This is an optimization exercise on Yosys and OpenROAD, whose aim is small area, not a production implementation.
Only simulation tests tie the RTL to the original design; equivalence was not proved.
Some runs may be left out. An edit can pass the tests and still lose a function that they never use.
Power is estimated from default activity; no workload was simulated.

==> design.v <==
module quarterwave_table #(
    parameter QLUT_DEPTH = 8,
    parameter DATA_WIDTH = 16
)(
    input  wire        [QLUT_DEPTH-3:0] address,  
    output reg signed [DATA_WIDTH-1:0] value     
);
    always @* begin
         case(address)
            6'd0: value = 16'h192;
            6'd1: value = 16'h4B6;
            6'd2: value = 16'h7D9;
            6'd3: value = 16'hAFB;
            6'd4: value = 16'hE1B;
            6'd5: value = 16'h1139;
            6'd6: value = 16'h1455;
            6'd7: value = 16'h176D;
            6'd8: value = 16'h1A82;
            6'd9: value = 16'h1D93;
            6'd10: value = 16'h209F;
            6'd11: value = 16'h23A6;
            6'd12: value = 16'h26A7;
            6'd13: value = 16'h29A3;
            6'd14: value = 16'h2C98;
            6'd15: value = 16'h2F86;
            6'd16: value = 16'h326D;
            6'd17: value = 16'h354D;
            6'd18: value = 16'h3824;
            6'd19: value = 16'h3AF2;
            6'd20: value = 16'h3DB7;
            6'd21: value = 16'h4073;
            6'd22: value = 16'h4325;
            6'd23: value = 16'h45CC;
            6'd24: value = 16'h4869;
            6'd25: value = 16'h4AFA;
            6'd26: value = 16'h4D80;
            6'd27: value = 16'h4FFA;
            6'd28: value = 16'h5268;
            6'd29: value = 16'h54C9;
            6'd30: value = 16'h571D;
            6'd31: value = 16'h5963;
            6'd32: value = 16'h5B9C;
            6'd33: value = 16'h5DC6;
            6'd34: value = 16'h5FE2;
            6'd35: value = 16'h61F0;
            6'd36: value = 16'h63EE;
            6'd37: value = 16'h65DD;
            6'd38: value = 16'h67BC;
            6'd39: value = 16'h698B;
            6'd40: value = 16'h6B4A;
            6'd41: value = 16'h6CF8;
            6'd42: value = 16'h6E95;
            6'd43: value = 16'h7022;
            6'd44: value = 16'h719D;
            6'd45: value = 16'h7306;
            6'd46: value = 16'h745E;
            6'd47: value = 16'h75A4;
            6'd48: value = 16'h76D8;
            6'd49: value = 16'h77F9;
            6'd50: value = 16'h7908;
            6'd51: value = 16'h7A04;
            6'd52: value = 16'h7AEE;
            6'd53: value = 16'h7BC4;
            6'd54: value = 16'h7C88;
            6'd55: value = 16'h7D38;
            6'd56: value = 16'h7DD5;
            6'd57: value = 16'h7E5E;
            6'd58: value = 16'h7ED4;
            6'd59: value = 16'h7F37;
            6'd60: value = 16'h7F86;
            6'd61: value = 16'h7FC1;
            6'd62: value = 16'h7FE8;
            6'd63: value = 16'h7FFC;
            default: value = 16'd0;
        endcase
    end
endmodule
module quarterwave_generator (
    input  wire        clk,
    input  wire        arst,
    input  wire        ce,
    input  wire [31:0] phase_increment,
    output wire [15:0] sinewave
);
  reg [31:0] phase_accumulator;
  reg [5:0]  sine_index;
  reg [1:0]  sine_negate;
  reg [5:0]  out_index;
  reg        out_negate;
  wire [15:0] sum_lo, sum_hi0, sum_hi1;
  wire        c16, c_unused0, c_unused1;
  rca #(16) add_lo  (.a(phase_accumulator[15:0]),  .b(phase_increment[15:0]),  .ci(1'b0), .s(sum_lo),  .co(c16));
  rca #(16) add_hi0 (.a(phase_accumulator[31:16]), .b(phase_increment[31:16]), .ci(1'b0), .s(sum_hi0), .co(c_unused0));
  rca #(16) add_hi1 (.a(phase_accumulator[31:16]), .b(phase_increment[31:16]), .ci(1'b1), .s(sum_hi1), .co(c_unused1));
  wire [31:0] next_phase = {c16 ? sum_hi1 : sum_hi0, sum_lo};
  always @(posedge clk or negedge arst) begin
    if (!arst) begin
      phase_accumulator <= 32'd0;
      sine_index        <= 6'd0;
      sine_negate       <= 2'b00;
    end else if (ce) begin
      phase_accumulator <= next_phase;
      sine_negate[0]    <= phase_accumulator[31];
      sine_negate[1]    <= sine_negate[0];
      sine_index        <= phase_accumulator[29:24] ^ {6{phase_accumulator[30]}};
    end
  end
  always @(posedge clk) begin
    if (ce) begin
      out_index  <= sine_index;
      out_negate <= sine_negate[1];
    end
  end
  wire [15:0] table_value;
  quarterwave_table sine_table (.address(out_index), .value(table_value));
  wire [15:0] neg_value;
  wire        c_unused2;
  rca #(16) negate (.a(table_value ^ {16{out_negate}}), .b(16'd0), .ci(out_negate), .s(neg_value), .co(c_unused2));
  assign sinewave = neg_value;
endmodule
module rca #(parameter W = 16) (
    input  wire [W-1:0] a,
    input  wire [W-1:0] b,
    input  wire         ci,
    output wire [W-1:0] s,
    output wire         co
);
    wire [W:0] c;
    assign c[0] = ci;
    genvar i;
    generate
        for (i = 0; i < W; i = i + 1) begin : bit_
            assign s[i]   = a[i] ^ b[i] ^ c[i];
            assign c[i+1] = (a[i] & b[i]) | (c[i] & (a[i] ^ b[i]));
        end
    endgenerate
    assign co = c[W];
endmodule
module csa3 #(parameter W = 16) (
    input  wire [W-1:0] a,
    input  wire [W-1:0] b,
    input  wire [W-1:0] c,
    input  wire         ci,
    output wire [W-1:0] s
);
    wire [W-1:0] ps = a ^ b ^ c;
    wire [W-1:0] pc = (a & b) | (c & (a ^ b));
    wire co;
    rca #(W) add (.a(ps), .b({pc[W-2:0], 1'b0}), .ci(ci), .s(s), .co(co));
endmodule
module sigma_delta_modulator (
    input  wire        clk,
    input  wire        rst_n,
    input  wire [15:0] in,
    output wire        out
);
    reg [20:0] s1, w1;
    reg        fb_valid, fb_neg;
    wire [20:0] sd_in = {{5{in[15]}}, in};
    wire [20:0] my1  = fb_valid ? (fb_neg ? 21'h00C000 : 21'h1F4000) : 21'd0;
    wire [20:0] my2  = fb_valid ? (fb_neg ? 21'h018000 : 21'h1E8000) : 21'd0;
    wire [20:0] s, w, t;
    csa3 #(21) add_s (.a(s1), .b(sd_in), .c(my1), .ci(1'b0), .s(s));
    wire [20:0] ps1 = w1 ^ s1 ^ sd_in;
    wire [20:0] pc1 = (w1 & s1) | (sd_in & (w1 ^ s1));
    csa3 #(21) add_w (.a(ps1), .b({pc1[19:0], 1'b0}), .c(my2), .ci(1'b0), .s(w));
    always @(posedge clk or negedge rst_n) begin
        if (!rst_n) begin
            s1 <= 21'd0; w1 <= 21'd0; fb_valid <= 1'b0; fb_neg <= 1'b0;
        end else begin
            s1 <= s; w1 <= w; fb_valid <= 1'b1; fb_neg <= w[20];
        end
    end
    assign out = fb_valid & ~fb_neg;
endmodule
module sched_rom (
    input  wire [6:0]  N,
    output wire [7:0]  xs,      
    output wire        x8,      
    output wire [1:0]  ms,      
    output wire        mf,      
    output wire        mt,      
    output wire        m2s,     
    output wire        swap,    
    output wire        first,   
    output wire [5:0]  cidx     
);
    wire [127:0] onehot = 128'd1 << N;
    assign xs[0] = |(onehot & 128'h20020410c00001000200008308000000);
    assign xs[1] = |(onehot & 128'h0c180104000000000020002000000400);
    assign xs[2] = |(onehot & 128'h00000040208880610008080880000012);
    assign xs[3] = |(onehot & 128'h00008200006010880004000040000000);
    assign xs[4] = |(onehot & 128'h00000088000000000081060010000080);
    assign xs[5] = |(onehot & 128'h00c00020000002004500010000000000);
    assign xs[6] = |(onehot & 128'h10004000000004000040001000008000);
    assign xs[7] = |(onehot & 128'h80200000100040123002000005d22b68);
    assign x8 = |(onehot & 128'h00000002080000000000000000000000);
    assign ms[0] = |(onehot & 128'h42050540000000008000050000000000);
    assign ms[1] = |(onehot & 128'h000002a100102800000080b800081000);
    assign mf = |(onehot & 128'h000007e000000000000005b800000000);
    assign mt = |(onehot & 128'h42050001001028008000800000081000);
    assign m2s = |(onehot & 128'h01003800070700040810700420254005);
    assign swap = |(onehot & 128'hc48ec02f0939b80d94fe1e027871e80f);
    assign first = |(onehot & 128'h80800820001008000010100800080800);
    assign cidx[0] = |(onehot & 128'hac6c4553386a163833b307129410460b);
    assign cidx[1] = |(onehot & 128'h9da3d1bca2f5461dc9a693a408ddb02c);
    assign cidx[2] = |(onehot & 128'h32380ff08468188251ca45b8f0d221c2);
    assign cidx[3] = |(onehot & 128'he8e332a25b7c768694063aad5d241aae);
    assign cidx[4] = |(onehot & 128'h02cc1989164a5d5b80535b27a0427081);
    assign cidx[5] = |(onehot & 128'had12c256c80180003a80840801890070);
endmodule
module coef_rom (input wire [5:0] cidx, output reg [18:0] coef);
    always @* begin
        case (cidx)
            6'd1: coef = 19'sd22;
            6'd2: coef = -19'sd38;
            6'd3: coef = 19'sd69;
            6'd4: coef = -19'sd115;
            6'd5: coef = -19'sd183;
            6'd6: coef = 19'sd183;
            6'd7: coef = -19'sd278;
            6'd8: coef = 19'sd281;
            6'd9: coef = 19'sd408;
            6'd10: coef = 19'sd473;
            6'd11: coef = -19'sd581;
            6'd12: coef = 19'sd808;
            6'd13: coef = -19'sd1100;
            6'd14: coef = 19'sd1321;
            6'd15: coef = 19'sd1470;
            6'd16: coef = -19'sd1934;
            6'd17: coef = -19'sd2041;
            6'd18: coef = 19'sd2507;
            6'd19: coef = -19'sd3208;
            6'd20: coef = -19'sd3603;
            6'd21: coef = 19'sd4058;
            6'd22: coef = -19'sd5081;
            6'd23: coef = -19'sd5334;
            6'd24: coef = 19'sd6304;
            6'd25: coef = -19'sd7758;
            6'd26: coef = 19'sd8768;
            6'd27: coef = 19'sd9481;
            6'd28: coef = -19'sd11517;
            6'd29: coef = 19'sd13925;
            6'd30: coef = 19'sd16030;
            6'd31: coef = -19'sd16777;
            6'd32: coef = 19'sd20173;
            6'd33: coef = -19'sd24253;
            6'd34: coef = 19'sd28891;
            6'd35: coef = 19'sd29219;
            6'd36: coef = -19'sd35383;
            6'd37: coef = -19'sd42993;
            6'd38: coef = 19'sd43246;
            6'd39: coef = -19'sd53681;
            6'd40: coef = 19'sd68336;
            6'd41: coef = 19'sd83359;
            6'd42: coef = -19'sd90759;
            6'd43: coef = 19'sd130184;
            6'd44: coef = 19'sd162229;
            6'd45: coef = -19'sd220505;
            default: coef = 19'd0;
        endcase
    end
endmodule
module mac_unit (
    input  wire        clk,
    input  wire        swap,
    input  wire        first,
    input  wire [18:0] coef,
    input  wire [21:0] dat,
    output reg  [40:0] acc,
    output reg  [1:0]  cp
);
    reg  [40:0] sh;
    reg  [1:0]  shcp;
    wire [40:0] acc_in = first ? 41'd0 : swap ? sh : acc;
    wire [1:0]  cp_in  = first ? 2'd0 : swap ? shcp : cp;
    wire [20:0] cb = {coef[18], coef, 1'b0};    
    wire [23:0] d  = {{2{dat[21]}}, dat};
    wire [9:0] neg, one, two;
    genvar i;
    generate
        for (i = 0; i < 10; i = i + 1) begin : digit
            assign neg[i] = cb[2*i+2] & ~(cb[2*i+1] & cb[2*i]);
            assign one[i] = cb[2*i+1] ^ cb[2*i];
            assign two[i] = (cb[2*i+2] & ~cb[2*i+1] & ~cb[2*i]) | (~cb[2*i+2] & cb[2*i+1] & cb[2*i]);
        end
    endgenerate
    wire pp0_0 = (((one[0] & d[0]) | (two[0] & 1'b0)) ^ neg[0]);
    wire pp0_1 = (((one[0] & d[1]) | (two[0] & d[0])) ^ neg[0]);
    wire pp0_2 = (((one[0] & d[2]) | (two[0] & d[1])) ^ neg[0]);
    wire pp0_3 = (((one[0] & d[3]) | (two[0] & d[2])) ^ neg[0]);
    wire pp0_4 = (((one[0] & d[4]) | (two[0] & d[3])) ^ neg[0]);
    wire pp0_5 = (((one[0] & d[5]) | (two[0] & d[4])) ^ neg[0]);
    wire pp0_6 = (((one[0] & d[6]) | (two[0] & d[5])) ^ neg[0]);
    wire pp0_7 = (((one[0] & d[7]) | (two[0] & d[6])) ^ neg[0]);
    wire pp0_8 = (((one[0] & d[8]) | (two[0] & d[7])) ^ neg[0]);
    wire pp0_9 = (((one[0] & d[9]) | (two[0] & d[8])) ^ neg[0]);
    wire pp0_10 = (((one[0] & d[10]) | (two[0] & d[9])) ^ neg[0]);
    wire pp0_11 = (((one[0] & d[11]) | (two[0] & d[10])) ^ neg[0]);
    wire pp0_12 = (((one[0] & d[12]) | (two[0] & d[11])) ^ neg[0]);
    wire pp0_13 = (((one[0] & d[13]) | (two[0] & d[12])) ^ neg[0]);
    wire pp0_14 = (((one[0] & d[14]) | (two[0] & d[13])) ^ neg[0]);
    wire pp0_15 = (((one[0] & d[15]) | (two[0] & d[14])) ^ neg[0]);
    wire pp0_16 = (((one[0] & d[16]) | (two[0] & d[15])) ^ neg[0]);
    wire pp0_17 = (((one[0] & d[17]) | (two[0] & d[16])) ^ neg[0]);
    wire pp0_18 = (((one[0] & d[18]) | (two[0] & d[17])) ^ neg[0]);
    wire pp0_19 = (((one[0] & d[19]) | (two[0] & d[18])) ^ neg[0]);
    wire pp0_20 = (((one[0] & d[20]) | (two[0] & d[19])) ^ neg[0]);
    wire pp0_21 = (((one[0] & d[21]) | (two[0] & d[20])) ^ neg[0]);
    wire pp0_22 = (((one[0] & d[22]) | (two[0] & d[21])) ^ neg[0]);
    wire pp0_23 = ~(((one[0] & d[23]) | (two[0] & d[22])) ^ neg[0]);
    wire pp1_0 = (((one[1] & d[0]) | (two[1] & 1'b0)) ^ neg[1]);
    wire pp1_1 = (((one[1] & d[1]) | (two[1] & d[0])) ^ neg[1]);
    wire pp1_2 = (((one[1] & d[2]) | (two[1] & d[1])) ^ neg[1]);
    wire pp1_3 = (((one[1] & d[3]) | (two[1] & d[2])) ^ neg[1]);
    wire pp1_4 = (((one[1] & d[4]) | (two[1] & d[3])) ^ neg[1]);
    wire pp1_5 = (((one[1] & d[5]) | (two[1] & d[4])) ^ neg[1]);
    wire pp1_6 = (((one[1] & d[6]) | (two[1] & d[5])) ^ neg[1]);
    wire pp1_7 = (((one[1] & d[7]) | (two[1] & d[6])) ^ neg[1]);
    wire pp1_8 = (((one[1] & d[8]) | (two[1] & d[7])) ^ neg[1]);
    wire pp1_9 = (((one[1] & d[9]) | (two[1] & d[8])) ^ neg[1]);
    wire pp1_10 = (((one[1] & d[10]) | (two[1] & d[9])) ^ neg[1]);
    wire pp1_11 = (((one[1] & d[11]) | (two[1] & d[10])) ^ neg[1]);
    wire pp1_12 = (((one[1] & d[12]) | (two[1] & d[11])) ^ neg[1]);
    wire pp1_13 = (((one[1] & d[13]) | (two[1] & d[12])) ^ neg[1]);
    wire pp1_14 = (((one[1] & d[14]) | (two[1] & d[13])) ^ neg[1]);
    wire pp1_15 = (((one[1] & d[15]) | (two[1] & d[14])) ^ neg[1]);
    wire pp1_16 = (((one[1] & d[16]) | (two[1] & d[15])) ^ neg[1]);
    wire pp1_17 = (((one[1] & d[17]) | (two[1] & d[16])) ^ neg[1]);
    wire pp1_18 = (((one[1] & d[18]) | (two[1] & d[17])) ^ neg[1]);
    wire pp1_19 = (((one[1] & d[19]) | (two[1] & d[18])) ^ neg[1]);
    wire pp1_20 = (((one[1] & d[20]) | (two[1] & d[19])) ^ neg[1]);
    wire pp1_21 = (((one[1] & d[21]) | (two[1] & d[20])) ^ neg[1]);
    wire pp1_22 = (((one[1] & d[22]) | (two[1] & d[21])) ^ neg[1]);
    wire pp1_23 = ~(((one[1] & d[23]) | (two[1] & d[22])) ^ neg[1]);
    wire pp2_0 = (((one[2] & d[0]) | (two[2] & 1'b0)) ^ neg[2]);
    wire pp2_1 = (((one[2] & d[1]) | (two[2] & d[0])) ^ neg[2]);
    wire pp2_2 = (((one[2] & d[2]) | (two[2] & d[1])) ^ neg[2]);
    wire pp2_3 = (((one[2] & d[3]) | (two[2] & d[2])) ^ neg[2]);
    wire pp2_4 = (((one[2] & d[4]) | (two[2] & d[3])) ^ neg[2]);
    wire pp2_5 = (((one[2] & d[5]) | (two[2] & d[4])) ^ neg[2]);
    wire pp2_6 = (((one[2] & d[6]) | (two[2] & d[5])) ^ neg[2]);
    wire pp2_7 = (((one[2] & d[7]) | (two[2] & d[6])) ^ neg[2]);
    wire pp2_8 = (((one[2] & d[8]) | (two[2] & d[7])) ^ neg[2]);
    wire pp2_9 = (((one[2] & d[9]) | (two[2] & d[8])) ^ neg[2]);
    wire pp2_10 = (((one[2] & d[10]) | (two[2] & d[9])) ^ neg[2]);
    wire pp2_11 = (((one[2] & d[11]) | (two[2] & d[10])) ^ neg[2]);
    wire pp2_12 = (((one[2] & d[12]) | (two[2] & d[11])) ^ neg[2]);
    wire pp2_13 = (((one[2] & d[13]) | (two[2] & d[12])) ^ neg[2]);
    wire pp2_14 = (((one[2] & d[14]) | (two[2] & d[13])) ^ neg[2]);
    wire pp2_15 = (((one[2] & d[15]) | (two[2] & d[14])) ^ neg[2]);
    wire pp2_16 = (((one[2] & d[16]) | (two[2] & d[15])) ^ neg[2]);
    wire pp2_17 = (((one[2] & d[17]) | (two[2] & d[16])) ^ neg[2]);
    wire pp2_18 = (((one[2] & d[18]) | (two[2] & d[17])) ^ neg[2]);
    wire pp2_19 = (((one[2] & d[19]) | (two[2] & d[18])) ^ neg[2]);
    wire pp2_20 = (((one[2] & d[20]) | (two[2] & d[19])) ^ neg[2]);
    wire pp2_21 = (((one[2] & d[21]) | (two[2] & d[20])) ^ neg[2]);
    wire pp2_22 = (((one[2] & d[22]) | (two[2] & d[21])) ^ neg[2]);
    wire pp2_23 = ~(((one[2] & d[23]) | (two[2] & d[22])) ^ neg[2]);
    wire pp3_0 = (((one[3] & d[0]) | (two[3] & 1'b0)) ^ neg[3]);
    wire pp3_1 = (((one[3] & d[1]) | (two[3] & d[0])) ^ neg[3]);
    wire pp3_2 = (((one[3] & d[2]) | (two[3] & d[1])) ^ neg[3]);
    wire pp3_3 = (((one[3] & d[3]) | (two[3] & d[2])) ^ neg[3]);
    wire pp3_4 = (((one[3] & d[4]) | (two[3] & d[3])) ^ neg[3]);
    wire pp3_5 = (((one[3] & d[5]) | (two[3] & d[4])) ^ neg[3]);
    wire pp3_6 = (((one[3] & d[6]) | (two[3] & d[5])) ^ neg[3]);
    wire pp3_7 = (((one[3] & d[7]) | (two[3] & d[6])) ^ neg[3]);
    wire pp3_8 = (((one[3] & d[8]) | (two[3] & d[7])) ^ neg[3]);
    wire pp3_9 = (((one[3] & d[9]) | (two[3] & d[8])) ^ neg[3]);
    wire pp3_10 = (((one[3] & d[10]) | (two[3] & d[9])) ^ neg[3]);
    wire pp3_11 = (((one[3] & d[11]) | (two[3] & d[10])) ^ neg[3]);
    wire pp3_12 = (((one[3] & d[12]) | (two[3] & d[11])) ^ neg[3]);
    wire pp3_13 = (((one[3] & d[13]) | (two[3] & d[12])) ^ neg[3]);
    wire pp3_14 = (((one[3] & d[14]) | (two[3] & d[13])) ^ neg[3]);
    wire pp3_15 = (((one[3] & d[15]) | (two[3] & d[14])) ^ neg[3]);
    wire pp3_16 = (((one[3] & d[16]) | (two[3] & d[15])) ^ neg[3]);
    wire pp3_17 = (((one[3] & d[17]) | (two[3] & d[16])) ^ neg[3]);
    wire pp3_18 = (((one[3] & d[18]) | (two[3] & d[17])) ^ neg[3]);
    wire pp3_19 = (((one[3] & d[19]) | (two[3] & d[18])) ^ neg[3]);
    wire pp3_20 = (((one[3] & d[20]) | (two[3] & d[19])) ^ neg[3]);
    wire pp3_21 = (((one[3] & d[21]) | (two[3] & d[20])) ^ neg[3]);
    wire pp3_22 = (((one[3] & d[22]) | (two[3] & d[21])) ^ neg[3]);
    wire pp3_23 = ~(((one[3] & d[23]) | (two[3] & d[22])) ^ neg[3]);
    wire pp4_0 = (((one[4] & d[0]) | (two[4] & 1'b0)) ^ neg[4]);
    wire pp4_1 = (((one[4] & d[1]) | (two[4] & d[0])) ^ neg[4]);
    wire pp4_2 = (((one[4] & d[2]) | (two[4] & d[1])) ^ neg[4]);
    wire pp4_3 = (((one[4] & d[3]) | (two[4] & d[2])) ^ neg[4]);
    wire pp4_4 = (((one[4] & d[4]) | (two[4] & d[3])) ^ neg[4]);
    wire pp4_5 = (((one[4] & d[5]) | (two[4] & d[4])) ^ neg[4]);
    wire pp4_6 = (((one[4] & d[6]) | (two[4] & d[5])) ^ neg[4]);
    wire pp4_7 = (((one[4] & d[7]) | (two[4] & d[6])) ^ neg[4]);
    wire pp4_8 = (((one[4] & d[8]) | (two[4] & d[7])) ^ neg[4]);
    wire pp4_9 = (((one[4] & d[9]) | (two[4] & d[8])) ^ neg[4]);
    wire pp4_10 = (((one[4] & d[10]) | (two[4] & d[9])) ^ neg[4]);
    wire pp4_11 = (((one[4] & d[11]) | (two[4] & d[10])) ^ neg[4]);
    wire pp4_12 = (((one[4] & d[12]) | (two[4] & d[11])) ^ neg[4]);
    wire pp4_13 = (((one[4] & d[13]) | (two[4] & d[12])) ^ neg[4]);
    wire pp4_14 = (((one[4] & d[14]) | (two[4] & d[13])) ^ neg[4]);
    wire pp4_15 = (((one[4] & d[15]) | (two[4] & d[14])) ^ neg[4]);
    wire pp4_16 = (((one[4] & d[16]) | (two[4] & d[15])) ^ neg[4]);
    wire pp4_17 = (((one[4] & d[17]) | (two[4] & d[16])) ^ neg[4]);
    wire pp4_18 = (((one[4] & d[18]) | (two[4] & d[17])) ^ neg[4]);
    wire pp4_19 = (((one[4] & d[19]) | (two[4] & d[18])) ^ neg[4]);
    wire pp4_20 = (((one[4] & d[20]) | (two[4] & d[19])) ^ neg[4]);
    wire pp4_21 = (((one[4] & d[21]) | (two[4] & d[20])) ^ neg[4]);
    wire pp4_22 = (((one[4] & d[22]) | (two[4] & d[21])) ^ neg[4]);
    wire pp4_23 = ~(((one[4] & d[23]) | (two[4] & d[22])) ^ neg[4]);
    wire pp5_0 = (((one[5] & d[0]) | (two[5] & 1'b0)) ^ neg[5]);
    wire pp5_1 = (((one[5] & d[1]) | (two[5] & d[0])) ^ neg[5]);
    wire pp5_2 = (((one[5] & d[2]) | (two[5] & d[1])) ^ neg[5]);
    wire pp5_3 = (((one[5] & d[3]) | (two[5] & d[2])) ^ neg[5]);
    wire pp5_4 = (((one[5] & d[4]) | (two[5] & d[3])) ^ neg[5]);
    wire pp5_5 = (((one[5] & d[5]) | (two[5] & d[4])) ^ neg[5]);
    wire pp5_6 = (((one[5] & d[6]) | (two[5] & d[5])) ^ neg[5]);
    wire pp5_7 = (((one[5] & d[7]) | (two[5] & d[6])) ^ neg[5]);
    wire pp5_8 = (((one[5] & d[8]) | (two[5] & d[7])) ^ neg[5]);
    wire pp5_9 = (((one[5] & d[9]) | (two[5] & d[8])) ^ neg[5]);
    wire pp5_10 = (((one[5] & d[10]) | (two[5] & d[9])) ^ neg[5]);
    wire pp5_11 = (((one[5] & d[11]) | (two[5] & d[10])) ^ neg[5]);
    wire pp5_12 = (((one[5] & d[12]) | (two[5] & d[11])) ^ neg[5]);
    wire pp5_13 = (((one[5] & d[13]) | (two[5] & d[12])) ^ neg[5]);
    wire pp5_14 = (((one[5] & d[14]) | (two[5] & d[13])) ^ neg[5]);
    wire pp5_15 = (((one[5] & d[15]) | (two[5] & d[14])) ^ neg[5]);
    wire pp5_16 = (((one[5] & d[16]) | (two[5] & d[15])) ^ neg[5]);
    wire pp5_17 = (((one[5] & d[17]) | (two[5] & d[16])) ^ neg[5]);
    wire pp5_18 = (((one[5] & d[18]) | (two[5] & d[17])) ^ neg[5]);
    wire pp5_19 = (((one[5] & d[19]) | (two[5] & d[18])) ^ neg[5]);
    wire pp5_20 = (((one[5] & d[20]) | (two[5] & d[19])) ^ neg[5]);
    wire pp5_21 = (((one[5] & d[21]) | (two[5] & d[20])) ^ neg[5]);
    wire pp5_22 = (((one[5] & d[22]) | (two[5] & d[21])) ^ neg[5]);
    wire pp5_23 = ~(((one[5] & d[23]) | (two[5] & d[22])) ^ neg[5]);
    wire pp6_0 = (((one[6] & d[0]) | (two[6] & 1'b0)) ^ neg[6]);
    wire pp6_1 = (((one[6] & d[1]) | (two[6] & d[0])) ^ neg[6]);
    wire pp6_2 = (((one[6] & d[2]) | (two[6] & d[1])) ^ neg[6]);
    wire pp6_3 = (((one[6] & d[3]) | (two[6] & d[2])) ^ neg[6]);
    wire pp6_4 = (((one[6] & d[4]) | (two[6] & d[3])) ^ neg[6]);
    wire pp6_5 = (((one[6] & d[5]) | (two[6] & d[4])) ^ neg[6]);
    wire pp6_6 = (((one[6] & d[6]) | (two[6] & d[5])) ^ neg[6]);
    wire pp6_7 = (((one[6] & d[7]) | (two[6] & d[6])) ^ neg[6]);
    wire pp6_8 = (((one[6] & d[8]) | (two[6] & d[7])) ^ neg[6]);
    wire pp6_9 = (((one[6] & d[9]) | (two[6] & d[8])) ^ neg[6]);
    wire pp6_10 = (((one[6] & d[10]) | (two[6] & d[9])) ^ neg[6]);
    wire pp6_11 = (((one[6] & d[11]) | (two[6] & d[10])) ^ neg[6]);
    wire pp6_12 = (((one[6] & d[12]) | (two[6] & d[11])) ^ neg[6]);
    wire pp6_13 = (((one[6] & d[13]) | (two[6] & d[12])) ^ neg[6]);
    wire pp6_14 = (((one[6] & d[14]) | (two[6] & d[13])) ^ neg[6]);
    wire pp6_15 = (((one[6] & d[15]) | (two[6] & d[14])) ^ neg[6]);
    wire pp6_16 = (((one[6] & d[16]) | (two[6] & d[15])) ^ neg[6]);
    wire pp6_17 = (((one[6] & d[17]) | (two[6] & d[16])) ^ neg[6]);
    wire pp6_18 = (((one[6] & d[18]) | (two[6] & d[17])) ^ neg[6]);
    wire pp6_19 = (((one[6] & d[19]) | (two[6] & d[18])) ^ neg[6]);
    wire pp6_20 = (((one[6] & d[20]) | (two[6] & d[19])) ^ neg[6]);
    wire pp6_21 = (((one[6] & d[21]) | (two[6] & d[20])) ^ neg[6]);
    wire pp6_22 = (((one[6] & d[22]) | (two[6] & d[21])) ^ neg[6]);
    wire pp6_23 = ~(((one[6] & d[23]) | (two[6] & d[22])) ^ neg[6]);
    wire pp7_0 = (((one[7] & d[0]) | (two[7] & 1'b0)) ^ neg[7]);
    wire pp7_1 = (((one[7] & d[1]) | (two[7] & d[0])) ^ neg[7]);
    wire pp7_2 = (((one[7] & d[2]) | (two[7] & d[1])) ^ neg[7]);
    wire pp7_3 = (((one[7] & d[3]) | (two[7] & d[2])) ^ neg[7]);
    wire pp7_4 = (((one[7] & d[4]) | (two[7] & d[3])) ^ neg[7]);
    wire pp7_5 = (((one[7] & d[5]) | (two[7] & d[4])) ^ neg[7]);
    wire pp7_6 = (((one[7] & d[6]) | (two[7] & d[5])) ^ neg[7]);
    wire pp7_7 = (((one[7] & d[7]) | (two[7] & d[6])) ^ neg[7]);
    wire pp7_8 = (((one[7] & d[8]) | (two[7] & d[7])) ^ neg[7]);
    wire pp7_9 = (((one[7] & d[9]) | (two[7] & d[8])) ^ neg[7]);
    wire pp7_10 = (((one[7] & d[10]) | (two[7] & d[9])) ^ neg[7]);
    wire pp7_11 = (((one[7] & d[11]) | (two[7] & d[10])) ^ neg[7]);
    wire pp7_12 = (((one[7] & d[12]) | (two[7] & d[11])) ^ neg[7]);
    wire pp7_13 = (((one[7] & d[13]) | (two[7] & d[12])) ^ neg[7]);
    wire pp7_14 = (((one[7] & d[14]) | (two[7] & d[13])) ^ neg[7]);
    wire pp7_15 = (((one[7] & d[15]) | (two[7] & d[14])) ^ neg[7]);
    wire pp7_16 = (((one[7] & d[16]) | (two[7] & d[15])) ^ neg[7]);
    wire pp7_17 = (((one[7] & d[17]) | (two[7] & d[16])) ^ neg[7]);
    wire pp7_18 = (((one[7] & d[18]) | (two[7] & d[17])) ^ neg[7]);
    wire pp7_19 = (((one[7] & d[19]) | (two[7] & d[18])) ^ neg[7]);
    wire pp7_20 = (((one[7] & d[20]) | (two[7] & d[19])) ^ neg[7]);
    wire pp7_21 = (((one[7] & d[21]) | (two[7] & d[20])) ^ neg[7]);
    wire pp7_22 = (((one[7] & d[22]) | (two[7] & d[21])) ^ neg[7]);
    wire pp7_23 = ~(((one[7] & d[23]) | (two[7] & d[22])) ^ neg[7]);
    wire pp8_0 = (((one[8] & d[0]) | (two[8] & 1'b0)) ^ neg[8]);
    wire pp8_1 = (((one[8] & d[1]) | (two[8] & d[0])) ^ neg[8]);
    wire pp8_2 = (((one[8] & d[2]) | (two[8] & d[1])) ^ neg[8]);
    wire pp8_3 = (((one[8] & d[3]) | (two[8] & d[2])) ^ neg[8]);
    wire pp8_4 = (((one[8] & d[4]) | (two[8] & d[3])) ^ neg[8]);
    wire pp8_5 = (((one[8] & d[5]) | (two[8] & d[4])) ^ neg[8]);
    wire pp8_6 = (((one[8] & d[6]) | (two[8] & d[5])) ^ neg[8]);
    wire pp8_7 = (((one[8] & d[7]) | (two[8] & d[6])) ^ neg[8]);
    wire pp8_8 = (((one[8] & d[8]) | (two[8] & d[7])) ^ neg[8]);
    wire pp8_9 = (((one[8] & d[9]) | (two[8] & d[8])) ^ neg[8]);
    wire pp8_10 = (((one[8] & d[10]) | (two[8] & d[9])) ^ neg[8]);
    wire pp8_11 = (((one[8] & d[11]) | (two[8] & d[10])) ^ neg[8]);
    wire pp8_12 = (((one[8] & d[12]) | (two[8] & d[11])) ^ neg[8]);
    wire pp8_13 = (((one[8] & d[13]) | (two[8] & d[12])) ^ neg[8]);
    wire pp8_14 = (((one[8] & d[14]) | (two[8] & d[13])) ^ neg[8]);
    wire pp8_15 = (((one[8] & d[15]) | (two[8] & d[14])) ^ neg[8]);
    wire pp8_16 = (((one[8] & d[16]) | (two[8] & d[15])) ^ neg[8]);
    wire pp8_17 = (((one[8] & d[17]) | (two[8] & d[16])) ^ neg[8]);
    wire pp8_18 = (((one[8] & d[18]) | (two[8] & d[17])) ^ neg[8]);
    wire pp8_19 = (((one[8] & d[19]) | (two[8] & d[18])) ^ neg[8]);
    wire pp8_20 = (((one[8] & d[20]) | (two[8] & d[19])) ^ neg[8]);
    wire pp8_21 = (((one[8] & d[21]) | (two[8] & d[20])) ^ neg[8]);
    wire pp8_22 = (((one[8] & d[22]) | (two[8] & d[21])) ^ neg[8]);
    wire pp8_23 = ~(((one[8] & d[23]) | (two[8] & d[22])) ^ neg[8]);
    wire pp9_0 = (((one[9] & d[0]) | (two[9] & 1'b0)) ^ neg[9]);
    wire pp9_1 = (((one[9] & d[1]) | (two[9] & d[0])) ^ neg[9]);
    wire pp9_2 = (((one[9] & d[2]) | (two[9] & d[1])) ^ neg[9]);
    wire pp9_3 = (((one[9] & d[3]) | (two[9] & d[2])) ^ neg[9]);
    wire pp9_4 = (((one[9] & d[4]) | (two[9] & d[3])) ^ neg[9]);
    wire pp9_5 = (((one[9] & d[5]) | (two[9] & d[4])) ^ neg[9]);
    wire pp9_6 = (((one[9] & d[6]) | (two[9] & d[5])) ^ neg[9]);
    wire pp9_7 = (((one[9] & d[7]) | (two[9] & d[6])) ^ neg[9]);
    wire pp9_8 = (((one[9] & d[8]) | (two[9] & d[7])) ^ neg[9]);
    wire pp9_9 = (((one[9] & d[9]) | (two[9] & d[8])) ^ neg[9]);
    wire pp9_10 = (((one[9] & d[10]) | (two[9] & d[9])) ^ neg[9]);
    wire pp9_11 = (((one[9] & d[11]) | (two[9] & d[10])) ^ neg[9]);
    wire pp9_12 = (((one[9] & d[12]) | (two[9] & d[11])) ^ neg[9]);
    wire pp9_13 = (((one[9] & d[13]) | (two[9] & d[12])) ^ neg[9]);
    wire pp9_14 = (((one[9] & d[14]) | (two[9] & d[13])) ^ neg[9]);
    wire pp9_15 = (((one[9] & d[15]) | (two[9] & d[14])) ^ neg[9]);
    wire pp9_16 = (((one[9] & d[16]) | (two[9] & d[15])) ^ neg[9]);
    wire pp9_17 = (((one[9] & d[17]) | (two[9] & d[16])) ^ neg[9]);
    wire pp9_18 = (((one[9] & d[18]) | (two[9] & d[17])) ^ neg[9]);
    wire pp9_19 = (((one[9] & d[19]) | (two[9] & d[18])) ^ neg[9]);
    wire pp9_20 = (((one[9] & d[20]) | (two[9] & d[19])) ^ neg[9]);
    wire pp9_21 = (((one[9] & d[21]) | (two[9] & d[20])) ^ neg[9]);
    wire pp9_22 = (((one[9] & d[22]) | (two[9] & d[21])) ^ neg[9]);
    wire t1, t2, t3, t4, t5, t6, t7, t8, t9, t10, t11, t12, t13, t14, t15, t16, t17, t18, t19, t20, t21, t22, t23, t24, t25, t26, t27, t28, t29, t30, t31, t32, t33, t34, t35, t36, t37, t38, t39, t40, t41, t42, t43, t44, t45, t46, t47, t48, t49, t50, t51, t52, t53, t54, t55, t56, t57, t58, t59, t60, t61, t62, t63, t64, t65, t66, t67, t68, t69, t70, t71, t72, t73, t74, t75, t76, t77, t78, t79, t80, t81, t82, t83, t84, t85, t86, t87, t88, t89, t90, t91, t92, t93, t94, t95, t96, t97, t98, t99, t100, t101, t102, t103, t104, t105, t106, t107, t108, t109, t110, t111, t112, t113, t114, t115, t116, t117, t118, t119, t120, t121, t122, t123, t124, t125, t126, t127, t128, t129, t130, t131, t132, t133, t134, t135, t136, t137, t138, t139, t140, t141, t142, t143, t144, t145, t146, t147, t148, t149, t150, t151, t152, t153, t154, t155, t156, t157, t158, t159, t160, t161, t162, t163, t164, t165, t166, t167, t168, t169, t170, t171, t172, t173, t174, t175, t176, t177, t178, t179, t180, t181, t182, t183, t184, t185, t186, t187, t188, t189, t190, t191, t192, t193, t194, t195, t196, t197, t198, t199, t200, t201, t202, t203, t204, t205, t206, t207, t208, t209, t210, t211, t212, t213, t214, t215, t216, t217, t218, t219, t220, t221, t222, t223, t224, t225, t226, t227, t228, t229, t230, t231, t232, t233, t234, t235, t236, t237, t238, t239, t240, t241, t242, t243, t244, t245, t246, t247, t248, t249, t250, t251, t252, t253, t254, t255, t256, t257, t258, t259, t260, t261, t262, t263, t264, t265, t266, t267, t268, t269, t270, t271, t272, t273, t274, t275, t276, t277, t278, t279, t280, t281, t282, t283, t284, t285, t286, t287, t288, t289, t290, t291, t292, t293, t294, t295, t296, t297, t298, t299, t300, t301, t302, t303, t304, t305, t306, t307, t308, t309, t310, t311, t312, t313, t314, t315, t316, t317, t318, t319, t320, t321, t322, t323, t324, t325, t326, t327, t328, t329, t330, t331, t332, t333, t334, t335, t336, t337, t338, t339, t340, t341, t342, t343, t344, t345, t346, t347, t348, t349, t350, t351, t352, t353, t354, t355, t356, t357, t358, t359, t360, t361, t362, t363, t364, t365, t366, t367, t368, t369, t370, t371, t372, t373, t374, t375, t376, t377, t378, t379, t380, t381, t382, t383, t384, t385, t386, t387, t388, t389, t390, t391, t392, t393, t394, t395, t396, t397, t398, t399, t400, t401, t402, t403, t404, t405, t406, t407, t408, t409, t410, t411, t412, t413, t414, t415, t416, t417, t418, t419, t420, t421, t422, t423, t424, t425, t426, t427, t428, t429, t430, t431, t432, t433, t434, t435, t436, t437, t438, t439, t440, t441, t442, t443, t444, t445, t446, t447, t448, t449, t450, t451, t452, t453, t454, t455, t456, t457, t458, t459, t460, t461, t462, t463, t464, t465, t466, t467, t468, t469, t470, t471, t472, t473, t474, t475, t476, t477, t478, t479, t480, t481, t482, t483, t484, t485, t486, t487, t488, t489, t490, t491, t492, t493, t494, t495, t496;
    assign t1 = acc_in[14] ^ pp0_14;
    assign t2 = acc_in[14] & pp0_14;
    assign t3 = acc_in[15] ^ pp0_15;
    assign t4 = acc_in[15] & pp0_15;
    assign t5 = acc_in[16] ^ pp0_16 ^ pp1_14;
    assign t6 = (acc_in[16] & pp0_16) | (pp1_14 & (acc_in[16] ^ pp0_16));
    assign t7 = pp2_12 ^ pp3_10;
    assign t8 = pp2_12 & pp3_10;
    assign t9 = acc_in[17] ^ pp0_17 ^ pp1_15;
    assign t10 = (acc_in[17] & pp0_17) | (pp1_15 & (acc_in[17] ^ pp0_17));
    assign t11 = pp2_13 ^ pp3_11;
    assign t12 = pp2_13 & pp3_11;
    assign t13 = acc_in[18] ^ pp0_18 ^ pp1_16;
    assign t14 = (acc_in[18] & pp0_18) | (pp1_16 & (acc_in[18] ^ pp0_18));
    assign t15 = pp2_14 ^ pp3_12 ^ pp4_10;
    assign t16 = (pp2_14 & pp3_12) | (pp4_10 & (pp2_14 ^ pp3_12));
    assign t17 = pp5_8 ^ pp6_6;
    assign t18 = pp5_8 & pp6_6;
    assign t19 = acc_in[19] ^ pp0_19 ^ pp1_17;
    assign t20 = (acc_in[19] & pp0_19) | (pp1_17 & (acc_in[19] ^ pp0_19));
    assign t21 = pp2_15 ^ pp3_13 ^ pp4_11;
    assign t22 = (pp2_15 & pp3_13) | (pp4_11 & (pp2_15 ^ pp3_13));
    assign t23 = pp5_9 ^ pp6_7;
    assign t24 = pp5_9 & pp6_7;
    assign t25 = acc_in[20] ^ pp0_20 ^ pp1_18;
    assign t26 = (acc_in[20] & pp0_20) | (pp1_18 & (acc_in[20] ^ pp0_20));
    assign t27 = pp2_16 ^ pp3_14 ^ pp4_12;
    assign t28 = (pp2_16 & pp3_14) | (pp4_12 & (pp2_16 ^ pp3_14));
    assign t29 = pp5_10 ^ pp6_8;
    assign t30 = pp5_10 & pp6_8;
    assign t31 = acc_in[21] ^ pp0_21 ^ pp1_19;
    assign t32 = (acc_in[21] & pp0_21) | (pp1_19 & (acc_in[21] ^ pp0_21));
    assign t33 = pp2_17 ^ pp3_15 ^ pp4_13;
    assign t34 = (pp2_17 & pp3_15) | (pp4_13 & (pp2_17 ^ pp3_15));
    assign t35 = pp5_11 ^ pp6_9;
    assign t36 = pp5_11 & pp6_9;
    assign t37 = acc_in[22] ^ pp0_22 ^ pp1_20;
    assign t38 = (acc_in[22] & pp0_22) | (pp1_20 & (acc_in[22] ^ pp0_22));
    assign t39 = pp2_18 ^ pp3_16 ^ pp4_14;
    assign t40 = (pp2_18 & pp3_16) | (pp4_14 & (pp2_18 ^ pp3_16));
    assign t41 = pp5_12 ^ pp6_10;
    assign t42 = pp5_12 & pp6_10;
    assign t43 = acc_in[23] ^ pp0_23 ^ pp1_21;
    assign t44 = (acc_in[23] & pp0_23) | (pp1_21 & (acc_in[23] ^ pp0_23));
    assign t45 = pp2_19 ^ pp3_17 ^ pp4_15;
    assign t46 = (pp2_19 & pp3_17) | (pp4_15 & (pp2_19 ^ pp3_17));
    assign t47 = pp5_13 ^ pp6_11 ^ pp7_9;
    assign t48 = (pp5_13 & pp6_11) | (pp7_9 & (pp5_13 ^ pp6_11));
    assign t49 = acc_in[24] ^ pp1_22 ^ pp2_20;
    assign t50 = (acc_in[24] & pp1_22) | (pp2_20 & (acc_in[24] ^ pp1_22));
    assign t51 = pp3_18 ^ pp4_16 ^ pp5_14;
    assign t52 = (pp3_18 & pp4_16) | (pp5_14 & (pp3_18 ^ pp4_16));
    assign t53 = pp6_12 ^ pp7_10;
    assign t54 = pp6_12 & pp7_10;
    assign t55 = acc_in[25] ^ pp1_23 ^ pp2_21;
    assign t56 = (acc_in[25] & pp1_23) | (pp2_21 & (acc_in[25] ^ pp1_23));
    assign t57 = pp3_19 ^ pp4_17 ^ pp5_15;
    assign t58 = (pp3_19 & pp4_17) | (pp5_15 & (pp3_19 ^ pp4_17));
    assign t59 = acc_in[26] ^ pp2_22 ^ pp3_20;
    assign t60 = (acc_in[26] & pp2_22) | (pp3_20 & (acc_in[26] ^ pp2_22));
    assign t61 = pp4_18 ^ pp5_16;
    assign t62 = pp4_18 & pp5_16;
    assign t63 = acc_in[27] ^ pp2_23 ^ pp3_21;
    assign t64 = (acc_in[27] & pp2_23) | (pp3_21 & (acc_in[27] ^ pp2_23));
    assign t65 = acc_in[28] ^ pp3_22;
    assign t66 = acc_in[28] & pp3_22;
    assign t67 = acc_in[8] ^ pp0_8;
    assign t68 = acc_in[8] & pp0_8;
    assign t69 = acc_in[9] ^ pp0_9;
    assign t70 = acc_in[9] & pp0_9;
    assign t71 = acc_in[10] ^ pp0_10 ^ pp1_8;
    assign t72 = (acc_in[10] & pp0_10) | (pp1_8 & (acc_in[10] ^ pp0_10));
    assign t73 = pp2_6 ^ pp3_4;
    assign t74 = pp2_6 & pp3_4;
    assign t75 = acc_in[11] ^ pp0_11 ^ pp1_9;
    assign t76 = (acc_in[11] & pp0_11) | (pp1_9 & (acc_in[11] ^ pp0_11));
    assign t77 = pp2_7 ^ pp3_5;
    assign t78 = pp2_7 & pp3_5;
    assign t79 = acc_in[12] ^ pp0_12 ^ pp1_10;
    assign t80 = (acc_in[12] & pp0_12) | (pp1_10 & (acc_in[12] ^ pp0_12));
    assign t81 = pp2_8 ^ pp3_6 ^ pp4_4;
    assign t82 = (pp2_8 & pp3_6) | (pp4_4 & (pp2_8 ^ pp3_6));
    assign t83 = pp5_2 ^ pp6_0;
    assign t84 = pp5_2 & pp6_0;
    assign t85 = acc_in[13] ^ pp0_13 ^ pp1_11;
    assign t86 = (acc_in[13] & pp0_13) | (pp1_11 & (acc_in[13] ^ pp0_13));
    assign t87 = pp2_9 ^ pp3_7 ^ pp4_5;
    assign t88 = (pp2_9 & pp3_7) | (pp4_5 & (pp2_9 ^ pp3_7));
    assign t89 = pp5_3 ^ pp6_1;
    assign t90 = pp5_3 & pp6_1;
    assign t91 = t1 ^ pp1_12 ^ pp2_10;
    assign t92 = (t1 & pp1_12) | (pp2_10 & (t1 ^ pp1_12));
    assign t93 = pp3_8 ^ pp4_6 ^ pp5_4;
    assign t94 = (pp3_8 & pp4_6) | (pp5_4 & (pp3_8 ^ pp4_6));
    assign t95 = pp6_2 ^ pp7_0 ^ neg[7];
    assign t96 = (pp6_2 & pp7_0) | (neg[7] & (pp6_2 ^ pp7_0));
    assign t97 = t3 ^ pp1_13 ^ pp2_11;
    assign t98 = (t3 & pp1_13) | (pp2_11 & (t3 ^ pp1_13));
    assign t99 = pp3_9 ^ pp4_7 ^ pp5_5;
    assign t100 = (pp3_9 & pp4_7) | (pp5_5 & (pp3_9 ^ pp4_7));
    assign t101 = pp6_3 ^ pp7_1 ^ t2;
    assign t102 = (pp6_3 & pp7_1) | (t2 & (pp6_3 ^ pp7_1));
    assign t103 = t5 ^ t7 ^ pp4_8;
    assign t104 = (t5 & t7) | (pp4_8 & (t5 ^ t7));
    assign t105 = pp5_6 ^ pp6_4 ^ pp7_2;
    assign t106 = (pp5_6 & pp6_4) | (pp7_2 & (pp5_6 ^ pp6_4));
    assign t107 = pp8_0 ^ neg[8] ^ t4;
    assign t108 = (pp8_0 & neg[8]) | (t4 & (pp8_0 ^ neg[8]));
    assign t109 = t9 ^ t11 ^ pp4_9;
    assign t110 = (t9 & t11) | (pp4_9 & (t9 ^ t11));
    assign t111 = pp5_7 ^ pp6_5 ^ pp7_3;
    assign t112 = (pp5_7 & pp6_5) | (pp7_3 & (pp5_7 ^ pp6_5));
    assign t113 = pp8_1 ^ t6 ^ t8;
    assign t114 = (pp8_1 & t6) | (t8 & (pp8_1 ^ t6));
    assign t115 = t13 ^ t15 ^ t17;
    assign t116 = (t13 & t15) | (t17 & (t13 ^ t15));
    assign t117 = pp7_4 ^ pp8_2 ^ pp9_0;
    assign t118 = (pp7_4 & pp8_2) | (pp9_0 & (pp7_4 ^ pp8_2));
    assign t119 = neg[9] ^ t10 ^ t12;
    assign t120 = (neg[9] & t10) | (t12 & (neg[9] ^ t10));
    assign t121 = t19 ^ t21 ^ t23;
    assign t122 = (t19 & t21) | (t23 & (t19 ^ t21));
    assign t123 = pp7_5 ^ pp8_3 ^ pp9_1;
    assign t124 = (pp7_5 & pp8_3) | (pp9_1 & (pp7_5 ^ pp8_3));
    assign t125 = t14 ^ t16 ^ t18;
    assign t126 = (t14 & t16) | (t18 & (t14 ^ t16));
    assign t127 = t25 ^ t27 ^ t29;
    assign t128 = (t25 & t27) | (t29 & (t25 ^ t27));
    assign t129 = pp7_6 ^ pp8_4 ^ pp9_2;
    assign t130 = (pp7_6 & pp8_4) | (pp9_2 & (pp7_6 ^ pp8_4));
    assign t131 = t20 ^ t22 ^ t24;
    assign t132 = (t20 & t22) | (t24 & (t20 ^ t22));
    assign t133 = t31 ^ t33 ^ t35;
    assign t134 = (t31 & t33) | (t35 & (t31 ^ t33));
    assign t135 = pp7_7 ^ pp8_5 ^ pp9_3;
    assign t136 = (pp7_7 & pp8_5) | (pp9_3 & (pp7_7 ^ pp8_5));
    assign t137 = t26 ^ t28 ^ t30;
    assign t138 = (t26 & t28) | (t30 & (t26 ^ t28));
    assign t139 = t37 ^ t39 ^ t41;
    assign t140 = (t37 & t39) | (t41 & (t37 ^ t39));
    assign t141 = pp7_8 ^ pp8_6 ^ pp9_4;
    assign t142 = (pp7_8 & pp8_6) | (pp9_4 & (pp7_8 ^ pp8_6));
    assign t143 = t32 ^ t34 ^ t36;
    assign t144 = (t32 & t34) | (t36 & (t32 ^ t34));
    assign t145 = t43 ^ t45 ^ t47;
    assign t146 = (t43 & t45) | (t47 & (t43 ^ t45));
    assign t147 = pp8_7 ^ pp9_5 ^ 1'b1;
    assign t148 = (pp8_7 & pp9_5) | (1'b1 & (pp8_7 ^ pp9_5));
    assign t149 = t38 ^ t40 ^ t42;
    assign t150 = (t38 & t40) | (t42 & (t38 ^ t40));
    assign t151 = t49 ^ t51 ^ t53;
    assign t152 = (t49 & t51) | (t53 & (t49 ^ t51));
    assign t153 = pp8_8 ^ pp9_6 ^ 1'b1;
    assign t154 = (pp8_8 & pp9_6) | (1'b1 & (pp8_8 ^ pp9_6));
    assign t155 = t44 ^ t46 ^ t48;
    assign t156 = (t44 & t46) | (t48 & (t44 ^ t46));
    assign t157 = t55 ^ t57 ^ pp6_13;
    assign t158 = (t55 & t57) | (pp6_13 & (t55 ^ t57));
    assign t159 = pp7_11 ^ pp8_9 ^ pp9_7;
    assign t160 = (pp7_11 & pp8_9) | (pp9_7 & (pp7_11 ^ pp8_9));
    assign t161 = t50 ^ t52 ^ t54;
    assign t162 = (t50 & t52) | (t54 & (t50 ^ t52));
    assign t163 = t59 ^ t61 ^ pp6_14;
    assign t164 = (t59 & t61) | (pp6_14 & (t59 ^ t61));
    assign t165 = pp7_12 ^ pp8_10 ^ pp9_8;
    assign t166 = (pp7_12 & pp8_10) | (pp9_8 & (pp7_12 ^ pp8_10));
    assign t167 = 1'b1 ^ t56 ^ t58;
    assign t168 = (1'b1 & t56) | (t58 & (1'b1 ^ t56));
    assign t169 = t63 ^ pp4_19 ^ pp5_17;
    assign t170 = (t63 & pp4_19) | (pp5_17 & (t63 ^ pp4_19));
    assign t171 = pp6_15 ^ pp7_13 ^ pp8_11;
    assign t172 = (pp6_15 & pp7_13) | (pp8_11 & (pp6_15 ^ pp7_13));
    assign t173 = pp9_9 ^ t60 ^ t62;
    assign t174 = (pp9_9 & t60) | (t62 & (pp9_9 ^ t60));
    assign t175 = t65 ^ pp4_20 ^ pp5_18;
    assign t176 = (t65 & pp4_20) | (pp5_18 & (t65 ^ pp4_20));
    assign t177 = pp6_16 ^ pp7_14 ^ pp8_12;
    assign t178 = (pp6_16 & pp7_14) | (pp8_12 & (pp6_16 ^ pp7_14));
    assign t179 = pp9_10 ^ 1'b1 ^ t64;
    assign t180 = (pp9_10 & 1'b1) | (t64 & (pp9_10 ^ 1'b1));
    assign t181 = acc_in[29] ^ pp3_23 ^ pp4_21;
    assign t182 = (acc_in[29] & pp3_23) | (pp4_21 & (acc_in[29] ^ pp3_23));
    assign t183 = pp5_19 ^ pp6_17 ^ pp7_15;
    assign t184 = (pp5_19 & pp6_17) | (pp7_15 & (pp5_19 ^ pp6_17));
    assign t185 = pp8_13 ^ pp9_11 ^ t66;
    assign t186 = (pp8_13 & pp9_11) | (t66 & (pp8_13 ^ pp9_11));
    assign t187 = acc_in[30] ^ pp4_22 ^ pp5_20;
    assign t188 = (acc_in[30] & pp4_22) | (pp5_20 & (acc_in[30] ^ pp4_22));
    assign t189 = pp6_18 ^ pp7_16 ^ pp8_14;
    assign t190 = (pp6_18 & pp7_16) | (pp8_14 & (pp6_18 ^ pp7_16));
    assign t191 = pp9_12 ^ 1'b1;
    assign t192 = pp9_12 & 1'b1;
    assign t193 = acc_in[31] ^ pp4_23 ^ pp5_21;
    assign t194 = (acc_in[31] & pp4_23) | (pp5_21 & (acc_in[31] ^ pp4_23));
    assign t195 = pp6_19 ^ pp7_17 ^ pp8_15;
    assign t196 = (pp6_19 & pp7_17) | (pp8_15 & (pp6_19 ^ pp7_17));
    assign t197 = acc_in[32] ^ pp5_22 ^ pp6_20;
    assign t198 = (acc_in[32] & pp5_22) | (pp6_20 & (acc_in[32] ^ pp5_22));
    assign t199 = pp7_18 ^ pp8_16;
    assign t200 = pp7_18 & pp8_16;
    assign t201 = acc_in[33] ^ pp5_23 ^ pp6_21;
    assign t202 = (acc_in[33] & pp5_23) | (pp6_21 & (acc_in[33] ^ pp5_23));
    assign t203 = acc_in[34] ^ pp6_22;
    assign t204 = acc_in[34] & pp6_22;
    assign t205 = acc_in[4] ^ pp0_4;
    assign t206 = acc_in[4] & pp0_4;
    assign t207 = acc_in[5] ^ pp0_5;
    assign t208 = acc_in[5] & pp0_5;
    assign t209 = acc_in[6] ^ pp0_6 ^ pp1_4;
    assign t210 = (acc_in[6] & pp0_6) | (pp1_4 & (acc_in[6] ^ pp0_6));
    assign t211 = pp2_2 ^ pp3_0;
    assign t212 = pp2_2 & pp3_0;
    assign t213 = acc_in[7] ^ pp0_7 ^ pp1_5;
    assign t214 = (acc_in[7] & pp0_7) | (pp1_5 & (acc_in[7] ^ pp0_7));
    assign t215 = pp2_3 ^ pp3_1;
    assign t216 = pp2_3 & pp3_1;
    assign t217 = t67 ^ pp1_6 ^ pp2_4;
    assign t218 = (t67 & pp1_6) | (pp2_4 & (t67 ^ pp1_6));
    assign t219 = pp3_2 ^ pp4_0 ^ neg[4];
    assign t220 = (pp3_2 & pp4_0) | (neg[4] & (pp3_2 ^ pp4_0));
    assign t221 = t69 ^ pp1_7 ^ pp2_5;
    assign t222 = (t69 & pp1_7) | (pp2_5 & (t69 ^ pp1_7));
    assign t223 = pp3_3 ^ pp4_1 ^ t68;
    assign t224 = (pp3_3 & pp4_1) | (t68 & (pp3_3 ^ pp4_1));
    assign t225 = t71 ^ t73 ^ pp4_2;
    assign t226 = (t71 & t73) | (pp4_2 & (t71 ^ t73));
    assign t227 = pp5_0 ^ neg[5] ^ t70;
    assign t228 = (pp5_0 & neg[5]) | (t70 & (pp5_0 ^ neg[5]));
    assign t229 = t75 ^ t77 ^ pp4_3;
    assign t230 = (t75 & t77) | (pp4_3 & (t75 ^ t77));
    assign t231 = pp5_1 ^ t72 ^ t74;
    assign t232 = (pp5_1 & t72) | (t74 & (pp5_1 ^ t72));
    assign t233 = t79 ^ t81 ^ t83;
    assign t234 = (t79 & t81) | (t83 & (t79 ^ t81));
    assign t235 = neg[6] ^ t76 ^ t78;
    assign t236 = (neg[6] & t76) | (t78 & (neg[6] ^ t76));
    assign t237 = t85 ^ t87 ^ t89;
    assign t238 = (t85 & t87) | (t89 & (t85 ^ t87));
    assign t239 = t80 ^ t82 ^ t84;
    assign t240 = (t80 & t82) | (t84 & (t80 ^ t82));
    assign t241 = t91 ^ t93 ^ t95;
    assign t242 = (t91 & t93) | (t95 & (t91 ^ t93));
    assign t243 = t86 ^ t88 ^ t90;
    assign t244 = (t86 & t88) | (t90 & (t86 ^ t88));
    assign t245 = t97 ^ t99 ^ t101;
    assign t246 = (t97 & t99) | (t101 & (t97 ^ t99));
    assign t247 = t92 ^ t94 ^ t96;
    assign t248 = (t92 & t94) | (t96 & (t92 ^ t94));
    assign t249 = t103 ^ t105 ^ t107;
    assign t250 = (t103 & t105) | (t107 & (t103 ^ t105));
    assign t251 = t98 ^ t100 ^ t102;
    assign t252 = (t98 & t100) | (t102 & (t98 ^ t100));
    assign t253 = t109 ^ t111 ^ t113;
    assign t254 = (t109 & t111) | (t113 & (t109 ^ t111));
    assign t255 = t104 ^ t106 ^ t108;
    assign t256 = (t104 & t106) | (t108 & (t104 ^ t106));
    assign t257 = t115 ^ t117 ^ t119;
    assign t258 = (t115 & t117) | (t119 & (t115 ^ t117));
    assign t259 = t110 ^ t112 ^ t114;
    assign t260 = (t110 & t112) | (t114 & (t110 ^ t112));
    assign t261 = t121 ^ t123 ^ t125;
    assign t262 = (t121 & t123) | (t125 & (t121 ^ t123));
    assign t263 = t116 ^ t118 ^ t120;
    assign t264 = (t116 & t118) | (t120 & (t116 ^ t118));
    assign t265 = t127 ^ t129 ^ t131;
    assign t266 = (t127 & t129) | (t131 & (t127 ^ t129));
    assign t267 = t122 ^ t124 ^ t126;
    assign t268 = (t122 & t124) | (t126 & (t122 ^ t124));
    assign t269 = t133 ^ t135 ^ t137;
    assign t270 = (t133 & t135) | (t137 & (t133 ^ t135));
    assign t271 = t128 ^ t130 ^ t132;
    assign t272 = (t128 & t130) | (t132 & (t128 ^ t130));
    assign t273 = t139 ^ t141 ^ t143;
    assign t274 = (t139 & t141) | (t143 & (t139 ^ t141));
    assign t275 = t134 ^ t136 ^ t138;
    assign t276 = (t134 & t136) | (t138 & (t134 ^ t136));
    assign t277 = t145 ^ t147 ^ t149;
    assign t278 = (t145 & t147) | (t149 & (t145 ^ t147));
    assign t279 = t140 ^ t142 ^ t144;
    assign t280 = (t140 & t142) | (t144 & (t140 ^ t142));
    assign t281 = t151 ^ t153 ^ t155;
    assign t282 = (t151 & t153) | (t155 & (t151 ^ t153));
    assign t283 = t146 ^ t148 ^ t150;
    assign t284 = (t146 & t148) | (t150 & (t146 ^ t148));
    assign t285 = t157 ^ t159 ^ t161;
    assign t286 = (t157 & t159) | (t161 & (t157 ^ t159));
    assign t287 = t152 ^ t154 ^ t156;
    assign t288 = (t152 & t154) | (t156 & (t152 ^ t154));
    assign t289 = t163 ^ t165 ^ t167;
    assign t290 = (t163 & t165) | (t167 & (t163 ^ t165));
    assign t291 = t158 ^ t160 ^ t162;
    assign t292 = (t158 & t160) | (t162 & (t158 ^ t160));
    assign t293 = t169 ^ t171 ^ t173;
    assign t294 = (t169 & t171) | (t173 & (t169 ^ t171));
    assign t295 = t164 ^ t166 ^ t168;
    assign t296 = (t164 & t166) | (t168 & (t164 ^ t166));
    assign t297 = t175 ^ t177 ^ t179;
    assign t298 = (t175 & t177) | (t179 & (t175 ^ t177));
    assign t299 = t170 ^ t172 ^ t174;
    assign t300 = (t170 & t172) | (t174 & (t170 ^ t172));
    assign t301 = t181 ^ t183 ^ t185;
    assign t302 = (t181 & t183) | (t185 & (t181 ^ t183));
    assign t303 = t176 ^ t178 ^ t180;
    assign t304 = (t176 & t178) | (t180 & (t176 ^ t178));
    assign t305 = t187 ^ t189 ^ t191;
    assign t306 = (t187 & t189) | (t191 & (t187 ^ t189));
    assign t307 = t182 ^ t184 ^ t186;
    assign t308 = (t182 & t184) | (t186 & (t182 ^ t184));
    assign t309 = t193 ^ t195 ^ pp9_13;
    assign t310 = (t193 & t195) | (pp9_13 & (t193 ^ t195));
    assign t311 = t188 ^ t190 ^ t192;
    assign t312 = (t188 & t190) | (t192 & (t188 ^ t190));
    assign t313 = t197 ^ t199 ^ pp9_14;
    assign t314 = (t197 & t199) | (pp9_14 & (t197 ^ t199));
    assign t315 = 1'b1 ^ t194 ^ t196;
    assign t316 = (1'b1 & t194) | (t196 & (1'b1 ^ t194));
    assign t317 = t201 ^ pp7_19 ^ pp8_17;
    assign t318 = (t201 & pp7_19) | (pp8_17 & (t201 ^ pp7_19));
    assign t319 = pp9_15 ^ t198 ^ t200;
    assign t320 = (pp9_15 & t198) | (t200 & (pp9_15 ^ t198));
    assign t321 = t203 ^ pp7_20 ^ pp8_18;
    assign t322 = (t203 & pp7_20) | (pp8_18 & (t203 ^ pp7_20));
    assign t323 = pp9_16 ^ 1'b1 ^ t202;
    assign t324 = (pp9_16 & 1'b1) | (t202 & (pp9_16 ^ 1'b1));
    assign t325 = acc_in[35] ^ pp6_23 ^ pp7_21;
    assign t326 = (acc_in[35] & pp6_23) | (pp7_21 & (acc_in[35] ^ pp6_23));
    assign t327 = pp8_19 ^ pp9_17 ^ t204;
    assign t328 = (pp8_19 & pp9_17) | (t204 & (pp8_19 ^ pp9_17));
    assign t329 = acc_in[36] ^ pp7_22 ^ pp8_20;
    assign t330 = (acc_in[36] & pp7_22) | (pp8_20 & (acc_in[36] ^ pp7_22));
    assign t331 = pp9_18 ^ 1'b1;
    assign t332 = pp9_18 & 1'b1;
    assign t333 = acc_in[37] ^ pp7_23 ^ pp8_21;
    assign t334 = (acc_in[37] & pp7_23) | (pp8_21 & (acc_in[37] ^ pp7_23));
    assign t335 = acc_in[38] ^ pp8_22;
    assign t336 = acc_in[38] & pp8_22;
    assign t337 = acc_in[2] ^ pp0_2;
    assign t338 = acc_in[2] & pp0_2;
    assign t339 = acc_in[3] ^ pp0_3;
    assign t340 = acc_in[3] & pp0_3;
    assign t341 = t205 ^ pp1_2 ^ pp2_0;
    assign t342 = (t205 & pp1_2) | (pp2_0 & (t205 ^ pp1_2));
    assign t343 = t207 ^ pp1_3 ^ pp2_1;
    assign t344 = (t207 & pp1_3) | (pp2_1 & (t207 ^ pp1_3));
    assign t345 = t209 ^ t211 ^ neg[3];
    assign t346 = (t209 & t211) | (neg[3] & (t209 ^ t211));
    assign t347 = t213 ^ t215 ^ t210;
    assign t348 = (t213 & t215) | (t210 & (t213 ^ t215));
    assign t349 = t217 ^ t219 ^ t214;
    assign t350 = (t217 & t219) | (t214 & (t217 ^ t219));
    assign t351 = t221 ^ t223 ^ t218;
    assign t352 = (t221 & t223) | (t218 & (t221 ^ t223));
    assign t353 = t225 ^ t227 ^ t222;
    assign t354 = (t225 & t227) | (t222 & (t225 ^ t227));
    assign t355 = t229 ^ t231 ^ t226;
    assign t356 = (t229 & t231) | (t226 & (t229 ^ t231));
    assign t357 = t233 ^ t235 ^ t230;
    assign t358 = (t233 & t235) | (t230 & (t233 ^ t235));
    assign t359 = t237 ^ t239 ^ t234;
    assign t360 = (t237 & t239) | (t234 & (t237 ^ t239));
    assign t361 = t241 ^ t243 ^ t238;
    assign t362 = (t241 & t243) | (t238 & (t241 ^ t243));
    assign t363 = t245 ^ t247 ^ t242;
    assign t364 = (t245 & t247) | (t242 & (t245 ^ t247));
    assign t365 = t249 ^ t251 ^ t246;
    assign t366 = (t249 & t251) | (t246 & (t249 ^ t251));
    assign t367 = t253 ^ t255 ^ t250;
    assign t368 = (t253 & t255) | (t250 & (t253 ^ t255));
    assign t369 = t257 ^ t259 ^ t254;
    assign t370 = (t257 & t259) | (t254 & (t257 ^ t259));
    assign t371 = t261 ^ t263 ^ t258;
    assign t372 = (t261 & t263) | (t258 & (t261 ^ t263));
    assign t373 = t265 ^ t267 ^ t262;
    assign t374 = (t265 & t267) | (t262 & (t265 ^ t267));
    assign t375 = t269 ^ t271 ^ t266;
    assign t376 = (t269 & t271) | (t266 & (t269 ^ t271));
    assign t377 = t273 ^ t275 ^ t270;
    assign t378 = (t273 & t275) | (t270 & (t273 ^ t275));
    assign t379 = t277 ^ t279 ^ t274;
    assign t380 = (t277 & t279) | (t274 & (t277 ^ t279));
    assign t381 = t281 ^ t283 ^ t278;
    assign t382 = (t281 & t283) | (t278 & (t281 ^ t283));
    assign t383 = t285 ^ t287 ^ t282;
    assign t384 = (t285 & t287) | (t282 & (t285 ^ t287));
    assign t385 = t289 ^ t291 ^ t286;
    assign t386 = (t289 & t291) | (t286 & (t289 ^ t291));
    assign t387 = t293 ^ t295 ^ t290;
    assign t388 = (t293 & t295) | (t290 & (t293 ^ t295));
    assign t389 = t297 ^ t299 ^ t294;
    assign t390 = (t297 & t299) | (t294 & (t297 ^ t299));
    assign t391 = t301 ^ t303 ^ t298;
    assign t392 = (t301 & t303) | (t298 & (t301 ^ t303));
    assign t393 = t305 ^ t307 ^ t302;
    assign t394 = (t305 & t307) | (t302 & (t305 ^ t307));
    assign t395 = t309 ^ t311 ^ t306;
    assign t396 = (t309 & t311) | (t306 & (t309 ^ t311));
    assign t397 = t313 ^ t315 ^ t310;
    assign t398 = (t313 & t315) | (t310 & (t313 ^ t315));
    assign t399 = t317 ^ t319 ^ t314;
    assign t400 = (t317 & t319) | (t314 & (t317 ^ t319));
    assign t401 = t321 ^ t323 ^ t318;
    assign t402 = (t321 & t323) | (t318 & (t321 ^ t323));
    assign t403 = t325 ^ t327 ^ t322;
    assign t404 = (t325 & t327) | (t322 & (t325 ^ t327));
    assign t405 = t329 ^ t331 ^ t326;
    assign t406 = (t329 & t331) | (t326 & (t329 ^ t331));
    assign t407 = t333 ^ pp9_19 ^ t330;
    assign t408 = (t333 & pp9_19) | (t330 & (t333 ^ pp9_19));
    assign t409 = t335 ^ pp9_20 ^ 1'b1;
    assign t410 = (t335 & pp9_20) | (1'b1 & (t335 ^ pp9_20));
    assign t411 = acc_in[39] ^ pp8_23 ^ pp9_21;
    assign t412 = (acc_in[39] & pp8_23) | (pp9_21 & (acc_in[39] ^ pp8_23));
    assign t413 = acc_in[40] ^ pp9_22;
    assign t414 = acc_in[40] & pp9_22;
    assign t415 = acc_in[0] ^ pp0_0;
    assign t416 = acc_in[0] & pp0_0;
    assign t417 = acc_in[1] ^ pp0_1;
    assign t418 = acc_in[1] & pp0_1;
    assign t419 = t337 ^ pp1_0 ^ neg[1];
    assign t420 = (t337 & pp1_0) | (neg[1] & (t337 ^ pp1_0));
    assign t421 = t339 ^ pp1_1 ^ t338;
    assign t422 = (t339 & pp1_1) | (t338 & (t339 ^ pp1_1));
    assign t423 = t341 ^ neg[2] ^ t340;
    assign t424 = (t341 & neg[2]) | (t340 & (t341 ^ neg[2]));
    assign t425 = t343 ^ t206 ^ t342;
    assign t426 = (t343 & t206) | (t342 & (t343 ^ t206));
    assign t427 = t345 ^ t208 ^ t344;
    assign t428 = (t345 & t208) | (t344 & (t345 ^ t208));
    assign t429 = t347 ^ t212 ^ t346;
    assign t430 = (t347 & t212) | (t346 & (t347 ^ t212));
    assign t431 = t349 ^ t216 ^ t348;
    assign t432 = (t349 & t216) | (t348 & (t349 ^ t216));
    assign t433 = t351 ^ t220 ^ t350;
    assign t434 = (t351 & t220) | (t350 & (t351 ^ t220));
    assign t435 = t353 ^ t224 ^ t352;
    assign t436 = (t353 & t224) | (t352 & (t353 ^ t224));
    assign t437 = t355 ^ t228 ^ t354;
    assign t438 = (t355 & t228) | (t354 & (t355 ^ t228));
    assign t439 = t357 ^ t232 ^ t356;
    assign t440 = (t357 & t232) | (t356 & (t357 ^ t232));
    assign t441 = t359 ^ t236 ^ t358;
    assign t442 = (t359 & t236) | (t358 & (t359 ^ t236));
    assign t443 = t361 ^ t240 ^ t360;
    assign t444 = (t361 & t240) | (t360 & (t361 ^ t240));
    assign t445 = t363 ^ t244 ^ t362;
    assign t446 = (t363 & t244) | (t362 & (t363 ^ t244));
    assign t447 = t365 ^ t248 ^ t364;
    assign t448 = (t365 & t248) | (t364 & (t365 ^ t248));
    assign t449 = t367 ^ t252 ^ t366;
    assign t450 = (t367 & t252) | (t366 & (t367 ^ t252));
    assign t451 = t369 ^ t256 ^ t368;
    assign t452 = (t369 & t256) | (t368 & (t369 ^ t256));
    assign t453 = t371 ^ t260 ^ t370;
    assign t454 = (t371 & t260) | (t370 & (t371 ^ t260));
    assign t455 = t373 ^ t264 ^ t372;
    assign t456 = (t373 & t264) | (t372 & (t373 ^ t264));
    assign t457 = t375 ^ t268 ^ t374;
    assign t458 = (t375 & t268) | (t374 & (t375 ^ t268));
    assign t459 = t377 ^ t272 ^ t376;
    assign t460 = (t377 & t272) | (t376 & (t377 ^ t272));
    assign t461 = t379 ^ t276 ^ t378;
    assign t462 = (t379 & t276) | (t378 & (t379 ^ t276));
    assign t463 = t381 ^ t280 ^ t380;
    assign t464 = (t381 & t280) | (t380 & (t381 ^ t280));
    assign t465 = t383 ^ t284 ^ t382;
    assign t466 = (t383 & t284) | (t382 & (t383 ^ t284));
    assign t467 = t385 ^ t288 ^ t384;
    assign t468 = (t385 & t288) | (t384 & (t385 ^ t288));
    assign t469 = t387 ^ t292 ^ t386;
    assign t470 = (t387 & t292) | (t386 & (t387 ^ t292));
    assign t471 = t389 ^ t296 ^ t388;
    assign t472 = (t389 & t296) | (t388 & (t389 ^ t296));
    assign t473 = t391 ^ t300 ^ t390;
    assign t474 = (t391 & t300) | (t390 & (t391 ^ t300));
    assign t475 = t393 ^ t304 ^ t392;
    assign t476 = (t393 & t304) | (t392 & (t393 ^ t304));
    assign t477 = t395 ^ t308 ^ t394;
    assign t478 = (t395 & t308) | (t394 & (t395 ^ t308));
    assign t479 = t397 ^ t312 ^ t396;
    assign t480 = (t397 & t312) | (t396 & (t397 ^ t312));
    assign t481 = t399 ^ t316 ^ t398;
    assign t482 = (t399 & t316) | (t398 & (t399 ^ t316));
    assign t483 = t401 ^ t320 ^ t400;
    assign t484 = (t401 & t320) | (t400 & (t401 ^ t320));
    assign t485 = t403 ^ t324 ^ t402;
    assign t486 = (t403 & t324) | (t402 & (t403 ^ t324));
    assign t487 = t405 ^ t328 ^ t404;
    assign t488 = (t405 & t328) | (t404 & (t405 ^ t328));
    assign t489 = t407 ^ t332 ^ t406;
    assign t490 = (t407 & t332) | (t406 & (t407 ^ t332));
    assign t491 = t409 ^ t334 ^ t408;
    assign t492 = (t409 & t334) | (t408 & (t409 ^ t334));
    assign t493 = t411 ^ t336 ^ t410;
    assign t494 = (t411 & t336) | (t410 & (t411 ^ t336));
    assign t495 = t413 ^ 1'b1 ^ t412;
    assign t496 = (t413 & 1'b1) | (t412 & (t413 ^ 1'b1));
    wire [40:0] ra = {t495, t493, t491, t489, t487, t485, t483, t481, t479, t477, t475, t473, t471, t469, t467, t465, t463, t461, t459, t457, t455, t453, t451, t449, t447, t445, t443, t441, t439, t437, t435, t433, t431, t429, t427, t425, t423, t421, t419, t417, t415};
    wire [40:0] rb = {t494, t492, t490, t488, t486, t484, t482, t480, t478, t476, t474, t472, t470, t468, t466, t464, t462, t460, t458, t456, t454, t452, t450, t448, t446, t444, t442, t440, t438, t436, t434, t432, t430, t428, t426, t424, t422, t420, t418, t416, neg[0]};
    wire [19:0] lo;
    wire [9:0]  mid;
    wire [10:0] hi;
    wire        c20, c30, c_unused;
    rca #(20) add_lo  (.a(ra[19:0]),  .b(rb[19:0]),  .ci(1'b0),     .s(lo),  .co(c20));
    rca #(10) add_mid (.a(ra[29:20]), .b(rb[29:20]), .ci(cp_in[0]), .s(mid), .co(c30));
    rca #(11) add_hi  (.a(ra[40:30]), .b(rb[40:30]), .ci(cp_in[1]), .s(hi),  .co(c_unused));
    always @(posedge clk) begin
        acc <= {hi, mid, lo};
        cp  <= {c30, c20};
        if (swap) begin sh <= acc; shcp <= cp; end
    end
endmodule
module sd_dac_top (
    input               clk,
    input               rst_n,
    input               tone_en,
    input        [31:0] phase_increment,
    input signed [15:0] sample_in,
    output              sample_strobe,
    output              output_pdm_p,
    output              output_pdm_n
);
    reg [6:0] N;
    reg clr;    
    wire [6:0] N_next;
    wire c_unused0;
    rca #(7) count (.a(N), .b(7'd0), .ci(1'b1), .s(N_next), .co(c_unused0));
    always @(posedge clk or negedge rst_n) begin
        if (!rst_n) begin N <= 7'd0; clr <= 1'b1; end
        else begin N <= N_next; if (N == 7'd127) clr <= 1'b0; end
    end
    assign sample_strobe = (N == 7'd127);
    wire [15:0] sine;
    quarterwave_generator nco (.clk(clk), .arst(rst_n), .ce(N == 7'd63), .phase_increment(phase_increment), .sinewave(sine));
    wire [15:0] xin = tone_en ? sine : sample_in;
    wire [7:0] xs;
    wire [1:0] ms;
    wire x8, mf, mt, m2s, swap, first;
    wire [18:0] coef;
    wire swap_a, first_a;
    wire [5:0] cidx_a;
    sched_rom ctl (.N(N), .xs(xs), .x8(x8), .ms(ms), .mf(mf), .mt(mt), .m2s(m2s),
                   .swap(swap_a), .first(first_a), .cidx(cidx_a));
    reg swap_r, first_r;
    reg [5:0] cidx_r;
    always @(posedge clk) begin swap_r <= swap_a; first_r <= first_a; cidx_r <= cidx_a; end
    assign swap = swap_r; assign first = first_r;
    coef_rom crom (.cidx(cidx_r), .coef(coef));
    wire [20:0] rndH;     
    wire [19:0] rndM2;    
    wire [15:0] rndV;     
    reg [67*16-1:0] r1;
    always @(posedge clk) r1 <= {r1[66*16-1:0], (N == 7'd127) ? xin : (clr ? 16'd0 : r1[67*16-1:66*16])};
    reg [7*21-1:0] rm;
    always @(posedge clk) rm <= {rm[6*21-1:0], clr ? 21'd0 : (N == 7'd127) ? rndH : rm[7*21-1:6*21]};
    reg [3*20-1:0] rm2;
    always @(posedge clk) rm2 <= {rm2[2*20-1:0], clr ? 20'd0 : (N == 7'd44 || N == 7'd108) ? rndM2 : rm2[3*20-1:2*20]};
    wire [15:0] xr = ({16{xs[0]}} & r1[0*16 +: 16]) | ({16{xs[1]}} & r1[4*16 +: 16]) | ({16{xs[2]}} & r1[8*16 +: 16]) | ({16{xs[3]}} & r1[17*16 +: 16]) | ({16{xs[4]}} & r1[21*16 +: 16]) | ({16{xs[5]}} & r1[25*16 +: 16]) | ({16{xs[6]}} & r1[27*16 +: 16]) | ({16{xs[7]}} & r1[51*16 +: 16]);
    wire [15:0] xr8 = {16{x8}} & r1[27*16 +: 16];
    wire [20:0] mr = ({21{ms[0]}} & rm[1*21 +: 21]) | ({21{ms[1]}} & rm[6*21 +: 21]);
    wire [19:0] m2r = rm2[0*20 +: 20];
    wire [21:0] opx = {{6{xr[15]}}, xr} | {{3{xr8[15]}}, xr8, 3'b000};
    wire [21:0] opy = ({22{mf}} & {mr[20], mr}) | ({22{mt}} & {{2{mr[19]}}, mr[19:0]}) | ({22{m2s}} & {{2{m2r[19]}}, m2r});
    wire [21:0] dsum;
    wire c_unused1;
    rca #(22) preadd (.a(opx), .b(opy), .ci(1'b0), .s(dsum), .co(c_unused1));
    reg [21:0] dat;
    always @(posedge clk) dat <= dsum;
    wire [40:0] acc;
    wire [1:0] cp;
    mac_unit mac (.clk(clk), .swap(swap), .first(first), .coef(coef), .dat(dat), .acc(acc), .cp(cp));
    wire [40:0] accH = acc, accS = acc;
    wire [1:0] cpH = cp, cpS = cp;
    wire rcH = accH[19] & ((accH[20] ^ cpH[0]) | (|accH[18:0]));
    wire c_unused2, c_unused3, c_unused4;
    rca #(21) roundH (.a(accH[40:20]), .b({10'd0, cpH[1], 9'd0, cpH[0]}), .ci(rcH), .s(rndH), .co(c_unused2));
    wire rcS2 = accS[17] & (accS[18] | (|accS[16:0]));
    rca #(20) roundM2 (.a(accS[37:18]), .b({7'd0, cpS[1], 9'd0, cpS[0], 2'b00}), .ci(rcS2), .s(rndM2), .co(c_unused3));
    wire rcS1 = accS[14] & (accS[15] | (|accS[13:0]));
    wire [16:0] rv;
    rca #(17) roundV (.a(accS[31:15]), .b({1'b0, cpS[1], 9'd0, cpS[0], 5'd0}), .ci(rcS1), .s(rv), .co(c_unused4));
    assign rndV = rv[16:1];
    reg [15:0] va, vb;
    always @(posedge clk) begin
        if (N[3:0] == 4'd4) begin va <= clr ? 16'd0 : rndV; vb <= va; end
    end
    reg [15:0] cic;
    wire g_new = (N[3:0] == 4'd4);      
    wire g_abs = (N[3:0] == 4'd8);      
    wire [15:0] va2 = {va[14:0], 1'b0};
    wire [15:0] vb2 = {vb[14:0], 1'b0};
    wire [15:0] opa = g_abs ? va2 : cic;
    wire [15:0] opb = g_new ? rndV : g_abs ? {vb[13:0], 2'b00} : va2;
    wire [15:0] opc = g_new ? ~vb : g_abs ? vb2 : ~vb2;
    wire [15:0] cic_next;
    csa3 #(16) cic_add (.a(opa), .b(opb), .c(opc), .ci(~g_abs), .s(cic_next));
    always @(posedge clk or negedge rst_n) begin
        if (!rst_n) cic <= 16'd0;
        else if (N[1:0] == 2'd0 && !clr) cic <= cic_next;
    end
    sigma_delta_modulator sdm (.clk(clk), .rst_n(rst_n), .in(cic), .out(output_pdm_p));
    assign output_pdm_n = ~output_pdm_p;
endmodule
==> flow/run.sh <==
#!/bin/bash
# The standard layout, with one change: synthesis maps the logic with an area-oriented ABC
# script (flow/abc_area.script, selected by ABC_AREA=1 in config.mk) instead of ORFS's.
set -euo pipefail
W=$(pwd)
rm -rf "$W/scripts"
cp -r "$FLOW_HOME/scripts" "$W/scripts"
cp "$W/flow/abc_area.script" "$W/scripts/abc_area.script"
bash "$W/standard.sh" SCRIPTS_DIR="$W/scripts" finish > "$W/standard_flow.log" 2>&1
==> flow/abc_area.script <==
strash
dch -f
map -a
mfs2
strash
dch -f
map -a
topo
==> standard.sh <==
#!/bin/bash
# synth_recipe.tcl (not shown) runs the flow's synth.tcl, then flattens the netlist and writes it again
# the make line also repeats each setting of config.mk as NAME=value (left out here)
make -C /OpenROAD-flow-scripts/flow DESIGN_CONFIG=/design/flow/config.mk WORK_HOME=/design/flow/orfs CLKGATE_MAP_FILE= SYNTH_SCRIPT=/design/flow/synth_recipe.tcl "${@:-finish}"
==> config.mk <==
export PLATFORM = sky130hd
export DESIGN_NAME = sd_dac_top
export DESIGN_NICKNAME = sd_dac_top
export VERILOG_FILES = /design/flow/design.v
export SDC_FILE = /design/flow/constraint.sdc
export NUM_CORES = 8
export LEC_CHECK = 0
export ABC_AREA = 1
export CAP_MARGIN = 30
export CORE_MARGIN = 2
export CORE_UTILIZATION = 40
export CTS_BUF_LIST = sky130_fd_sc_hd__clkbuf_16
export CTS_CLUSTER_DIAMETER = 100
export CTS_CLUSTER_SIZE = 25
export GPL_TIMING_DRIVEN = 0
export SLEW_MARGIN = 30
==> constraint.sdc <==
create_clock -name core_clock -period 15.0 [get_ports {clk}]
set_input_delay 3.0000 -clock core_clock [delete_from_list [all_inputs] [get_ports {clk}]]
set_output_delay 3.0000 -clock core_clock [all_outputs]
set_load 0.01 [all_outputs]
==> run_1/final_ir_drop.png <==
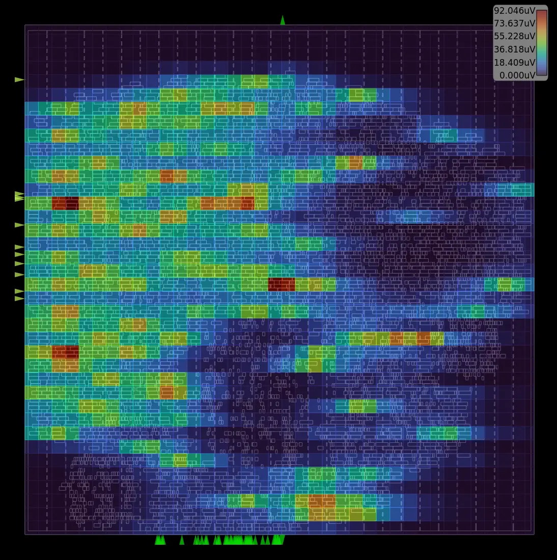
Cell Int Power: 5.39 mW
Design Power: 6.88 mW

==> run_1/port_nets.png <==
Drawn at 1 px/um.
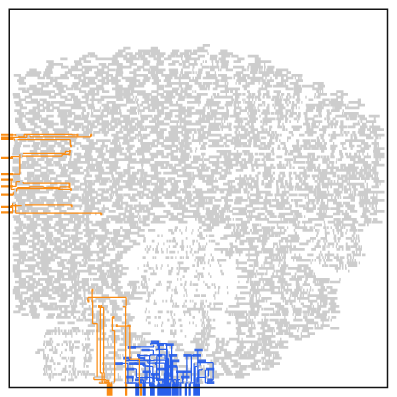
Key: `sample_in` = orange [bits 16, direction input, edge 10 left, 6 bottom, end cells 16, buffers 16, wire 1310 um]; `phase_increment` = blue [bits 32, direction input, edge bottom, end cells 33, buffers 32, wire 1200 um]
port bufs: 53
I/O pin count: 54

==> run_1/final_all.png <==
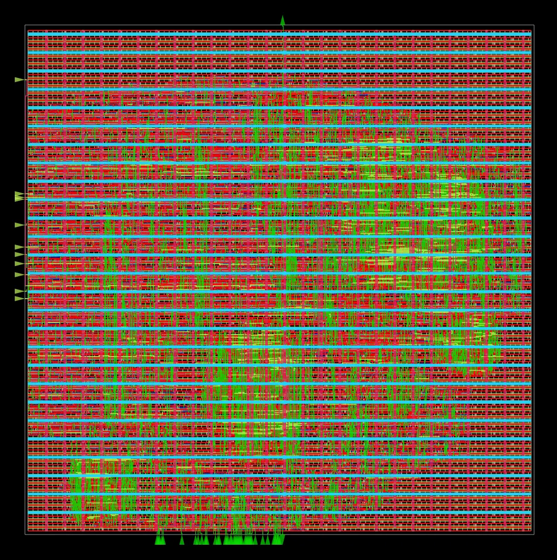
Die W: 377 um
FP Rows: 136
fin cells: 6606
Die ar.: 0.142 mm^2

==> run_1/metal_stack.png <==
Drawn at 1 px/um. Only two layers are drawn.
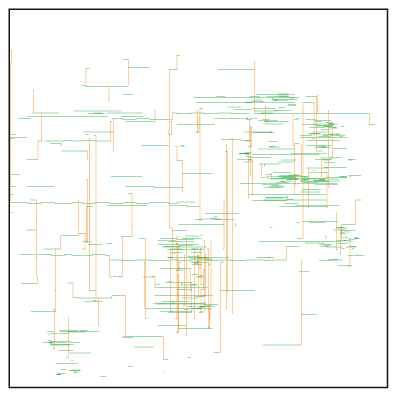
Key: met3 = green [wire length 6910 um]; met4 = orange [wire length 4500 um]
DR vias: 33000
WL final: 130000 um

==> flow_metrics.env, run 1 <==
export IMPL_critPathTopFamily="adder cells"
export IMPL_gp_congestion=0.944
export IMPL_clock_buffer_count=81
export IMPL_use_met1=0.259
export IMPL_nNonClkBuffers=90
export IMPL_wire_per_inst_um=19.7
export IMPL_avgSynthCellArea_um2=12.0
export IMPL_crit_type="in -> reg"
export IMPL_yosys_area_share_simple=0.0632
export IMPL_power_leakage_nw=24.4
export IMPL_rsz0062_at_grt="no"
export IMPL_multi_input_area_mm2=0.0211
export IMPL_synth_cell_area_mm2=0.0556
export IMPL_cts_resized=1
export IMPL_setup_violations=0
export IMPL_antenna_found_initial=2
export IMPL_fin_tns_setup_ns=0
export IMPL_synth_compound_area_frac=0.0893
export IMPL_cts_max_path_buffers=3
export IMPL_grt_max_degree=71
export IMPL_track_usage=0.186
export IMPL_drc=0
export IMPL_numCtsBuffers=79
export IMPL_design_seq_count=1569
export IMPL_dr_wl_met3_um=6910
export IMPL_grt_pass1_vias=33900
export IMPL_ant_nets=0
export IMPL_wl_met1_um=59800
export IMPL_cp_start_kind="primary input"
export IMPL_hpwl_um=93100
export IMPL_synth_adder_area_share=0.182
export IMPL_sh_seq_area=0.531
export IMPL_nNetsFinal=5411
export IMPL_ys_types=46
export IMPL_drive_gt1_frac=0.0457
export IMPL_grt_pass1_wl_um=203000
export IMPL_synth_area_mux_share=0.000180
export IMPL_cp_slowest_stage_delay_ns=0.44
export IMPL_drt_vias_per_instance=5.00
export IMPL_ys_async_sr_fraction=0.0682
export IMPL_synth_xor_area_frac=0.0399
export IMPL_power_density_mw_per_mm2=111
export IMPL_drt_initial_drc_count=2555
export IMPL_gr_total_overflow=0
export IMPL_layout_min_cycle_time_ns=14.58
export IMPL_layout_common_cells="dfxtp_1 (1377), clkinv_1 (519), nand2_1 (399)"
export IMPL_clk_share=0.0384
export IMPL_synth_cells=4615
export IMPL_yosys_top_cells_area="dfxtp_1 (50%), fa_1 (14%), dfrtp_1 (4.8%)"
export IMPL_synth_seq_cells=1569
export IMPL_status="timing/DRC/antenna clean"
export IMPL_nWellTaps=1794
export IMPL_cts_setup_buffers=0
export IMPL_cts_sinks=1569
run 1: report_power, final:
group / switching (mW) / internal, mW / leakage (nW)
logic: 0.149 / 0.145 / 10.2
registers: 0.0158 / 4.23 / 13.1
clock network: 1.33 / 1.01 / 1.17
total: 1.49 / 5.39 / 24.4
run 1: flip-flops by register name (all words and copies together), names as in the netlist, 6 cells and up:
signal	flops
nco.phase_accumulator	32
nco.sine_index	6
va	16
rm2	60
coef	19
rm	147
nco.out_index	6
mac.acc	41
mac.sh	41
cic	16
r1	1072
sdm.s1	21
N	7
sdm.w1	21
dat	22
nco.table_value	15
vb	16
run 1: cells in the mapped netlist, drive strengths merged (3+ instances only):
cell type / instances
o211ai: 12
or2: 6
nor4: 33
a21oi: 195
o311ai: 5
a31oi: 9
dfxtp: 1380
o31ai: 8
a2111oi: 5
nand4: 30
nand3: 40
o21a: 15
a41oi: 3
o22ai: 205
a32o: 3
a221oi: 20
edfxtp: 82
o21ai: 236
dfrtp: 106
clkinv: 526
nand2: 400
nor2: 322
a211oi: 22
xor2: 223
o2111ai: 7
a22o: 3
fa: 391
a22oi: 67
o221ai: 5
xnor2: 30
nor3: 25
ha: 183
run 1: per-stage QoR:
step           instance area (um^2)  worst slack [ns]  hold slack [ns]
4_1_cts                       61700            0.0217            0.298
5_1_grt                       61800            0.0520            0.310
6_report                      61800             0.419            0.298
3_3_place_gp                  58400            -0.817            0.310
3_5_place_dp                  59300            -0.799            0.312
2_1_floorplan                 55600            0.0287            0.310
run 1: cell families (layout without fill, tap and decap cells):
| group | Yosys count | after routing |
|---|---|---|
| XOR/XNOR | 253 | 253 |
| other | 1 | 2 |
| adder cells (fa/ha/maj) | 574 | 574 |
| multiplexers | 1 | 1 |
| AO/OA/AOI/OAI | 829 | 829 |
| flip-flops | 1569 | 1569 |
| AND/OR/NAND/NOR | 862 | 862 |
| buffers and inverters | 526 | 722 |
run 1: final timing paths:
| kind | from | endpoint | slack, ns | cells past startpoint |
|---|---|---|---|---|
| setup / recovery | phase_increment[0] | nco.phase_accumulator[31] | 0.42 | 36 |
| hold / removal | rm[121] | rm[142] | 0.30 | 0 |
| setup reg to reg | N[0] | dat[20] | 1.47 | 33 |
| hold reg to reg | rm[121] | rm[142] | 0.30 | 0 |
| max in group asynchronous | rst_n | cic[9] | 12.18 | 2 |
| min in group asynchronous | rst_n | nco.phase_accumulator[8] | 2.15 | 1 |
==> run_1/registers.png <==
Drawn at 1 px/um.
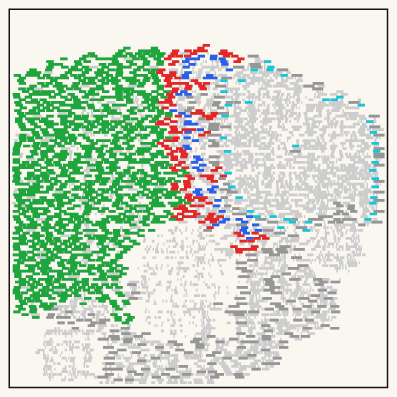

==> run 2, diff against run 1 <==
==> run.sh (new file) <==
#!/bin/bash
# synth_recipe.tcl (not shown) runs the flow's synth.tcl, then flattens the netlist and writes it again
# the make line also repeats each setting of config.mk as NAME=value (left out here)
make -C /OpenROAD-flow-scripts/flow DESIGN_CONFIG=/design/flow/config.mk WORK_HOME=/design/flow/orfs CLKGATE_MAP_FILE= SYNTH_SCRIPT=/design/flow/synth_recipe.tcl finish
--- a/config.mk
+++ b/config.mk
@@ -6,11 +6,10 @@
 export NUM_CORES = 8
 export LEC_CHECK = 0
-export ABC_AREA = 1
 export CAP_MARGIN = 30
 export CORE_MARGIN = 2
 export CORE_UTILIZATION = 40
 export CTS_BUF_LIST = sky130_fd_sc_hd__clkbuf_16
-export CTS_CLUSTER_DIAMETER = 100
-export CTS_CLUSTER_SIZE = 25
+export CTS_CLUSTER_DIAMETER = 60
+export CTS_CLUSTER_SIZE = 30
 export GPL_TIMING_DRIVEN = 0
 export SLEW_MARGIN = 30
removed: flow/run.sh
removed: flow/abc_area.script
removed: standard.sh
==> run_2/registers.png <==
Drawn at 1 px/um.
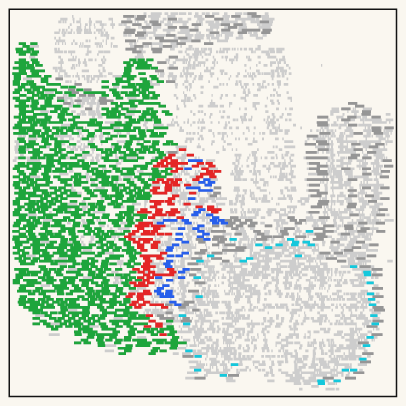
Key: `mac.acc` = cyan [sequential cells 41]; `rm2` = blue [sequential cells 60, where centre]; `rm` = red [sequential cells 147]; `r1` = green [sequential cells 1072]
Another 249 sequential cells are not coloured.
storage element area: 0.0328 mm^2
sequential cell power: 4.24 mW

==> run_2/metal_stack.png <==
Drawn at 1 px/um. Only two layers are drawn.
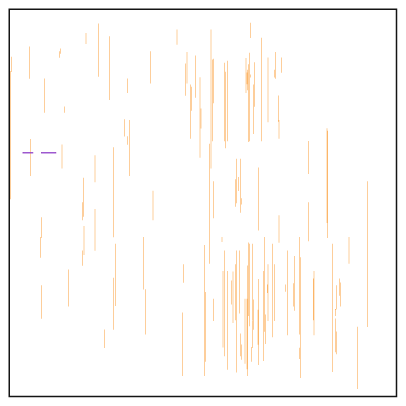
Key: met5 = purple [wire length 23.0 um]; met4 = orange [wire length 6260 um]
Avg WL per Cell: 23.1 um
DR vias: 35100
Global Route Usage Sum: 0.211

==> run_2/final_ir_drop.png <==
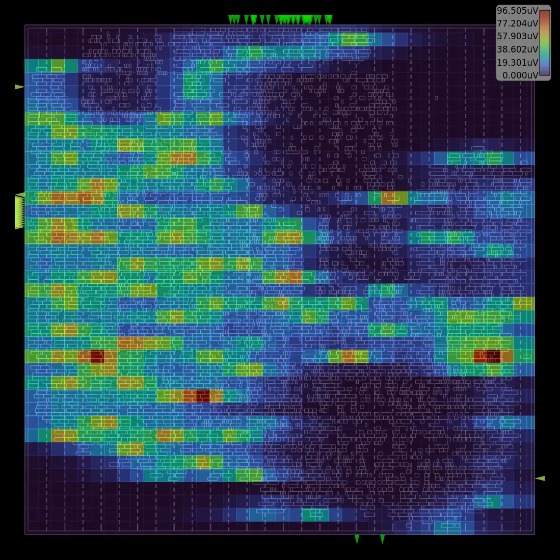
Cell Int Power: 5.59 mW
P_sw: 1.65 mW
Design Power: 7.24 mW
pwr/cell area: 112 mW/mm^2

==> flow_metrics.env, run 2 <==
export IMPL_gr_total_overflow=0
export IMPL_clockRootBuffer="clkbuf_16"
export IMPL_gp_congestion=0.967
export IMPL_cp_slowest_stage_delay_ns=0.42
export IMPL_io_buffers=52
export IMPL_grt_max_degree=69
export IMPL_worstPathArrival_ns=15.17
export IMPL_hpwl_um=116000
export IMPL_cp_max_fo=2
export IMPL_worst_pin_slew_ns=1.10
export IMPL_synth_cell_area_mm2=0.0583
export IMPL_start_util=0.402
export IMPL_die_area_mm2=0.149
export IMPL_cts_setup_buffers=0
export IMPL_syn_nets=5293
export IMPL_drc=0
export IMPL_syn_to_final_growth_pct=10.8
export IMPL_rrSetupSlack_ns=1.79
export IMPL_status="timing/DRC/antenna clean"
export IMPL_synth_top_area_cell="dfxtp_1"
export IMPL_synth_most_common_cell="dfxtp_1"
export IMPL_die_w_um=386
export IMPL_power_frac_clock=0.376
export IMPL_num_io_pins=54
export IMPL_finalNonFillerCells=6793
export IMPL_synth_cells=4668
export IMPL_finClkSkew_ns=0.0662
export IMPL_clkTransAtPathRegs_ns=0.10
export IMPL_avgSynthCellArea_um2=12.5
export IMPL_setup_ws_ns=0.459
export IMPL_path_common_cell="fa_2"
export IMPL_power_frac_comb=0.038
export IMPL_p_sw_frac=0.227
export IMPL_synth_top_area_share=0.474
export IMPL_die_height_um=386
export IMPL_ant_nets=0
export IMPL_slew_limit_headroom=0.264
export IMPL_hold_path_endpoint="r1[636]"
export IMPL_cts_max_level=3
export IMPL_dp_cells=6640
export IMPL_min_from="r1[620]"
export IMPL_final_common_cell="dfxtp_1"
export IMPL_antenna_found_initial=7
export IMPL_layout_min_cycle_time_ns=14.54
export IMPL_rows=140
export IMPL_worstReg2RegEnd="dat[20]"
export IMPL_endpoint_kind="flop"
export IMPL_final_area_mm2=0.0646
export IMPL_cts_tree="yes"
export IMPL_layout_common_cells="dfxtp_1 (1379), fa_1 (366), inv_1 (316)"
export IMPL_grt_pass1_vias=35600
export IMPL_postLayoutCoreUtil=0.445
export IMPL_setup_violations=0
export IMPL_synth_common_cells="dfxtp_1 (1380), fa_1 (391), inv_1 (310)"
export IMPL_grt_pass1_wl_um=233000
export IMPL_ys_seq_area_frac=0.562
export IMPL_clk_latency_ns=0.74
export IMPL_dpl_worst_slack_ns=-0.971
export IMPL_fin_tns_setup_ns=0
export IMPL_rsz0062_at_grt="no"
export IMPL_pwr_share_seq=0.586
export IMPL_drive_gt1_frac=0.0693
export IMPL_hold_class="reg -> reg"
export IMPL_whs_ns=0.299
export IMPL_nNetsFinal=5442
export IMPL_cts_sinks=1569
export IMPL_fmax_mhz=68.8
export IMPL_numCtsBuffers=90
export IMPL_rr_worst_depth=33
export IMPL_r2r_start="N[2]"
export IMPL_ys_async_sr_fraction=0.0682
export IMPL_synth_edf_count=82
export IMPL_vdd_drop_max_mv=0.115
export IMPL_crit_type="in -> reg"
export IMPL_whs_path_depth=0
export IMPL_hold_viol=0
export IMPL_yosysWarnings=6
export IMPL_regMostFlops="r1"
export IMPL_holdBufCountCts=0
export IMPL_slew_violations=0
export IMPL_yosys_top_cells_area="dfxtp_1 (47%), fa_1 (13%), dfrtp_1 (4.5%)"
export IMPL_drt_vias_per_instance=5.16
export IMPL_cp_start_kind="primary input"
export IMPL_ys_flop_type="dfxtp_1"
export IMPL_drt_initial_drc_count=2944
export IMPL_fin_crit_sh=0.969
export IMPL_pg_clk_mw=2.72
export IMPL_dr_pass1_iters=6
export IMPL_fillers=13300
export IMPL_power_leakage_nw=25.2
export IMPL_maxPowerGroup="sequential cells"
export IMPL_top_regs="r1 x1072, rm x147, rm2 x60"
export IMPL_coreArea_mm2=0.145
export IMPL_synth_seq_cells=1569
export IMPL_cts_max_path_buffers=3
export IMPL_max_cap_violations=0
export IMPL_largest_register_ffs=1072
export IMPL_dpl_cell_area_mm2=0.0614
export IMPL_drt_wl_total_um=157000
export IMPL_slowest_stage="fa_1"
export IMPL_required_ns=15.63
export IMPL_pg_comb_mw=0.277
export IMPL_ys_types=98
==> run 2: changes by cell type after synthesis, moves of 149 or more <==
cell	delta
clkinv_1	-523
nand2_1	-149
inv_1	+310
o22ai_1	-180
clkbuf_1	+186
nor2_1	-181
==> run 2: routing by layer <==
| metal | GRT usage | vias to the layer above | wire length, um |
|---|---|---|---|
| li1 | - | 15900 | - |
| met1 | 0.297 | 17600 | 70800 |
| met2 | 0.328 | 1214 | 70500 |
| met3 | 0.0335 | 296 | 9640 |
| met4 | 0.0790 | 4 | 6260 |
| met5 | 0 | - | 23 |
==> run 2: logic make-up after synthesis <==
logic type      after synthesis  synth area share
mux                         162            0.0290
compound gates              747            0.0879
other cells                   1         0.0000643
buf+inv                     610            0.0425
xor+xnor                    292            0.0438
simple gates                713            0.0615
flops                      1569             0.562
fa+ha+maj                   574             0.173
==> run 2: what timing repair did <==
item / 4_1_cts / 5_1_grt
resized for setup: 3 / 7
pin swaps: 1 / 1
gates cloned: 0 / 0
setup endpoints to repair: 2 / 2
==> run 2: how the worst max path moves through the flow <==
stage	start	depth (start not counted)	end	slack (ns)
2_1_floorplan	phase_increment[0]	35	nco.phase_accumulator[31]	0.01
5_1_grt	phase_increment[0]	36	nco.phase_accumulator[31]	0.06
6_report	phase_increment[0]	36	nco.phase_accumulator[31]	0.46
3_5_place_dp	phase_increment[0]	36	nco.phase_accumulator[31]	-0.97
3_3_place_gp	phase_increment[0]	36	nco.phase_accumulator[31]	-0.89
4_1_cts	phase_increment[0]	36	nco.phase_accumulator[31]	0.03
==> run 2: layout make-up <==
type | count | area (um^2) | share of cell area
multi-input combinational | 2489 | 23200 | 0.359
sequential | 1569 | 32800 | 0.507
clock buffer | 91 | 2280 | 0.0352
tap | 1917 | 2400 | 0.0371
inverter | 316 | 1190 | 0.0184
antenna | 2 | 5.00 | 0.0000775
clock inverter | 58 | 840 | 0.0130
timing repair buffer | 57 | 626 | 0.00968
buffer | 294 | 1300 | 0.0201
==> run 2: worst max-delay path, delay by kind of cell <==
family                     cells  cell delay, ns
adders and majority gates     30           11.13
muxes                          1            0.13
and+or+nand+nor                1            0.08
xor gates and xnor gates       2            0.30
buffers and inverters          2            0.50
==> run_2/drive_strength.png <==
Drawn at 1.5 px/um.
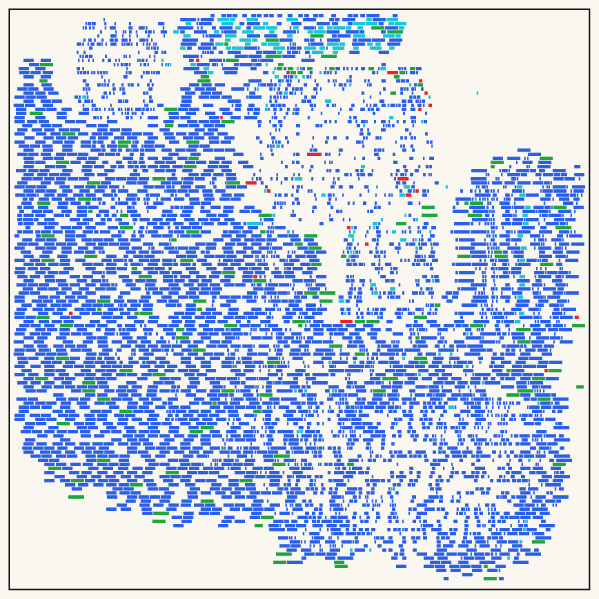

==> run 3, diff against run 2 <==
==> flow/run.sh (new file) <==
#!/bin/bash
# The standard layout, with a different synthesis of the same RTL:
#  - the standard synthesis is run first, for the names and cell types of its registers;
#  - then the whole flow runs with flow/synth.tcl as the synthesis script (Yosys's quick ABC pass
#    skipped, registers renamed to the standard names) and with flow/abc_area.script, an
#    area-oriented ABC script, in a copy of ORFS's scripts (ABC_AREA=1 in config.mk selects it).
set -euo pipefail
W=$(pwd)
RES="$W/orfs/results/$FLOW_PLATFORM/sd_dac_top/base"

bash "$W/standard.sh" synth > "$W/standard_synth.log" 2>&1
python3 "$W/flow/regs.py" "$RES/1_2_yosys.v" > "$W/standard_regs.txt"
cp "$RES/1_2_yosys.v" "$W/standard_synth.v"
rm -rf "$W/orfs"

rm -rf "$W/scripts"
cp -r "$FLOW_HOME/scripts" "$W/scripts"
cp "$W/flow/abc_area.script" "$W/scripts/abc_area.script"
REF_REGS="$W/standard_regs.txt" bash "$W/standard.sh" SCRIPTS_DIR="$W/scripts" \
  SYNTH_SCRIPT="$W/flow/synth.tcl" finish > "$W/flow.log" 2>&1
==> flow/abc_area.script (new file) <==
strash
dch -f
map -a
mfs2
strash
dch -f
map -a
topo
==> flow/regs.py (new file) <==
# Lists the flip-flops of a mapped netlist: "base type name" per line (name without the leading
# backslash; base is the name without Yosys's cell-type suffix).
import re, sys
net = open(sys.argv[1]).read()
for typ, name in re.findall(r'^\s*(sky130_fd_sc_hd__\w*df\w*)\s+(\S+)\s*\(', net, re.M):
    if name.startswith('\\'):
        name = name[1:]
    base = re.sub(r'\$_[A-Z0-9_]+_$', '', name)
    print('{%s} %s {%s}' % (base, typ, name))
==> flow/synth.tcl (new file) <==
# synth_recipe.tcl with two changes: Yosys's synth skips its quick ABC pass (-noabc), so that the
# adders are extracted from the logic as written, and the registers are then given the names the
# standard synthesis gives them (the enable polarity Yosys puts in a register's name can differ).
proc synth {args} { yosys synth -nofsm -noshare -noabc {*}$args }
source $::env(SCRIPTS_DIR)/synth.tcl
# left out here: clear keep_hierarchy, flatten, clean up, hide names made inside functions

# reference registers: lines "base type name" from the standard synthesis
set ref [dict create]
set f [open $::env(REF_REGS) r]
while {[gets $f line] >= 0} {
  if {[llength $line] != 3} { continue }
  lassign $line base type name
  dict set ref $base [list $type $name]
}
close $f
set top $::env(DESIGN_NAME)
set types [lsort -unique [lmap v [dict values $ref] {lindex $v 0}]]
set seen 0
set renames {}
foreach type $types {
  set l [yosys tee -q -s result.string select -list t:$type]
  foreach c [split [string trim $l] "\n"] {
    if {$c eq ""} { continue }
    set name [string range $c [expr {[string length $top] + 1}] end]
    regsub {\$_[A-Z0-9_]+_$} $name {} base
    if {![dict exists $ref $base]} { error "register $name has no counterpart in the standard synthesis" }
    lassign [dict get $ref $base] rtype rname
    if {$rtype ne $type} { error "register $name is a $type, the standard synthesis has a $rtype" }
    incr seen
    if {$name ne $rname} { lappend renames $name $rname }
  }
}
# every flip-flop cell must be one of the reference registers
set all [yosys tee -q -s result.string select -list t:sky130_fd_sc_hd__*df*]
set nall [llength [lsearch -all -inline -not [split [string trim $all] "\n"] ""]]
if {$seen != [dict size $ref] || $nall != $seen} { error "register count differs: $seen of [dict size $ref], $nall flip-flops" }
yosys cd $top
foreach {old new} $renames { yosys rename $old $new }
yosys cd
puts "registers renamed: [expr {[llength $renames] / 2}] of $seen"
# left out here: write 1_2_yosys.v
==> standard.sh (new file) <==
#!/bin/bash
# synth_recipe.tcl (not shown) runs the flow's synth.tcl, then flattens the netlist and writes it again
# the make line also repeats each setting of config.mk as NAME=value (left out here)
make -C /OpenROAD-flow-scripts/flow DESIGN_CONFIG=/design/flow/config.mk WORK_HOME=/design/flow/orfs CLKGATE_MAP_FILE= SYNTH_SCRIPT=/design/flow/synth_recipe.tcl "${@:-finish}"
--- a/config.mk
+++ b/config.mk
@@ -6,9 +6,10 @@
 export NUM_CORES = 8
 export LEC_CHECK = 0
+export ABC_AREA = 1
 export CAP_MARGIN = 30
 export CORE_MARGIN = 2
 export CORE_UTILIZATION = 40
 export CTS_BUF_LIST = sky130_fd_sc_hd__clkbuf_16
-export CTS_CLUSTER_DIAMETER = 60
+export CTS_CLUSTER_DIAMETER = 100
 export CTS_CLUSTER_SIZE = 30
 export GPL_TIMING_DRIVEN = 0
removed: run.sh
==> run_3/drive_strength.png <==
Drawn at 1.5 px/um.
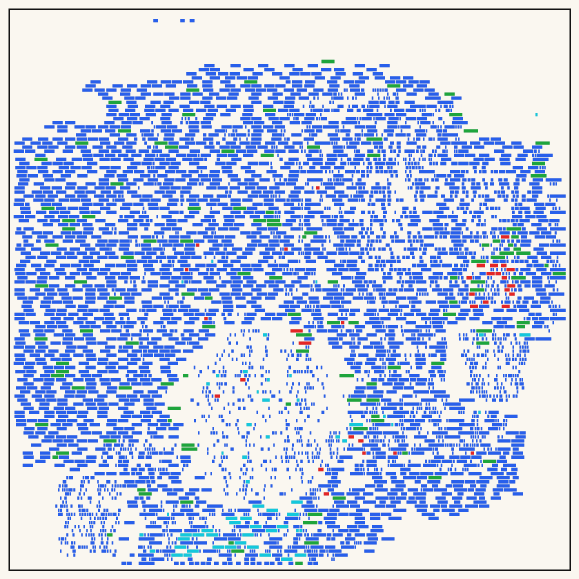
Key: drive 2 = cyan [cells 58]; drive 6 and up = green [cells 118]; drive 3 to 4 = red [cells 33]; drive 1 or less = blue [cells 4400]
area grow syn2layout: 10.9%
Buffers excl. clock: 96
Design Area, Final: 0.0604 mm^2
worst setup margin: 0.355 ns

==> run_3/metal_stack.png <==
Drawn at 1 px/um. Only two layers are drawn.
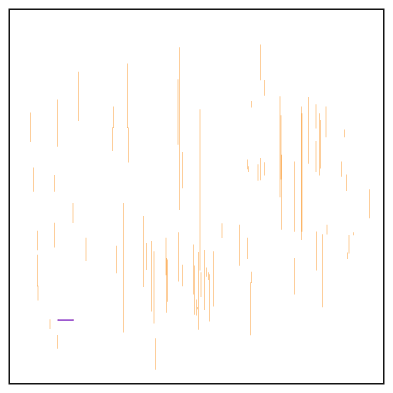
Key: met4 = orange [wire length 3260 um]; met5 = purple [wire length 14.7 um]
WL final: 126000 um
Avg WL per Cell: 19.7 um
Global Route Usage Sum: 0.184
DR vias: 31800

==> flow_metrics.env, run 3 <==
export IMPL_grt_max_degree=74
export IMPL_fillers=12400
export IMPL_die_area_mm2=0.139
export IMPL_ys_flop_type="dfxtp_1"
export IMPL_finalNonFillerCells=6393
export IMPL_cts_setup_buffers=0
export IMPL_grt_pass1_wl_um=199000
export IMPL_final_common_cell="dfxtp_1"
export IMPL_dp_cells=6295
export IMPL_largest_register_ffs=1072
export IMPL_yosysWarnings=6
export IMPL_fin_tns_setup_ns=0
export IMPL_fmax_mhz=68.3
export IMPL_regMostFlops="r1"
export IMPL_required_ns=15.61
export IMPL_avgSynthCellArea_um2=12.3
export IMPL_p_sw_frac=0.216
export IMPL_hold_viol=0
export IMPL_power_frac_clock=0.327
export IMPL_power_density_mw_per_mm2=111
export IMPL_cts_max_level=3
export IMPL_grt_pass1_vias=32900
export IMPL_io_buffers=53
export IMPL_power_leakage_nw=24.2
export IMPL_synth_most_common_cell="dfxtp_1"
export IMPL_antenna_found_initial=2
export IMPL_top_regs="r1 x1072, rm x147, rm2 x60"
export IMPL_dpl_worst_slack_ns=-0.731
export IMPL_clockRootBuffer="clkbuf_16"
export IMPL_status="timing/DRC/antenna clean"
export IMPL_slew_violations=0
export IMPL_postLayoutCoreUtil=0.446
export IMPL_pwr_share_seq=0.633
export IMPL_p_switching_mw=1.45
export IMPL_clk_latency_ns=0.72
export IMPL_nNetsFinal=5188
export IMPL_layout_min_cycle_time_ns=14.64
export IMPL_drt_vias_per_instance=4.98
export IMPL_clkTransAtPathRegs_ns=0.11
export IMPL_dr_pass1_iters=5
export IMPL_slew_limit_headroom=0.352
export IMPL_yosys_top_cells_area="dfxtp_1 (51%), fa_1 (15%), dfrtp_1 (4.9%)"
export IMPL_slowest_stage="fa_2"
export IMPL_regArea_mm2=0.0328
export IMPL_synth_cell_area_mm2=0.0545
export IMPL_numCtsBuffers=68
export IMPL_fin_crit_sh=0.976
export IMPL_synth_seq_cells=1569
export IMPL_wl_met1_um=59100
export IMPL_die_w_um=373
export IMPL_worstPathArrival_ns=15.25
export IMPL_ys_async_sr_fraction=0.0682
export IMPL_cp_slowest_stage_delay_ns=0.41
export IMPL_ys_seq_area_frac=0.602
export IMPL_gr_total_overflow=0
export IMPL_hpwl_um=91100
export IMPL_synth_edf_count=82
export IMPL_die_height_um=373
export IMPL_vdd_drop_max_mv=0.111
export IMPL_ant_nets=0
export IMPL_endpoint_kind="flop"
export IMPL_coreArea_mm2=0.135
export IMPL_synth_top_area_cell="dfxtp_1"
export IMPL_start_util=0.402
export IMPL_highest_signal_layer="met5"
export IMPL_rsz0062_at_grt="no"
export IMPL_cp_start_kind="primary input"
export IMPL_finClkSkew_ns=0.0434
export IMPL_drt_initial_drc_count=2669
export IMPL_path_common_cell="fa_2"
export IMPL_rows=135
export IMPL_multi_input_area_mm2=0.0209
export IMPL_cp_max_fo=4
export IMPL_power_frac_comb=0.040
export IMPL_cts_max_path_buffers=3
export IMPL_cts_tree="yes"
export IMPL_synth_cells=4420
export IMPL_worst_pin_slew_ns=0.970
export IMPL_cts_resized=0
export IMPL_dr_wl_met3_um=5370
export IMPL_syn_nets=5023
export IMPL_setup_violations=0
export IMPL_layout_common_cells="dfxtp_1 (1377), nand2_1 (491), nor2_1 (383)"
export IMPL_hold_class="reg -> reg"
export IMPL_cts_sinks=1569
export IMPL_synth_top_area_share=0.507
export IMPL_gp_congestion=0.928
export IMPL_synth_common_cells="dfxtp_1 (1380), nand2_1 (491), nor2_1 (402)"
export IMPL_drc=0
export IMPL_num_io_pins=54
export IMPL_whs_ns=0.298
export IMPL_ys_types=47
export IMPL_drive_gt1_frac=0.0453
export IMPL_holdBufCountCts=0
export IMPL_dpl_cell_area_mm2=0.0582
export IMPL_crit_type="in -> reg"
export IMPL_max_cap_violations=0
export IMPL_wl_met2_um=57900
==> run_3/final_ir_drop.png <==
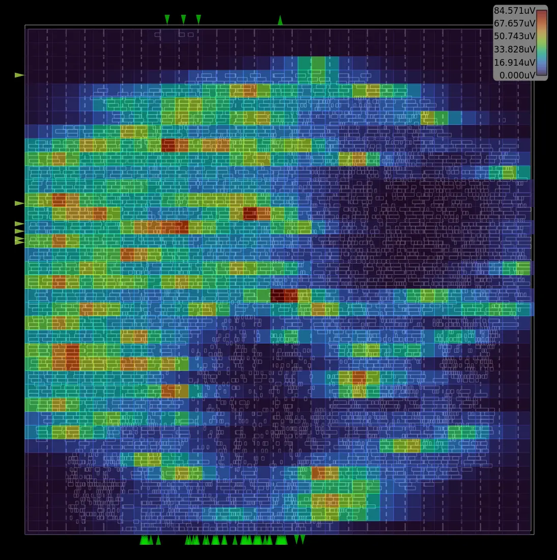
Cell Int Power: 5.26 mW
Design Power: 6.71 mW

run 3: cell count changes in the layout (fill, tap and decap cells not counted), moves of 48 or more:
| cell | delta |
|---|---|
| buf_1 | -50 |
| xor2_1 | +63 |
| xnor2_1 | -111 |
| nor2_1 | +243 |
| a222oi_1 | -48 |
| nand2_1 | +240 |
| clkinv_1 | +290 |
| mux2i_1 | -104 |
| o22ai_1 | +185 |
| inv_1 | -311 |
| clkbuf_1 | -182 |
| a22oi_1 | -135 |
| mux2_2 | -53 |
run 3: power groups by stage:
stage | clock network, mW | registers, mW | logic [mW]
global placement | 0 | 4.34 | 0.256
floorplan | 0 | 4.34 | 0.201
global route | 2.42 | 4.25 | 0.332
detailed placement | 0 | 4.34 | 0.283
CTS | 2.27 | 4.24 | 0.282
finish | 2.19 | 4.24 | 0.269
run 3: final cells by class:
class                   count  share of cell area
plain buffers               1           0.0000622
multi-input cells        2550               0.346
clock inverters            24             0.00574
inverters                 300              0.0187
well taps                1781              0.0369
diodes                      3            0.000124
repair buffers             95              0.0211
clock buffers              70              0.0290
flip-flops and latches   1569               0.543
run 3: worst max-delay path: cells and delay by family:
family	cells	cell delay, ns
buf+inv	1	0.40
fa+ha+maj	30	11.24
simple gates	2	0.19
xor+xnor	2	0.31
compound gates	1	0.06
run 3: per-layer routing:
metal,vias up,GRT usage
li1,15100,-
met1,15800,0.263
met2,787,0.293
met3,177,0.0248
met4,2,0.0505
met5,-,0
run 3: kinds of logic (layout without fill, tap and decap cells):
logic type / after synthesis / in the layout / synth area share
adder cells (fa/ha/maj): 552 / 552 / 0.182
AND/OR/NAND/NOR: 1052 / 1052 / 0.0782
flip-flops: 1569 / 1569 / 0.602
multiplexers: 2 / 2 / 0.000368
AO/OA/AOI/OAI: 699 / 699 / 0.0781
other: 1 / 4 / 0.0000689
XOR/XNOR: 244 / 244 / 0.0392
buffers and inverters: 301 / 490 / 0.0207
run 3: final timing paths:
path / start / to / slack, ns / depth (start not counted)
setup / recovery: phase_increment[0] / nco.phase_accumulator[31] / 0.36 / 36
hold / removal: rm[15] / rm[36] / 0.30 / 0
setup reg to reg: N[3] / dat[20] / 2.30 / 33
hold reg to reg: rm[15] / rm[36] / 0.30 / 0
max in group asynchronous: rst_n / clr / 12.17 / 2
min in group asynchronous: rst_n / nco.phase_accumulator[4] / 2.14 / 1
==> run_3/port_nets.png <==
Drawn at 1 px/um.
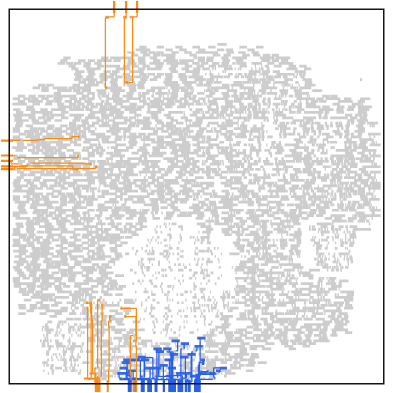

==> run 4, diff against run 3 <==
--- a/config.mk
+++ b/config.mk
@@ -10,7 +10,7 @@
 export CORE_MARGIN = 2
 export CORE_UTILIZATION = 40
-export CTS_BUF_LIST = sky130_fd_sc_hd__clkbuf_16
+export CTS_BUF_LIST = sky130_fd_sc_hd__clkbuf_8
 export CTS_CLUSTER_DIAMETER = 100
-export CTS_CLUSTER_SIZE = 30
+export CTS_CLUSTER_SIZE = 16
 export GPL_TIMING_DRIVEN = 0
 export SLEW_MARGIN = 30
==> run_4/port_nets.png <==
Drawn at 1 px/um.
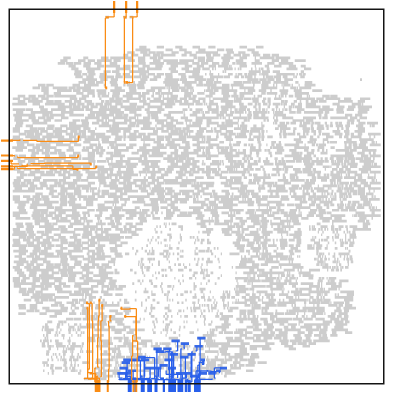
Key: `sample_in` = orange [bits 16, direction input, edge 8 bottom, 5 left, 3 top, end cells 16, buffers 16, wire 1320 um]; `phase_increment` = blue [bits 32, direction input, edge bottom, end cells 33, buffers 32, wire 957 um]

==> run_4/registers.png <==
Drawn at 1 px/um.
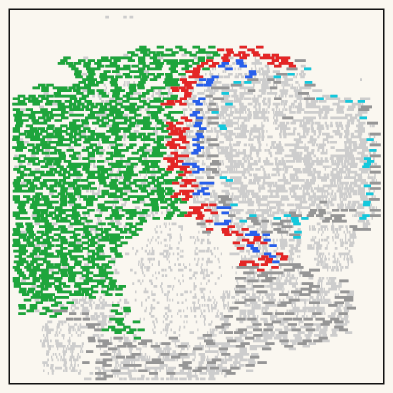
storage element area: 0.0328 mm^2
sequential cell area share: 0.546
Finished Core Util: 0.444

==> flow_metrics.env, run 4 <==
export IMPL_cp_slowest_stage_delay_ns=0.41
export IMPL_grt_max_degree=74
export IMPL_synth_top_area_share=0.507
export IMPL_avgSynthCellArea_um2=12.3
export IMPL_top_regs="r1 x1072, rm x147, rm2 x60"
export IMPL_synth_compound_area_frac=0.0781
export IMPL_multi_input_area_mm2=0.0209
export IMPL_regMostFlops="r1"
export IMPL_synth_common_cells="dfxtp_1 (1380), nand2_1 (491), nor2_1 (402)"
export IMPL_cts_sinks=1569
export IMPL_rows=135
export IMPL_gr_total_overflow=0
export IMPL_cts_setup_buffers=0
export IMPL_path_common_cell="fa_2"
export IMPL_layout_common_cells="dfxtp_1 (1377), nand2_1 (491), nor2_1 (384)"
export IMPL_hold_path_endpoint="rm[33]"
export IMPL_dr_pass1_iters=5
export IMPL_fillers=12500
export IMPL_fmax_mhz=68.5
export IMPL_cts_resized=0
export IMPL_synth_cell_area_mm2=0.0545
export IMPL_ys_seq_area_frac=0.602
export IMPL_drt_initial_drc_count=2530
export IMPL_die_area_mm2=0.139
export IMPL_synth_seq_cells=1569
export IMPL_drt_vias_per_instance=4.99
export IMPL_hpwl_um=91100
export IMPL_drc=0
export IMPL_slew_limit_headroom=0.326
export IMPL_yosysWarnings=6
export IMPL_synth_area_mux_share=0.000368
export IMPL_setup_violations=0
export IMPL_power_density_mw_per_mm2=108
export IMPL_fin_crit_sh=0.974
export IMPL_synth_top_family_by_area="adder cells"
export IMPL_cp_start_kind="primary input"
export IMPL_rrSetupSlack_ns=2.26
export IMPL_worstReg2RegEnd="dat[20]"
export IMPL_required_ns=15.74
export IMPL_status="timing/DRC/antenna clean"
export IMPL_synth_cells=4420
export IMPL_finClkSkew_ns=0.0623
export IMPL_syn_nets=5023
export IMPL_slowest_stage="fa_2"
export IMPL_power_leakage_nw=24.2
export IMPL_clk_latency_ns=0.86
export IMPL_ys_flop_type="dfxtp_1"
export IMPL_yosys_top_cells_area="dfxtp_1 (51%), fa_1 (15%), dfrtp_1 (4.9%)"
export IMPL_gp_congestion=0.928
export IMPL_ys_async_sr_fraction=0.0682
export IMPL_whs_path_depth=0
export IMPL_slew_violations=0
export IMPL_crit_type="in -> reg"
export IMPL_num_io_pins=54
export IMPL_synth_edf_count=82
export IMPL_rsz0062_at_grt="no"
export IMPL_synth_top_area_cell="dfxtp_1"
export IMPL_ant_nets=0
export IMPL_worst_pin_slew_ns=1.01
export IMPL_hold_viol=0
export IMPL_coreArea_mm2=0.135
export IMPL_syn_to_final_growth_pct=10.2
export IMPL_start_util=0.402
export IMPL_drt_wl_total_um=126000
export IMPL_rr_worst_depth=33
export IMPL_fin_tns_setup_ns=0
export IMPL_setup_ws_ns=0.396
export IMPL_power_mw=6.46
export IMPL_layout_min_cycle_time_ns=14.60
export IMPL_final_common_cell="dfxtp_1"
export IMPL_grt_pass1_vias=33400
export IMPL_antenna_found_initial=3
export IMPL_yosys_area_share_simple=0.0782
export IMPL_io_buffers=53
export IMPL_synth_xor_area_frac=0.0392
export IMPL_max_cap_violations=0
export IMPL_whs_ns=0.295
export IMPL_worstPathArrival_ns=15.34
export IMPL_vdd_drop_max_mv=0.0996
export IMPL_min_from="rm[12]"
export IMPL_die_w_um=373
export IMPL_dpl_worst_slack_ns=-0.731
export IMPL_wire_per_inst_um=19.6
export IMPL_synth_most_common_cell="dfxtp_1"
export IMPL_track_usage=0.185
export IMPL_dr_total_vias=32100
export IMPL_r2r_start="N[3]"
export IMPL_holdBufCountCts=0
export IMPL_hold_class="reg -> reg"
export IMPL_endpoint_kind="flop"
export IMPL_clockRootBuffer="clkbuf_8"
export IMPL_nNetsFinal=5230
export IMPL_cts_max_level=3
export IMPL_numCtsBuffers=111
export IMPL_cts_tree="yes"
export IMPL_synth_adder_area_share=0.182
==> run_4/final_all.png <==
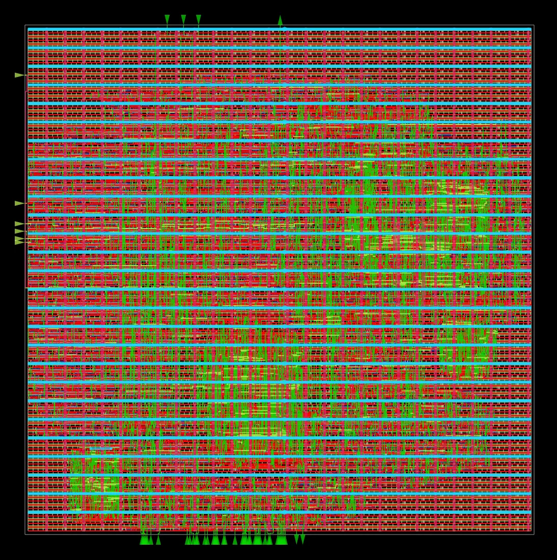
fin cells: 6444
Die H: 373 um

==> run 4: changes by cell type in the layout (fill, tap and decap cells not counted), sizes merged <==
cell	before	now
inv	15	26
buf	44	43
clkbuf	70	113
diode	3	4
clkinv	309	304
clkinvlp	0	2
==> run 4: worst max path at each step <==
stage,from,to,depth (start not counted)
after floorplan,phase_increment[0],nco.phase_accumulator[31],35
after global placement,swap_r,mac.acc[19],24
after detailed placement,phase_increment[0],nco.phase_accumulator[31],36
after CTS,phase_increment[0],nco.phase_accumulator[31],36
after global routing,phase_increment[0],nco.phase_accumulator[31],36
final,phase_increment[0],nco.phase_accumulator[31],36
==> run 4: area by class of cell <==
class,instances,share of cell area
multi-input cells,2550,0.348
flip-flops and latches,1569,0.546
well taps,1781,0.0371
clock buffers,113,0.0259
diodes,4,0.000167
repair buffers,94,0.0207
inverters,300,0.0189
clock inverters,32,0.00363
plain buffers,1,0.0000625
==> run 4: metrics by stage <==
step	cell area (um^2)	std cells
3_5_place_dp	58200	6295
2_1_floorplan	54500	4420
6_report	60000	6444
5_1_grt	60000	6442
3_3_place_gp	57300	6254
4_1_cts	60000	6440
==> run 4: logic make-up (layout without fill, tap and decap cells) <==
kind of cell	Yosys count	in the layout
AND/OR/NAND/NOR	1052	1052
other	1	5
buffers and inverters	301	540
adder cells (fa/ha/maj)	552	552
XOR/XNOR	244	244
flip-flops	1569	1569
multiplexers	2	2
AO/OA/AOI/OAI	699	699
==> run 4: where the power goes <==
group	internal (mW)	switching (mW)
combinational	0.137	0.132
sequential	4.23	0.0160
clock	0.700	1.25
==> run 4: layer usage <==
layer / GRT usage / up-vias / routed length (um) / part of all wire
li1: - / 15200 / - / -
met1: 0.263 / 15900 / 59400 / 0.47
met2: 0.293 / 833 / 58200 / 0.46
met3: 0.0243 / 201 / 5370 / 0.043
met4: 0.0552 / 2 / 3250 / 0.026
met5: 0 / - / 14 / 0.00011
==> run 4: worst max-delay path: cells and delay by family <==
family,cells,cell delay [ns]
XOR/XNOR,2,0.31
AO/OA/AOI/OAI,1,0.07
AND/OR/NAND/NOR,2,0.20
adder cells (fa/ha/maj),30,11.32
buffers and inverters,1,0.40
==> run_4/metal_stack.png <==
Drawn at 1 px/um. Only two layers are drawn.
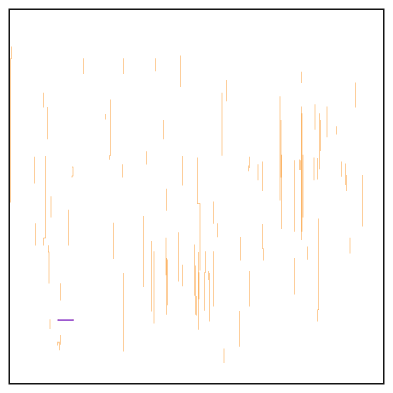

==> run 5, diff against run 4 <==
--- a/config.mk
+++ b/config.mk
@@ -7,5 +7,5 @@
 export LEC_CHECK = 0
 export ABC_AREA = 1
-export CAP_MARGIN = 30
+export CAP_MARGIN = 10
 export CORE_MARGIN = 2
 export CORE_UTILIZATION = 40
@@ -14,3 +14,3 @@
 export CTS_CLUSTER_SIZE = 16
 export GPL_TIMING_DRIVEN = 0
-export SLEW_MARGIN = 30
+export SLEW_MARGIN = 10
==> run_5/metal_stack.png <==
Drawn at 1 px/um. Only two layers are drawn.
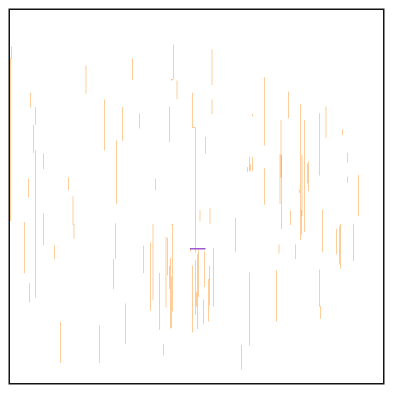
Key: met4 = orange [wire length 3730 um]; met5 = purple [wire length 13.8 um]
DR vias: 32100
Avg WL per Cell: 19.7 um
Global Route Usage Sum: 0.185
WL final: 127000 um

==> run_5/final_all.png <==
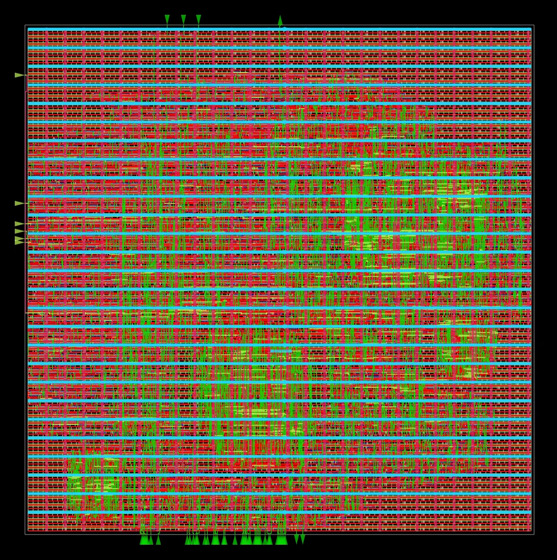
Die W: 373 um
Die ar.: 0.139 mm^2

==> flow_metrics.env, run 5 <==
export IMPL_status="timing/DRC/antenna clean"
export IMPL_synth_cells=4420
export IMPL_yosys_top_cells_area="dfxtp_1 (51%), fa_1 (15%), dfrtp_1 (4.9%)"
export IMPL_slew_limit_headroom=0.204
export IMPL_setup_ws_ns=0.339
export IMPL_slowest_stage="fa_1"
export IMPL_power_mw=6.49
export IMPL_holdBufCountCts=0
export IMPL_grt_pass1_wl_um=199000
export IMPL_io_buffers=53
export IMPL_ys_async_sr_fraction=0.0682
export IMPL_rr_worst_depth=37
export IMPL_drt_vias_per_instance=4.99
export IMPL_synth_top_area_share=0.507
export IMPL_cts_setup_buffers=0
export IMPL_ys_seq_area_frac=0.602
export IMPL_vdd_drop_max_mv=0.126
export IMPL_cp_slowest_stage_delay_ns=0.43
export IMPL_ant_nets=0
export IMPL_regMostFlops="r1"
export IMPL_clkTransAtPathRegs_ns=0.11
export IMPL_layout_min_cycle_time_ns=14.66
export IMPL_dr_pass1_iters=7
export IMPL_clockRootBuffer="clkbuf_8"
export IMPL_fin_crit_sh=0.977
export IMPL_syn_nets=5023
export IMPL_cts_tree="yes"
export IMPL_endpoint_kind="flop"
export IMPL_worstPathArrival_ns=15.41
export IMPL_ys_types=47
export IMPL_cp_max_fo=4
export IMPL_num_io_pins=54
export IMPL_drt_initial_drc_count=2430
export IMPL_gp_congestion=0.928
export IMPL_rsz0062_at_grt="no"
export IMPL_fmax_mhz=68.2
export IMPL_clk_latency_ns=0.86
export IMPL_cp_start_kind="primary input"
export IMPL_hold_viol=0
export IMPL_drc=0
export IMPL_grt_pass1_vias=33000
export IMPL_power_leakage_nw=24.2
export IMPL_whs_ns=0.290
export IMPL_cts_max_level=3
export IMPL_dpl_cell_area_mm2=0.0581
export IMPL_yosysWarnings=6
export IMPL_slew_violations=0
export IMPL_dpl_worst_slack_ns=-0.777
export IMPL_gr_total_overflow=0
export IMPL_hold_class="reg -> reg"
export IMPL_antenna_found_initial=7
export IMPL_grt_max_degree=74
export IMPL_required_ns=15.75
export IMPL_synth_edf_count=82
export IMPL_dp_cells=6292
export IMPL_finClkSkew_ns=0.0723
export IMPL_hpwl_um=90800
export IMPL_coreArea_mm2=0.135
export IMPL_synth_most_common_cell="dfxtp_1"
export IMPL_max_cap_violations=0
export IMPL_ys_flop_type="dfxtp_1"
export IMPL_postLayoutCoreUtil=0.443
export IMPL_worst_pin_slew_ns=1.18
export IMPL_path_common_cell="fa_2"
export IMPL_cts_max_path_buffers=3
export IMPL_avgSynthCellArea_um2=12.3
export IMPL_power_density_mw_per_mm2=108
export IMPL_finalNonFillerCells=6443
export IMPL_drive_gt1_frac=0.0511
export IMPL_synth_cell_area_mm2=0.0545
export IMPL_syn_to_final_growth_pct=10.1
export IMPL_layout_common_cells="dfxtp_1 (1377), nand2_1 (491), nor2_1 (386)"
export IMPL_numCtsBuffers=111
export IMPL_rows=135
==> run_5/port_nets.png <==
Drawn at 1 px/um.
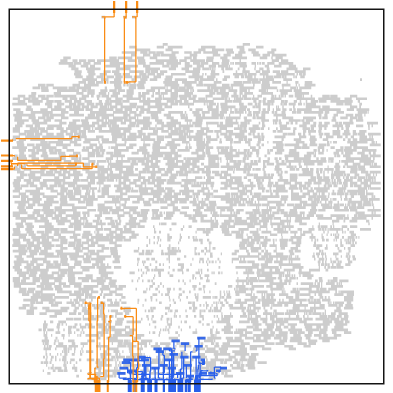
Key: `sample_in` = orange [bits 16, direction input, edge 8 bottom, 5 left, 3 top, end cells 16, buffers 16, wire 1330 um]; `phase_increment` = blue [bits 32, direction input, edge bottom, end cells 33, buffers 32, wire 971 um]

[run 5: cell types whose count changed in the layout (fill, tap and decap cells not counted), sizes merged]
cell	change
inv	+4
diode	-2
buf	-2
clkinv	-1
[run 5: logic make-up (layout without fill, tap and decap cells)]
family	after synthesis	after routing	synth area share
muxes	2	2	0.000368
AOI/OAI and AO/OA	699	699	0.0781
DFF	1569	1569	0.602
buffers and inverters	301	541	0.0207
other	1	3	0.0000689
and+or+nand+nor	1052	1052	0.0782
xor gates and xnor gates	244	244	0.0392
adders and majority gates	552	552	0.182
[run 5: worst max-delay path: cells and delay by family]
family	cells	cell delay (ns)
adders and majority gates	30	11.34
xor gates and xnor gates	2	0.37
and+or+nand+nor	2	0.21
AOI/OAI and AO/OA	1	0.07
buffers and inverters	1	0.40
[run 5: timing repair]
| item | 4_1_cts | 5_1_grt |
|---|---|---|
| resized for setup | 0 | 2 |
| endpoints found under the hold margin | 0 | 0 |
| endpoints found under the setup margin | 0 | 1 |
[run 5: report_power, final]
part / leakage [nW] / internal, mW / switching, mW
Combinational: 10.1 / 0.138 / 0.133
Sequential: 13.1 / 4.23 / 0.0161
Clock: 0.996 / 0.704 / 1.27
Total: 24.2 / 5.07 / 1.42
[run 5: worst paths after layout]
check | slack [ns] | end | startpoint
worst max-delay path | 0.34 | nco.phase_accumulator[31] | phase_increment[0]
worst min-delay path | 0.29 | r1[323] | r1[307]
worst max register to register | 1.87 | dat[20] | N[4]
worst min register to register | 0.29 | r1[323] | r1[307]
max in group asynchronous | 12.24 | clr | rst_n
min in group asynchronous | 2.01 | nco.phase_accumulator[5] | rst_n
[run 5: cell type report]
| cell class | count | area [um^2] |
|---|---|---|
| Fill cell | 12500 | 75300 |
| Clock inverter | 35 | 239 |
| Antenna cell | 2 | 5.00 |
| Buffer | 1 | 3.75 |
| Sequential cell | 1569 | 32800 |
| Tap cell | 1781 | 2230 |
| Clock buffer | 113 | 1560 |
| Timing Repair Buffer | 92 | 1240 |
| Multi-Input combinational cell | 2550 | 20800 |
| Inverter | 300 | 1130 |
[run 5: layer usage]
metal	track usage	routed length (um)	up-vias	share of wire
li1	-	-	15200	-
met1	0.263	59500	15900	0.47
met2	0.291	57900	856	0.46
met3	0.0248	5610	212	0.044
met4	0.0598	3730	2	0.029
met5	0	13	-	0.00010
==> run_5/drive_strength.png <==
Drawn at 1.5 px/um.
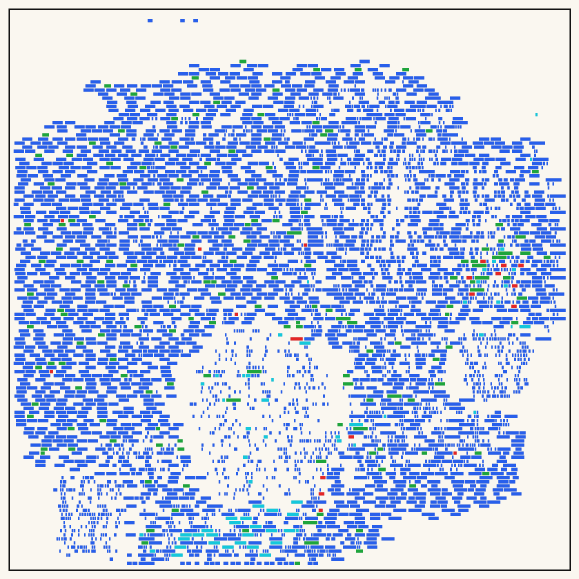

==> run 6, diff against run 5 <==
--- a/config.mk
+++ b/config.mk
@@ -10,7 +10,7 @@
 export CORE_MARGIN = 2
 export CORE_UTILIZATION = 40
-export CTS_BUF_LIST = sky130_fd_sc_hd__clkbuf_8
+export CTS_BUF_LIST = sky130_fd_sc_hd__clkbuf_16
 export CTS_CLUSTER_DIAMETER = 100
-export CTS_CLUSTER_SIZE = 16
+export CTS_CLUSTER_SIZE = 25
 export GPL_TIMING_DRIVEN = 0
 export SLEW_MARGIN = 10
==> run_6/drive_strength.png <==
Drawn at 1.5 px/um.
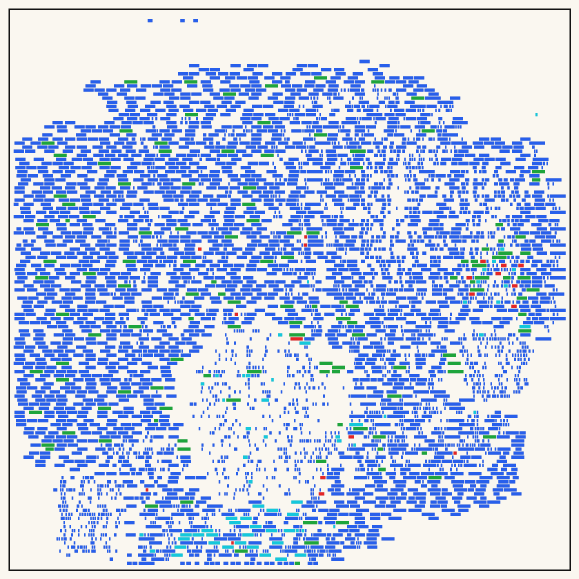
Key: drive 6 and up = green [cells 128]; drive 3 to 4 = red [cells 19]; drive 1 or less = blue [cells 4407]; drive 2 = cyan [cells 62]
area grow syn2layout: 11.0%
Design Area, Final: 0.0605 mm^2
worst setup margin: 0.349 ns

==> run_6/registers.png <==
Drawn at 1 px/um.
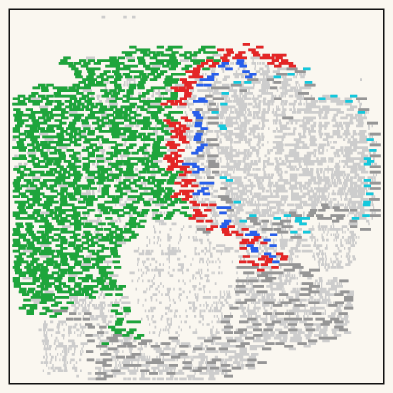
sequential cell area share: 0.542
Finished Core Util: 0.447

==> flow_metrics.env, run 6 <==
export IMPL_rsz0062_at_grt="no"
export IMPL_track_usage=0.184
export IMPL_synth_cell_area_mm2=0.0545
export IMPL_fin_tns_setup_ns=0
export IMPL_ys_types=47
export IMPL_wire_per_inst_um=19.7
export IMPL_worst_pin_slew_ns=1.24
export IMPL_power_leakage_nw=24.3
export IMPL_ys_flop_type="dfxtp_1"
export IMPL_cts_sinks=1569
export IMPL_num_io_pins=54
export IMPL_worstPathArrival_ns=15.23
export IMPL_rows=135
export IMPL_drive_gt1_frac=0.0453
export IMPL_avgSynthCellArea_um2=12.3
export IMPL_io_buffers=53
export IMPL_cp_start_kind="primary input"
export IMPL_fin_crit_sh=0.977
export IMPL_finClkSkew_ns=0.0267
export IMPL_gr_total_overflow=0
export IMPL_grt_pass1_wl_um=198000
export IMPL_drt_wl_total_um=126000
export IMPL_start_util=0.402
export IMPL_largest_register_ffs=1072
export IMPL_endpoint_kind="flop"
export IMPL_cp_endpoint="nco.phase_accumulator[31]"
export IMPL_synth_top_area_share=0.507
export IMPL_die_height_um=373
export IMPL_final_common_cell="dfxtp_1"
export IMPL_die_area_mm2=0.139
export IMPL_startpoint="phase_increment[0]"
export IMPL_clk_latency_ns=0.69
export IMPL_grt_max_degree=74
export IMPL_slew_limit_headroom=0.166
export IMPL_regMostFlops="r1"
export IMPL_fmax_mhz=68.3
export IMPL_hold_viol=0
export IMPL_dr_total_vias=31900
export IMPL_hold_class="reg -> reg"
export IMPL_max_cap_violations=0
export IMPL_layout_common_cells="dfxtp_1 (1377), nand2_1 (491), nor2_1 (385)"
export IMPL_status="timing/DRC/antenna clean"
export IMPL_antenna_found_initial=4
export IMPL_vdd_drop_max_mv=0.110
export IMPL_regArea_mm2=0.0328
export IMPL_nNetsFinal=5194
export IMPL_yosysWarnings=6
export IMPL_cts_max_path_buffers=3
export IMPL_rrSetupSlack_ns=2.01
export IMPL_syn_nets=5023
export IMPL_drt_vias_per_instance=4.98
export IMPL_r2r_start="N[4]"
export IMPL_top_regs="r1 x1072, rm x147, rm2 x60"
export IMPL_die_w_um=373
export IMPL_drt_initial_drc_count=2631
export IMPL_hpwl_um=90800
export IMPL_fillers=12400
export IMPL_yosys_top_cells_area="dfxtp_1 (51%), fa_1 (15%), dfrtp_1 (4.9%)"
export IMPL_min_from="r1[807]"
export IMPL_drc=0
export IMPL_synth_top_area_cell="dfxtp_1"
export IMPL_synth_seq_cells=1569
export IMPL_ant_nets=0
export IMPL_worstReg2RegEnd="dat[20]"
export IMPL_path_common_cell="fa_2"
export IMPL_dpl_cell_area_mm2=0.0581
export IMPL_rr_worst_depth=37
export IMPL_setup_violations=0
export IMPL_dr_pass1_iters=5
export IMPL_slowest_stage="fa_1"
export IMPL_grt_pass1_vias=32800
export IMPL_synth_edf_count=82
export IMPL_clkTransAtPathRegs_ns=0.10
export IMPL_synth_cells=4420
export IMPL_cp_slowest_stage_delay_ns=0.43
export IMPL_power_density_mw_per_mm2=113
export IMPL_cts_tree="yes"
export IMPL_slew_violations=0
export IMPL_dpl_worst_slack_ns=-0.777
export IMPL_num_antenna_cells=0
export IMPL_gp_congestion=0.928
export IMPL_ys_seq_area_frac=0.602
export IMPL_coreArea_mm2=0.135
export IMPL_synth_common_cells="dfxtp_1 (1380), nand2_1 (491), nor2_1 (402)"
export IMPL_synth_most_common_cell="dfxtp_1"
export IMPL_crit_type="in -> reg"
export IMPL_cts_max_level=3
export IMPL_multi_input_area_mm2=0.0208
export IMPL_required_ns=15.58
export IMPL_cts_setup_buffers=0
export IMPL_ys_async_sr_fraction=0.0682
export IMPL_cp_max_fo=4
export IMPL_clockRootBuffer="clkbuf_16"
export IMPL_numCtsBuffers=77
export IMPL_layout_min_cycle_time_ns=14.65
==> run_6/final_ir_drop.png <==
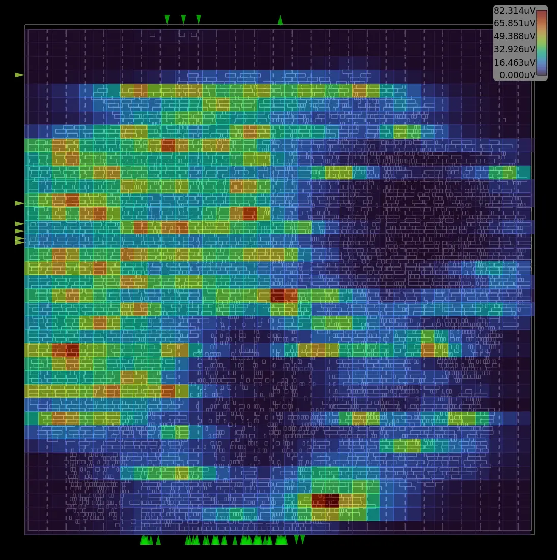
Design Power: 6.82 mW
Cell Int Power: 5.36 mW

-- run 6: critical path: cells and delay by family --
kind	cells	cell delay, ns
AOI/OAI and AO/OA	1	0.06
adders and majority gates	30	11.16
and+or+nand+nor	2	0.21
buffers and inverters	1	0.40
xor gates and xnor gates	2	0.37
-- run 6: through the flow --
step,hold WS [ns],cells,power [mW],utilization
floorplan,0.310,4420,4.54,-
finish,0.312,6397,6.82,0.447
global route,0.317,6397,7.11,0.447
global placement,0.309,6254,4.60,0.423
detailed placement,0.312,6292,4.62,0.430
CTS,0.311,6396,6.91,0.446
-- run 6: worst min-delay path by stage --
stage | cells past startpoint | slack, ns | endpoint
2_1_floorplan | 0 | 0.31 | r1[1000]
3_3_place_gp | 0 | 0.31 | r1[1064]
3_5_place_dp | 0 | 0.31 | r1[1014]
4_1_cts | 0 | 0.31 | r1[722]
5_1_grt | 0 | 0.32 | rm[65]
6_report | 0 | 0.31 | r1[823]
-- run 6: cells by family after synthesis --
| kind of cell | share of synthesized area |
|---|---|
| DFF | 0.602 |
| buffers and inverters | 0.0207 |
| muxes | 0.000368 |
| and+or+nand+nor | 0.0782 |
| adders and majority gates | 0.182 |
| xor gates and xnor gates | 0.0392 |
| other | 0.0000689 |
| AOI/OAI and AO/OA | 0.0781 |
-- run 6: cell type report --
type,instances,share of cell area
multi-input cells,2550,0.344
clock buffers,80,0.0331
plain buffers,1,0.0000621
inverters,300,0.0187
well taps,1781,0.0369
repair buffers,92,0.0206
flip-flops and latches,1569,0.542
clock inverters,24,0.00468
-- run 6: repair_timing --
action	4_1_cts	5_1_grt
setup endpoints to repair	1	2
hold buffers	0	0
gates resized for setup	1	4
pin swaps	1	6
-- run 6: where the power goes --
group          internal, mW  leakage [nW]  switching, mW
Clock                 0.995          1.14           1.31
Combinational         0.137          10.1          0.133
Sequential             4.23          13.1         0.0160
Total                  5.36          24.3           1.46
-- run 6: layer usage --
| layer | routed length, um | vias to the layer above | share of wire | GRT usage |
|---|---|---|---|---|
| li1 | - | 15100 | - | - |
| met1 | 58900 | 15800 | 0.47 | 0.262 |
| met2 | 57500 | 773 | 0.46 | 0.290 |
| met3 | 5900 | 200 | 0.047 | 0.0260 |
| met4 | 3710 | 0 | 0.029 | 0.0538 |
| met5 | 0 | - | 0 | 0 |
==> run_6/metal_stack.png <==
Drawn at 1 px/um. Only two layers are drawn.
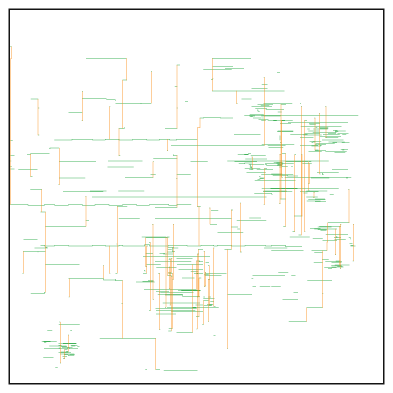

==> run 7, diff against run 6 <==
--- a/flow/run.sh
+++ b/flow/run.sh
@@ -18,3 +18,3 @@
 cp "$W/flow/abc_area.script" "$W/scripts/abc_area.script"
 REF_REGS="$W/standard_regs.txt" bash "$W/standard.sh" SCRIPTS_DIR="$W/scripts" \
-  SYNTH_SCRIPT="$W/flow/synth.tcl" finish > "$W/flow.log" 2>&1
+  SYNTH_SCRIPT="$W/flow/synth.tcl" BUFFER_PORTS_ARGS="-buffer_cell sky130_fd_sc_hd__buf_1" finish > "$W/flow.log" 2>&1
--- a/config.mk
+++ b/config.mk
@@ -10,7 +10,7 @@
 export CORE_MARGIN = 2
 export CORE_UTILIZATION = 40
-export CTS_BUF_LIST = sky130_fd_sc_hd__clkbuf_16
+export CTS_BUF_LIST = sky130_fd_sc_hd__clkbuf_8
 export CTS_CLUSTER_DIAMETER = 100
-export CTS_CLUSTER_SIZE = 25
+export CTS_CLUSTER_SIZE = 16
 export GPL_TIMING_DRIVEN = 0
 export SLEW_MARGIN = 10
==> run_7/metal_stack.png <==
Drawn at 1 px/um. Only two layers are drawn.
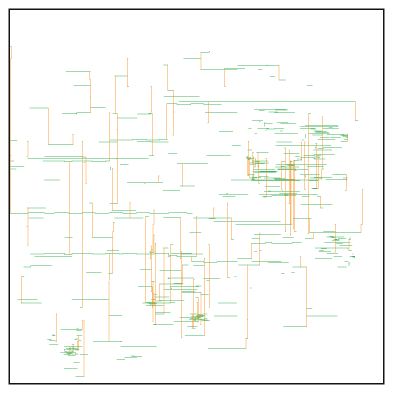
Key: met3 = green [wire length 5390 um]; met4 = orange [wire length 3840 um]
WL final: 125000 um
Global Route Usage Sum: 0.183

==> run_7/final_ir_drop.png <==
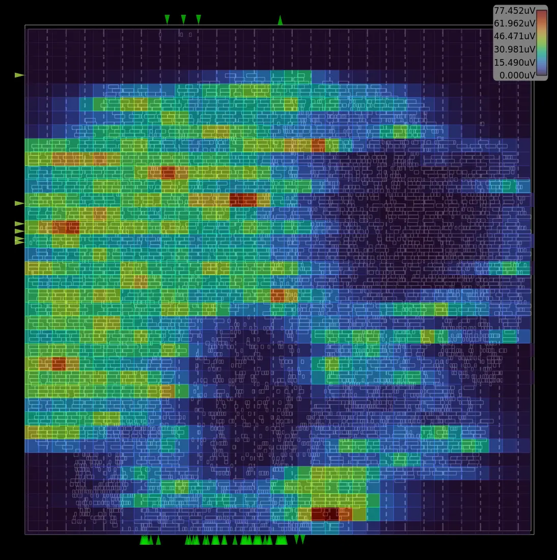
Design Power: 6.51 mW
pwr/cell area: 109 mW/mm^2
P_sw: 1.42 mW
Cell Int Power: 5.09 mW

==> run_7/drive_strength.png <==
Drawn at 1.5 px/um.
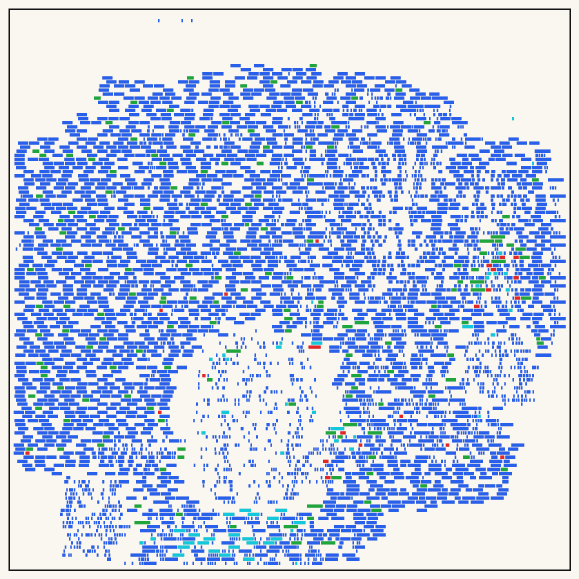
Key: drive 2 = cyan [cells 55]; drive 1 or less = blue [cells 4425]; drive 3 to 4 = red [cells 22]; drive 6 and up = green [cells 158]
Design Area, Final: 0.0597 mm^2
worst setup margin: 0.487 ns
area grow syn2layout: 9.56%

==> flow_metrics.env, run 7 <==
export IMPL_synth_edf_count=82
export IMPL_status="timing/DRC/antenna clean"
export IMPL_ys_flop_type="dfxtp_1"
export IMPL_ys_types=47
export IMPL_final_common_cell="dfxtp_1"
export IMPL_cp_start_kind="primary input"
export IMPL_slew_violations=0
export IMPL_hold_viol=0
export IMPL_cts_resized=0
export IMPL_regArea_mm2=0.0328
export IMPL_dr_total_vias=32100
export IMPL_largest_register_ffs=1072
export IMPL_fin_crit_sh=0.968
export IMPL_rsz0062_at_grt="no"
export IMPL_syn_nets=5023
export IMPL_ys_seq_area_frac=0.602
export IMPL_worstPathArrival_ns=15.27
export IMPL_pwr_share_seq=0.652
export IMPL_ant_nets=0
export IMPL_clkTransAtPathRegs_ns=0.11
export IMPL_yosys_top_cells_area="dfxtp_1 (51%), fa_1 (15%), dfrtp_1 (4.9%)"
export IMPL_slew_limit_headroom=0.191
export IMPL_synth_cells=4420
export IMPL_dr_pass1_iters=6
export IMPL_dp_cells=6294
export IMPL_power_leakage_nw=24.0
export IMPL_numCtsBuffers=111
export IMPL_drt_vias_per_instance=4.98
export IMPL_crit_type="in -> reg"
export IMPL_io_buffers=53
export IMPL_rows=135
export IMPL_cp_max_fo=4
export IMPL_die_height_um=373
export IMPL_path_common_cell="fa_2"
export IMPL_wire_per_inst_um=19.4
export IMPL_drive_gt1_frac=0.0504
export IMPL_fin_tns_setup_ns=0
export IMPL_postLayoutCoreUtil=0.441
export IMPL_cts_tree="yes"
export IMPL_required_ns=15.76
export IMPL_synth_seq_cells=1569
export IMPL_dpl_cell_area_mm2=0.0578
export IMPL_endpoint_kind="flop"
export IMPL_gr_total_overflow=0
export IMPL_layout_min_cycle_time_ns=14.51
export IMPL_die_area_mm2=0.139
export IMPL_top_regs="r1 x1072, rm x147, rm2 x60"
export IMPL_die_w_um=373
export IMPL_p_sw_frac=0.218
export IMPL_holdBufCountCts=0
export IMPL_clockRootBuffer="clkbuf_8"
export IMPL_finClkSkew_ns=0.0555
export IMPL_vdd_drop_max_mv=0.120
export IMPL_drc=0
export IMPL_coreArea_mm2=0.135
export IMPL_avgSynthCellArea_um2=12.3
export IMPL_synth_cell_area_mm2=0.0545
export IMPL_start_util=0.402
export IMPL_fmax_mhz=68.9
export IMPL_setup_violations=0
==> run 7: worst paths after layout <==
check | start | to | slack, ns | depth (start not counted)
worst max-delay path | phase_increment[0] | nco.phase_accumulator[31] | 0.49 | 36
worst min-delay path | r1[260] | r1[276] | 0.29 | 0
worst max register to register | N[6] | dat[20] | 2.34 | 34
worst min register to register | r1[260] | r1[276] | 0.29 | 0
max in group asynchronous | rst_n | sdm.s1[2] | 12.21 | 2
min in group asynchronous | rst_n | sdm.w1[19] | 2.17 | 1
==> run 7: cells by family after synthesis <==
| kind of cell | synth area share |
|---|---|
| xor gates and xnor gates | 0.0392 |
| and+or+nand+nor | 0.0782 |
| muxes | 0.000368 |
| other | 0.0000689 |
| adders and majority gates | 0.182 |
| AOI/OAI and AO/OA | 0.0781 |
| DFF | 0.602 |
| buffers and inverters | 0.0207 |
==> run 7: final cells by class <==
type | instances | share of cell area
clock inverter | 33 | 0.00480
antenna | 6 | 0.000252
buffer | 1 | 0.0000629
tap | 1781 | 0.0373
sequential | 1569 | 0.549
multi-input combinational | 2550 | 0.348
clock buffer | 112 | 0.0258
timing repair buffer | 95 | 0.0155
inverter | 300 | 0.0189
==> run 7: routing by layer <==
layer / global-route usage / up-vias / part of all wire
li1: - / 15200 / -
met1: 0.256 / 15900 / 0.47
met2: 0.292 / 787 / 0.46
met3: 0.0268 / 234 / 0.043
met4: 0.0583 / 0 / 0.031
met5: 0 / - / 0
==> run 7: power groups by stage <==
stage / clock (mW) / sequential [mW] / combinational [mW]
6_report: 2.00 / 4.24 / 0.268
5_1_grt: 2.24 / 4.25 / 0.326
4_1_cts: 2.08 / 4.24 / 0.281
3_5_place_dp: 0 / 4.34 / 0.275
3_3_place_gp: 0 / 4.34 / 0.244
2_1_floorplan: 0 / 4.34 / 0.201
==> run 7: critical path: cells and delay by family <==
| kind | cells | cell delay, ns |
|---|---|---|
| adders and majority gates | 30 | 11.53 |
| xor gates and xnor gates | 2 | 0.35 |
| and+or+nand+nor | 2 | 0.22 |
| buffers and inverters | 1 | 0.08 |
| AOI/OAI and AO/OA | 1 | 0.07 |
==> run_7/port_nets.png <==
Drawn at 1 px/um.
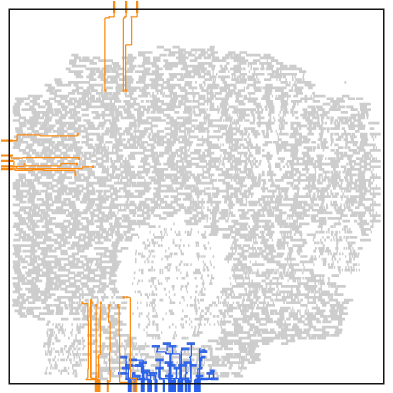

==> run 8, diff against run 7 <==
--- a/config.mk
+++ b/config.mk
@@ -12,5 +12,5 @@
 export CTS_BUF_LIST = sky130_fd_sc_hd__clkbuf_8
 export CTS_CLUSTER_DIAMETER = 100
-export CTS_CLUSTER_SIZE = 16
+export CTS_CLUSTER_SIZE = 14
 export GPL_TIMING_DRIVEN = 0
 export SLEW_MARGIN = 10
==> run_8/port_nets.png <==
Drawn at 1 px/um.
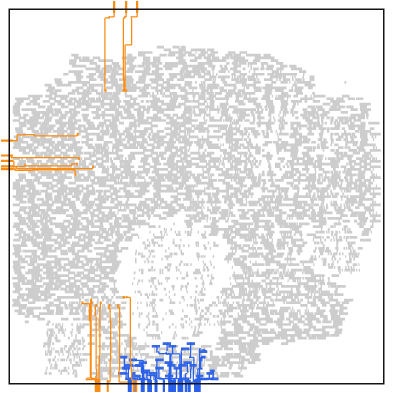
Key: `phase_increment` = blue [bits 32, direction input, edge bottom, end cells 33, buffers 32, wire 832 um]; `sample_in` = orange [bits 16, direction input, edge 8 bottom, 5 left, 3 top, end cells 16, buffers 16, wire 1360 um]

==> run_8/registers.png <==
Drawn at 1 px/um.
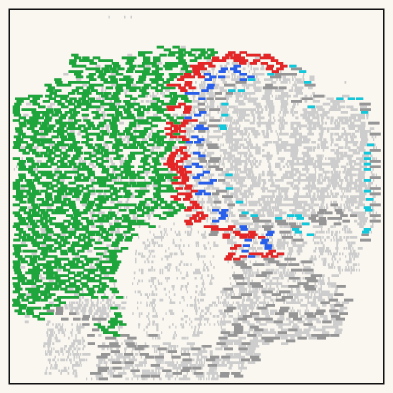
Key: `rm` = red [sequential cells 147]; `r1` = green [sequential cells 1072]; `mac.acc` = cyan [sequential cells 41]; `rm2` = blue [sequential cells 60]
sequential cell area share: 0.546
storage element area: 0.0328 mm^2
Finished Core Util: 0.444

==> flow_metrics.env, run 8 <==
export IMPL_status="timing/DRC/antenna clean"
export IMPL_grt_max_degree=47
export IMPL_hold_viol=0
export IMPL_clkTransAtPathRegs_ns=0.10
export IMPL_ys_seq_area_frac=0.602
export IMPL_die_height_um=373
export IMPL_io_buffers=53
export IMPL_cts_sinks=1569
export IMPL_clockRootBuffer="clkbuf_8"
export IMPL_finalNonFillerCells=6478
export IMPL_avgSynthCellArea_um2=12.3
export IMPL_grt_pass1_vias=33600
export IMPL_multi_input_area_mm2=0.0208
export IMPL_drt_vias_per_instance=4.97
export IMPL_dpl_cell_area_mm2=0.0578
export IMPL_cts_resized=0
export IMPL_synth_edf_count=82
export IMPL_synth_top_area_share=0.507
export IMPL_gp_congestion=0.937
export IMPL_finClkSkew_ns=0.0652
export IMPL_fmax_mhz=68.7
export IMPL_die_w_um=373
export IMPL_clk_latency_ns=0.85
export IMPL_holdBufCountCts=0
export IMPL_dp_cells=6294
export IMPL_max_cap_violations=0
export IMPL_power_mw=6.71
export IMPL_rsz0062_at_grt="no"
export IMPL_drc=0
export IMPL_synth_cells=4420
export IMPL_top_regs="r1 x1072, rm x147, rm2 x60"
export IMPL_cp_slowest_stage_delay_ns=0.44
export IMPL_power_leakage_nw=24.2
export IMPL_slew_limit_headroom=0.213
export IMPL_hpwl_um=90600
export IMPL_layout_min_cycle_time_ns=14.55
export IMPL_grt_pass1_wl_um=199000
export IMPL_nNetsFinal=5254
export IMPL_antenna_found_initial=4
export IMPL_ys_types=47
export IMPL_ys_flop_type="dfxtp_1"
export IMPL_pwr_share_seq=0.632
export IMPL_setup_violations=0
export IMPL_gr_total_overflow=0
export IMPL_fin_crit_sh=0.970
export IMPL_slowest_stage="fa_1"
export IMPL_critPathTopFamily="adder cells"
export IMPL_numCtsBuffers=134
export IMPL_synth_most_common_cell="dfxtp_1"
export IMPL_power_frac_clock=0.328
export IMPL_hold_class="reg -> reg"
export IMPL_fin_tns_setup_ns=0
export IMPL_largest_register_ffs=1072
export IMPL_cp_max_fo=4
export IMPL_final_common_cell="dfxtp_1"
export IMPL_intPower_mw=5.23
export IMPL_synth_common_cells="dfxtp_1 (1380), nand2_1 (491), nor2_1 (402)"
export IMPL_synth_top_area_cell="dfxtp_1"
export IMPL_cts_tree="yes"
export IMPL_critPathBufInv=1
export IMPL_drive_gt1_frac=0.0569
export IMPL_slew_violations=0
export IMPL_required_ns=15.71
export IMPL_yosys_top_cells_area="dfxtp_1 (51%), fa_1 (15%), dfrtp_1 (4.9%)"
==> run_8/drive_strength.png <==
Drawn at 1.5 px/um.
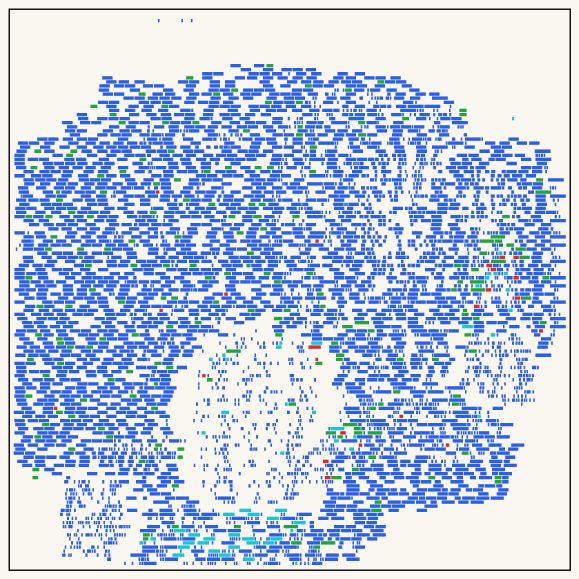
Design Area, Final: 0.0601 mm^2
worst setup margin: 0.445 ns
area grow syn2layout: 10.3%

[run 8: changes by cell type in the layout (fill, tap and decap cells not counted), sizes merged]
| cell | before | now |
|---|---|---|
| clkinv | 305 | 304 |
| inv | 25 | 33 |
| clkbuf | 112 | 137 |
| clkinvlp | 1 | 2 |
| bufinv | 2 | 1 |
| diode | 6 | 5 |
[run 8: final cells by class]
cell class                      count  area share
Tap cell                         1781      0.0371
Antenna cell                        5    0.000208
Multi-Input combinational cell   2550       0.346
Buffer                              1   0.0000625
Timing Repair Buffer               95      0.0154
Clock inverter                     40     0.00565
Inverter                          300      0.0188
Clock buffer                      137      0.0314
Sequential cell                  1569       0.546
[run 8: metrics by stage]
step	util	hold WS, ns
6_report	0.444	0.295
5_1_grt	0.444	0.298
4_1_cts	0.444	0.294
3_5_place_dp	0.427	0.312
3_3_place_gp	0.421	0.309
2_1_floorplan	-	0.310
[run 8: routing by layer]
metal / GRT usage / routed length [um] / share of wire / up-vias
met5: 0 / 0 / 0 / -
met4: 0.0665 / 3430 / 0.027 / 0
met2: 0.291 / 58000 / 0.46 / 869
li1: - / - / - / 15200
met1: 0.257 / 58700 / 0.47 / 15900
met3: 0.0268 / 5430 / 0.043 / 188
[run 8: logic make-up (layout without fill, tap and decap cells)]
| logic type | after synthesis | count (layout) | share of synthesized area |
|---|---|---|---|
| buffers and inverters | 301 | 573 | 0.0207 |
| AOI/OAI and AO/OA | 699 | 699 | 0.0781 |
| xor gates and xnor gates | 244 | 244 | 0.0392 |
| adders and majority gates | 552 | 552 | 0.182 |
| muxes | 2 | 2 | 0.000368 |
| other | 1 | 6 | 0.0000689 |
| and+or+nand+nor | 1052 | 1052 | 0.0782 |
| DFF | 1569 | 1569 | 0.602 |
[run 8: final timing paths]
| path | startpoint | cells after the start | endpoint |
|---|---|---|---|
| hold / removal | r1[271] | 0 | r1[287] |
| max in group asynchronous | rst_n | 2 | sdm.w1[0] |
| min in group asynchronous | rst_n | 1 | sdm.w1[19] |
| setup reg to reg | N[6] | 34 | dat[20] |
| hold reg to reg | r1[271] | 0 | r1[287] |
| setup / recovery | phase_increment[0] | 36 | nco.phase_accumulator[31] |
[run 8: power groups by stage]
stage	Clock [mW]	Sequential, mW	Combinational [mW]
after detailed placement	0	4.34	0.275
after global routing	2.46	4.25	0.326
after global placement	0	4.34	0.244
after CTS	2.29	4.24	0.281
final	2.20	4.24	0.268
after floorplan	0	4.34	0.201
==> run_8/metal_stack.png <==
Drawn at 1 px/um. Only two layers are drawn.
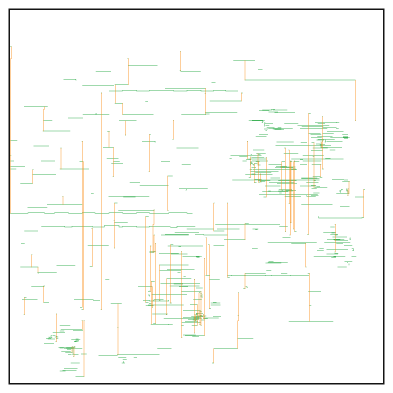

==> run 9, diff against run 8 <==
--- a/config.mk
+++ b/config.mk
@@ -12,5 +12,5 @@
 export CTS_BUF_LIST = sky130_fd_sc_hd__clkbuf_8
 export CTS_CLUSTER_DIAMETER = 100
-export CTS_CLUSTER_SIZE = 14
+export CTS_CLUSTER_SIZE = 15
 export GPL_TIMING_DRIVEN = 0
 export SLEW_MARGIN = 10
==> run_9/metal_stack.png <==
Drawn at 1 px/um. Only two layers are drawn.
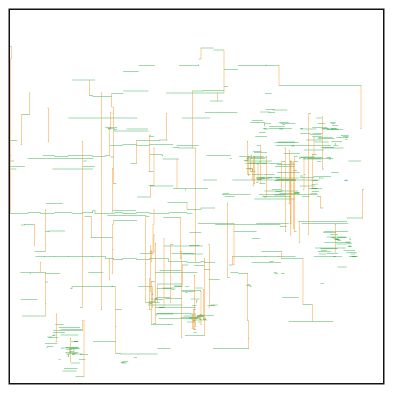
Key: met3 = green [wire length 5620 um]; met4 = orange [wire length 3960 um]
WL final: 125000 um
Global Route Usage Sum: 0.183

==> run_9/registers.png <==
Drawn at 1 px/um.
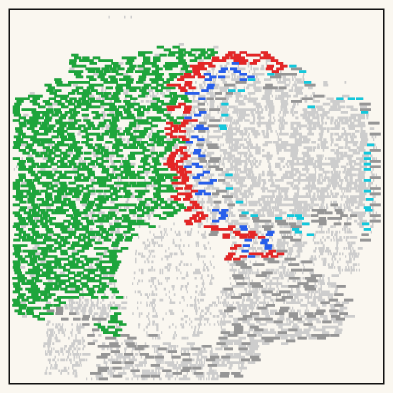
Key: `r1` = green [sequential cells 1072]; `rm` = red [sequential cells 147]; `rm2` = blue [sequential cells 60]; `mac.acc` = cyan [sequential cells 41]
Finished Core Util: 0.442
sequential cell area share: 0.549

==> run_9/final_ir_drop.png <==
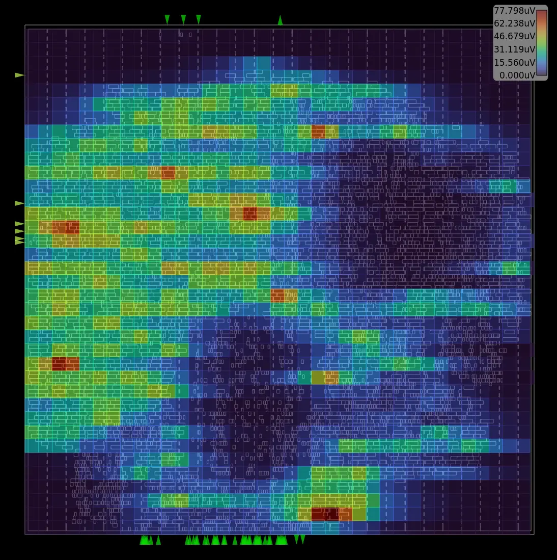
Design Power: 6.53 mW
P_sw: 1.41 mW
pwr/cell area: 109 mW/mm^2
Cell Int Power: 5.12 mW

==> flow_metrics.env, run 9 <==
export IMPL_status="timing/DRC/antenna clean"
export IMPL_cts_setup_buffers=0
export IMPL_rsz0062_at_grt="no"
export IMPL_top_regs="r1 x1072, rm x147, rm2 x60"
export IMPL_crit_type="in -> reg"
export IMPL_cts_tree="yes"
export IMPL_grt_pass1_wl_um=198000
export IMPL_whs_ns=0.299
export IMPL_slew_limit_headroom=0.191
export IMPL_die_w_um=373
export IMPL_ys_types=47
export IMPL_fmax_mhz=68.8
export IMPL_slew_violations=0
export IMPL_antenna_found_initial=3
export IMPL_hold_path_endpoint="r1[286]"
export IMPL_layout_common_cells="dfxtp_1 (1377), nand2_1 (491), nor2_1 (387)"
export IMPL_fin_crit_sh=0.969
export IMPL_cp_slowest_stage_delay_ns=0.44
export IMPL_start_util=0.402
export IMPL_min_from="r1[270]"
export IMPL_setup_violations=0
export IMPL_holdBufCountCts=0
export IMPL_synth_top_area_share=0.507
export IMPL_endpoint_kind="flop"
export IMPL_yosysWarnings=6
export IMPL_avgSynthCellArea_um2=12.3
export IMPL_drive_gt1_frac=0.0514
export IMPL_finClkSkew_ns=0.0674
export IMPL_synth_cells=4420
export IMPL_synth_top_family_by_area="adder cells"
export IMPL_yosys_area_share_simple=0.0782
export IMPL_largest_register_ffs=1072
export IMPL_coreArea_mm2=0.135
export IMPL_synth_seq_cells=1569
export IMPL_dr_pass1_iters=5
export IMPL_ys_seq_area_frac=0.602
export IMPL_max_cap_violations=0
export IMPL_drt_initial_drc_count=2501
export IMPL_synth_adder_area_share=0.182
export IMPL_whs_path_depth=0
export IMPL_yosys_top_cells_area="dfxtp_1 (51%), fa_1 (15%), dfrtp_1 (4.9%)"
export IMPL_final_area_mm2=0.0597
export IMPL_required_ns=15.74
export IMPL_synth_cell_area_mm2=0.0545
export IMPL_fillers=12500
export IMPL_ys_flop_type="dfxtp_1"
export IMPL_synth_compound_area_frac=0.0781
export IMPL_dpl_cell_area_mm2=0.0578
export IMPL_path_common_cell="fa_2"
export IMPL_drc=0
export IMPL_syn_nets=5023
export IMPL_cp_max_fo=4
export IMPL_numCtsBuffers=117
export IMPL_synth_top_area_cell="dfxtp_1"
export IMPL_grt_max_degree=47
export IMPL_io_buffers=53
export IMPL_gp_congestion=0.937
export IMPL_drt_vias_per_instance=4.97
export IMPL_hold_class="reg -> reg"
export IMPL_rows=135
export IMPL_ys_async_sr_fraction=0.0682
export IMPL_synth_xor_area_frac=0.0392
export IMPL_worstReg2RegEnd="nco.phase_accumulator[31]"
export IMPL_rrSetupSlack_ns=2.33
export IMPL_wire_per_inst_um=19.4
export IMPL_clockRootBuffer="clkbuf_8"
export IMPL_die_area_mm2=0.139
export IMPL_syn_to_final_growth_pct=9.69
export IMPL_cts_max_level=3
export IMPL_slowest_stage="fa_1"
export IMPL_die_height_um=373
export IMPL_hold_viol=0
export IMPL_cts_max_path_buffers=3
export IMPL_synth_most_common_cell="dfxtp_1"
export IMPL_clk_latency_ns=0.87
export IMPL_num_io_pins=54
export IMPL_final_common_cell="dfxtp_1"
export IMPL_hpwl_um=90600
export IMPL_synth_edf_count=82
export IMPL_cp_start_kind="primary input"
export IMPL_worst_pin_slew_ns=1.20
export IMPL_nNetsFinal=5237
export IMPL_vdd_drop_max_mv=0.108
export IMPL_dr_total_vias=32100
export IMPL_regMostFlops="r1"
export IMPL_cts_sinks=1569
export IMPL_fin_tns_setup_ns=0
export IMPL_layout_min_cycle_time_ns=14.54
export IMPL_synth_common_cells="dfxtp_1 (1380), nand2_1 (491), nor2_1 (402)"
export IMPL_synth_area_mux_share=0.000368
export IMPL_ant_nets=0
export IMPL_power_leakage_nw=24.1
export IMPL_clkTransAtPathRegs_ns=0.11
export IMPL_rr_worst_depth=35
export IMPL_gr_total_overflow=0
export IMPL_worstPathArrival_ns=15.28
export IMPL_r2r_start="nco.phase_accumulator[0]"
export IMPL_grt_pass1_vias=33400
export IMPL_cts_resized=0
==> run 9: cell type report <==
type                       count  area [um^2]  share of cell area
timing repair buffer          95          926              0.0155
antenna                        6         15.0            0.000251
inverter                     300         1130              0.0189
buffer                         1         3.75           0.0000628
sequential                  1569        32800               0.549
tap                         1781         2230              0.0373
clock buffer                 121         1670              0.0279
multi-input combinational   2550        20800               0.348
clock inverter                33          234             0.00392
==> run 9: kinds of logic after synthesis <==
group,Yosys count
xor+xnor,244
mux,2
flops,1569
compound gates,699
other cells,1
simple gates,1052
fa+ha+maj,552
buf+inv,301
==> run 9: where the power goes <==
part | internal (mW) | total (mW) | switching (mW) | leakage (nW)
Combinational | 0.132 | 0.269 | 0.137 | 9.96
Sequential | 4.23 | 4.24 | 0.0160 | 13.1
Clock | 0.760 | 2.02 | 1.26 | 1.06
Total | 5.12 | 6.53 | 1.41 | 24.1
==> run 9: worst max path at each step <==
| stage | startpoint | end | slack, ns |
|---|---|---|---|
| 3_3_place_gp | swap_r | mac.acc[19] | -0.73 |
| 4_1_cts | phase_increment[0] | nco.phase_accumulator[31] | 0.45 |
| 6_report | phase_increment[0] | nco.phase_accumulator[31] | 0.46 |
| 2_1_floorplan | phase_increment[0] | nco.phase_accumulator[31] | 0.03 |
| 5_1_grt | phase_increment[0] | nco.phase_accumulator[31] | 0.15 |
| 3_5_place_dp | phase_increment[0] | nco.phase_accumulator[31] | -0.49 |
==> run 9: through the flow <==
step / util / worst slack [ns] / instances
after floorplan: - / 0.0315 / 4420
after global placement: 0.421 / -0.727 / 6254
after detailed placement: 0.427 / -0.486 / 6294
after CTS: 0.441 / 0.454 / 6448
after global routing: 0.441 / 0.147 / 6452
final: 0.442 / 0.463 / 6456
==> run 9: worst max-delay path: cells and delay by family <==
| kind | cells | cell delay [ns] |
|---|---|---|
| adders and majority gates | 30 | 11.54 |
| and+or+nand+nor | 2 | 0.22 |
| AOI/OAI and AO/OA | 1 | 0.07 |
| buffers and inverters | 1 | 0.08 |
| xor gates and xnor gates | 2 | 0.35 |
==> run 9: metal layers <==
| metal | wire [um] | GRT usage | share of wire |
|---|---|---|---|
| met4 | 3960 | 0.0595 | 0.032 |
| met5 | 0 | 0 | 0 |
| met1 | 58300 | 0.256 | 0.47 |
| met3 | 5620 | 0.0277 | 0.045 |
| met2 | 57400 | 0.291 | 0.46 |
==> run_9/port_nets.png <==
Drawn at 1 px/um.
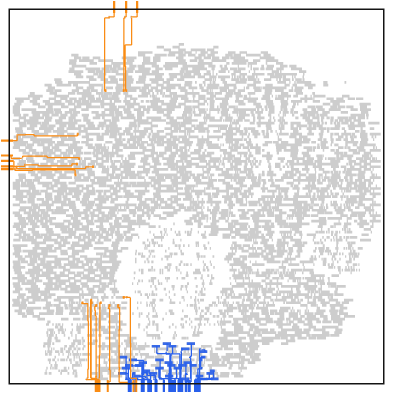

==> run 10, diff against run 9 <==
--- a/config.mk
+++ b/config.mk
@@ -9,5 +9,5 @@
 export CAP_MARGIN = 10
 export CORE_MARGIN = 2
-export CORE_UTILIZATION = 40
+export CORE_UTILIZATION = 45
 export CTS_BUF_LIST = sky130_fd_sc_hd__clkbuf_8
 export CTS_CLUSTER_DIAMETER = 100
==> run_10/port_nets.png <==
Drawn at 1.5 px/um.
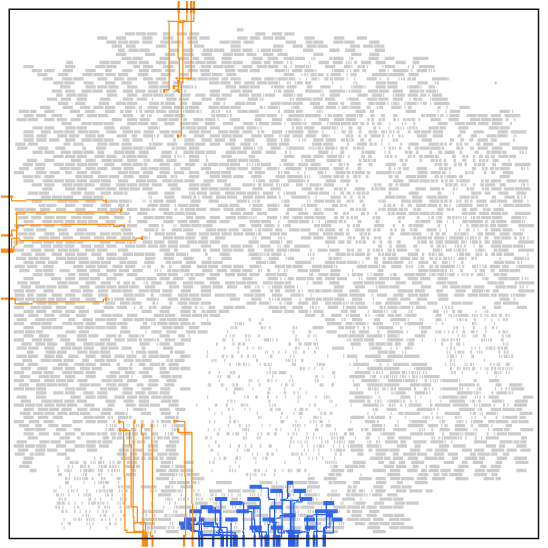
Key: `phase_increment` = blue [bits 32, direction input, edge bottom, end cells 33, buffers 32, wire 798 um]; `sample_in` = orange [bits 16, direction input, edge 7 bottom, 5 left, 4 top, end cells 16, buffers 16, wire 1300 um]

==> run_10/drive_strength.png <==
Drawn at 1.5 px/um.
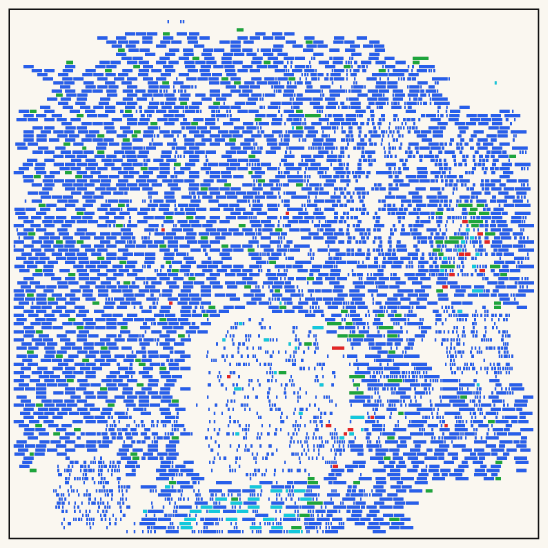
Key: drive 3 to 4 = red [cells 19]; drive 2 = cyan [cells 55]; drive 6 and up = green [cells 162]; drive 1 or less = blue [cells 4425]
Buffers excl. clock: 93
worst setup margin: 0.518 ns

==> flow_metrics.env, run 10 <==
export IMPL_coreArea_mm2=0.120
export IMPL_fin_tns_setup_ns=0
export IMPL_cts_setup_buffers=0
export IMPL_synth_edf_count=82
export IMPL_hold_class="reg -> reg"
export IMPL_top_regs="r1 x1072, rm x147, rm2 x60"
export IMPL_power_leakage_nw=24.1
export IMPL_clkTransAtPathRegs_ns=0.10
export IMPL_hold_viol=0
export IMPL_drt_initial_drc_count=2421
export IMPL_synth_seq_cells=1569
export IMPL_die_w_um=352
export IMPL_drive_gt1_frac=0.0506
export IMPL_drt_vias_per_instance=5.12
export IMPL_slew_limit_headroom=0.190
export IMPL_start_util=0.454
export IMPL_syn_to_final_growth_pct=9.25
export IMPL_path_common_cell="fa_2"
export IMPL_fmax_mhz=69.0
export IMPL_synth_top_area_share=0.507
export IMPL_grt_pass1_wl_um=198000
export IMPL_slew_violations=0
export IMPL_cts_tree="yes"
export IMPL_die_area_mm2=0.124
export IMPL_grt_pass1_vias=33300
export IMPL_fin_crit_sh=0.965
export IMPL_synth_cells=4420
export IMPL_synth_cell_area_mm2=0.0545
export IMPL_worstPathArrival_ns=15.21
export IMPL_nNetsFinal=5233
export IMPL_r2r_start="N[6]"
export IMPL_rrSetupSlack_ns=2.28
export IMPL_vdd_drop_max_mv=0.0928
export IMPL_min_from="rm[1]"
export IMPL_required_ns=15.72
export IMPL_cts_max_level=3
export IMPL_setup_violations=0
export IMPL_antenna_found_initial=4
export IMPL_max_cap_violations=0
export IMPL_regMostFlops="r1"
export IMPL_power_density_mw_per_mm2=110
export IMPL_worst_pin_slew_ns=1.21
export IMPL_cp_start_kind="primary input"
export IMPL_ant_nets=0
export IMPL_whs_path_depth=0
export IMPL_gr_total_overflow=0
export IMPL_drc=0
export IMPL_cts_max_path_buffers=3
export IMPL_layout_min_cycle_time_ns=14.48
export IMPL_ys_async_sr_fraction=0.0682
export IMPL_status="timing/DRC/antenna clean"
export IMPL_io_buffers=53
==> run_10/metal_stack.png <==
Drawn at 1.5 px/um. Only two layers are drawn.
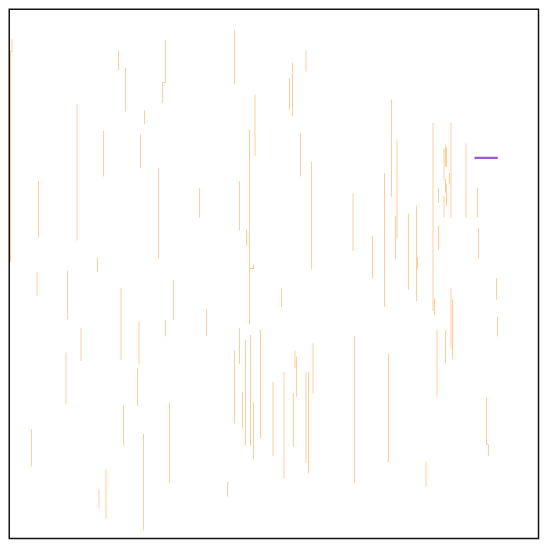
WL final: 125000 um
DR vias: 32100
Avg WL per Cell: 19.9 um
Global Route Usage Sum: 0.208

[run 10: cell counts after synthesis]
Identical to the previous run, type by type.
[run 10: routing by layer]
metal,vias to the layer above,wire (um)
li1,15200,-
met1,15900,58300
met2,870,57200
met3,220,6130
met4,2,3370
met5,-,13
[run 10: layout make-up]
type	instances	area [um^2]
fill	10700	60500
inverter	300	1130
tap	1612	2020
sequential	1569	32800
clock buffer	118	1620
multi-input combinational	2550	20800
clock inverter	31	303
antenna	6	15.0
buffer	1	3.75
timing repair buffer	92	867
[run 10: cells by family after synthesis]
kind of cell,share of synthesized area
fa+ha+maj,0.182
mux,0.000368
simple gates,0.0782
xor+xnor,0.0392
buf+inv,0.0207
compound gates,0.0781
flops,0.602
other cells,0.0000689
[run 10: critical path, delay by kind of cell]
family	cells	cell delay, ns
adder cells (fa/ha/maj)	30	11.52
XOR/XNOR	2	0.34
AO/OA/AOI/OAI	1	0.07
AND/OR/NAND/NOR	2	0.20
buffers and inverters	1	0.08
[run 10: power by group]
group          internal, mW  switching, mW  total, mW
Sequential             4.23         0.0154       4.24
Clock                 0.779           1.26       2.04
Combinational         0.129          0.137      0.266
[run 10: worst max-delay path by stage]
| stage | slack (ns) | cells after the start | from | to |
|---|---|---|---|---|
| final | 0.52 | 36 | phase_increment[0] | nco.phase_accumulator[31] |
| after global routing | 0.15 | 36 | phase_increment[0] | nco.phase_accumulator[31] |
| after CTS | 0.50 | 36 | phase_increment[0] | nco.phase_accumulator[31] |
| after detailed placement | -0.41 | 36 | phase_increment[0] | nco.phase_accumulator[31] |
| after global placement | -1.00 | 24 | swap_r | mac.acc[19] |
| after floorplan | 0.03 | 35 | phase_increment[0] | nco.phase_accumulator[31] |
[run 10: stage by stage]
step	instance area (um^2)	std cells	total power, mW	setup WS (ns)	utilization
floorplan	54500	4420	4.54	0.0315	-
global placement	56700	6085	4.59	-1.00	0.473
detailed placement	57500	6122	4.62	-0.407	0.479
CTS	59400	6271	6.65	0.498	0.495
global route	59500	6274	6.86	0.153	0.496
finish	59500	6279	6.55	0.518	0.496
==> run_10/registers.png <==
Drawn at 1.5 px/um.
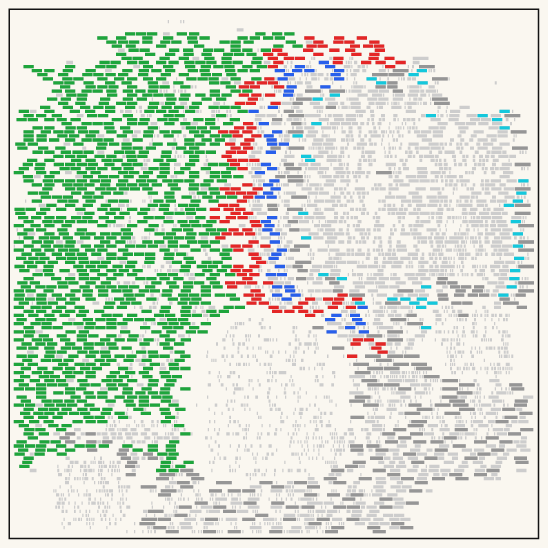

==> run 11, diff against run 10 <==
--- a/config.mk
+++ b/config.mk
@@ -9,5 +9,5 @@
 export CAP_MARGIN = 10
 export CORE_MARGIN = 2
-export CORE_UTILIZATION = 45
+export CORE_UTILIZATION = 50
 export CTS_BUF_LIST = sky130_fd_sc_hd__clkbuf_8
 export CTS_CLUSTER_DIAMETER = 100
==> run_11/registers.png <==
Drawn at 1.5 px/um.
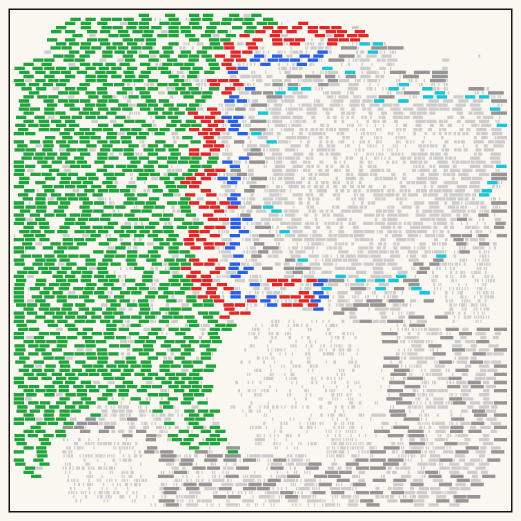
Key: `rm2` = blue [sequential cells 60]; `rm` = red [sequential cells 147]; `r1` = green [sequential cells 1072]; `mac.acc` = cyan [sequential cells 41]
Finished Core Util: 0.546
sequential cell area share: 0.554

==> run_11/drive_strength.png <==
Drawn at 1.5 px/um.
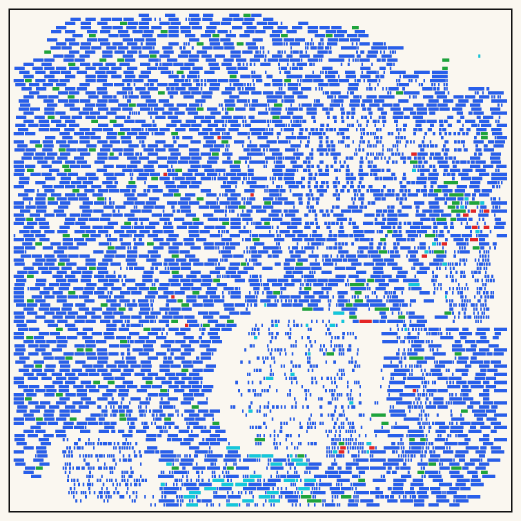
Buffers excl. clock: 91
area grow syn2layout: 8.59%
worst setup margin: 0.415 ns
Design Area, Final: 0.0591 mm^2

==> flow_metrics.env, run 11 <==
export IMPL_gp_congestion=0.980
export IMPL_hold_class="reg -> reg"
export IMPL_power_leakage_nw=24.0
export IMPL_track_usage=0.226
export IMPL_multi_input_area_mm2=0.0208
export IMPL_fillers=9380
export IMPL_endpoint_kind="flop"
export IMPL_worstPathArrival_ns=15.28
export IMPL_synth_seq_cells=1569
export IMPL_cts_tree="yes"
export IMPL_dr_pass1_iters=5
export IMPL_wire_per_inst_um=20.3
export IMPL_ant_nets=0
export IMPL_num_io_pins=54
export IMPL_synth_top_area_cell="dfxtp_1"
export IMPL_power_density_mw_per_mm2=110
export IMPL_drive_gt1_frac=0.0500
export IMPL_antenna_found_initial=4
export IMPL_slowest_stage="fa_1"
export IMPL_start_util=0.502
export IMPL_die_area_mm2=0.112
export IMPL_io_buffers=53
export IMPL_rsz0062_at_grt="no"
export IMPL_synth_common_cells="dfxtp_1 (1380), nand2_1 (491), nor2_1 (402)"
export IMPL_grt_use_met2=0.354
export IMPL_final_common_cell="dfxtp_1"
export IMPL_synth_top_area_share=0.507
export IMPL_slew_violations=0
export IMPL_fin_tns_setup_ns=0
export IMPL_regMostFlops="r1"
export IMPL_cp_slowest_stage_delay_ns=0.43
export IMPL_holdBufCountCts=0
export IMPL_max_cap_violations=0
export IMPL_synth_most_common_cell="dfxtp_1"
export IMPL_power_frac_comb=0.040
export IMPL_use_met1=0.324
export IMPL_synth_cells=4420
export IMPL_power_frac_clock=0.307
export IMPL_cts_resized=0
export IMPL_finClkSkew_ns=0.0572
export IMPL_nNetsFinal=5232
export IMPL_setup_violations=0
export IMPL_drt_vias_per_instance=5.29
export IMPL_clockRootBuffer="clkbuf_8"
export IMPL_top_regs="r1 x1072, rm x147, rm2 x60"
export IMPL_drc=0
export IMPL_die_height_um=334
export IMPL_cts_setup_buffers=0
export IMPL_met3_usage=0.0326
export IMPL_fmax_mhz=68.6
export IMPL_vdd_drop_max_mv=0.118
export IMPL_hold_viol=0
export IMPL_clkTransAtPathRegs_ns=0.10
export IMPL_ys_flop_type="dfxtp_1"
export IMPL_hpwl_um=89000
export IMPL_yosysWarnings=6
export IMPL_gr_total_overflow=0
export IMPL_cts_max_path_buffers=3
export IMPL_drt_initial_drc_count=2304
export IMPL_regArea_mm2=0.0328
export IMPL_crit_type="in -> reg"
export IMPL_grt_pass1_wl_um=194000
export IMPL_grt_max_degree=50
export IMPL_ys_async_sr_fraction=0.0682
export IMPL_syn_nets=5023
export IMPL_synth_edf_count=82
export IMPL_numCtsBuffers=117
export IMPL_ys_seq_area_frac=0.602
export IMPL_avgSynthCellArea_um2=12.3
export IMPL_cp_max_fo=4
export IMPL_intPower_mw=5.09
export IMPL_largest_register_ffs=1072
export IMPL_layout_common_cells="dfxtp_1 (1377), nand2_1 (491), nor2_1 (387)"
export IMPL_pwr_share_seq=0.653
export IMPL_cp_start_kind="primary input"
export IMPL_fin_crit_sh=0.972
export IMPL_grt_pass1_vias=32800
export IMPL_cts_sinks=1569
export IMPL_p_switching_mw=1.41
export IMPL_status="timing/DRC/antenna clean"
export IMPL_ys_types=47
export IMPL_dr_total_vias=32200
export IMPL_synth_cell_area_mm2=0.0545
export IMPL_cts_max_level=3
export IMPL_power_mw=6.50
export IMPL_drt_wl_total_um=124000
export IMPL_die_w_um=334
export IMPL_yosys_top_cells_area="dfxtp_1 (51%), fa_1 (15%), dfrtp_1 (4.9%)"
export IMPL_coreArea_mm2=0.108
export IMPL_path_common_cell="fa_2"
export IMPL_grt_busiest_layer="met2"
export IMPL_clk_latency_ns=0.82
export IMPL_slew_limit_headroom=0.206
export IMPL_rows=121
export IMPL_required_ns=15.70
export IMPL_worst_pin_slew_ns=1.19
export IMPL_p_sw_frac=0.217
export IMPL_layout_min_cycle_time_ns=14.58
==> run_11/port_nets.png <==
Drawn at 1.5 px/um.
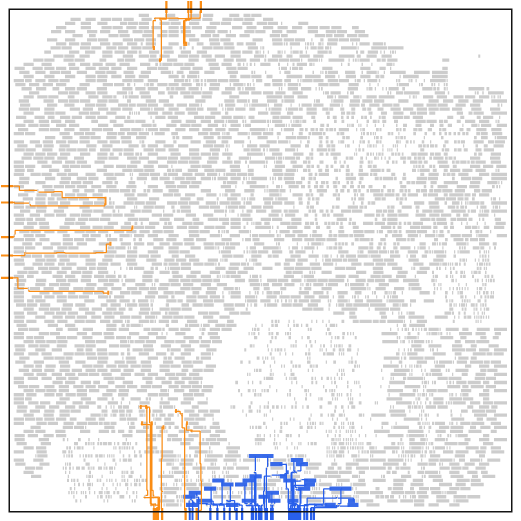
Key: `sample_in` = orange [bits 16, direction input, edge 7 bottom, 5 left, 4 top, end cells 16, buffers 16, wire 1020 um]; `phase_increment` = blue [bits 32, direction input, edge bottom, end cells 33, buffers 32, wire 754 um]

## run 11: cell types whose count changed in the layout (fill, tap and decap cells not counted), sizes merged
cell,before,now
bufinv,3,0
inv,25,30
diode,6,3
clkinvlp,0,1
clkbuf,118,119
buf,93,91
## run 11: path summary, 6_finish.rpt
path	slack, ns	to	startpoint	cells after the start
setup / recovery	0.42	nco.phase_accumulator[31]	phase_increment[0]	36
hold / removal	0.29	r1[415]	r1[399]	0
setup reg to reg	2.30	nco.phase_accumulator[31]	nco.phase_accumulator[0]	35
hold reg to reg	0.29	r1[415]	r1[399]	0
max in group asynchronous	12.12	sdm.w1[1]	rst_n	3
min in group asynchronous	2.12	N[6]	rst_n	1
## run 11: cell families after synthesis
family,share of synthesized area
AO/OA/AOI/OAI,0.0781
XOR/XNOR,0.0392
adder cells (fa/ha/maj),0.182
buffers and inverters,0.0207
flip-flops,0.602
multiplexers,0.000368
other,0.0000689
AND/OR/NAND/NOR,0.0782
## run 11: cell type report
cell class / count / share of cell area
Antenna cell: 3 / 0.000127
Clock buffer: 119 / 0.0277
Buffer: 1 / 0.0000635
Clock inverter: 34 / 0.00364
Sequential cell: 1569 / 0.554
Tap cell: 1414 / 0.0299
Inverter: 300 / 0.0191
Multi-Input combinational cell: 2550 / 0.351
Timing Repair Buffer: 90 / 0.0140
## run 11: power by group through the flow
stage,clock (mW),combinational (mW),sequential (mW)
2_1_floorplan,0,0.201,4.34
3_3_place_gp,0,0.253,4.34
3_5_place_dp,0,0.271,4.34
4_1_cts,2.08,0.274,4.24
5_1_grt,2.22,0.319,4.25
6_report,2.00,0.262,4.24
## run 11: per-stage QoR
stage	instance area, um^2	utilization	hold slack [ns]	cells	worst slack (ns)
2_1_floorplan	54500	-	0.310	4420	0.0315
3_3_place_gp	56500	0.521	0.310	5887	-0.732
3_5_place_dp	57200	0.528	0.312	5923	-0.486
6_report	59100	0.546	0.294	6080	0.415
4_1_cts	59100	0.545	0.286	6076	0.409
5_1_grt	59100	0.545	0.297	6079	0.0979
## run 11: worst max-delay path: cells and delay by family
family	cells	cell delay [ns]
adder cells (fa/ha/maj)	30	11.57
XOR/XNOR	2	0.35
AND/OR/NAND/NOR	2	0.21
buffers and inverters	1	0.08
AO/OA/AOI/OAI	1	0.07
## run 11: layer usage
layer  part of all wire  up-vias
met4              0.031        0
met3              0.050      250
met1               0.47    15900
met2               0.45      916
met5                  0        -
li1                   -    15200
==> run_11/metal_stack.png <==
Drawn at 1.5 px/um. Only two layers are drawn.
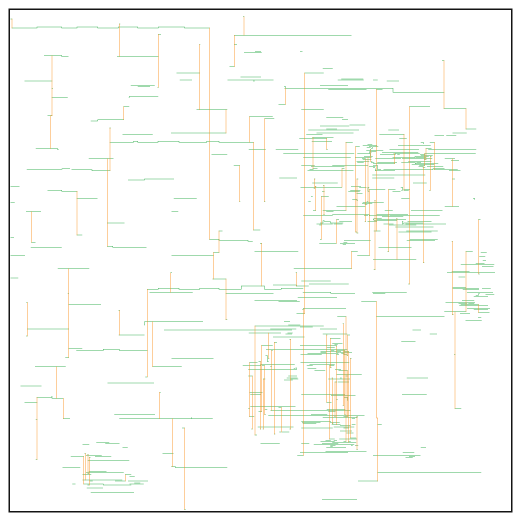

==> run 12, diff against run 11 <==
==> flow/abc_area.script (replaced) <==
strash
dch -f
map -a
mfs2
strash
dch -f
map -a
topo
stime -c
buffer -c
upsize -c
dnsize -c
--- a/config.mk
+++ b/config.mk
@@ -9,8 +9,8 @@
 export CAP_MARGIN = 10
 export CORE_MARGIN = 2
-export CORE_UTILIZATION = 50
+export CORE_UTILIZATION = 40
 export CTS_BUF_LIST = sky130_fd_sc_hd__clkbuf_8
 export CTS_CLUSTER_DIAMETER = 100
-export CTS_CLUSTER_SIZE = 15
+export CTS_CLUSTER_SIZE = 16
 export GPL_TIMING_DRIVEN = 0
 export SLEW_MARGIN = 10
==> run_12/metal_stack.png <==
Drawn at 1 px/um. Only two layers are drawn.
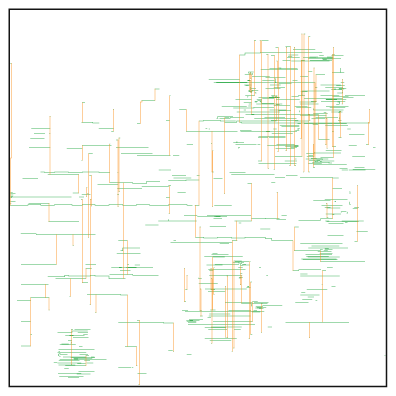
Key: met4 = orange [wire length 5020 um]; met3 = green [wire length 7500 um]
Global Route Usage Sum: 0.203
Avg WL per Cell: 21.5 um

==> run_12/port_nets.png <==
Drawn at 1 px/um.
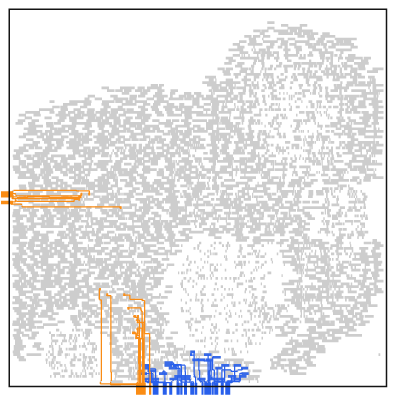
port bufs: 52

==> run_12/drive_strength.png <==
Drawn at 1.5 px/um.
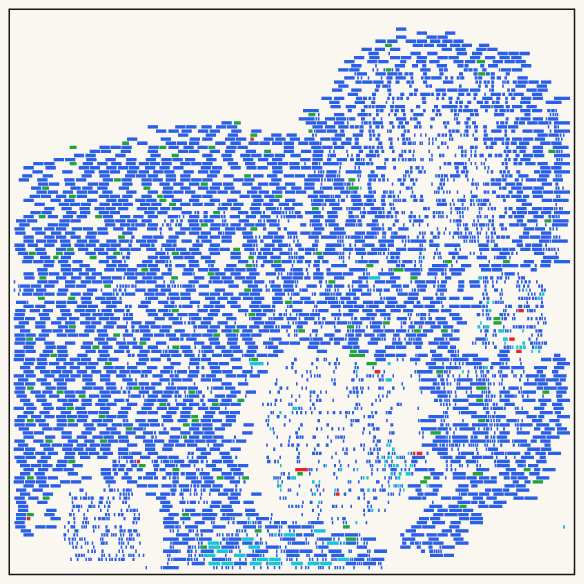
Key: drive 6 and up = green [cells 131]; drive 1 or less = blue [cells 4564]; drive 3 to 4 = red [cells 11]; drive 2 = cyan [cells 103]
Buffers excl. clock: 242
Design Area, Final: 0.0598 mm^2
worst setup margin: 0.412 ns

==> flow_metrics.env, run 12 <==
export IMPL_status="timing/DRC/antenna clean"
export IMPL_layout_min_cycle_time_ns=14.59
export IMPL_rsz0062_at_grt="no"
export IMPL_dr_total_vias=33200
export IMPL_power_leakage_nw=24.6
export IMPL_min_from="rm2[30]"
export IMPL_coreArea_mm2=0.137
export IMPL_num_io_pins=54
export IMPL_rrSetupSlack_ns=2.25
export IMPL_clockRootBuffer="clkbuf_8"
export IMPL_power_density_mw_per_mm2=109
export IMPL_synth_edf_count=82
export IMPL_grt_pass1_wl_um=217000
export IMPL_synth_common_cells="dfxtp_1 (1380), nand2_1 (487), fa_1 (397)"
export IMPL_antenna_found_initial=5
export IMPL_regMostFlops="r1"
export IMPL_fillers=12800
export IMPL_slew_limit_headroom=0.206
export IMPL_required_ns=15.75
export IMPL_power_mw=6.50
export IMPL_drc=0
export IMPL_dr_wl_met3_um=7500
export IMPL_met3_usage=0.0286
export IMPL_avgSynthCellArea_um2=12.0
export IMPL_layout_common_cells="dfxtp_1 (1379), nand2_1 (487), nor2_1 (380)"
export IMPL_die_w_um=376
export IMPL_worstReg2RegEnd="nco.phase_accumulator[31]"
export IMPL_use_met1=0.290
export IMPL_worst_pin_slew_ns=1.19
export IMPL_nNetsFinal=5377
export IMPL_fin_tns_setup_ns=0
export IMPL_largest_register_ffs=1072
export IMPL_finalNonFillerCells=6608
export IMPL_yosysWarnings=6
export IMPL_cts_tree="yes"
export IMPL_wl_met1_um=66100
export IMPL_cts_max_level=3
export IMPL_drt_initial_drc_count=2743
export IMPL_ys_flop_type="dfxtp_1"
export IMPL_crit_type="in -> reg"
export IMPL_max_cap_violations=0
export IMPL_ys_seq_area_frac=0.593
export IMPL_hold_class="reg -> reg"
export IMPL_grt_busiest_layer="met2"
export IMPL_fin_crit_sh=0.973
[run 12: cell types whose count changed in the layout (fill, tap and decap cells not counted), moves of 7 or more]
cell,change
o21ai_1,+7
buf_16,-8
clkinv_1,-272
inv_1,+234
buf_2,+13
buf_8,-8
buf_6,-7
nor2_2,+12
clkbuf_1,+164
nor2_1,-7
inv_2,+36
[run 12: cell type report]
type / count / area [um^2] / share of cell area
antenna: 5 / 12.5 / 0.000209
buffer: 183 / 706 / 0.0118
clock buffer: 113 / 1560 / 0.0260
clock inverter: 35 / 268 / 0.00448
inverter: 300 / 1130 / 0.0189
multi-input combinational: 2550 / 20800 / 0.347
sequential: 1569 / 32800 / 0.548
tap: 1794 / 2240 / 0.0376
timing repair buffer: 59 / 313 / 0.00523
[run 12: how the worst max path moves through the flow]
stage,to,cells past startpoint,startpoint,slack [ns]
floorplan,nco.phase_accumulator[31],35,phase_increment[0],0.02
global placement,nco.phase_accumulator[31],36,phase_increment[0],-0.45
detailed placement,nco.phase_accumulator[31],36,phase_increment[0],-0.51
CTS,nco.phase_accumulator[31],36,phase_increment[0],0.42
global route,nco.phase_accumulator[31],36,phase_increment[0],0.03
finish,nco.phase_accumulator[31],36,phase_increment[0],0.41
[run 12: power breakdown]
part	internal, mW	switching [mW]	leakage (nW)
clock	0.706	1.29	1.00
combinational	0.126	0.131	10.6
sequential	4.23	0.0162	13.1
[run 12: metrics by stage]
stage	instance area, um^2	hold WS [ns]	worst slack (ns)
2_1_floorplan	55300	0.310	0.0244
3_3_place_gp	57800	0.310	-0.447
3_5_place_dp	57900	0.312	-0.514
4_1_cts	59700	0.254	0.418
5_1_grt	59700	0.270	0.0266
6_report	59800	0.249	0.412
[run 12: logic make-up after synthesis]
| family | synth area share |
|---|---|
| flip-flops | 0.593 |
| AND/OR/NAND/NOR | 0.0793 |
| AO/OA/AOI/OAI | 0.0771 |
| adder cells (fa/ha/maj) | 0.179 |
| buffers and inverters | 0.0332 |
| XOR/XNOR | 0.0386 |
| multiplexers | 0.000362 |
| other | 0.0000678 |
[run 12: worst max-delay path, delay by kind of cell]
family	cells	cell delay, ns
XOR/XNOR	2	0.33
AO/OA/AOI/OAI	1	0.07
adder cells (fa/ha/maj)	30	11.64
AND/OR/NAND/NOR	2	0.19
buffers and inverters	1	0.09
==> run_12/final_ir_drop.png <==
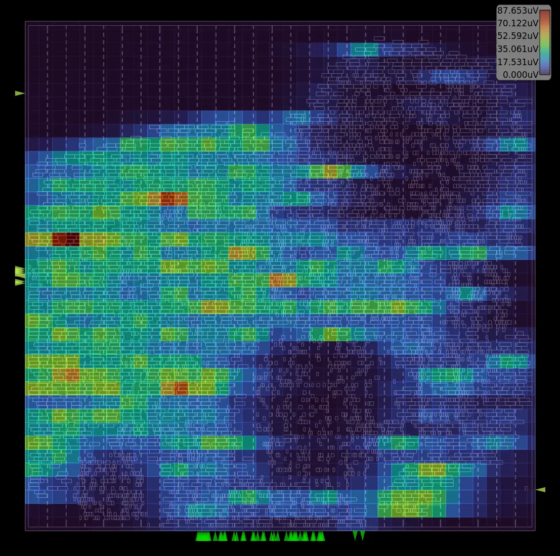

==> run 13, diff against run 12 <==
--- a/flow/run.sh
+++ b/flow/run.sh
@@ -18,3 +18,3 @@
 cp "$W/flow/abc_area.script" "$W/scripts/abc_area.script"
 REF_REGS="$W/standard_regs.txt" bash "$W/standard.sh" SCRIPTS_DIR="$W/scripts" \
-  SYNTH_SCRIPT="$W/flow/synth.tcl" BUFFER_PORTS_ARGS="-buffer_cell sky130_fd_sc_hd__buf_1" finish > "$W/flow.log" 2>&1
+  SYNTH_SCRIPT="$W/flow/synth.tcl" finish > "$W/flow.log" 2>&1
==> flow/abc_area.script (replaced) <==
strash
dch -f
map -a
mfs2
strash
dch -f
map -a
topo
--- a/config.mk
+++ b/config.mk
@@ -7,10 +7,10 @@
 export LEC_CHECK = 0
 export ABC_AREA = 1
-export CAP_MARGIN = 10
+export CAP_MARGIN = 30
 export CORE_MARGIN = 2
 export CORE_UTILIZATION = 40
-export CTS_BUF_LIST = sky130_fd_sc_hd__clkbuf_8
+export CTS_BUF_LIST = sky130_fd_sc_hd__clkbuf_16
 export CTS_CLUSTER_DIAMETER = 100
-export CTS_CLUSTER_SIZE = 16
+export CTS_CLUSTER_SIZE = 25
 export GPL_TIMING_DRIVEN = 0
-export SLEW_MARGIN = 10
+export SLEW_MARGIN = 30
==> run_13/final_ir_drop.png <==
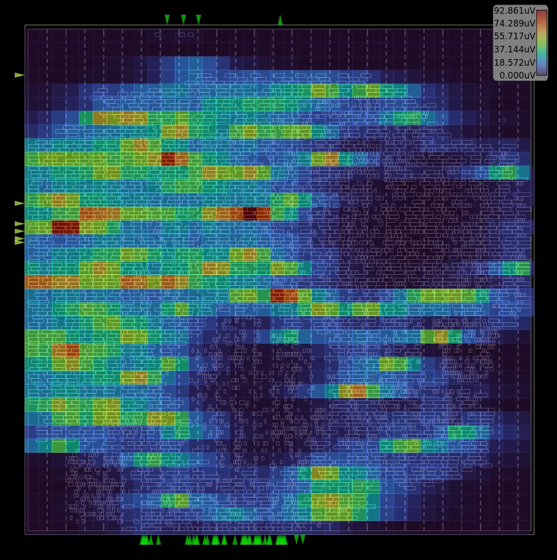
Cell Int Power: 5.33 mW
P_sw: 1.46 mW
pwr/cell area: 112 mW/mm^2

==> run_13/drive_strength.png <==
Drawn at 1.5 px/um.
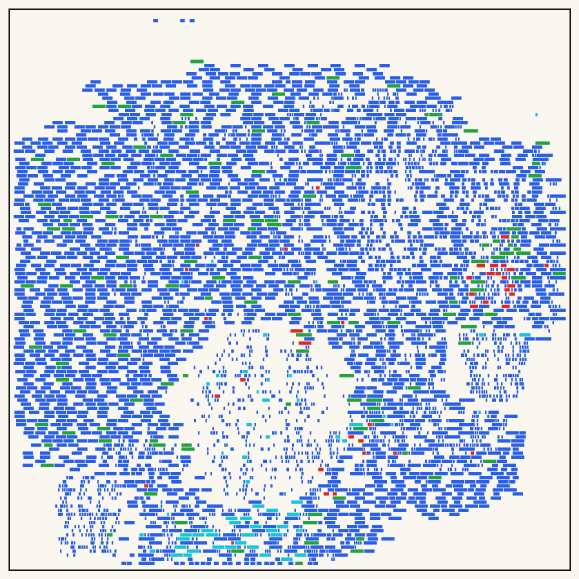
Key: drive 1 or less = blue [cells 4400]; drive 6 and up = green [cells 122]; drive 2 = cyan [cells 59]; drive 3 to 4 = red [cells 38]
worst setup margin: 0.357 ns
Design Area, Final: 0.0606 mm^2
area grow syn2layout: 11.2%
Buffers excl. clock: 96

==> flow_metrics.env, run 13 <==
export IMPL_grt_pass1_wl_um=199000
export IMPL_worst_pin_slew_ns=0.970
export IMPL_num_io_pins=54
export IMPL_worstReg2RegEnd="dat[20]"
export IMPL_ys_flop_type="dfxtp_1"
export IMPL_cp_max_fo=4
export IMPL_yosysWarnings=6
export IMPL_min_from="rm2[28]"
export IMPL_clkTransAtPathRegs_ns=0.10
export IMPL_nNetsFinal=5197
export IMPL_slew_limit_headroom=0.352
export IMPL_drt_initial_drc_count=2763
export IMPL_regMostFlops="r1"
export IMPL_hold_class="reg -> reg"
export IMPL_fillers=12400
export IMPL_syn_nets=5023
export IMPL_power_frac_clock=0.336
export IMPL_synth_seq_cells=1569
export IMPL_status="timing/DRC/antenna clean"
export IMPL_synth_most_common_cell="dfxtp_1"
export IMPL_power_frac_comb=0.040
export IMPL_fmax_mhz=68.3
export IMPL_cp_slowest_stage_delay_ns=0.41
export IMPL_worstPathArrival_ns=15.24
export IMPL_p_sw_frac=0.215
export IMPL_power_leakage_nw=24.3
export IMPL_dr_pass1_iters=8
export IMPL_ys_types=47
export IMPL_grt_pass1_vias=33100
export IMPL_synth_top_area_cell="dfxtp_1"
export IMPL_cts_tree="yes"
export IMPL_synth_edf_count=82
export IMPL_cts_sinks=1569
export IMPL_dpl_worst_slack_ns=-0.731
export IMPL_final_common_cell="dfxtp_1"
export IMPL_rows=135
export IMPL_dr_total_vias=32100
export IMPL_ys_async_sr_fraction=0.0682
export IMPL_cts_setup_buffers=0
export IMPL_slew_violations=0
export IMPL_avgSynthCellArea_um2=12.3
export IMPL_slowest_stage="fa_2"
export IMPL_cp_start_kind="primary input"
export IMPL_endpoint_kind="flop"
export IMPL_hold_path_endpoint="rm2[48]"
export IMPL_clockRootBuffer="clkbuf_16"
export IMPL_whs_path_depth=0
export IMPL_grt_max_degree=74
export IMPL_yosys_top_cells_area="dfxtp_1 (51%), fa_1 (15%), dfrtp_1 (4.9%)"
export IMPL_coreArea_mm2=0.135
export IMPL_power_mw=6.79
export IMPL_cts_max_path_buffers=3
export IMPL_clk_latency_ns=0.72
export IMPL_crit_type="in -> reg"
export IMPL_setup_violations=0
export IMPL_critPathBufInv=1
export IMPL_die_height_um=373
export IMPL_hpwl_um=91100
export IMPL_die_w_um=373
export IMPL_layout_common_cells="dfxtp_1 (1377), nand2_1 (491), nor2_1 (383)"
==> run_13/registers.png <==
Drawn at 1 px/um.
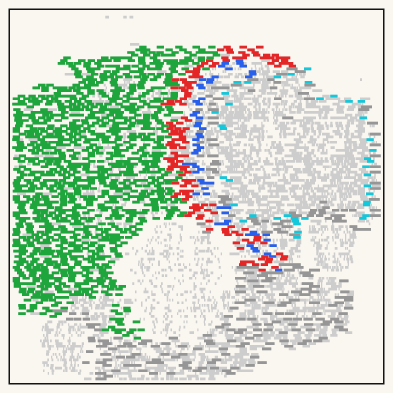
Key: `mac.acc` = cyan [sequential cells 41]; `rm` = red [sequential cells 147]; `rm2` = blue [sequential cells 60]; `r1` = green [sequential cells 1072]
storage element area: 0.0328 mm^2
Finished Core Util: 0.448
sequential cell area share: 0.541

-- run 13: worst max path at each step --
| stage | startpoint | cells past startpoint | slack, ns | end |
|---|---|---|---|---|
| final | phase_increment[0] | 36 | 0.36 | nco.phase_accumulator[31] |
| after global routing | phase_increment[0] | 36 | 0.02 | nco.phase_accumulator[31] |
| after CTS | phase_increment[0] | 36 | 0.05 | nco.phase_accumulator[31] |
| after detailed placement | phase_increment[0] | 36 | -0.73 | nco.phase_accumulator[31] |
| after global placement | swap_r | 24 | -0.87 | mac.acc[19] |
| after floorplan | phase_increment[0] | 35 | 0.03 | nco.phase_accumulator[31] |
-- run 13: area by class of cell --
| cell class | count | area share |
|---|---|---|
| Clock inverter | 27 | 0.00566 |
| Tap cell | 1781 | 0.0368 |
| Inverter | 300 | 0.0187 |
| Buffer | 1 | 0.0000620 |
| Sequential cell | 1569 | 0.541 |
| Multi-Input combinational cell | 2550 | 0.345 |
| Antenna cell | 3 | 0.000124 |
| Clock buffer | 77 | 0.0318 |
| Timing Repair Buffer | 95 | 0.0210 |
-- run 13: stage by stage --
stage               hold WS, ns  instance area [um^2]   util
finish                    0.290                 60600  0.448
global route              0.298                 60600  0.448
global placement          0.309                 57300  0.423
CTS                       0.292                 60500  0.447
detailed placement        0.312                 58200  0.430
floorplan                 0.310                 54500      -
-- run 13: cells by family (layout without fill, tap and decap cells) --
logic type,count (synthesis),in the layout,share of synthesized area
buffers and inverters,301,500,0.0207
xor gates and xnor gates,244,244,0.0392
AOI/OAI and AO/OA,699,699,0.0781
DFF,1569,1569,0.602
muxes,2,2,0.000368
other,1,4,0.0000689
and+or+nand+nor,1052,1052,0.0782
adders and majority gates,552,552,0.182
-- run 13: power groups by stage --
stage / clock network [mW] / logic (mW) / registers (mW)
global route: 2.51 / 0.332 / 4.25
detailed placement: 0 / 0.283 / 4.34
floorplan: 0 / 0.201 / 4.34
CTS: 2.36 / 0.282 / 4.24
global placement: 0 / 0.256 / 4.34
finish: 2.28 / 0.270 / 4.24
-- run 13: metal layers --
metal	up-vias	part of all wire	global-route usage
met5	-	0.00011	0
met3	203	0.046	0.0223
met1	15900	0.47	0.264
met2	851	0.46	0.294
met4	2	0.027	0.0539
li1	15100	-	-
-- run 13: repair_timing --
action | 4_1_cts | 5_1_grt
resized for setup | 0 | 7
hold buffers | 0 | 0
setup endpoints to repair | 0 | 2
endpoints found under the hold margin | 0 | 0
==> run_13/metal_stack.png <==
Drawn at 1 px/um. Only two layers are drawn.
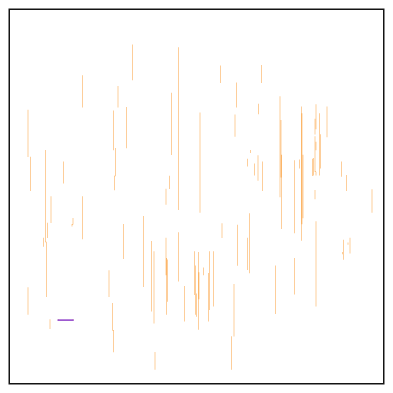

==> run 14, diff against run 13 <==
--- a/design.v
+++ b/design.v
@@ -3,76 +3,8 @@
     parameter DATA_WIDTH = 16
 )(
-    input  wire        [QLUT_DEPTH-3:0] address,  
-    output reg signed [DATA_WIDTH-1:0] value     
+    input  wire [QLUT_DEPTH-3:0] address,
+    output wire [DATA_WIDTH-1:0] value
 );
-    always @* begin
-         case(address)
-            6'd0: value = 16'h192;
-            6'd1: value = 16'h4B6;
-            6'd2: value = 16'h7D9;
-            6'd3: value = 16'hAFB;
-            6'd4: value = 16'hE1B;
-            6'd5: value = 16'h1139;
-            6'd6: value = 16'h1455;
-            6'd7: value = 16'h176D;
-            6'd8: value = 16'h1A82;
-            6'd9: value = 16'h1D93;
-            6'd10: value = 16'h209F;
-            6'd11: value = 16'h23A6;
-            6'd12: value = 16'h26A7;
-            6'd13: value = 16'h29A3;
-            6'd14: value = 16'h2C98;
-            6'd15: value = 16'h2F86;
-            6'd16: value = 16'h326D;
-            6'd17: value = 16'h354D;
-            6'd18: value = 16'h3824;
-            6'd19: value = 16'h3AF2;
-            6'd20: value = 16'h3DB7;
-            6'd21: value = 16'h4073;
-            6'd22: value = 16'h4325;
-            6'd23: value = 16'h45CC;
-            6'd24: value = 16'h4869;
-            6'd25: value = 16'h4AFA;
-            6'd26: value = 16'h4D80;
-            6'd27: value = 16'h4FFA;
-            6'd28: value = 16'h5268;
-            6'd29: value = 16'h54C9;
-            6'd30: value = 16'h571D;
-            6'd31: value = 16'h5963;
-            6'd32: value = 16'h5B9C;
-            6'd33: value = 16'h5DC6;
-            6'd34: value = 16'h5FE2;
-            6'd35: value = 16'h61F0;
-            6'd36: value = 16'h63EE;
-            6'd37: value = 16'h65DD;
-            6'd38: value = 16'h67BC;
-            6'd39: value = 16'h698B;
-            6'd40: value = 16'h6B4A;
-            6'd41: value = 16'h6CF8;
-            6'd42: value = 16'h6E95;
-            6'd43: value = 16'h7022;
-            6'd44: value = 16'h719D;
-            6'd45: value = 16'h7306;
-            6'd46: value = 16'h745E;
-            6'd47: value = 16'h75A4;
-            6'd48: value = 16'h76D8;
-            6'd49: value = 16'h77F9;
-            6'd50: value = 16'h7908;
-            6'd51: value = 16'h7A04;
-            6'd52: value = 16'h7AEE;
-            6'd53: value = 16'h7BC4;
-            6'd54: value = 16'h7C88;
-            6'd55: value = 16'h7D38;
-            6'd56: value = 16'h7DD5;
-            6'd57: value = 16'h7E5E;
-            6'd58: value = 16'h7ED4;
-            6'd59: value = 16'h7F37;
-            6'd60: value = 16'h7F86;
-            6'd61: value = 16'h7FC1;
-            6'd62: value = 16'h7FE8;
-            6'd63: value = 16'h7FFC;
-            default: value = 16'd0;
-        endcase
-    end
+    assign value = (address[5] ? (address[4] ? (address[3] ? (address[2] ? (address[1] ? (address[0] ? 16'h7ffc : 16'h7fe8) : (address[0] ? 16'h7fc1 : 16'h7f86)) : (address[1] ? (address[0] ? 16'h7f37 : 16'h7ed4) : (address[0] ? 16'h7e5e : 16'h7dd5))) : (address[2] ? (address[1] ? (address[0] ? 16'h7d38 : 16'h7c88) : (address[0] ? 16'h7bc4 : 16'h7aee)) : (address[1] ? (address[0] ? 16'h7a04 : 16'h7908) : (address[0] ? 16'h77f9 : 16'h76d8)))) : (address[3] ? (address[2] ? (address[1] ? (address[0] ? 16'h75a4 : 16'h745e) : (address[0] ? 16'h7306 : 16'h719d)) : (address[1] ? (address[0] ? 16'h7022 : 16'h6e95) : (address[0] ? 16'h6cf8 : 16'h6b4a))) : (address[2] ? (address[1] ? (address[0] ? 16'h698b : 16'h67bc) : (address[0] ? 16'h65dd : 16'h63ee)) : (address[1] ? (address[0] ? 16'h61f0 : 16'h5fe2) : (address[0] ? 16'h5dc6 : 16'h5b9c))))) : (address[4] ? (address[3] ? (address[2] ? (address[1] ? (address[0] ? 16'h5963 : 16'h571d) : (address[0] ? 16'h54c9 : 16'h5268)) : (address[1] ? (address[0] ? 16'h4ffa : 16'h4d80) : (address[0] ? 16'h4afa : 16'h4869))) : (address[2] ? (address[1] ? (address[0] ? 16'h45cc : 16'h4325) : (address[0] ? 16'h4073 : 16'h3db7)) : (address[1] ? (address[0] ? 16'h3af2 : 16'h3824) : (address[0] ? 16'h354d : 16'h326d)))) : (address[3] ? (address[2] ? (address[1] ? (address[0] ? 16'h2f86 : 16'h2c98) : (address[0] ? 16'h29a3 : 16'h26a7)) : (address[1] ? (address[0] ? 16'h23a6 : 16'h209f) : (address[0] ? 16'h1d93 : 16'h1a82))) : (address[2] ? (address[1] ? (address[0] ? 16'h176d : 16'h1455) : (address[0] ? 16'h1139 : 16'he1b)) : (address[1] ? (address[0] ? 16'hafb : 16'h7d9) : (address[0] ? 16'h4b6 : 16'h192))))));
 endmodule
 module quarterwave_generator (
@@ -186,79 +118,10 @@
     output wire [5:0]  cidx     
 );
-    wire [127:0] onehot = 128'd1 << N;
-    assign xs[0] = |(onehot & 128'h20020410c00001000200008308000000);
-    assign xs[1] = |(onehot & 128'h0c180104000000000020002000000400);
-    assign xs[2] = |(onehot & 128'h00000040208880610008080880000012);
-    assign xs[3] = |(onehot & 128'h00008200006010880004000040000000);
-    assign xs[4] = |(onehot & 128'h00000088000000000081060010000080);
-    assign xs[5] = |(onehot & 128'h00c00020000002004500010000000000);
-    assign xs[6] = |(onehot & 128'h10004000000004000040001000008000);
-    assign xs[7] = |(onehot & 128'h80200000100040123002000005d22b68);
-    assign x8 = |(onehot & 128'h00000002080000000000000000000000);
-    assign ms[0] = |(onehot & 128'h42050540000000008000050000000000);
-    assign ms[1] = |(onehot & 128'h000002a100102800000080b800081000);
-    assign mf = |(onehot & 128'h000007e000000000000005b800000000);
-    assign mt = |(onehot & 128'h42050001001028008000800000081000);
-    assign m2s = |(onehot & 128'h01003800070700040810700420254005);
-    assign swap = |(onehot & 128'hc48ec02f0939b80d94fe1e027871e80f);
-    assign first = |(onehot & 128'h80800820001008000010100800080800);
-    assign cidx[0] = |(onehot & 128'hac6c4553386a163833b307129410460b);
-    assign cidx[1] = |(onehot & 128'h9da3d1bca2f5461dc9a693a408ddb02c);
-    assign cidx[2] = |(onehot & 128'h32380ff08468188251ca45b8f0d221c2);
-    assign cidx[3] = |(onehot & 128'he8e332a25b7c768694063aad5d241aae);
-    assign cidx[4] = |(onehot & 128'h02cc1989164a5d5b80535b27a0427081);
-    assign cidx[5] = |(onehot & 128'had12c256c80180003a80840801890070);
+    wire [21:0] ctl;
+    assign ctl = (N[6] ? (N[5] ? (N[4] ? (N[3] ? (N[2] ? (N[1] ? (N[0] ? 22'h2bc080 : 22'h85200) : (N[0] ? 22'h2d0001 : 22'h60040)) : (N[1] ? (N[0] ? 22'h2b0002 : 22'h234002) : (N[0] ? 22'h141200 : 22'h222000))) : (N[2] ? (N[1] ? (N[0] ? 22'h1ac020 : 22'h190020) : (N[0] ? 22'hf0080 : 22'h240002)) : (N[1] ? (N[0] ? 22'h154002 : 22'h115200) : (N[0] ? 22'h2a4001 : 22'ha1200)))) : (N[3] ? (N[2] ? (N[1] ? (N[0] ? 22'h224008 : 22'h234040) : (N[0] ? 22'h82000 : 22'h1a2000)) : (N[1] ? (N[0] ? 22'h14a000 : 22'h50a01) : (N[0] ? 22'h2c0c08 : 22'h170a02))) : (N[2] ? (N[1] ? (N[0] ? 22'h1e0c10 : 22'h250a04) : (N[0] ? 22'hecc20 : 22'h270001)) : (N[1] ? (N[0] ? 22'h124010 : 22'h224002) : (N[0] ? 22'h294100 : 22'h115400))))) : (N[4] ? (N[3] ? (N[2] ? (N[1] ? (N[0] ? 22'h260001 : 22'h280001) : (N[0] ? 22'h30004 : 22'h190080)) : (N[1] ? (N[0] ? 22'h294100 : 22'h142000) : (N[0] ? 22'h1a2000 : 22'h86000))) : (N[2] ? (N[1] ? (N[0] ? 22'h20004 : 22'h1f0008) : (N[0] ? 22'hf4008 : 22'had400)) : (N[1] ? (N[0] ? 22'h1d4004 : 22'ha2000) : (N[0] ? 22'h112000 : 22'h226000)))) : (N[3] ? (N[2] ? (N[1] ? (N[0] ? 22'h204004 : 22'h1a0080) : (N[0] ? 22'h85400 : 22'h1d4008)) : (N[1] ? (N[0] ? 22'h14d400 : 22'h1b0040) : (N[0] ? 22'hb0020 : 22'h100001))) : (N[2] ? (N[1] ? (N[0] ? 22'hc0008 : 22'h100004) : (N[0] ? 22'h10004 : 22'h130080)) : (N[1] ? (N[0] ? 22'h134008 : 22'ha6000) : (N[0] ? 22'h1c0080 : 22'h124004)))))) : (N[5] ? (N[4] ? (N[3] ? (N[2] ? (N[1] ? (N[0] ? 22'h1a5200 : 22'h60020) : (N[0] ? 22'h210080 : 22'h2d4080)) : (N[1] ? (N[0] ? 22'h222000 : 22'h84020) : (N[0] ? 22'h210001 : 22'h70020))) : (N[2] ? (N[1] ? (N[0] ? 22'h274010 : 22'h144040) : (N[0] ? 22'h34002 : 22'h11e000)) : (N[1] ? (N[0] ? 22'h44004 : 22'ha4008) : (N[0] ? 22'h1f4080 : 22'h110010)))) : (N[3] ? (N[2] ? (N[1] ? (N[0] ? 22'h221400 : 22'h142000) : (N[0] ? 22'h82000 : 22'h1ae000)) : (N[1] ? (N[0] ? 22'h184004 : 22'h254a10) : (N[0] ? 22'h1b4010 : 22'h170a20))) : (N[2] ? (N[1] ? (N[0] ? 22'he0c01 : 22'h0) : (N[0] ? 22'h1e0c02 : 22'h50c40)) : (N[1] ? (N[0] ? 22'h2c8c04 : 22'h1a2000) : (N[0] ? 22'h114001 : 22'h180001))))) : (N[4] ? (N[3] ? (N[2] ? (N[1] ? (N[0] ? 22'h150004 : 22'hc4008) : (N[0] ? 22'h146000 : 22'hd4010)) : (N[1] ? (N[0] ? 22'ha4001 : 22'h90080) : (N[0] ? 22'h0 : 22'h280080))) : (N[2] ? (N[1] ? (N[0] ? 22'h260080 : 22'h164080) : (N[0] ? 22'h86000 : 22'h74080)) : (N[1] ? (N[0] ? 22'h229400 : 22'ha2000) : (N[0] ? 22'h140080 : 22'h226000)))) : (N[3] ? (N[2] ? (N[1] ? (N[0] ? 22'h24040 : 22'h116000) : (N[0] ? 22'h164080 : 22'h1a1400)) : (N[1] ? (N[0] ? 22'h8c080 : 22'h10002) : (N[0] ? 22'h90080 : 22'h40080))) : (N[2] ? (N[1] ? (N[0] ? 22'h1c0010 : 22'h240080) : (N[0] ? 22'h2a0080 : 22'h200004)) : (N[1] ? (N[0] ? 22'hb4080 : 22'ha6000) : (N[0] ? 22'hd4004 : 22'h116000)))))));
+    assign {cidx[5], cidx[4], cidx[3], cidx[2], cidx[1], cidx[0], first, swap, m2s, mt, mf, ms[1], ms[0], x8, xs[7], xs[6], xs[5], xs[4], xs[3], xs[2], xs[1], xs[0]} = ctl;
 endmodule
-module coef_rom (input wire [5:0] cidx, output reg [18:0] coef);
-    always @* begin
-        case (cidx)
-            6'd1: coef = 19'sd22;
-            6'd2: coef = -19'sd38;
-            6'd3: coef = 19'sd69;
-            6'd4: coef = -19'sd115;
-            6'd5: coef = -19'sd183;
-            6'd6: coef = 19'sd183;
-            6'd7: coef = -19'sd278;
-            6'd8: coef = 19'sd281;
-            6'd9: coef = 19'sd408;
-            6'd10: coef = 19'sd473;
-            6'd11: coef = -19'sd581;
-            6'd12: coef = 19'sd808;
-            6'd13: coef = -19'sd1100;
-            6'd14: coef = 19'sd1321;
-            6'd15: coef = 19'sd1470;
-            6'd16: coef = -19'sd1934;
-            6'd17: coef = -19'sd2041;
-            6'd18: coef = 19'sd2507;
-            6'd19: coef = -19'sd3208;
-            6'd20: coef = -19'sd3603;
-            6'd21: coef = 19'sd4058;
-            6'd22: coef = -19'sd5081;
-            6'd23: coef = -19'sd5334;
-            6'd24: coef = 19'sd6304;
-            6'd25: coef = -19'sd7758;
-            6'd26: coef = 19'sd8768;
-            6'd27: coef = 19'sd9481;
-            6'd28: coef = -19'sd11517;
-            6'd29: coef = 19'sd13925;
-            6'd30: coef = 19'sd16030;
-            6'd31: coef = -19'sd16777;
-            6'd32: coef = 19'sd20173;
-            6'd33: coef = -19'sd24253;
-            6'd34: coef = 19'sd28891;
-            6'd35: coef = 19'sd29219;
-            6'd36: coef = -19'sd35383;
-            6'd37: coef = -19'sd42993;
-            6'd38: coef = 19'sd43246;
-            6'd39: coef = -19'sd53681;
-            6'd40: coef = 19'sd68336;
-            6'd41: coef = 19'sd83359;
-            6'd42: coef = -19'sd90759;
-            6'd43: coef = 19'sd130184;
-            6'd44: coef = 19'sd162229;
-            6'd45: coef = -19'sd220505;
-            default: coef = 19'd0;
-        endcase
-    end
+module coef_rom (input wire [5:0] cidx, output wire [18:0] coef);
+    assign coef = (cidx[5] ? (cidx[4] ? 19'h0 : (cidx[3] ? (cidx[2] ? (cidx[1] ? 19'h0 : (cidx[0] ? 19'h4a2a7 : 19'h279b5)) : (cidx[1] ? (cidx[0] ? 19'h1fc88 : 19'h69d79) : (cidx[0] ? 19'h1459f : 19'h10af0))) : (cidx[2] ? (cidx[1] ? (cidx[0] ? 19'h72e4f : 19'ha8ee) : (cidx[0] ? 19'h7580f : 19'h775c9)) : (cidx[1] ? (cidx[0] ? 19'h7223 : 19'h70db) : (cidx[0] ? 19'h7a143 : 19'h4ecd))))) : (cidx[4] ? (cidx[3] ? (cidx[2] ? (cidx[1] ? (cidx[0] ? 19'h7be77 : 19'h3e9e) : (cidx[0] ? 19'h3665 : 19'h7d303)) : (cidx[1] ? (cidx[0] ? 19'h2509 : 19'h2240) : (cidx[0] ? 19'h7e1b2 : 19'h18a0))) : (cidx[2] ? (cidx[1] ? (cidx[0] ? 19'h7eb2a : 19'h7ec27) : (cidx[0] ? 19'hfda : 19'h7f1ed)) : (cidx[1] ? (cidx[0] ? 19'h7f378 : 19'h9cb) : (cidx[0] ? 19'h7f807 : 19'h7f872)))) : (cidx[3] ? (cidx[2] ? (cidx[1] ? (cidx[0] ? 19'h5be : 19'h529) : (cidx[0] ? 19'h7fbb4 : 19'h328)) : (cidx[1] ? (cidx[0] ? 19'h7fdbb : 19'h1d9) : (cidx[0] ? 19'h198 : 19'h119))) : (cidx[2] ? (cidx[1] ? (cidx[0] ? 19'h7feea : 19'hb7) : (cidx[0] ? 19'h7ff49 : 19'h7ff8d)) : (cidx[1] ? (cidx[0] ? 19'h45 : 19'h7ffda) : (cidx[0] ? 19'h16 : 19'h0))))));
 endmodule
 module mac_unit (
--- a/flow/run.sh
+++ b/flow/run.sh
@@ -18,3 +18,3 @@
 cp "$W/flow/abc_area.script" "$W/scripts/abc_area.script"
 REF_REGS="$W/standard_regs.txt" bash "$W/standard.sh" SCRIPTS_DIR="$W/scripts" \
-  SYNTH_SCRIPT="$W/flow/synth.tcl" finish > "$W/flow.log" 2>&1
+  SYNTH_SCRIPT="$W/flow/synth.tcl" BUFFER_PORTS_ARGS="-buffer_cell sky130_fd_sc_hd__buf_1" finish > "$W/flow.log" 2>&1
==> config.mk (replaced) <==
export PLATFORM = sky130hd
export DESIGN_NAME = sd_dac_top
export DESIGN_NICKNAME = sd_dac_top
export VERILOG_FILES = /design/flow/design.v
export SDC_FILE = /design/flow/constraint.sdc
export NUM_CORES = 8
export LEC_CHECK = 0
export ABC_AREA = 1
export CAP_MARGIN = 10
export CORE_MARGIN = 2
export CORE_UTILIZATION = 50
export CTS_BUF_LIST = sky130_fd_sc_hd__clkbuf_8
export CTS_CLUSTER_DIAMETER = 100
export CTS_CLUSTER_SIZE = 15
export GPL_TIMING_DRIVEN = 0
export SLEW_MARGIN = 10
==> run_14/metal_stack.png <==
Drawn at 1.5 px/um. Only two layers are drawn.
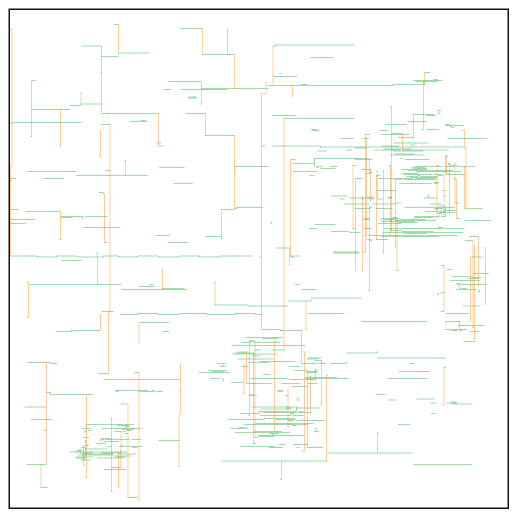
Key: met3 = green [wire length 5760 um]; met4 = orange [wire length 3630 um]
DR vias: 31200
Avg WL per Cell: 20.4 um
Global Route Usage Sum: 0.221
WL final: 120000 um

==> run_14/drive_strength.png <==
Drawn at 1.5 px/um.
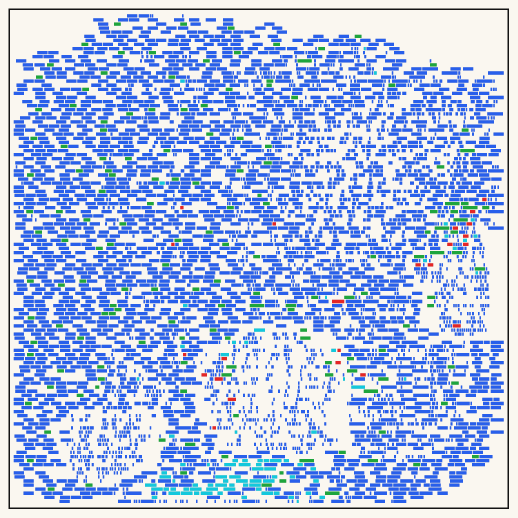
worst setup margin: 0.469 ns
Buffers excl. clock: 94

==> run_14/final_all.png <==
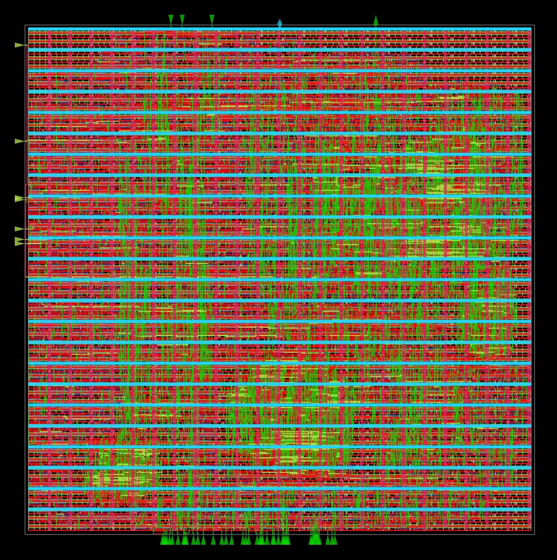
Die W: 332 um
fin cells: 5874
FP Rows: 120

==> flow_metrics.env, run 14 <==
export IMPL_intPower_mw=5.00
export IMPL_cp_slowest_stage_delay_ns=0.43
export IMPL_status="timing/DRC/antenna clean"
export IMPL_ys_async_sr_fraction=0.0694
export IMPL_ys_types=45
export IMPL_drc=0
export IMPL_fmax_mhz=68.8
export IMPL_fin_crit_sh=0.969
export IMPL_dr_pass1_iters=6
export IMPL_power_frac_clock=0.306
export IMPL_slowest_stage="fa_1"
export IMPL_cts_max_level=3
export IMPL_holdBufCountCts=0
export IMPL_avgSynthCellArea_um2=12.7
export IMPL_required_ns=15.73
export IMPL_path_common_cell="fa_2"
export IMPL_dpl_worst_slack_ns=-0.391
export IMPL_cts_tree="yes"
export IMPL_synth_top_area_cell="dfxtp_1"
export IMPL_numCtsBuffers=114
export IMPL_nNetsFinal=5037
export IMPL_die_area_mm2=0.110
export IMPL_endpoint_kind="flop"
export IMPL_cts_resized=0
export IMPL_power_leakage_nw=23.9
export IMPL_layout_common_cells="dfxtp_1 (1350), fa_1 (375), nor2_1 (328)"
export IMPL_synth_common_cells="dfxtp_1 (1352), fa_1 (397), nor2_1 (342)"
export IMPL_synth_seq_cells=1541
export IMPL_clockRootBuffer="clkbuf_8"
export IMPL_start_util=0.503
export IMPL_rsz0062_at_grt="no"
export IMPL_drive_gt1_frac=0.0589
export IMPL_drt_initial_drc_count=2520
export IMPL_hold_class="reg -> reg"
export IMPL_hpwl_um=84400
export IMPL_top_regs="r1 x1072, rm x147, rm2 x60"
export IMPL_gr_total_overflow=0
export IMPL_yosys_top_cells_area="dfxtp_1 (50%), fa_1 (15%), dfrtp_1 (4.9%)"
export IMPL_cts_max_path_buffers=3
export IMPL_regMostFlops="r1"
export IMPL_grt_pass1_vias=32300
export IMPL_grt_pass1_wl_um=190000
export IMPL_synth_top_area_share=0.504
export IMPL_finClkSkew_ns=0.0601
export IMPL_synth_most_common_cell="dfxtp_1"
export IMPL_gp_congestion=0.930
export IMPL_multi_input_area_mm2=0.0205
export IMPL_clk_latency_ns=0.80
export IMPL_yosysWarnings=4
export IMPL_syn_to_final_growth_pct=8.83
export IMPL_rrSetupSlack_ns=1.10
export IMPL_startpoint="phase_increment[0]"
export IMPL_final_area_mm2=0.0584
export IMPL_num_io_pins=54
export IMPL_syn_nets=4828
export IMPL_p_sw_frac=0.219
export IMPL_cts_setup_buffers=0
export IMPL_max_cap_violations=0
export IMPL_layout_min_cycle_time_ns=14.53
export IMPL_clkTransAtPathRegs_ns=0.10
export IMPL_io_buffers=53
export IMPL_regArea_mm2=0.0322
export IMPL_setup_violations=0
export IMPL_slew_limit_headroom=0.150
export IMPL_antenna_found_initial=5
export IMPL_synth_cells=4225
export IMPL_pwr_share_seq=0.651
run 14: worst max-delay path, delay by kind of cell:
kind | cells | cell delay, ns
adder cells (fa/ha/maj) | 30 | 11.45
AND/OR/NAND/NOR | 3 | 0.48
XOR/XNOR | 1 | 0.15
buffers and inverters | 1 | 0.07
AO/OA/AOI/OAI | 1 | 0.07
run 14: worst min-delay path by stage:
stage / end / slack, ns / depth (start not counted)
after floorplan: r1[1000] / 0.31 / 0
after global placement: r1[815] / 0.31 / 0
after detailed placement: r1[851] / 0.31 / 0
after CTS: rm[112] / 0.28 / 0
after global routing: rm[87] / 0.30 / 0
final: rm[112] / 0.29 / 0
run 14: cell families (layout without fill, tap and decap cells):
logic type | after synthesis | in the layout | share of synthesized area
compound gates | 813 | 813 | 0.0913
xor+xnor | 267 | 267 | 0.0436
fa+ha+maj | 552 | 552 | 0.184
buf+inv | 316 | 557 | 0.0221
flops | 1541 | 1541 | 0.600
mux | 33 | 33 | 0.00687
other cells | 1 | 6 | 0.0000698
simple gates | 702 | 702 | 0.0520
run 14: power by group through the flow:
stage,logic (mW),registers [mW],clock network (mW)
final,0.272,4.17,1.96
after global routing,0.329,4.17,2.18
after CTS,0.283,4.17,2.03
after detailed placement,0.281,4.26,0
after global placement,0.262,4.26,0
after floorplan,0.207,4.26,0
run 14: cell type report:
cell class                 instances  area share
clock inverter                    32     0.00345
tap                             1403      0.0300
inverter                         315      0.0203
timing repair buffer              93      0.0160
sequential                      1541       0.551
clock buffer                     116      0.0273
antenna                            5    0.000214
buffer                             1   0.0000642
multi-input combinational       2368       0.351
run 14: metal layers:
layer | part of all wire | wire length [um] | up-vias | GRT usage
met4 | 0.030 | 3630 | 0 | 0.0741
met2 | 0.45 | 54200 | 900 | 0.347
met1 | 0.47 | 56100 | 15500 | 0.318
li1 | - | - | 14600 | -
met3 | 0.048 | 5760 | 226 | 0.0301
met5 | 0 | 0 | - | 0
run 14: per-stage QoR:
stage	hold WS (ns)	power, mW	TNS [ns]
2_1_floorplan	0.310	4.47	0
3_3_place_gp	0.310	4.53	-1.48
3_5_place_dp	0.312	4.54	-0.594
4_1_cts	0.281	6.48	0
5_1_grt	0.298	6.68	0
6_report	0.290	6.40	0
==> run_14/port_nets.png <==
Drawn at 1.5 px/um.
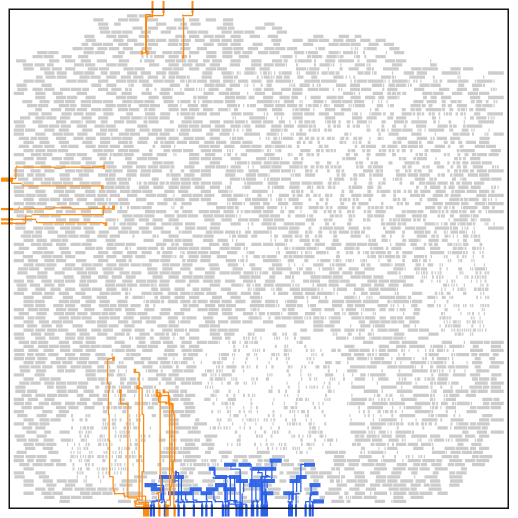

==> run 15, diff against run 14 <==
--- a/config.mk
+++ b/config.mk
@@ -9,5 +9,5 @@
 export CAP_MARGIN = 10
 export CORE_MARGIN = 2
-export CORE_UTILIZATION = 50
+export CORE_UTILIZATION = 40
 export CTS_BUF_LIST = sky130_fd_sc_hd__clkbuf_8
 export CTS_CLUSTER_DIAMETER = 100
==> run_15/port_nets.png <==
Drawn at 1 px/um.
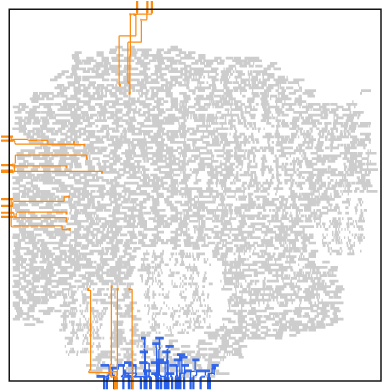
Key: `phase_increment` = blue [bits 32, direction input, edge bottom, end cells 34, buffers 32, wire 679 um]; `sample_in` = orange [bits 16, direction input, edge 9 left, 4 bottom, 3 top, end cells 16, buffers 16, wire 1370 um]
port bufs: 53

==> run_15/final_all.png <==
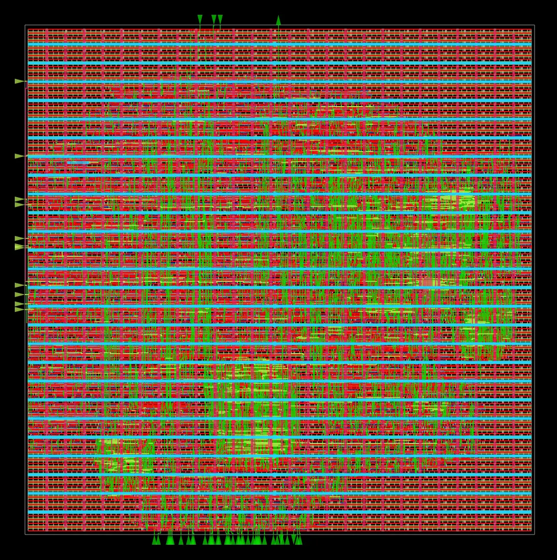
Finished Core Util: 0.442
Die ar.: 0.137 mm^2
Die W: 370 um
WL final: 117000 um

==> run_15/metal_stack.png <==
Drawn at 1 px/um. Only two layers are drawn.
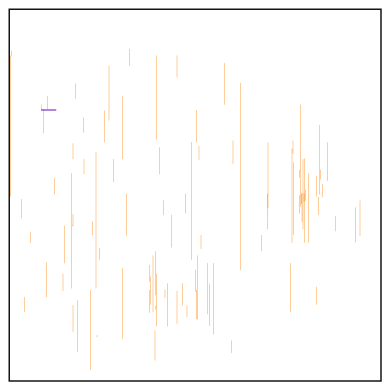
Key: met5 = purple [wire length 13.8 um]; met4 = orange [wire length 3460 um]
Avg WL per Cell: 18.8 um
DR vias: 31200
Global Route Usage Sum: 0.175

==> flow_metrics.env, run 15 <==
export IMPL_slew_limit_headroom=0.126
export IMPL_numCtsBuffers=114
export IMPL_endpoint_kind="flop"
export IMPL_fmax_mhz=68.8
export IMPL_synth_seq_cells=1541
export IMPL_num_io_pins=54
export IMPL_final_common_cell="dfxtp_1"
export IMPL_clockRootBuffer="clkbuf_8"
export IMPL_syn_to_final_growth_pct=9.64
export IMPL_worst_pin_slew_ns=1.31
export IMPL_rows=134
export IMPL_regMostFlops="r1"
export IMPL_layout_min_cycle_time_ns=14.54
export IMPL_drt_vias_per_instance=5.01
export IMPL_power_mw=6.40
export IMPL_crit_type="in -> reg"
export IMPL_power_leakage_nw=23.9
export IMPL_worstReg2RegEnd="dat[20]"
export IMPL_gr_total_overflow=0
export IMPL_cp_max_fo=4
export IMPL_ant_nets=0
export IMPL_setup_violations=0
export IMPL_yosysWarnings=4
export IMPL_cp_start_kind="primary input"
export IMPL_rrSetupSlack_ns=1.43
export IMPL_min_from="r1[308]"
export IMPL_drt_initial_drc_count=2437
export IMPL_ys_seq_area_frac=0.600
export IMPL_synth_cells=4225
export IMPL_nNetsFinal=5036
export IMPL_dpl_worst_slack_ns=-0.470
export IMPL_grt_pass1_wl_um=188000
export IMPL_cts_max_path_buffers=3
export IMPL_status="timing/DRC/antenna clean"
export IMPL_cts_max_level=3
export IMPL_vdd_drop_max_mv=0.116
export IMPL_top_regs="r1 x1072, rm x147, rm2 x60"
export IMPL_rsz0062_at_grt="no"
export IMPL_synth_cell_area_mm2=0.0537
export IMPL_cp_slowest_stage_delay_ns=0.43
export IMPL_clk_latency_ns=0.83
export IMPL_cts_sinks=1541
export IMPL_setup_ws_ns=0.465
export IMPL_coreArea_mm2=0.133
export IMPL_startpoint="phase_increment[0]"
export IMPL_synth_common_cells="dfxtp_1 (1352), fa_1 (397), nor2_1 (342)"
export IMPL_largest_register_ffs=1072
export IMPL_worstPathArrival_ns=15.30
export IMPL_fin_crit_sh=0.969
export IMPL_dr_pass1_iters=6
export IMPL_r2r_start="N[1]"
export IMPL_cts_resized=0
export IMPL_finalNonFillerCells=6232
export IMPL_dp_cells=6085
export IMPL_grt_pass1_vias=32400
export IMPL_synth_top_area_cell="dfxtp_1"
export IMPL_ys_async_sr_fraction=0.0694
export IMPL_avgSynthCellArea_um2=12.7
export IMPL_synth_most_common_cell="dfxtp_1"
export IMPL_cts_setup_buffers=0
export IMPL_antenna_found_initial=3
export IMPL_layout_common_cells="dfxtp_1 (1350), fa_1 (375), nor2_1 (328)"
export IMPL_hold_class="reg -> reg"
export IMPL_drc=0
export IMPL_rr_worst_depth=35
export IMPL_synth_top_area_share=0.504
export IMPL_holdBufCountCts=0
export IMPL_max_cap_violations=0
export IMPL_hold_viol=0
export IMPL_required_ns=15.76
export IMPL_slowest_stage="fa_1"
export IMPL_critPathBufInv=1
export IMPL_power_density_mw_per_mm2=109
export IMPL_gp_congestion=0.903
export IMPL_clkTransAtPathRegs_ns=0.10
export IMPL_ys_types=45
export IMPL_finClkSkew_ns=0.0543
export IMPL_yosys_top_cells_area="dfxtp_1 (50%), fa_1 (15%), dfrtp_1 (4.9%)"
export IMPL_whs_path_depth=0
export IMPL_cts_tree="yes"
export IMPL_path_common_cell="fa_2"
export IMPL_start_util=0.403
export IMPL_critPathTopFamily="adder cells"
export IMPL_whs_ns=0.289
export IMPL_hold_path_endpoint="r1[324]"
export IMPL_drive_gt1_frac=0.0590
export IMPL_syn_nets=4828
export IMPL_grt_max_degree=51
export IMPL_synth_edf_count=82
export IMPL_hpwl_um=82900
export IMPL_ys_flop_type="dfxtp_1"
export IMPL_slew_violations=0
==> run 15: layout make-up <==
type,instances,area (um^2)
sequential,1541,32200
multi-input combinational,2368,20500
clock inverter,29,230
clock buffer,115,1580
timing repair buffer,92,922
fill,12400,74400
antenna,3,7.51
inverter,315,1190
tap,1768,2210
buffer,1,3.75
==> run 15: cell families (layout without fill, tap and decap cells) <==
| family | count (synthesis) | in the layout | synth area share |
|---|---|---|---|
| multiplexers | 33 | 33 | 0.00687 |
| buffers and inverters | 316 | 552 | 0.0221 |
| AND/OR/NAND/NOR | 702 | 702 | 0.0520 |
| flip-flops | 1541 | 1541 | 0.600 |
| adder cells (fa/ha/maj) | 552 | 552 | 0.184 |
| other | 1 | 4 | 0.0000698 |
| XOR/XNOR | 267 | 267 | 0.0436 |
| AO/OA/AOI/OAI | 813 | 813 | 0.0913 |
==> run 15: layer usage <==
layer | GRT usage | wire (um) | vias to the layer above
li1 | - | - | 14600
met1 | 0.246 | 54200 | 15500
met2 | 0.276 | 53600 | 876
met3 | 0.0273 | 5890 | 209
met4 | 0.0561 | 3460 | 2
met5 | 0 | 13 | -
==> run 15: stage by stage <==
step	TNS [ns]	instance area (um^2)
after floorplan	0	53700
after global placement	-2.13	56200
after detailed placement	-0.703	57000
after CTS	0	58900
after global routing	0	58900
final	0	58900
==> run 15: report_power, final <==
| part | switching [mW] | internal (mW) | leakage, nW |
|---|---|---|---|
| combinational | 0.132 | 0.127 | 9.90 |
| sequential | 0.0166 | 4.15 | 13.0 |
| clock | 1.24 | 0.726 | 1.00 |
| total | 1.39 | 5.00 | 23.9 |
==> run 15: worst max path at each step <==
stage / end / depth (start not counted)
CTS: nco.phase_accumulator[31] / 36
global placement: mac.acc[19] / 24
global route: nco.phase_accumulator[31] / 36
floorplan: nco.phase_accumulator[31] / 35
finish: nco.phase_accumulator[31] / 36
detailed placement: nco.phase_accumulator[31] / 36
==> run 15: worst register-to-register path: cells and delay by family, from the launching register on <==
family	cells	cell delay, ns
and+or+nand+nor	4	1.29
AOI/OAI and AO/OA	5	1.37
buffers and inverters	5	1.80
adders and majority gates	21	8.41
DFF	1	0.65
==> run_15/drive_strength.png <==
Drawn at 1.5 px/um.
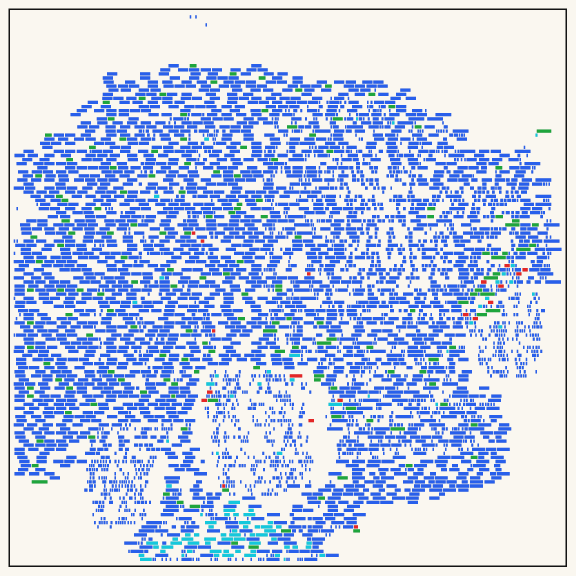

==> run 16, diff against run 15 <==
--- a/config.mk
+++ b/config.mk
@@ -9,8 +9,8 @@
 export CAP_MARGIN = 10
 export CORE_MARGIN = 2
-export CORE_UTILIZATION = 40
-export CTS_BUF_LIST = sky130_fd_sc_hd__clkbuf_8
+export CORE_UTILIZATION = 50
+export CTS_BUF_LIST = sky130_fd_sc_hd__clkbuf_8 sky130_fd_sc_hd__clkbuf_16
 export CTS_CLUSTER_DIAMETER = 100
-export CTS_CLUSTER_SIZE = 15
+export CTS_CLUSTER_SIZE = 20
 export GPL_TIMING_DRIVEN = 0
 export SLEW_MARGIN = 10
==> run_16/drive_strength.png <==
Drawn at 1.5 px/um.
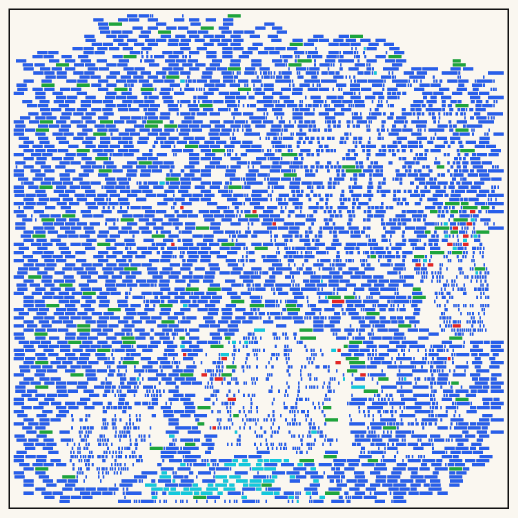
area grow syn2layout: 10.4%
worst setup margin: 0.376 ns
Design Area, Final: 0.0593 mm^2

==> run_16/port_nets.png <==
Drawn at 1.5 px/um.
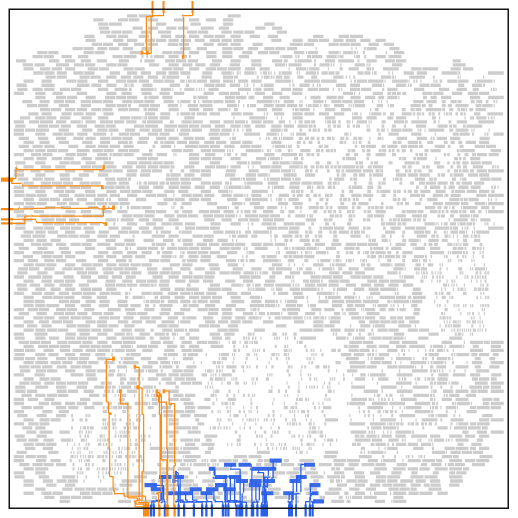
Key: `sample_in` = orange [bits 16, direction input, edge 8 bottom, 5 left, 3 top, end cells 16, buffers 16, wire 1210 um]; `phase_increment` = blue [bits 32, direction input, edge bottom, end cells 34, buffers 32, wire 692 um]

==> run_16/registers.png <==
Drawn at 1.5 px/um.
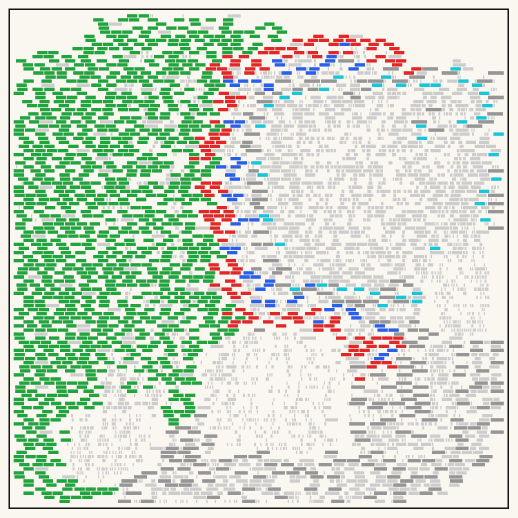
Finished Core Util: 0.555
storage element area: 0.0322 mm^2
sequential cell power: 4.17 mW

==> flow_metrics.env, run 16 <==
export IMPL_synth_most_common_cell="dfxtp_1"
export IMPL_track_usage=0.221
export IMPL_regMostFlops="r1"
export IMPL_critPathTopFamily="adder cells"
export IMPL_clkTransAtPathRegs_ns=0.09
export IMPL_vdd_drop_max_mv=0.111
export IMPL_synth_edf_count=82
export IMPL_multi_input_area_mm2=0.0205
export IMPL_cts_max_path_buffers=3
export IMPL_dr_total_vias=31100
export IMPL_slew_limit_headroom=0.132
export IMPL_power_mw=6.89
export IMPL_drc=0
export IMPL_hold_class="reg -> reg"
export IMPL_ys_types=45
export IMPL_synth_cells=4225
export IMPL_ys_async_sr_fraction=0.0694
export IMPL_drt_wl_total_um=119000
export IMPL_cts_sinks=1541
export IMPL_grt_pass1_vias=32200
export IMPL_cts_resized=0
export IMPL_synth_top_area_share=0.504
export IMPL_worstPathArrival_ns=15.25
export IMPL_ys_seq_area_frac=0.600
export IMPL_critPathBufInv=1
export IMPL_coreArea_mm2=0.107
export IMPL_num_io_pins=54
export IMPL_power_leakage_nw=24.2
export IMPL_power_density_mw_per_mm2=116
export IMPL_final_common_cell="dfxtp_1"
export IMPL_fin_crit_sh=0.975
export IMPL_antenna_found_initial=7
export IMPL_synth_top_area_cell="dfxtp_1"
export IMPL_gp_congestion=0.930
export IMPL_layout_min_cycle_time_ns=14.62
export IMPL_yosys_top_cells_area="dfxtp_1 (50%), fa_1 (15%), dfrtp_1 (4.9%)"
export IMPL_nNetsFinal=5013
export IMPL_synth_cell_area_mm2=0.0537
export IMPL_numCtsBuffers=90
export IMPL_crit_type="in -> reg"
export IMPL_cp_max_fo=4
export IMPL_die_height_um=332
export IMPL_fillers=8975
export IMPL_drt_vias_per_instance=5.32
export IMPL_cts_tree="yes"
export IMPL_hold_viol=0
export IMPL_endpoint_kind="flop"
export IMPL_drive_gt1_frac=0.0552
export IMPL_synth_common_cells="dfxtp_1 (1352), fa_1 (397), nor2_1 (342)"
export IMPL_finClkSkew_ns=0.0581
export IMPL_cp_slowest_stage_delay_ns=0.44
export IMPL_cts_max_level=3
export IMPL_drt_initial_drc_count=2536
export IMPL_dr_pass1_iters=8
export IMPL_hpwl_um=84400
export IMPL_required_ns=15.62
export IMPL_status="timing/DRC/antenna clean"
export IMPL_start_util=0.503
export IMPL_die_w_um=332
export IMPL_wire_per_inst_um=20.5
export IMPL_clk_latency_ns=0.70
export IMPL_ant_nets=0
export IMPL_cts_setup_buffers=0
export IMPL_cp_start_kind="primary input"
export IMPL_grt_pass1_wl_um=190000
export IMPL_io_buffers=53
export IMPL_slew_violations=0
export IMPL_grt_max_degree=51
export IMPL_holdBufCountCts=0
export IMPL_path_common_cell="fa_2"
export IMPL_setup_violations=0
export IMPL_avgSynthCellArea_um2=12.7
export IMPL_top_regs="r1 x1072, rm x147, rm2 x60"
export IMPL_yosysWarnings=4
export IMPL_clockRootBuffer="clkbuf_16"
export IMPL_largest_register_ffs=1072
export IMPL_worst_pin_slew_ns=1.30
export IMPL_layout_common_cells="dfxtp_1 (1350), fa_1 (375), nor2_1 (328)"
export IMPL_syn_nets=4828
export IMPL_rows=120
export IMPL_gr_total_overflow=0
export IMPL_max_cap_violations=0
export IMPL_slowest_stage="fa_1"
export IMPL_rsz0062_at_grt="no"
export IMPL_synth_seq_cells=1541
export IMPL_fmax_mhz=68.4
export IMPL_die_area_mm2=0.110
export IMPL_ys_flop_type="dfxtp_1"
==> run 16: cell counts after synthesis <==
No cell type changed its count.
==> run 16: per-stage QoR <==
stage | worst slack, ns | setup TNS (ns) | cells | hold WS [ns] | instance area (um^2)
3_5_place_dp | -0.391 | -0.594 | 5720 | 0.312 | 56600
5_1_grt | 0.0122 | 0 | 5839 | 0.275 | 59300
3_3_place_gp | -0.527 | -1.48 | 5681 | 0.310 | 55700
6_report | 0.376 | 0 | 5840 | 0.283 | 59300
2_1_floorplan | 0.0382 | 0 | 4225 | 0.310 | 53700
4_1_cts | 0.337 | 0 | 5838 | 0.280 | 59200
==> run 16: logic make-up after synthesis <==
| group | after synthesis | synth area share |
|---|---|---|
| AO/OA/AOI/OAI | 813 | 0.0913 |
| buffers and inverters | 316 | 0.0221 |
| multiplexers | 33 | 0.00687 |
| other | 1 | 0.0000698 |
| flip-flops | 1541 | 0.600 |
| XOR/XNOR | 267 | 0.0436 |
| adder cells (fa/ha/maj) | 552 | 0.184 |
| AND/OR/NAND/NOR | 702 | 0.0520 |
==> run 16: layer usage <==
| layer | wire (um) | track usage | share of wire | up-vias |
|---|---|---|---|---|
| met1 | 55900 | 0.319 | 0.47 | 15500 |
| met4 | 3780 | 0.0688 | 0.032 | 0 |
| met2 | 54000 | 0.348 | 0.45 | 867 |
| met5 | 0 | 0 | 0 | - |
| met3 | 5830 | 0.0303 | 0.049 | 221 |
| li1 | - | - | - | 14500 |
==> run 16: cell type report <==
type                       instances  area share
timing repair buffer              93      0.0158
inverter                         315      0.0200
buffer                             1   0.0000633
sequential                      1541       0.544
clock buffer                      93      0.0391
multi-input combinational       2368       0.346
antenna                            1   0.0000422
clock inverter                    25     0.00532
tap                             1403      0.0296
==> run 16: report_power, final <==
part           switching [mW]  internal (mW)
Combinational           0.140          0.133
Clock                    1.32           1.13
Sequential             0.0162           4.15
Total                    1.47           5.42
==> run 16: path summary, 6_finish.rpt <==
| kind | from | end | slack [ns] | depth (start not counted) |
|---|---|---|---|---|
| hold / removal | rm[91] | rm[112] | 0.28 | 0 |
| setup reg to reg | cidx_r[3] | mac.acc[19] | 1.08 | 29 |
| hold reg to reg | rm[91] | rm[112] | 0.28 | 0 |
| min in group asynchronous | rst_n | nco.phase_accumulator[6] | 2.24 | 1 |
| setup / recovery | phase_increment[0] | nco.phase_accumulator[31] | 0.38 | 36 |
| max in group asynchronous | rst_n | clr | 12.00 | 3 |
==> run_16/final_all.png <==
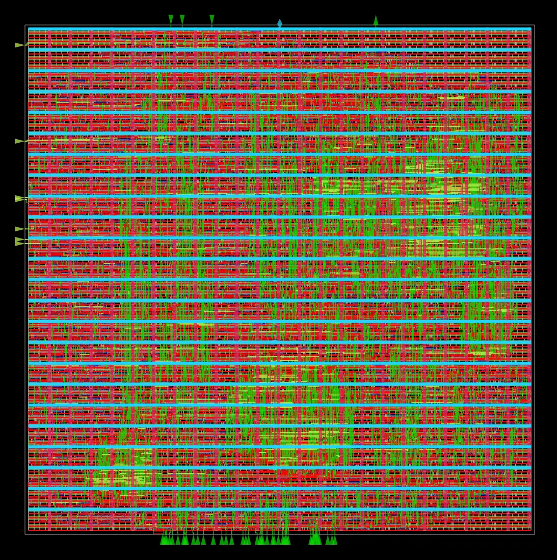

==> run 17, diff against run 16 <==
--- a/flow/run.sh
+++ b/flow/run.sh
@@ -4,5 +4,7 @@
 #  - then the whole flow runs with flow/synth.tcl as the synthesis script (Yosys's quick ABC pass
 #    skipped, registers renamed to the standard names) and with flow/abc_area.script, an
-#    area-oriented ABC script, in a copy of ORFS's scripts (ABC_AREA=1 in config.mk selects it).
+#    area-oriented ABC script, in a copy of ORFS's scripts (ABC_AREA=1 in config.mk selects it);
+#  - the input and output ports are buffered with sky130_fd_sc_hd__buf_1.
+# Each step's full output: standard_synth.log, flow.log, and ORFS's logs under orfs/logs.
 set -euo pipefail
 W=$(pwd)
--- a/config.mk
+++ b/config.mk
@@ -9,8 +9,8 @@
 export CAP_MARGIN = 10
 export CORE_MARGIN = 2
-export CORE_UTILIZATION = 50
-export CTS_BUF_LIST = sky130_fd_sc_hd__clkbuf_8 sky130_fd_sc_hd__clkbuf_16
-export CTS_CLUSTER_DIAMETER = 100
-export CTS_CLUSTER_SIZE = 20
+export CORE_UTILIZATION = 40
+export CTS_BUF_LIST = sky130_fd_sc_hd__clkbuf_8
+export CTS_CLUSTER_DIAMETER = 60
+export CTS_CLUSTER_SIZE = 15
 export GPL_TIMING_DRIVEN = 0
 export SLEW_MARGIN = 10
==> run_17/final_all.png <==
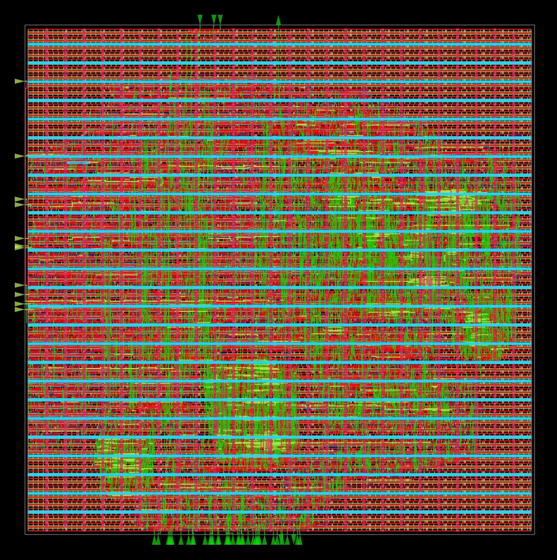
FP Rows: 134
Design Area, Final: 0.0594 mm^2
WL final: 117000 um
fin cells: 6267
Die H: 370 um

==> run_17/final_ir_drop.png <==
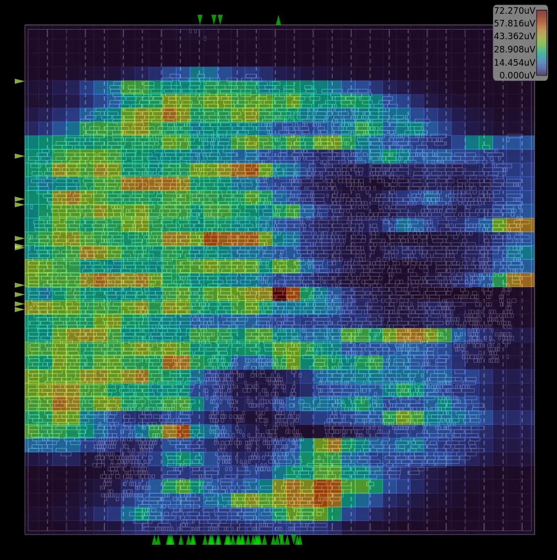
Cell Int Power: 5.16 mW
pwr/cell area: 112 mW/mm^2
P_sw: 1.48 mW
Design Power: 6.64 mW

==> run_17/port_nets.png <==
Drawn at 1 px/um.
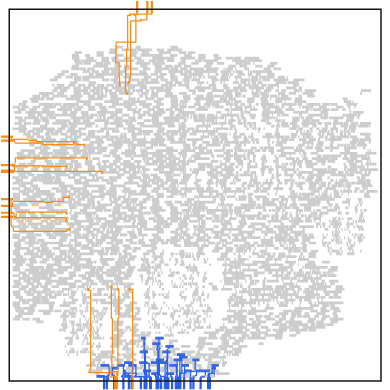

==> flow_metrics.env, run 17 <==
export IMPL_path_common_cell="fa_2"
export IMPL_die_w_um=370
export IMPL_synth_top_area_cell="dfxtp_1"
export IMPL_drc=0
export IMPL_grt_pass1_wl_um=188000
export IMPL_top_regs="r1 x1072, rm x147, rm2 x60"
export IMPL_syn_nets=4828
export IMPL_layout_common_cells="dfxtp_1 (1350), fa_1 (375), nor2_1 (329)"
export IMPL_clkTransAtPathRegs_ns=0.09
export IMPL_postLayoutCoreUtil=0.445
export IMPL_cts_max_level=4
export IMPL_antenna_found_initial=3
export IMPL_grt_max_degree=51
export IMPL_crit_type="in -> reg"
export IMPL_fillers=12400
export IMPL_setup_ws_ns=0.489
export IMPL_drt_vias_per_instance=5.00
export IMPL_avgSynthCellArea_um2=12.7
export IMPL_ys_seq_area_frac=0.600
export IMPL_synth_common_cells="dfxtp_1 (1352), fa_1 (397), nor2_1 (342)"
export IMPL_coreArea_mm2=0.133
export IMPL_vdd_drop_max_mv=0.104
export IMPL_endpoint_kind="flop"
export IMPL_setup_violations=0
export IMPL_slowest_stage="fa_1"
export IMPL_ys_types=45
export IMPL_syn_to_final_growth_pct=10.6
export IMPL_slew_limit_headroom=0.172
export IMPL_highest_signal_layer="met5"
export IMPL_clk_latency_ns=0.87
export IMPL_clockRootBuffer="clkbuf_8"
export IMPL_synth_cell_area_mm2=0.0537
export IMPL_worstPathArrival_ns=15.30
export IMPL_wl_met1_um=54100
export IMPL_dpl_worst_slack_ns=-0.470
export IMPL_synth_most_common_cell="dfxtp_1"
export IMPL_regMostFlops="r1"
export IMPL_cts_resized=0
export IMPL_cp_start_kind="primary input"
export IMPL_hold_class="reg -> reg"
export IMPL_num_io_pins=54
export IMPL_start_util=0.403
export IMPL_cp_slowest_stage_delay_ns=0.43
export IMPL_holdBufCountCts=0
export IMPL_layout_min_cycle_time_ns=14.51
export IMPL_final_common_cell="dfxtp_1"
export IMPL_ys_async_sr_fraction=0.0694
export IMPL_synth_top_area_share=0.504
export IMPL_cp_max_fo=4
export IMPL_hold_viol=0
export IMPL_drt_initial_drc_count=2379
export IMPL_drive_gt1_frac=0.0683
export IMPL_yosysWarnings=4
export IMPL_finClkSkew_ns=0.0591
export IMPL_hpwl_um=82900
export IMPL_wire_per_inst_um=18.7
export IMPL_regArea_mm2=0.0322
export IMPL_wl_met2_um=53100
export IMPL_synth_edf_count=82
export IMPL_io_buffers=53
export IMPL_cts_sinks=1541
export IMPL_fin_crit_sh=0.967
export IMPL_grt_pass1_vias=32500
export IMPL_nNetsFinal=5055
export IMPL_largest_register_ffs=1072
export IMPL_ant_nets=0
export IMPL_required_ns=15.78
export IMPL_fmax_mhz=68.9
export IMPL_status="timing/DRC/antenna clean"
export IMPL_cts_max_path_buffers=3
export IMPL_ys_flop_type="dfxtp_1"
export IMPL_gr_total_overflow=0
export IMPL_gp_congestion=0.903
export IMPL_dr_total_vias=31300
export IMPL_track_usage=0.176
export IMPL_max_cap_violations=0
export IMPL_rsz0062_at_grt="no"
export IMPL_numCtsBuffers=131
export IMPL_dr_pass1_iters=6
export IMPL_cts_tree="yes"
export IMPL_power_leakage_nw=24.1
export IMPL_synth_seq_cells=1541
export IMPL_cts_setup_buffers=0
export IMPL_worst_pin_slew_ns=1.24
export IMPL_synth_cells=4225
export IMPL_dr_wl_met3_um=5850
export IMPL_die_area_mm2=0.137
export IMPL_yosys_top_cells_area="dfxtp_1 (50%), fa_1 (15%), dfrtp_1 (4.9%)"
export IMPL_multi_input_area_mm2=0.0205
export IMPL_slew_violations=0
-- run 17: cell count changes in the layout (fill, tap and decap cells not counted), sizes merged --
cell	before	now
buf	94	95
inv	15	26
clkbuf	93	134
clkinv	325	329
bufinv	0	1
clkinvlp	0	3
diode	1	2
-- run 17: path summary, 6_finish.rpt --
kind                       depth (start not counted)                        end          startpoint  slack, ns
setup / recovery                                  36  nco.phase_accumulator[31]  phase_increment[0]       0.49
hold / removal                                     0                   r1[1032]            r1[1016]       0.31
setup reg to reg                                  31                mac.acc[19]           cidx_r[0]       1.53
hold reg to reg                                    0                   r1[1032]            r1[1016]       0.31
max in group asynchronous                          3                 sdm.s1[12]               rst_n      12.15
min in group asynchronous                          1   nco.phase_accumulator[5]               rst_n       2.04
-- run 17: cells by family after synthesis --
logic type,count (synthesis),share of synthesized area
xor gates and xnor gates,267,0.0436
AOI/OAI and AO/OA,813,0.0913
muxes,33,0.00687
and+or+nand+nor,702,0.0520
buffers and inverters,316,0.0221
other,1,0.0000698
DFF,1541,0.600
adders and majority gates,552,0.184
-- run 17: final cells by class --
cell class / count / area share
multi-input combinational: 2368 / 0.345
clock inverter: 44 / 0.00748
antenna: 2 / 0.0000843
buffer: 1 / 0.0000632
tap: 1768 / 0.0373
clock buffer: 134 / 0.0311
timing repair buffer: 94 / 0.0159
inverter: 315 / 0.0200
sequential: 1541 / 0.543
-- run 17: where the power goes --
part	internal, mW	switching [mW]
logic	0.127	0.132
clock network	0.877	1.33
registers	4.15	0.0165
total	5.16	1.48
-- run 17: critical path, delay by kind of cell --
family | cells | cell delay [ns]
fa+ha+maj | 30 | 11.45
compound gates | 1 | 0.08
buf+inv | 1 | 0.08
simple gates | 3 | 0.51
xor+xnor | 1 | 0.16
-- run 17: routing by layer --
metal / vias up / track usage
li1: 14700 / -
met1: 15500 / 0.245
met2: 913 / 0.274
met3: 243 / 0.0292
met4: 2 / 0.0681
met5: - / 0
-- run 17: per-stage QoR --
stage	instance area (um^2)	TNS (ns)	hold WS, ns	std cells	power [mW]
2_1_floorplan	53700	0	0.310	4225	4.47
3_3_place_gp	56200	-2.13	0.309	6046	4.52
3_5_place_dp	57000	-0.703	0.312	6085	4.54
4_1_cts	59300	0	0.287	6263	6.75
5_1_grt	59400	0	0.303	6266	6.96
6_report	59400	0	0.306	6267	6.64
==> run_17/registers.png <==
Drawn at 1 px/um.
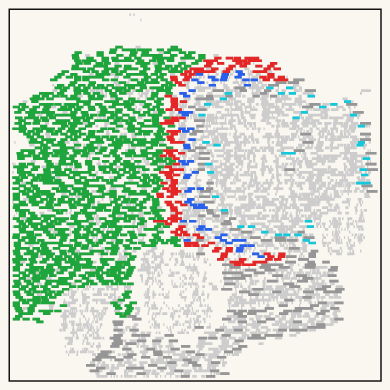

==> run 18, diff against run 17 <==
--- a/config.mk
+++ b/config.mk
@@ -11,5 +11,5 @@
 export CORE_UTILIZATION = 40
 export CTS_BUF_LIST = sky130_fd_sc_hd__clkbuf_8
-export CTS_CLUSTER_DIAMETER = 60
+export CTS_CLUSTER_DIAMETER = 150
 export CTS_CLUSTER_SIZE = 15
 export GPL_TIMING_DRIVEN = 0
==> run_18/registers.png <==
Drawn at 1 px/um.
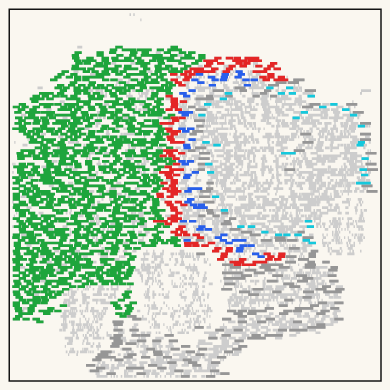
Key: `r1` = green [sequential cells 1072]; `rm2` = blue [sequential cells 60]; `rm` = red [sequential cells 147]; `mac.acc` = cyan [sequential cells 41]
Another 221 sequential cells are not coloured.
sequential cell area share: 0.548
Finished Core Util: 0.441

==> run_18/port_nets.png <==
Drawn at 1 px/um.
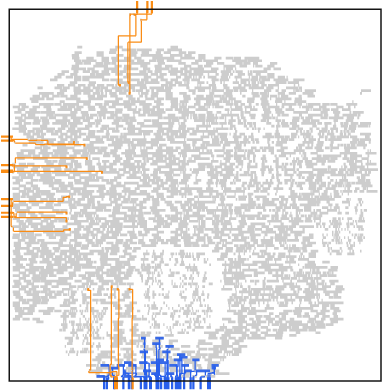

==> run_18/final_ir_drop.png <==
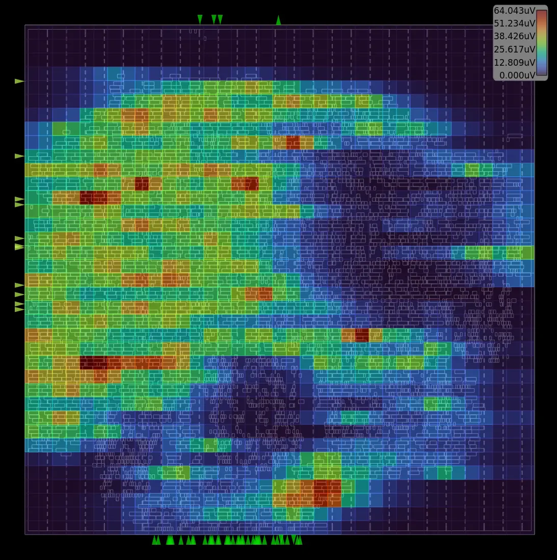
Cell Int Power: 4.97 mW
pwr/cell area: 108 mW/mm^2

==> flow_metrics.env, run 18 <==
export IMPL_whs_ns=0.273
export IMPL_synth_most_common_cell="dfxtp_1"
export IMPL_synth_xor_area_frac=0.0436
export IMPL_yosys_top_cells_area="dfxtp_1 (50%), fa_1 (15%), dfrtp_1 (4.9%)"
export IMPL_worstPathArrival_ns=15.30
export IMPL_power_frac_comb=0.041
export IMPL_dr_pass1_iters=6
export IMPL_synth_seq_cells=1541
export IMPL_fmax_mhz=68.8
export IMPL_synth_top_family_by_area="adder cells"
export IMPL_synth_cells=4225
export IMPL_r2r_start="N[1]"
export IMPL_clkTransAtPathRegs_ns=0.12
export IMPL_yosys_area_share_simple=0.0520
export IMPL_hold_class="reg -> reg"
export IMPL_synth_common_cells="dfxtp_1 (1352), fa_1 (397), nor2_1 (342)"
export IMPL_pg_comb_mw=0.258
export IMPL_dp_cells=6085
export IMPL_dr_total_vias=31300
export IMPL_vdd_drop_max_mv=0.0985
export IMPL_crit_type="in -> reg"
export IMPL_synth_top_area_cell="dfxtp_1"
export IMPL_die_height_um=370
export IMPL_synth_top_area_share=0.504
export IMPL_cts_max_path_buffers=3
export IMPL_die_w_um=370
export IMPL_holdBufCountCts=0
export IMPL_fin_crit_sh=0.970
export IMPL_worstReg2RegEnd="dat[20]"
export IMPL_cts_resized=0
export IMPL_grt_pass1_wl_um=188000
export IMPL_syn_nets=4828
export IMPL_cp_max_fo=4
export IMPL_antenna_found_initial=4
export IMPL_drt_vias_per_instance=5.02
export IMPL_rsz0062_at_grt="no"
export IMPL_slew_violations=0
export IMPL_synth_compound_area_frac=0.0913
export IMPL_track_usage=0.174
export IMPL_p_switching_mw=1.37
export IMPL_numCtsBuffers=112
export IMPL_ys_flop_type="dfxtp_1"
export IMPL_io_buffers=53
export IMPL_path_common_cell="fa_2"
export IMPL_power_mw=6.34
export IMPL_num_io_pins=54
export IMPL_yosysWarnings=4
export IMPL_ys_types=45
export IMPL_cp_endpoint="nco.phase_accumulator[31]"
export IMPL_top_regs="r1 x1072, rm x147, rm2 x60"
export IMPL_drt_wl_total_um=117000
export IMPL_drive_gt1_frac=0.0576
export IMPL_layout_min_cycle_time_ns=14.54
export IMPL_p_sw_frac=0.216
export IMPL_slew_limit_headroom=0.0968
export IMPL_avgSynthCellArea_um2=12.7
export IMPL_ys_async_sr_fraction=0.0694
export IMPL_grt_pass1_vias=32400
export IMPL_cts_max_level=3
export IMPL_power_leakage_nw=23.8
export IMPL_endpoint_kind="flop"
export IMPL_gr_total_overflow=0
export IMPL_pg_clk_mw=1.91
export IMPL_cts_tree="yes"
export IMPL_cp_slowest_stage_delay_ns=0.43
export IMPL_wire_per_inst_um=18.8
export IMPL_pwr_share_seq=0.657
export IMPL_power_frac_clock=0.302
export IMPL_grt_max_degree=51
export IMPL_rr_worst_depth=35
export IMPL_finalNonFillerCells=6230
export IMPL_drt_initial_drc_count=2525
export IMPL_startpoint="phase_increment[0]"
export IMPL_status="timing/DRC/antenna clean"
export IMPL_hold_viol=0
export IMPL_synth_cell_area_mm2=0.0537
export IMPL_die_area_mm2=0.137
export IMPL_hpwl_um=82900
export IMPL_synth_adder_area_share=0.184
export IMPL_slowest_stage="fa_1"
export IMPL_drc=0
export IMPL_start_util=0.403
export IMPL_cts_setup_buffers=0
export IMPL_synth_edf_count=82
export IMPL_ys_seq_area_frac=0.600
export IMPL_max_cap_violations=0
export IMPL_setup_violations=0
export IMPL_largest_register_ffs=1072
export IMPL_finClkSkew_ns=0.0706
export IMPL_seq_power_mw=4.17
export IMPL_layout_common_cells="dfxtp_1 (1350), fa_1 (375), nor2_1 (328)"
export IMPL_rows=134
export IMPL_cp_start_kind="primary input"
export IMPL_nNetsFinal=5034
export IMPL_cts_sinks=1541
-- run 18: cell count changes in the layout (fill, tap and decap cells not counted), sizes merged --
cell	delta
buf	-2
bufinv	-1
clkbuf	-21
clkinv	-13
clkinvlp	-2
diode	+2
-- run 18: routing by layer --
| layer | wire [um] | vias up | share of wire | GRT usage |
|---|---|---|---|---|
| met1 | 54400 | 15600 | 0.46 | 0.246 |
| met2 | 53500 | 870 | 0.46 | 0.275 |
| met4 | 3560 | 2 | 0.030 | 0.0561 |
| met5 | 11 | - | 0.000094 | 0 |
| li1 | - | 14600 | - | - |
| met3 | 5620 | 210 | 0.048 | 0.0247 |
-- run 18: logic make-up (layout without fill, tap and decap cells) --
logic type / Yosys count / after routing
flip-flops: 1541 / 1541
AO/OA/AOI/OAI: 813 / 813
AND/OR/NAND/NOR: 702 / 702
adder cells (fa/ha/maj): 552 / 552
buffers and inverters: 316 / 549
XOR/XNOR: 267 / 267
multiplexers: 33 / 33
other: 1 / 5
-- run 18: layout make-up --
class                   instances  area, um^2
fillers                     12400       74500
flip-flops and latches       1541       32200
multi-input cells            2368       20500
well taps                    1768        2210
clock buffers                 113        1560
inverters                     315        1190
repair buffers                 92         922
clock inverters                28         165
diodes                          4        10.0
plain buffers                   1        3.75
-- run 18: metrics by stage --
| stage | TNS, ns | util | cell area (um^2) | setup slack, ns |
|---|---|---|---|---|
| 5_1_grt | 0 | 0.441 | 58800 | 0.129 |
| 3_5_place_dp | -0.703 | 0.428 | 57000 | -0.470 |
| 4_1_cts | 0 | 0.441 | 58800 | 0.449 |
| 6_report | 0 | 0.441 | 58800 | 0.457 |
| 2_1_floorplan | 0 | - | 53700 | 0.0382 |
| 3_3_place_gp | -2.13 | 0.421 | 56200 | -0.705 |
-- run 18: worst min-delay path by stage --
stage / startpoint / to / slack (ns) / cells past startpoint
4_1_cts: r1[709] / r1[725] / 0.26 / 0
5_1_grt: r1[709] / r1[725] / 0.27 / 0
2_1_floorplan: r1[984] / r1[1000] / 0.31 / 0
3_3_place_gp: rm[113] / rm[134] / 0.31 / 0
6_report: r1[709] / r1[725] / 0.27 / 0
3_5_place_dp: r1[264] / r1[280] / 0.31 / 0
-- run 18: critical path: cells and delay by family --
kind,cells,cell delay (ns)
fa+ha+maj,30,11.44
xor+xnor,1,0.16
simple gates,3,0.51
buf+inv,1,0.08
compound gates,1,0.08

==> separate check: timing with driven ports <==
No port has a modelled driver above. Below, the same layouts with a new extraction and two added sets of constraints.
Step 1, drivers: a clkbuf_16 drives clk and a buf_2 each remaining input, both assumed.
Step 2 adds t to the input delays and takes it off the output delays; t is the mean of the earliest and latest rising clock arrival at the registers after step 1. Input paths then give back, and output paths get back, about the clock's delay inside the block.
Slacks: ideal / step 1 / step 2; pairs: ideal / step 1.
run	shift t [ns]	setup slack, ns	slew at the worst register clock pin (ns)	worst data-port slew with drivers (ns)	pins driven straight from the clock port
run 1	0.763	0.419 / 0.460 / -0.303	0.11 / 0.11	0.07	1
run 2	0.780	0.459 / 0.507 / -0.274	0.11 / 0.11	0.09	1
run 3	0.764	0.355 / 0.389 / -0.375	0.12 / 0.12	0.07	1
run 4	0.893	0.396 / 0.423 / -0.471	0.11 / 0.11	0.07	1
run 5	0.897	0.339 / 0.370 / -0.526	0.12 / 0.12	0.06	1
run 6	0.746	0.349 / 0.382 / -0.364	0.11 / 0.11	0.06	1
run 7	0.903	0.487 / 0.531 / -0.372	0.12 / 0.12	0.07	1
run 8	0.887	0.445 / 0.490 / -0.398	0.10 / 0.10	0.07	1
run 9	0.902	0.463 / 0.507 / -0.395	0.11 / 0.11	0.07	1
run 10	0.860	0.518 / 0.552 / -0.308	0.12 / 0.12	0.07	1
run 11	0.854	0.415 / 0.443 / -0.411	0.11 / 0.11	0.07	1
run 12	0.922	0.412 / 0.455 / -0.467	0.12 / 0.12	0.09	1
run 13	0.762	0.357 / 0.392 / -0.370	0.10 / 0.10	0.06	1
run 14	0.838	0.469 / 0.512 / -0.326	0.11 / 0.11	0.07	1
run 15	0.871	0.465 / 0.506 / -0.366	0.11 / 0.11	0.06	1
run 16	0.740	0.376 / 0.425 / -0.315	0.10 / 0.10	0.07	1
run 17	0.903	0.489 / 0.532 / -0.371	0.10 / 0.10	0.07	1
run 18	0.853	0.457 / 0.498 / -0.355	0.12 / 0.12	0.06	1
Met with ideal ports but missed after step 2: setup timing in every run listed. For run 12, which loses most, drivers alone change the setup slack by +0.043 ns; drivers and shift together by -0.879 ns.
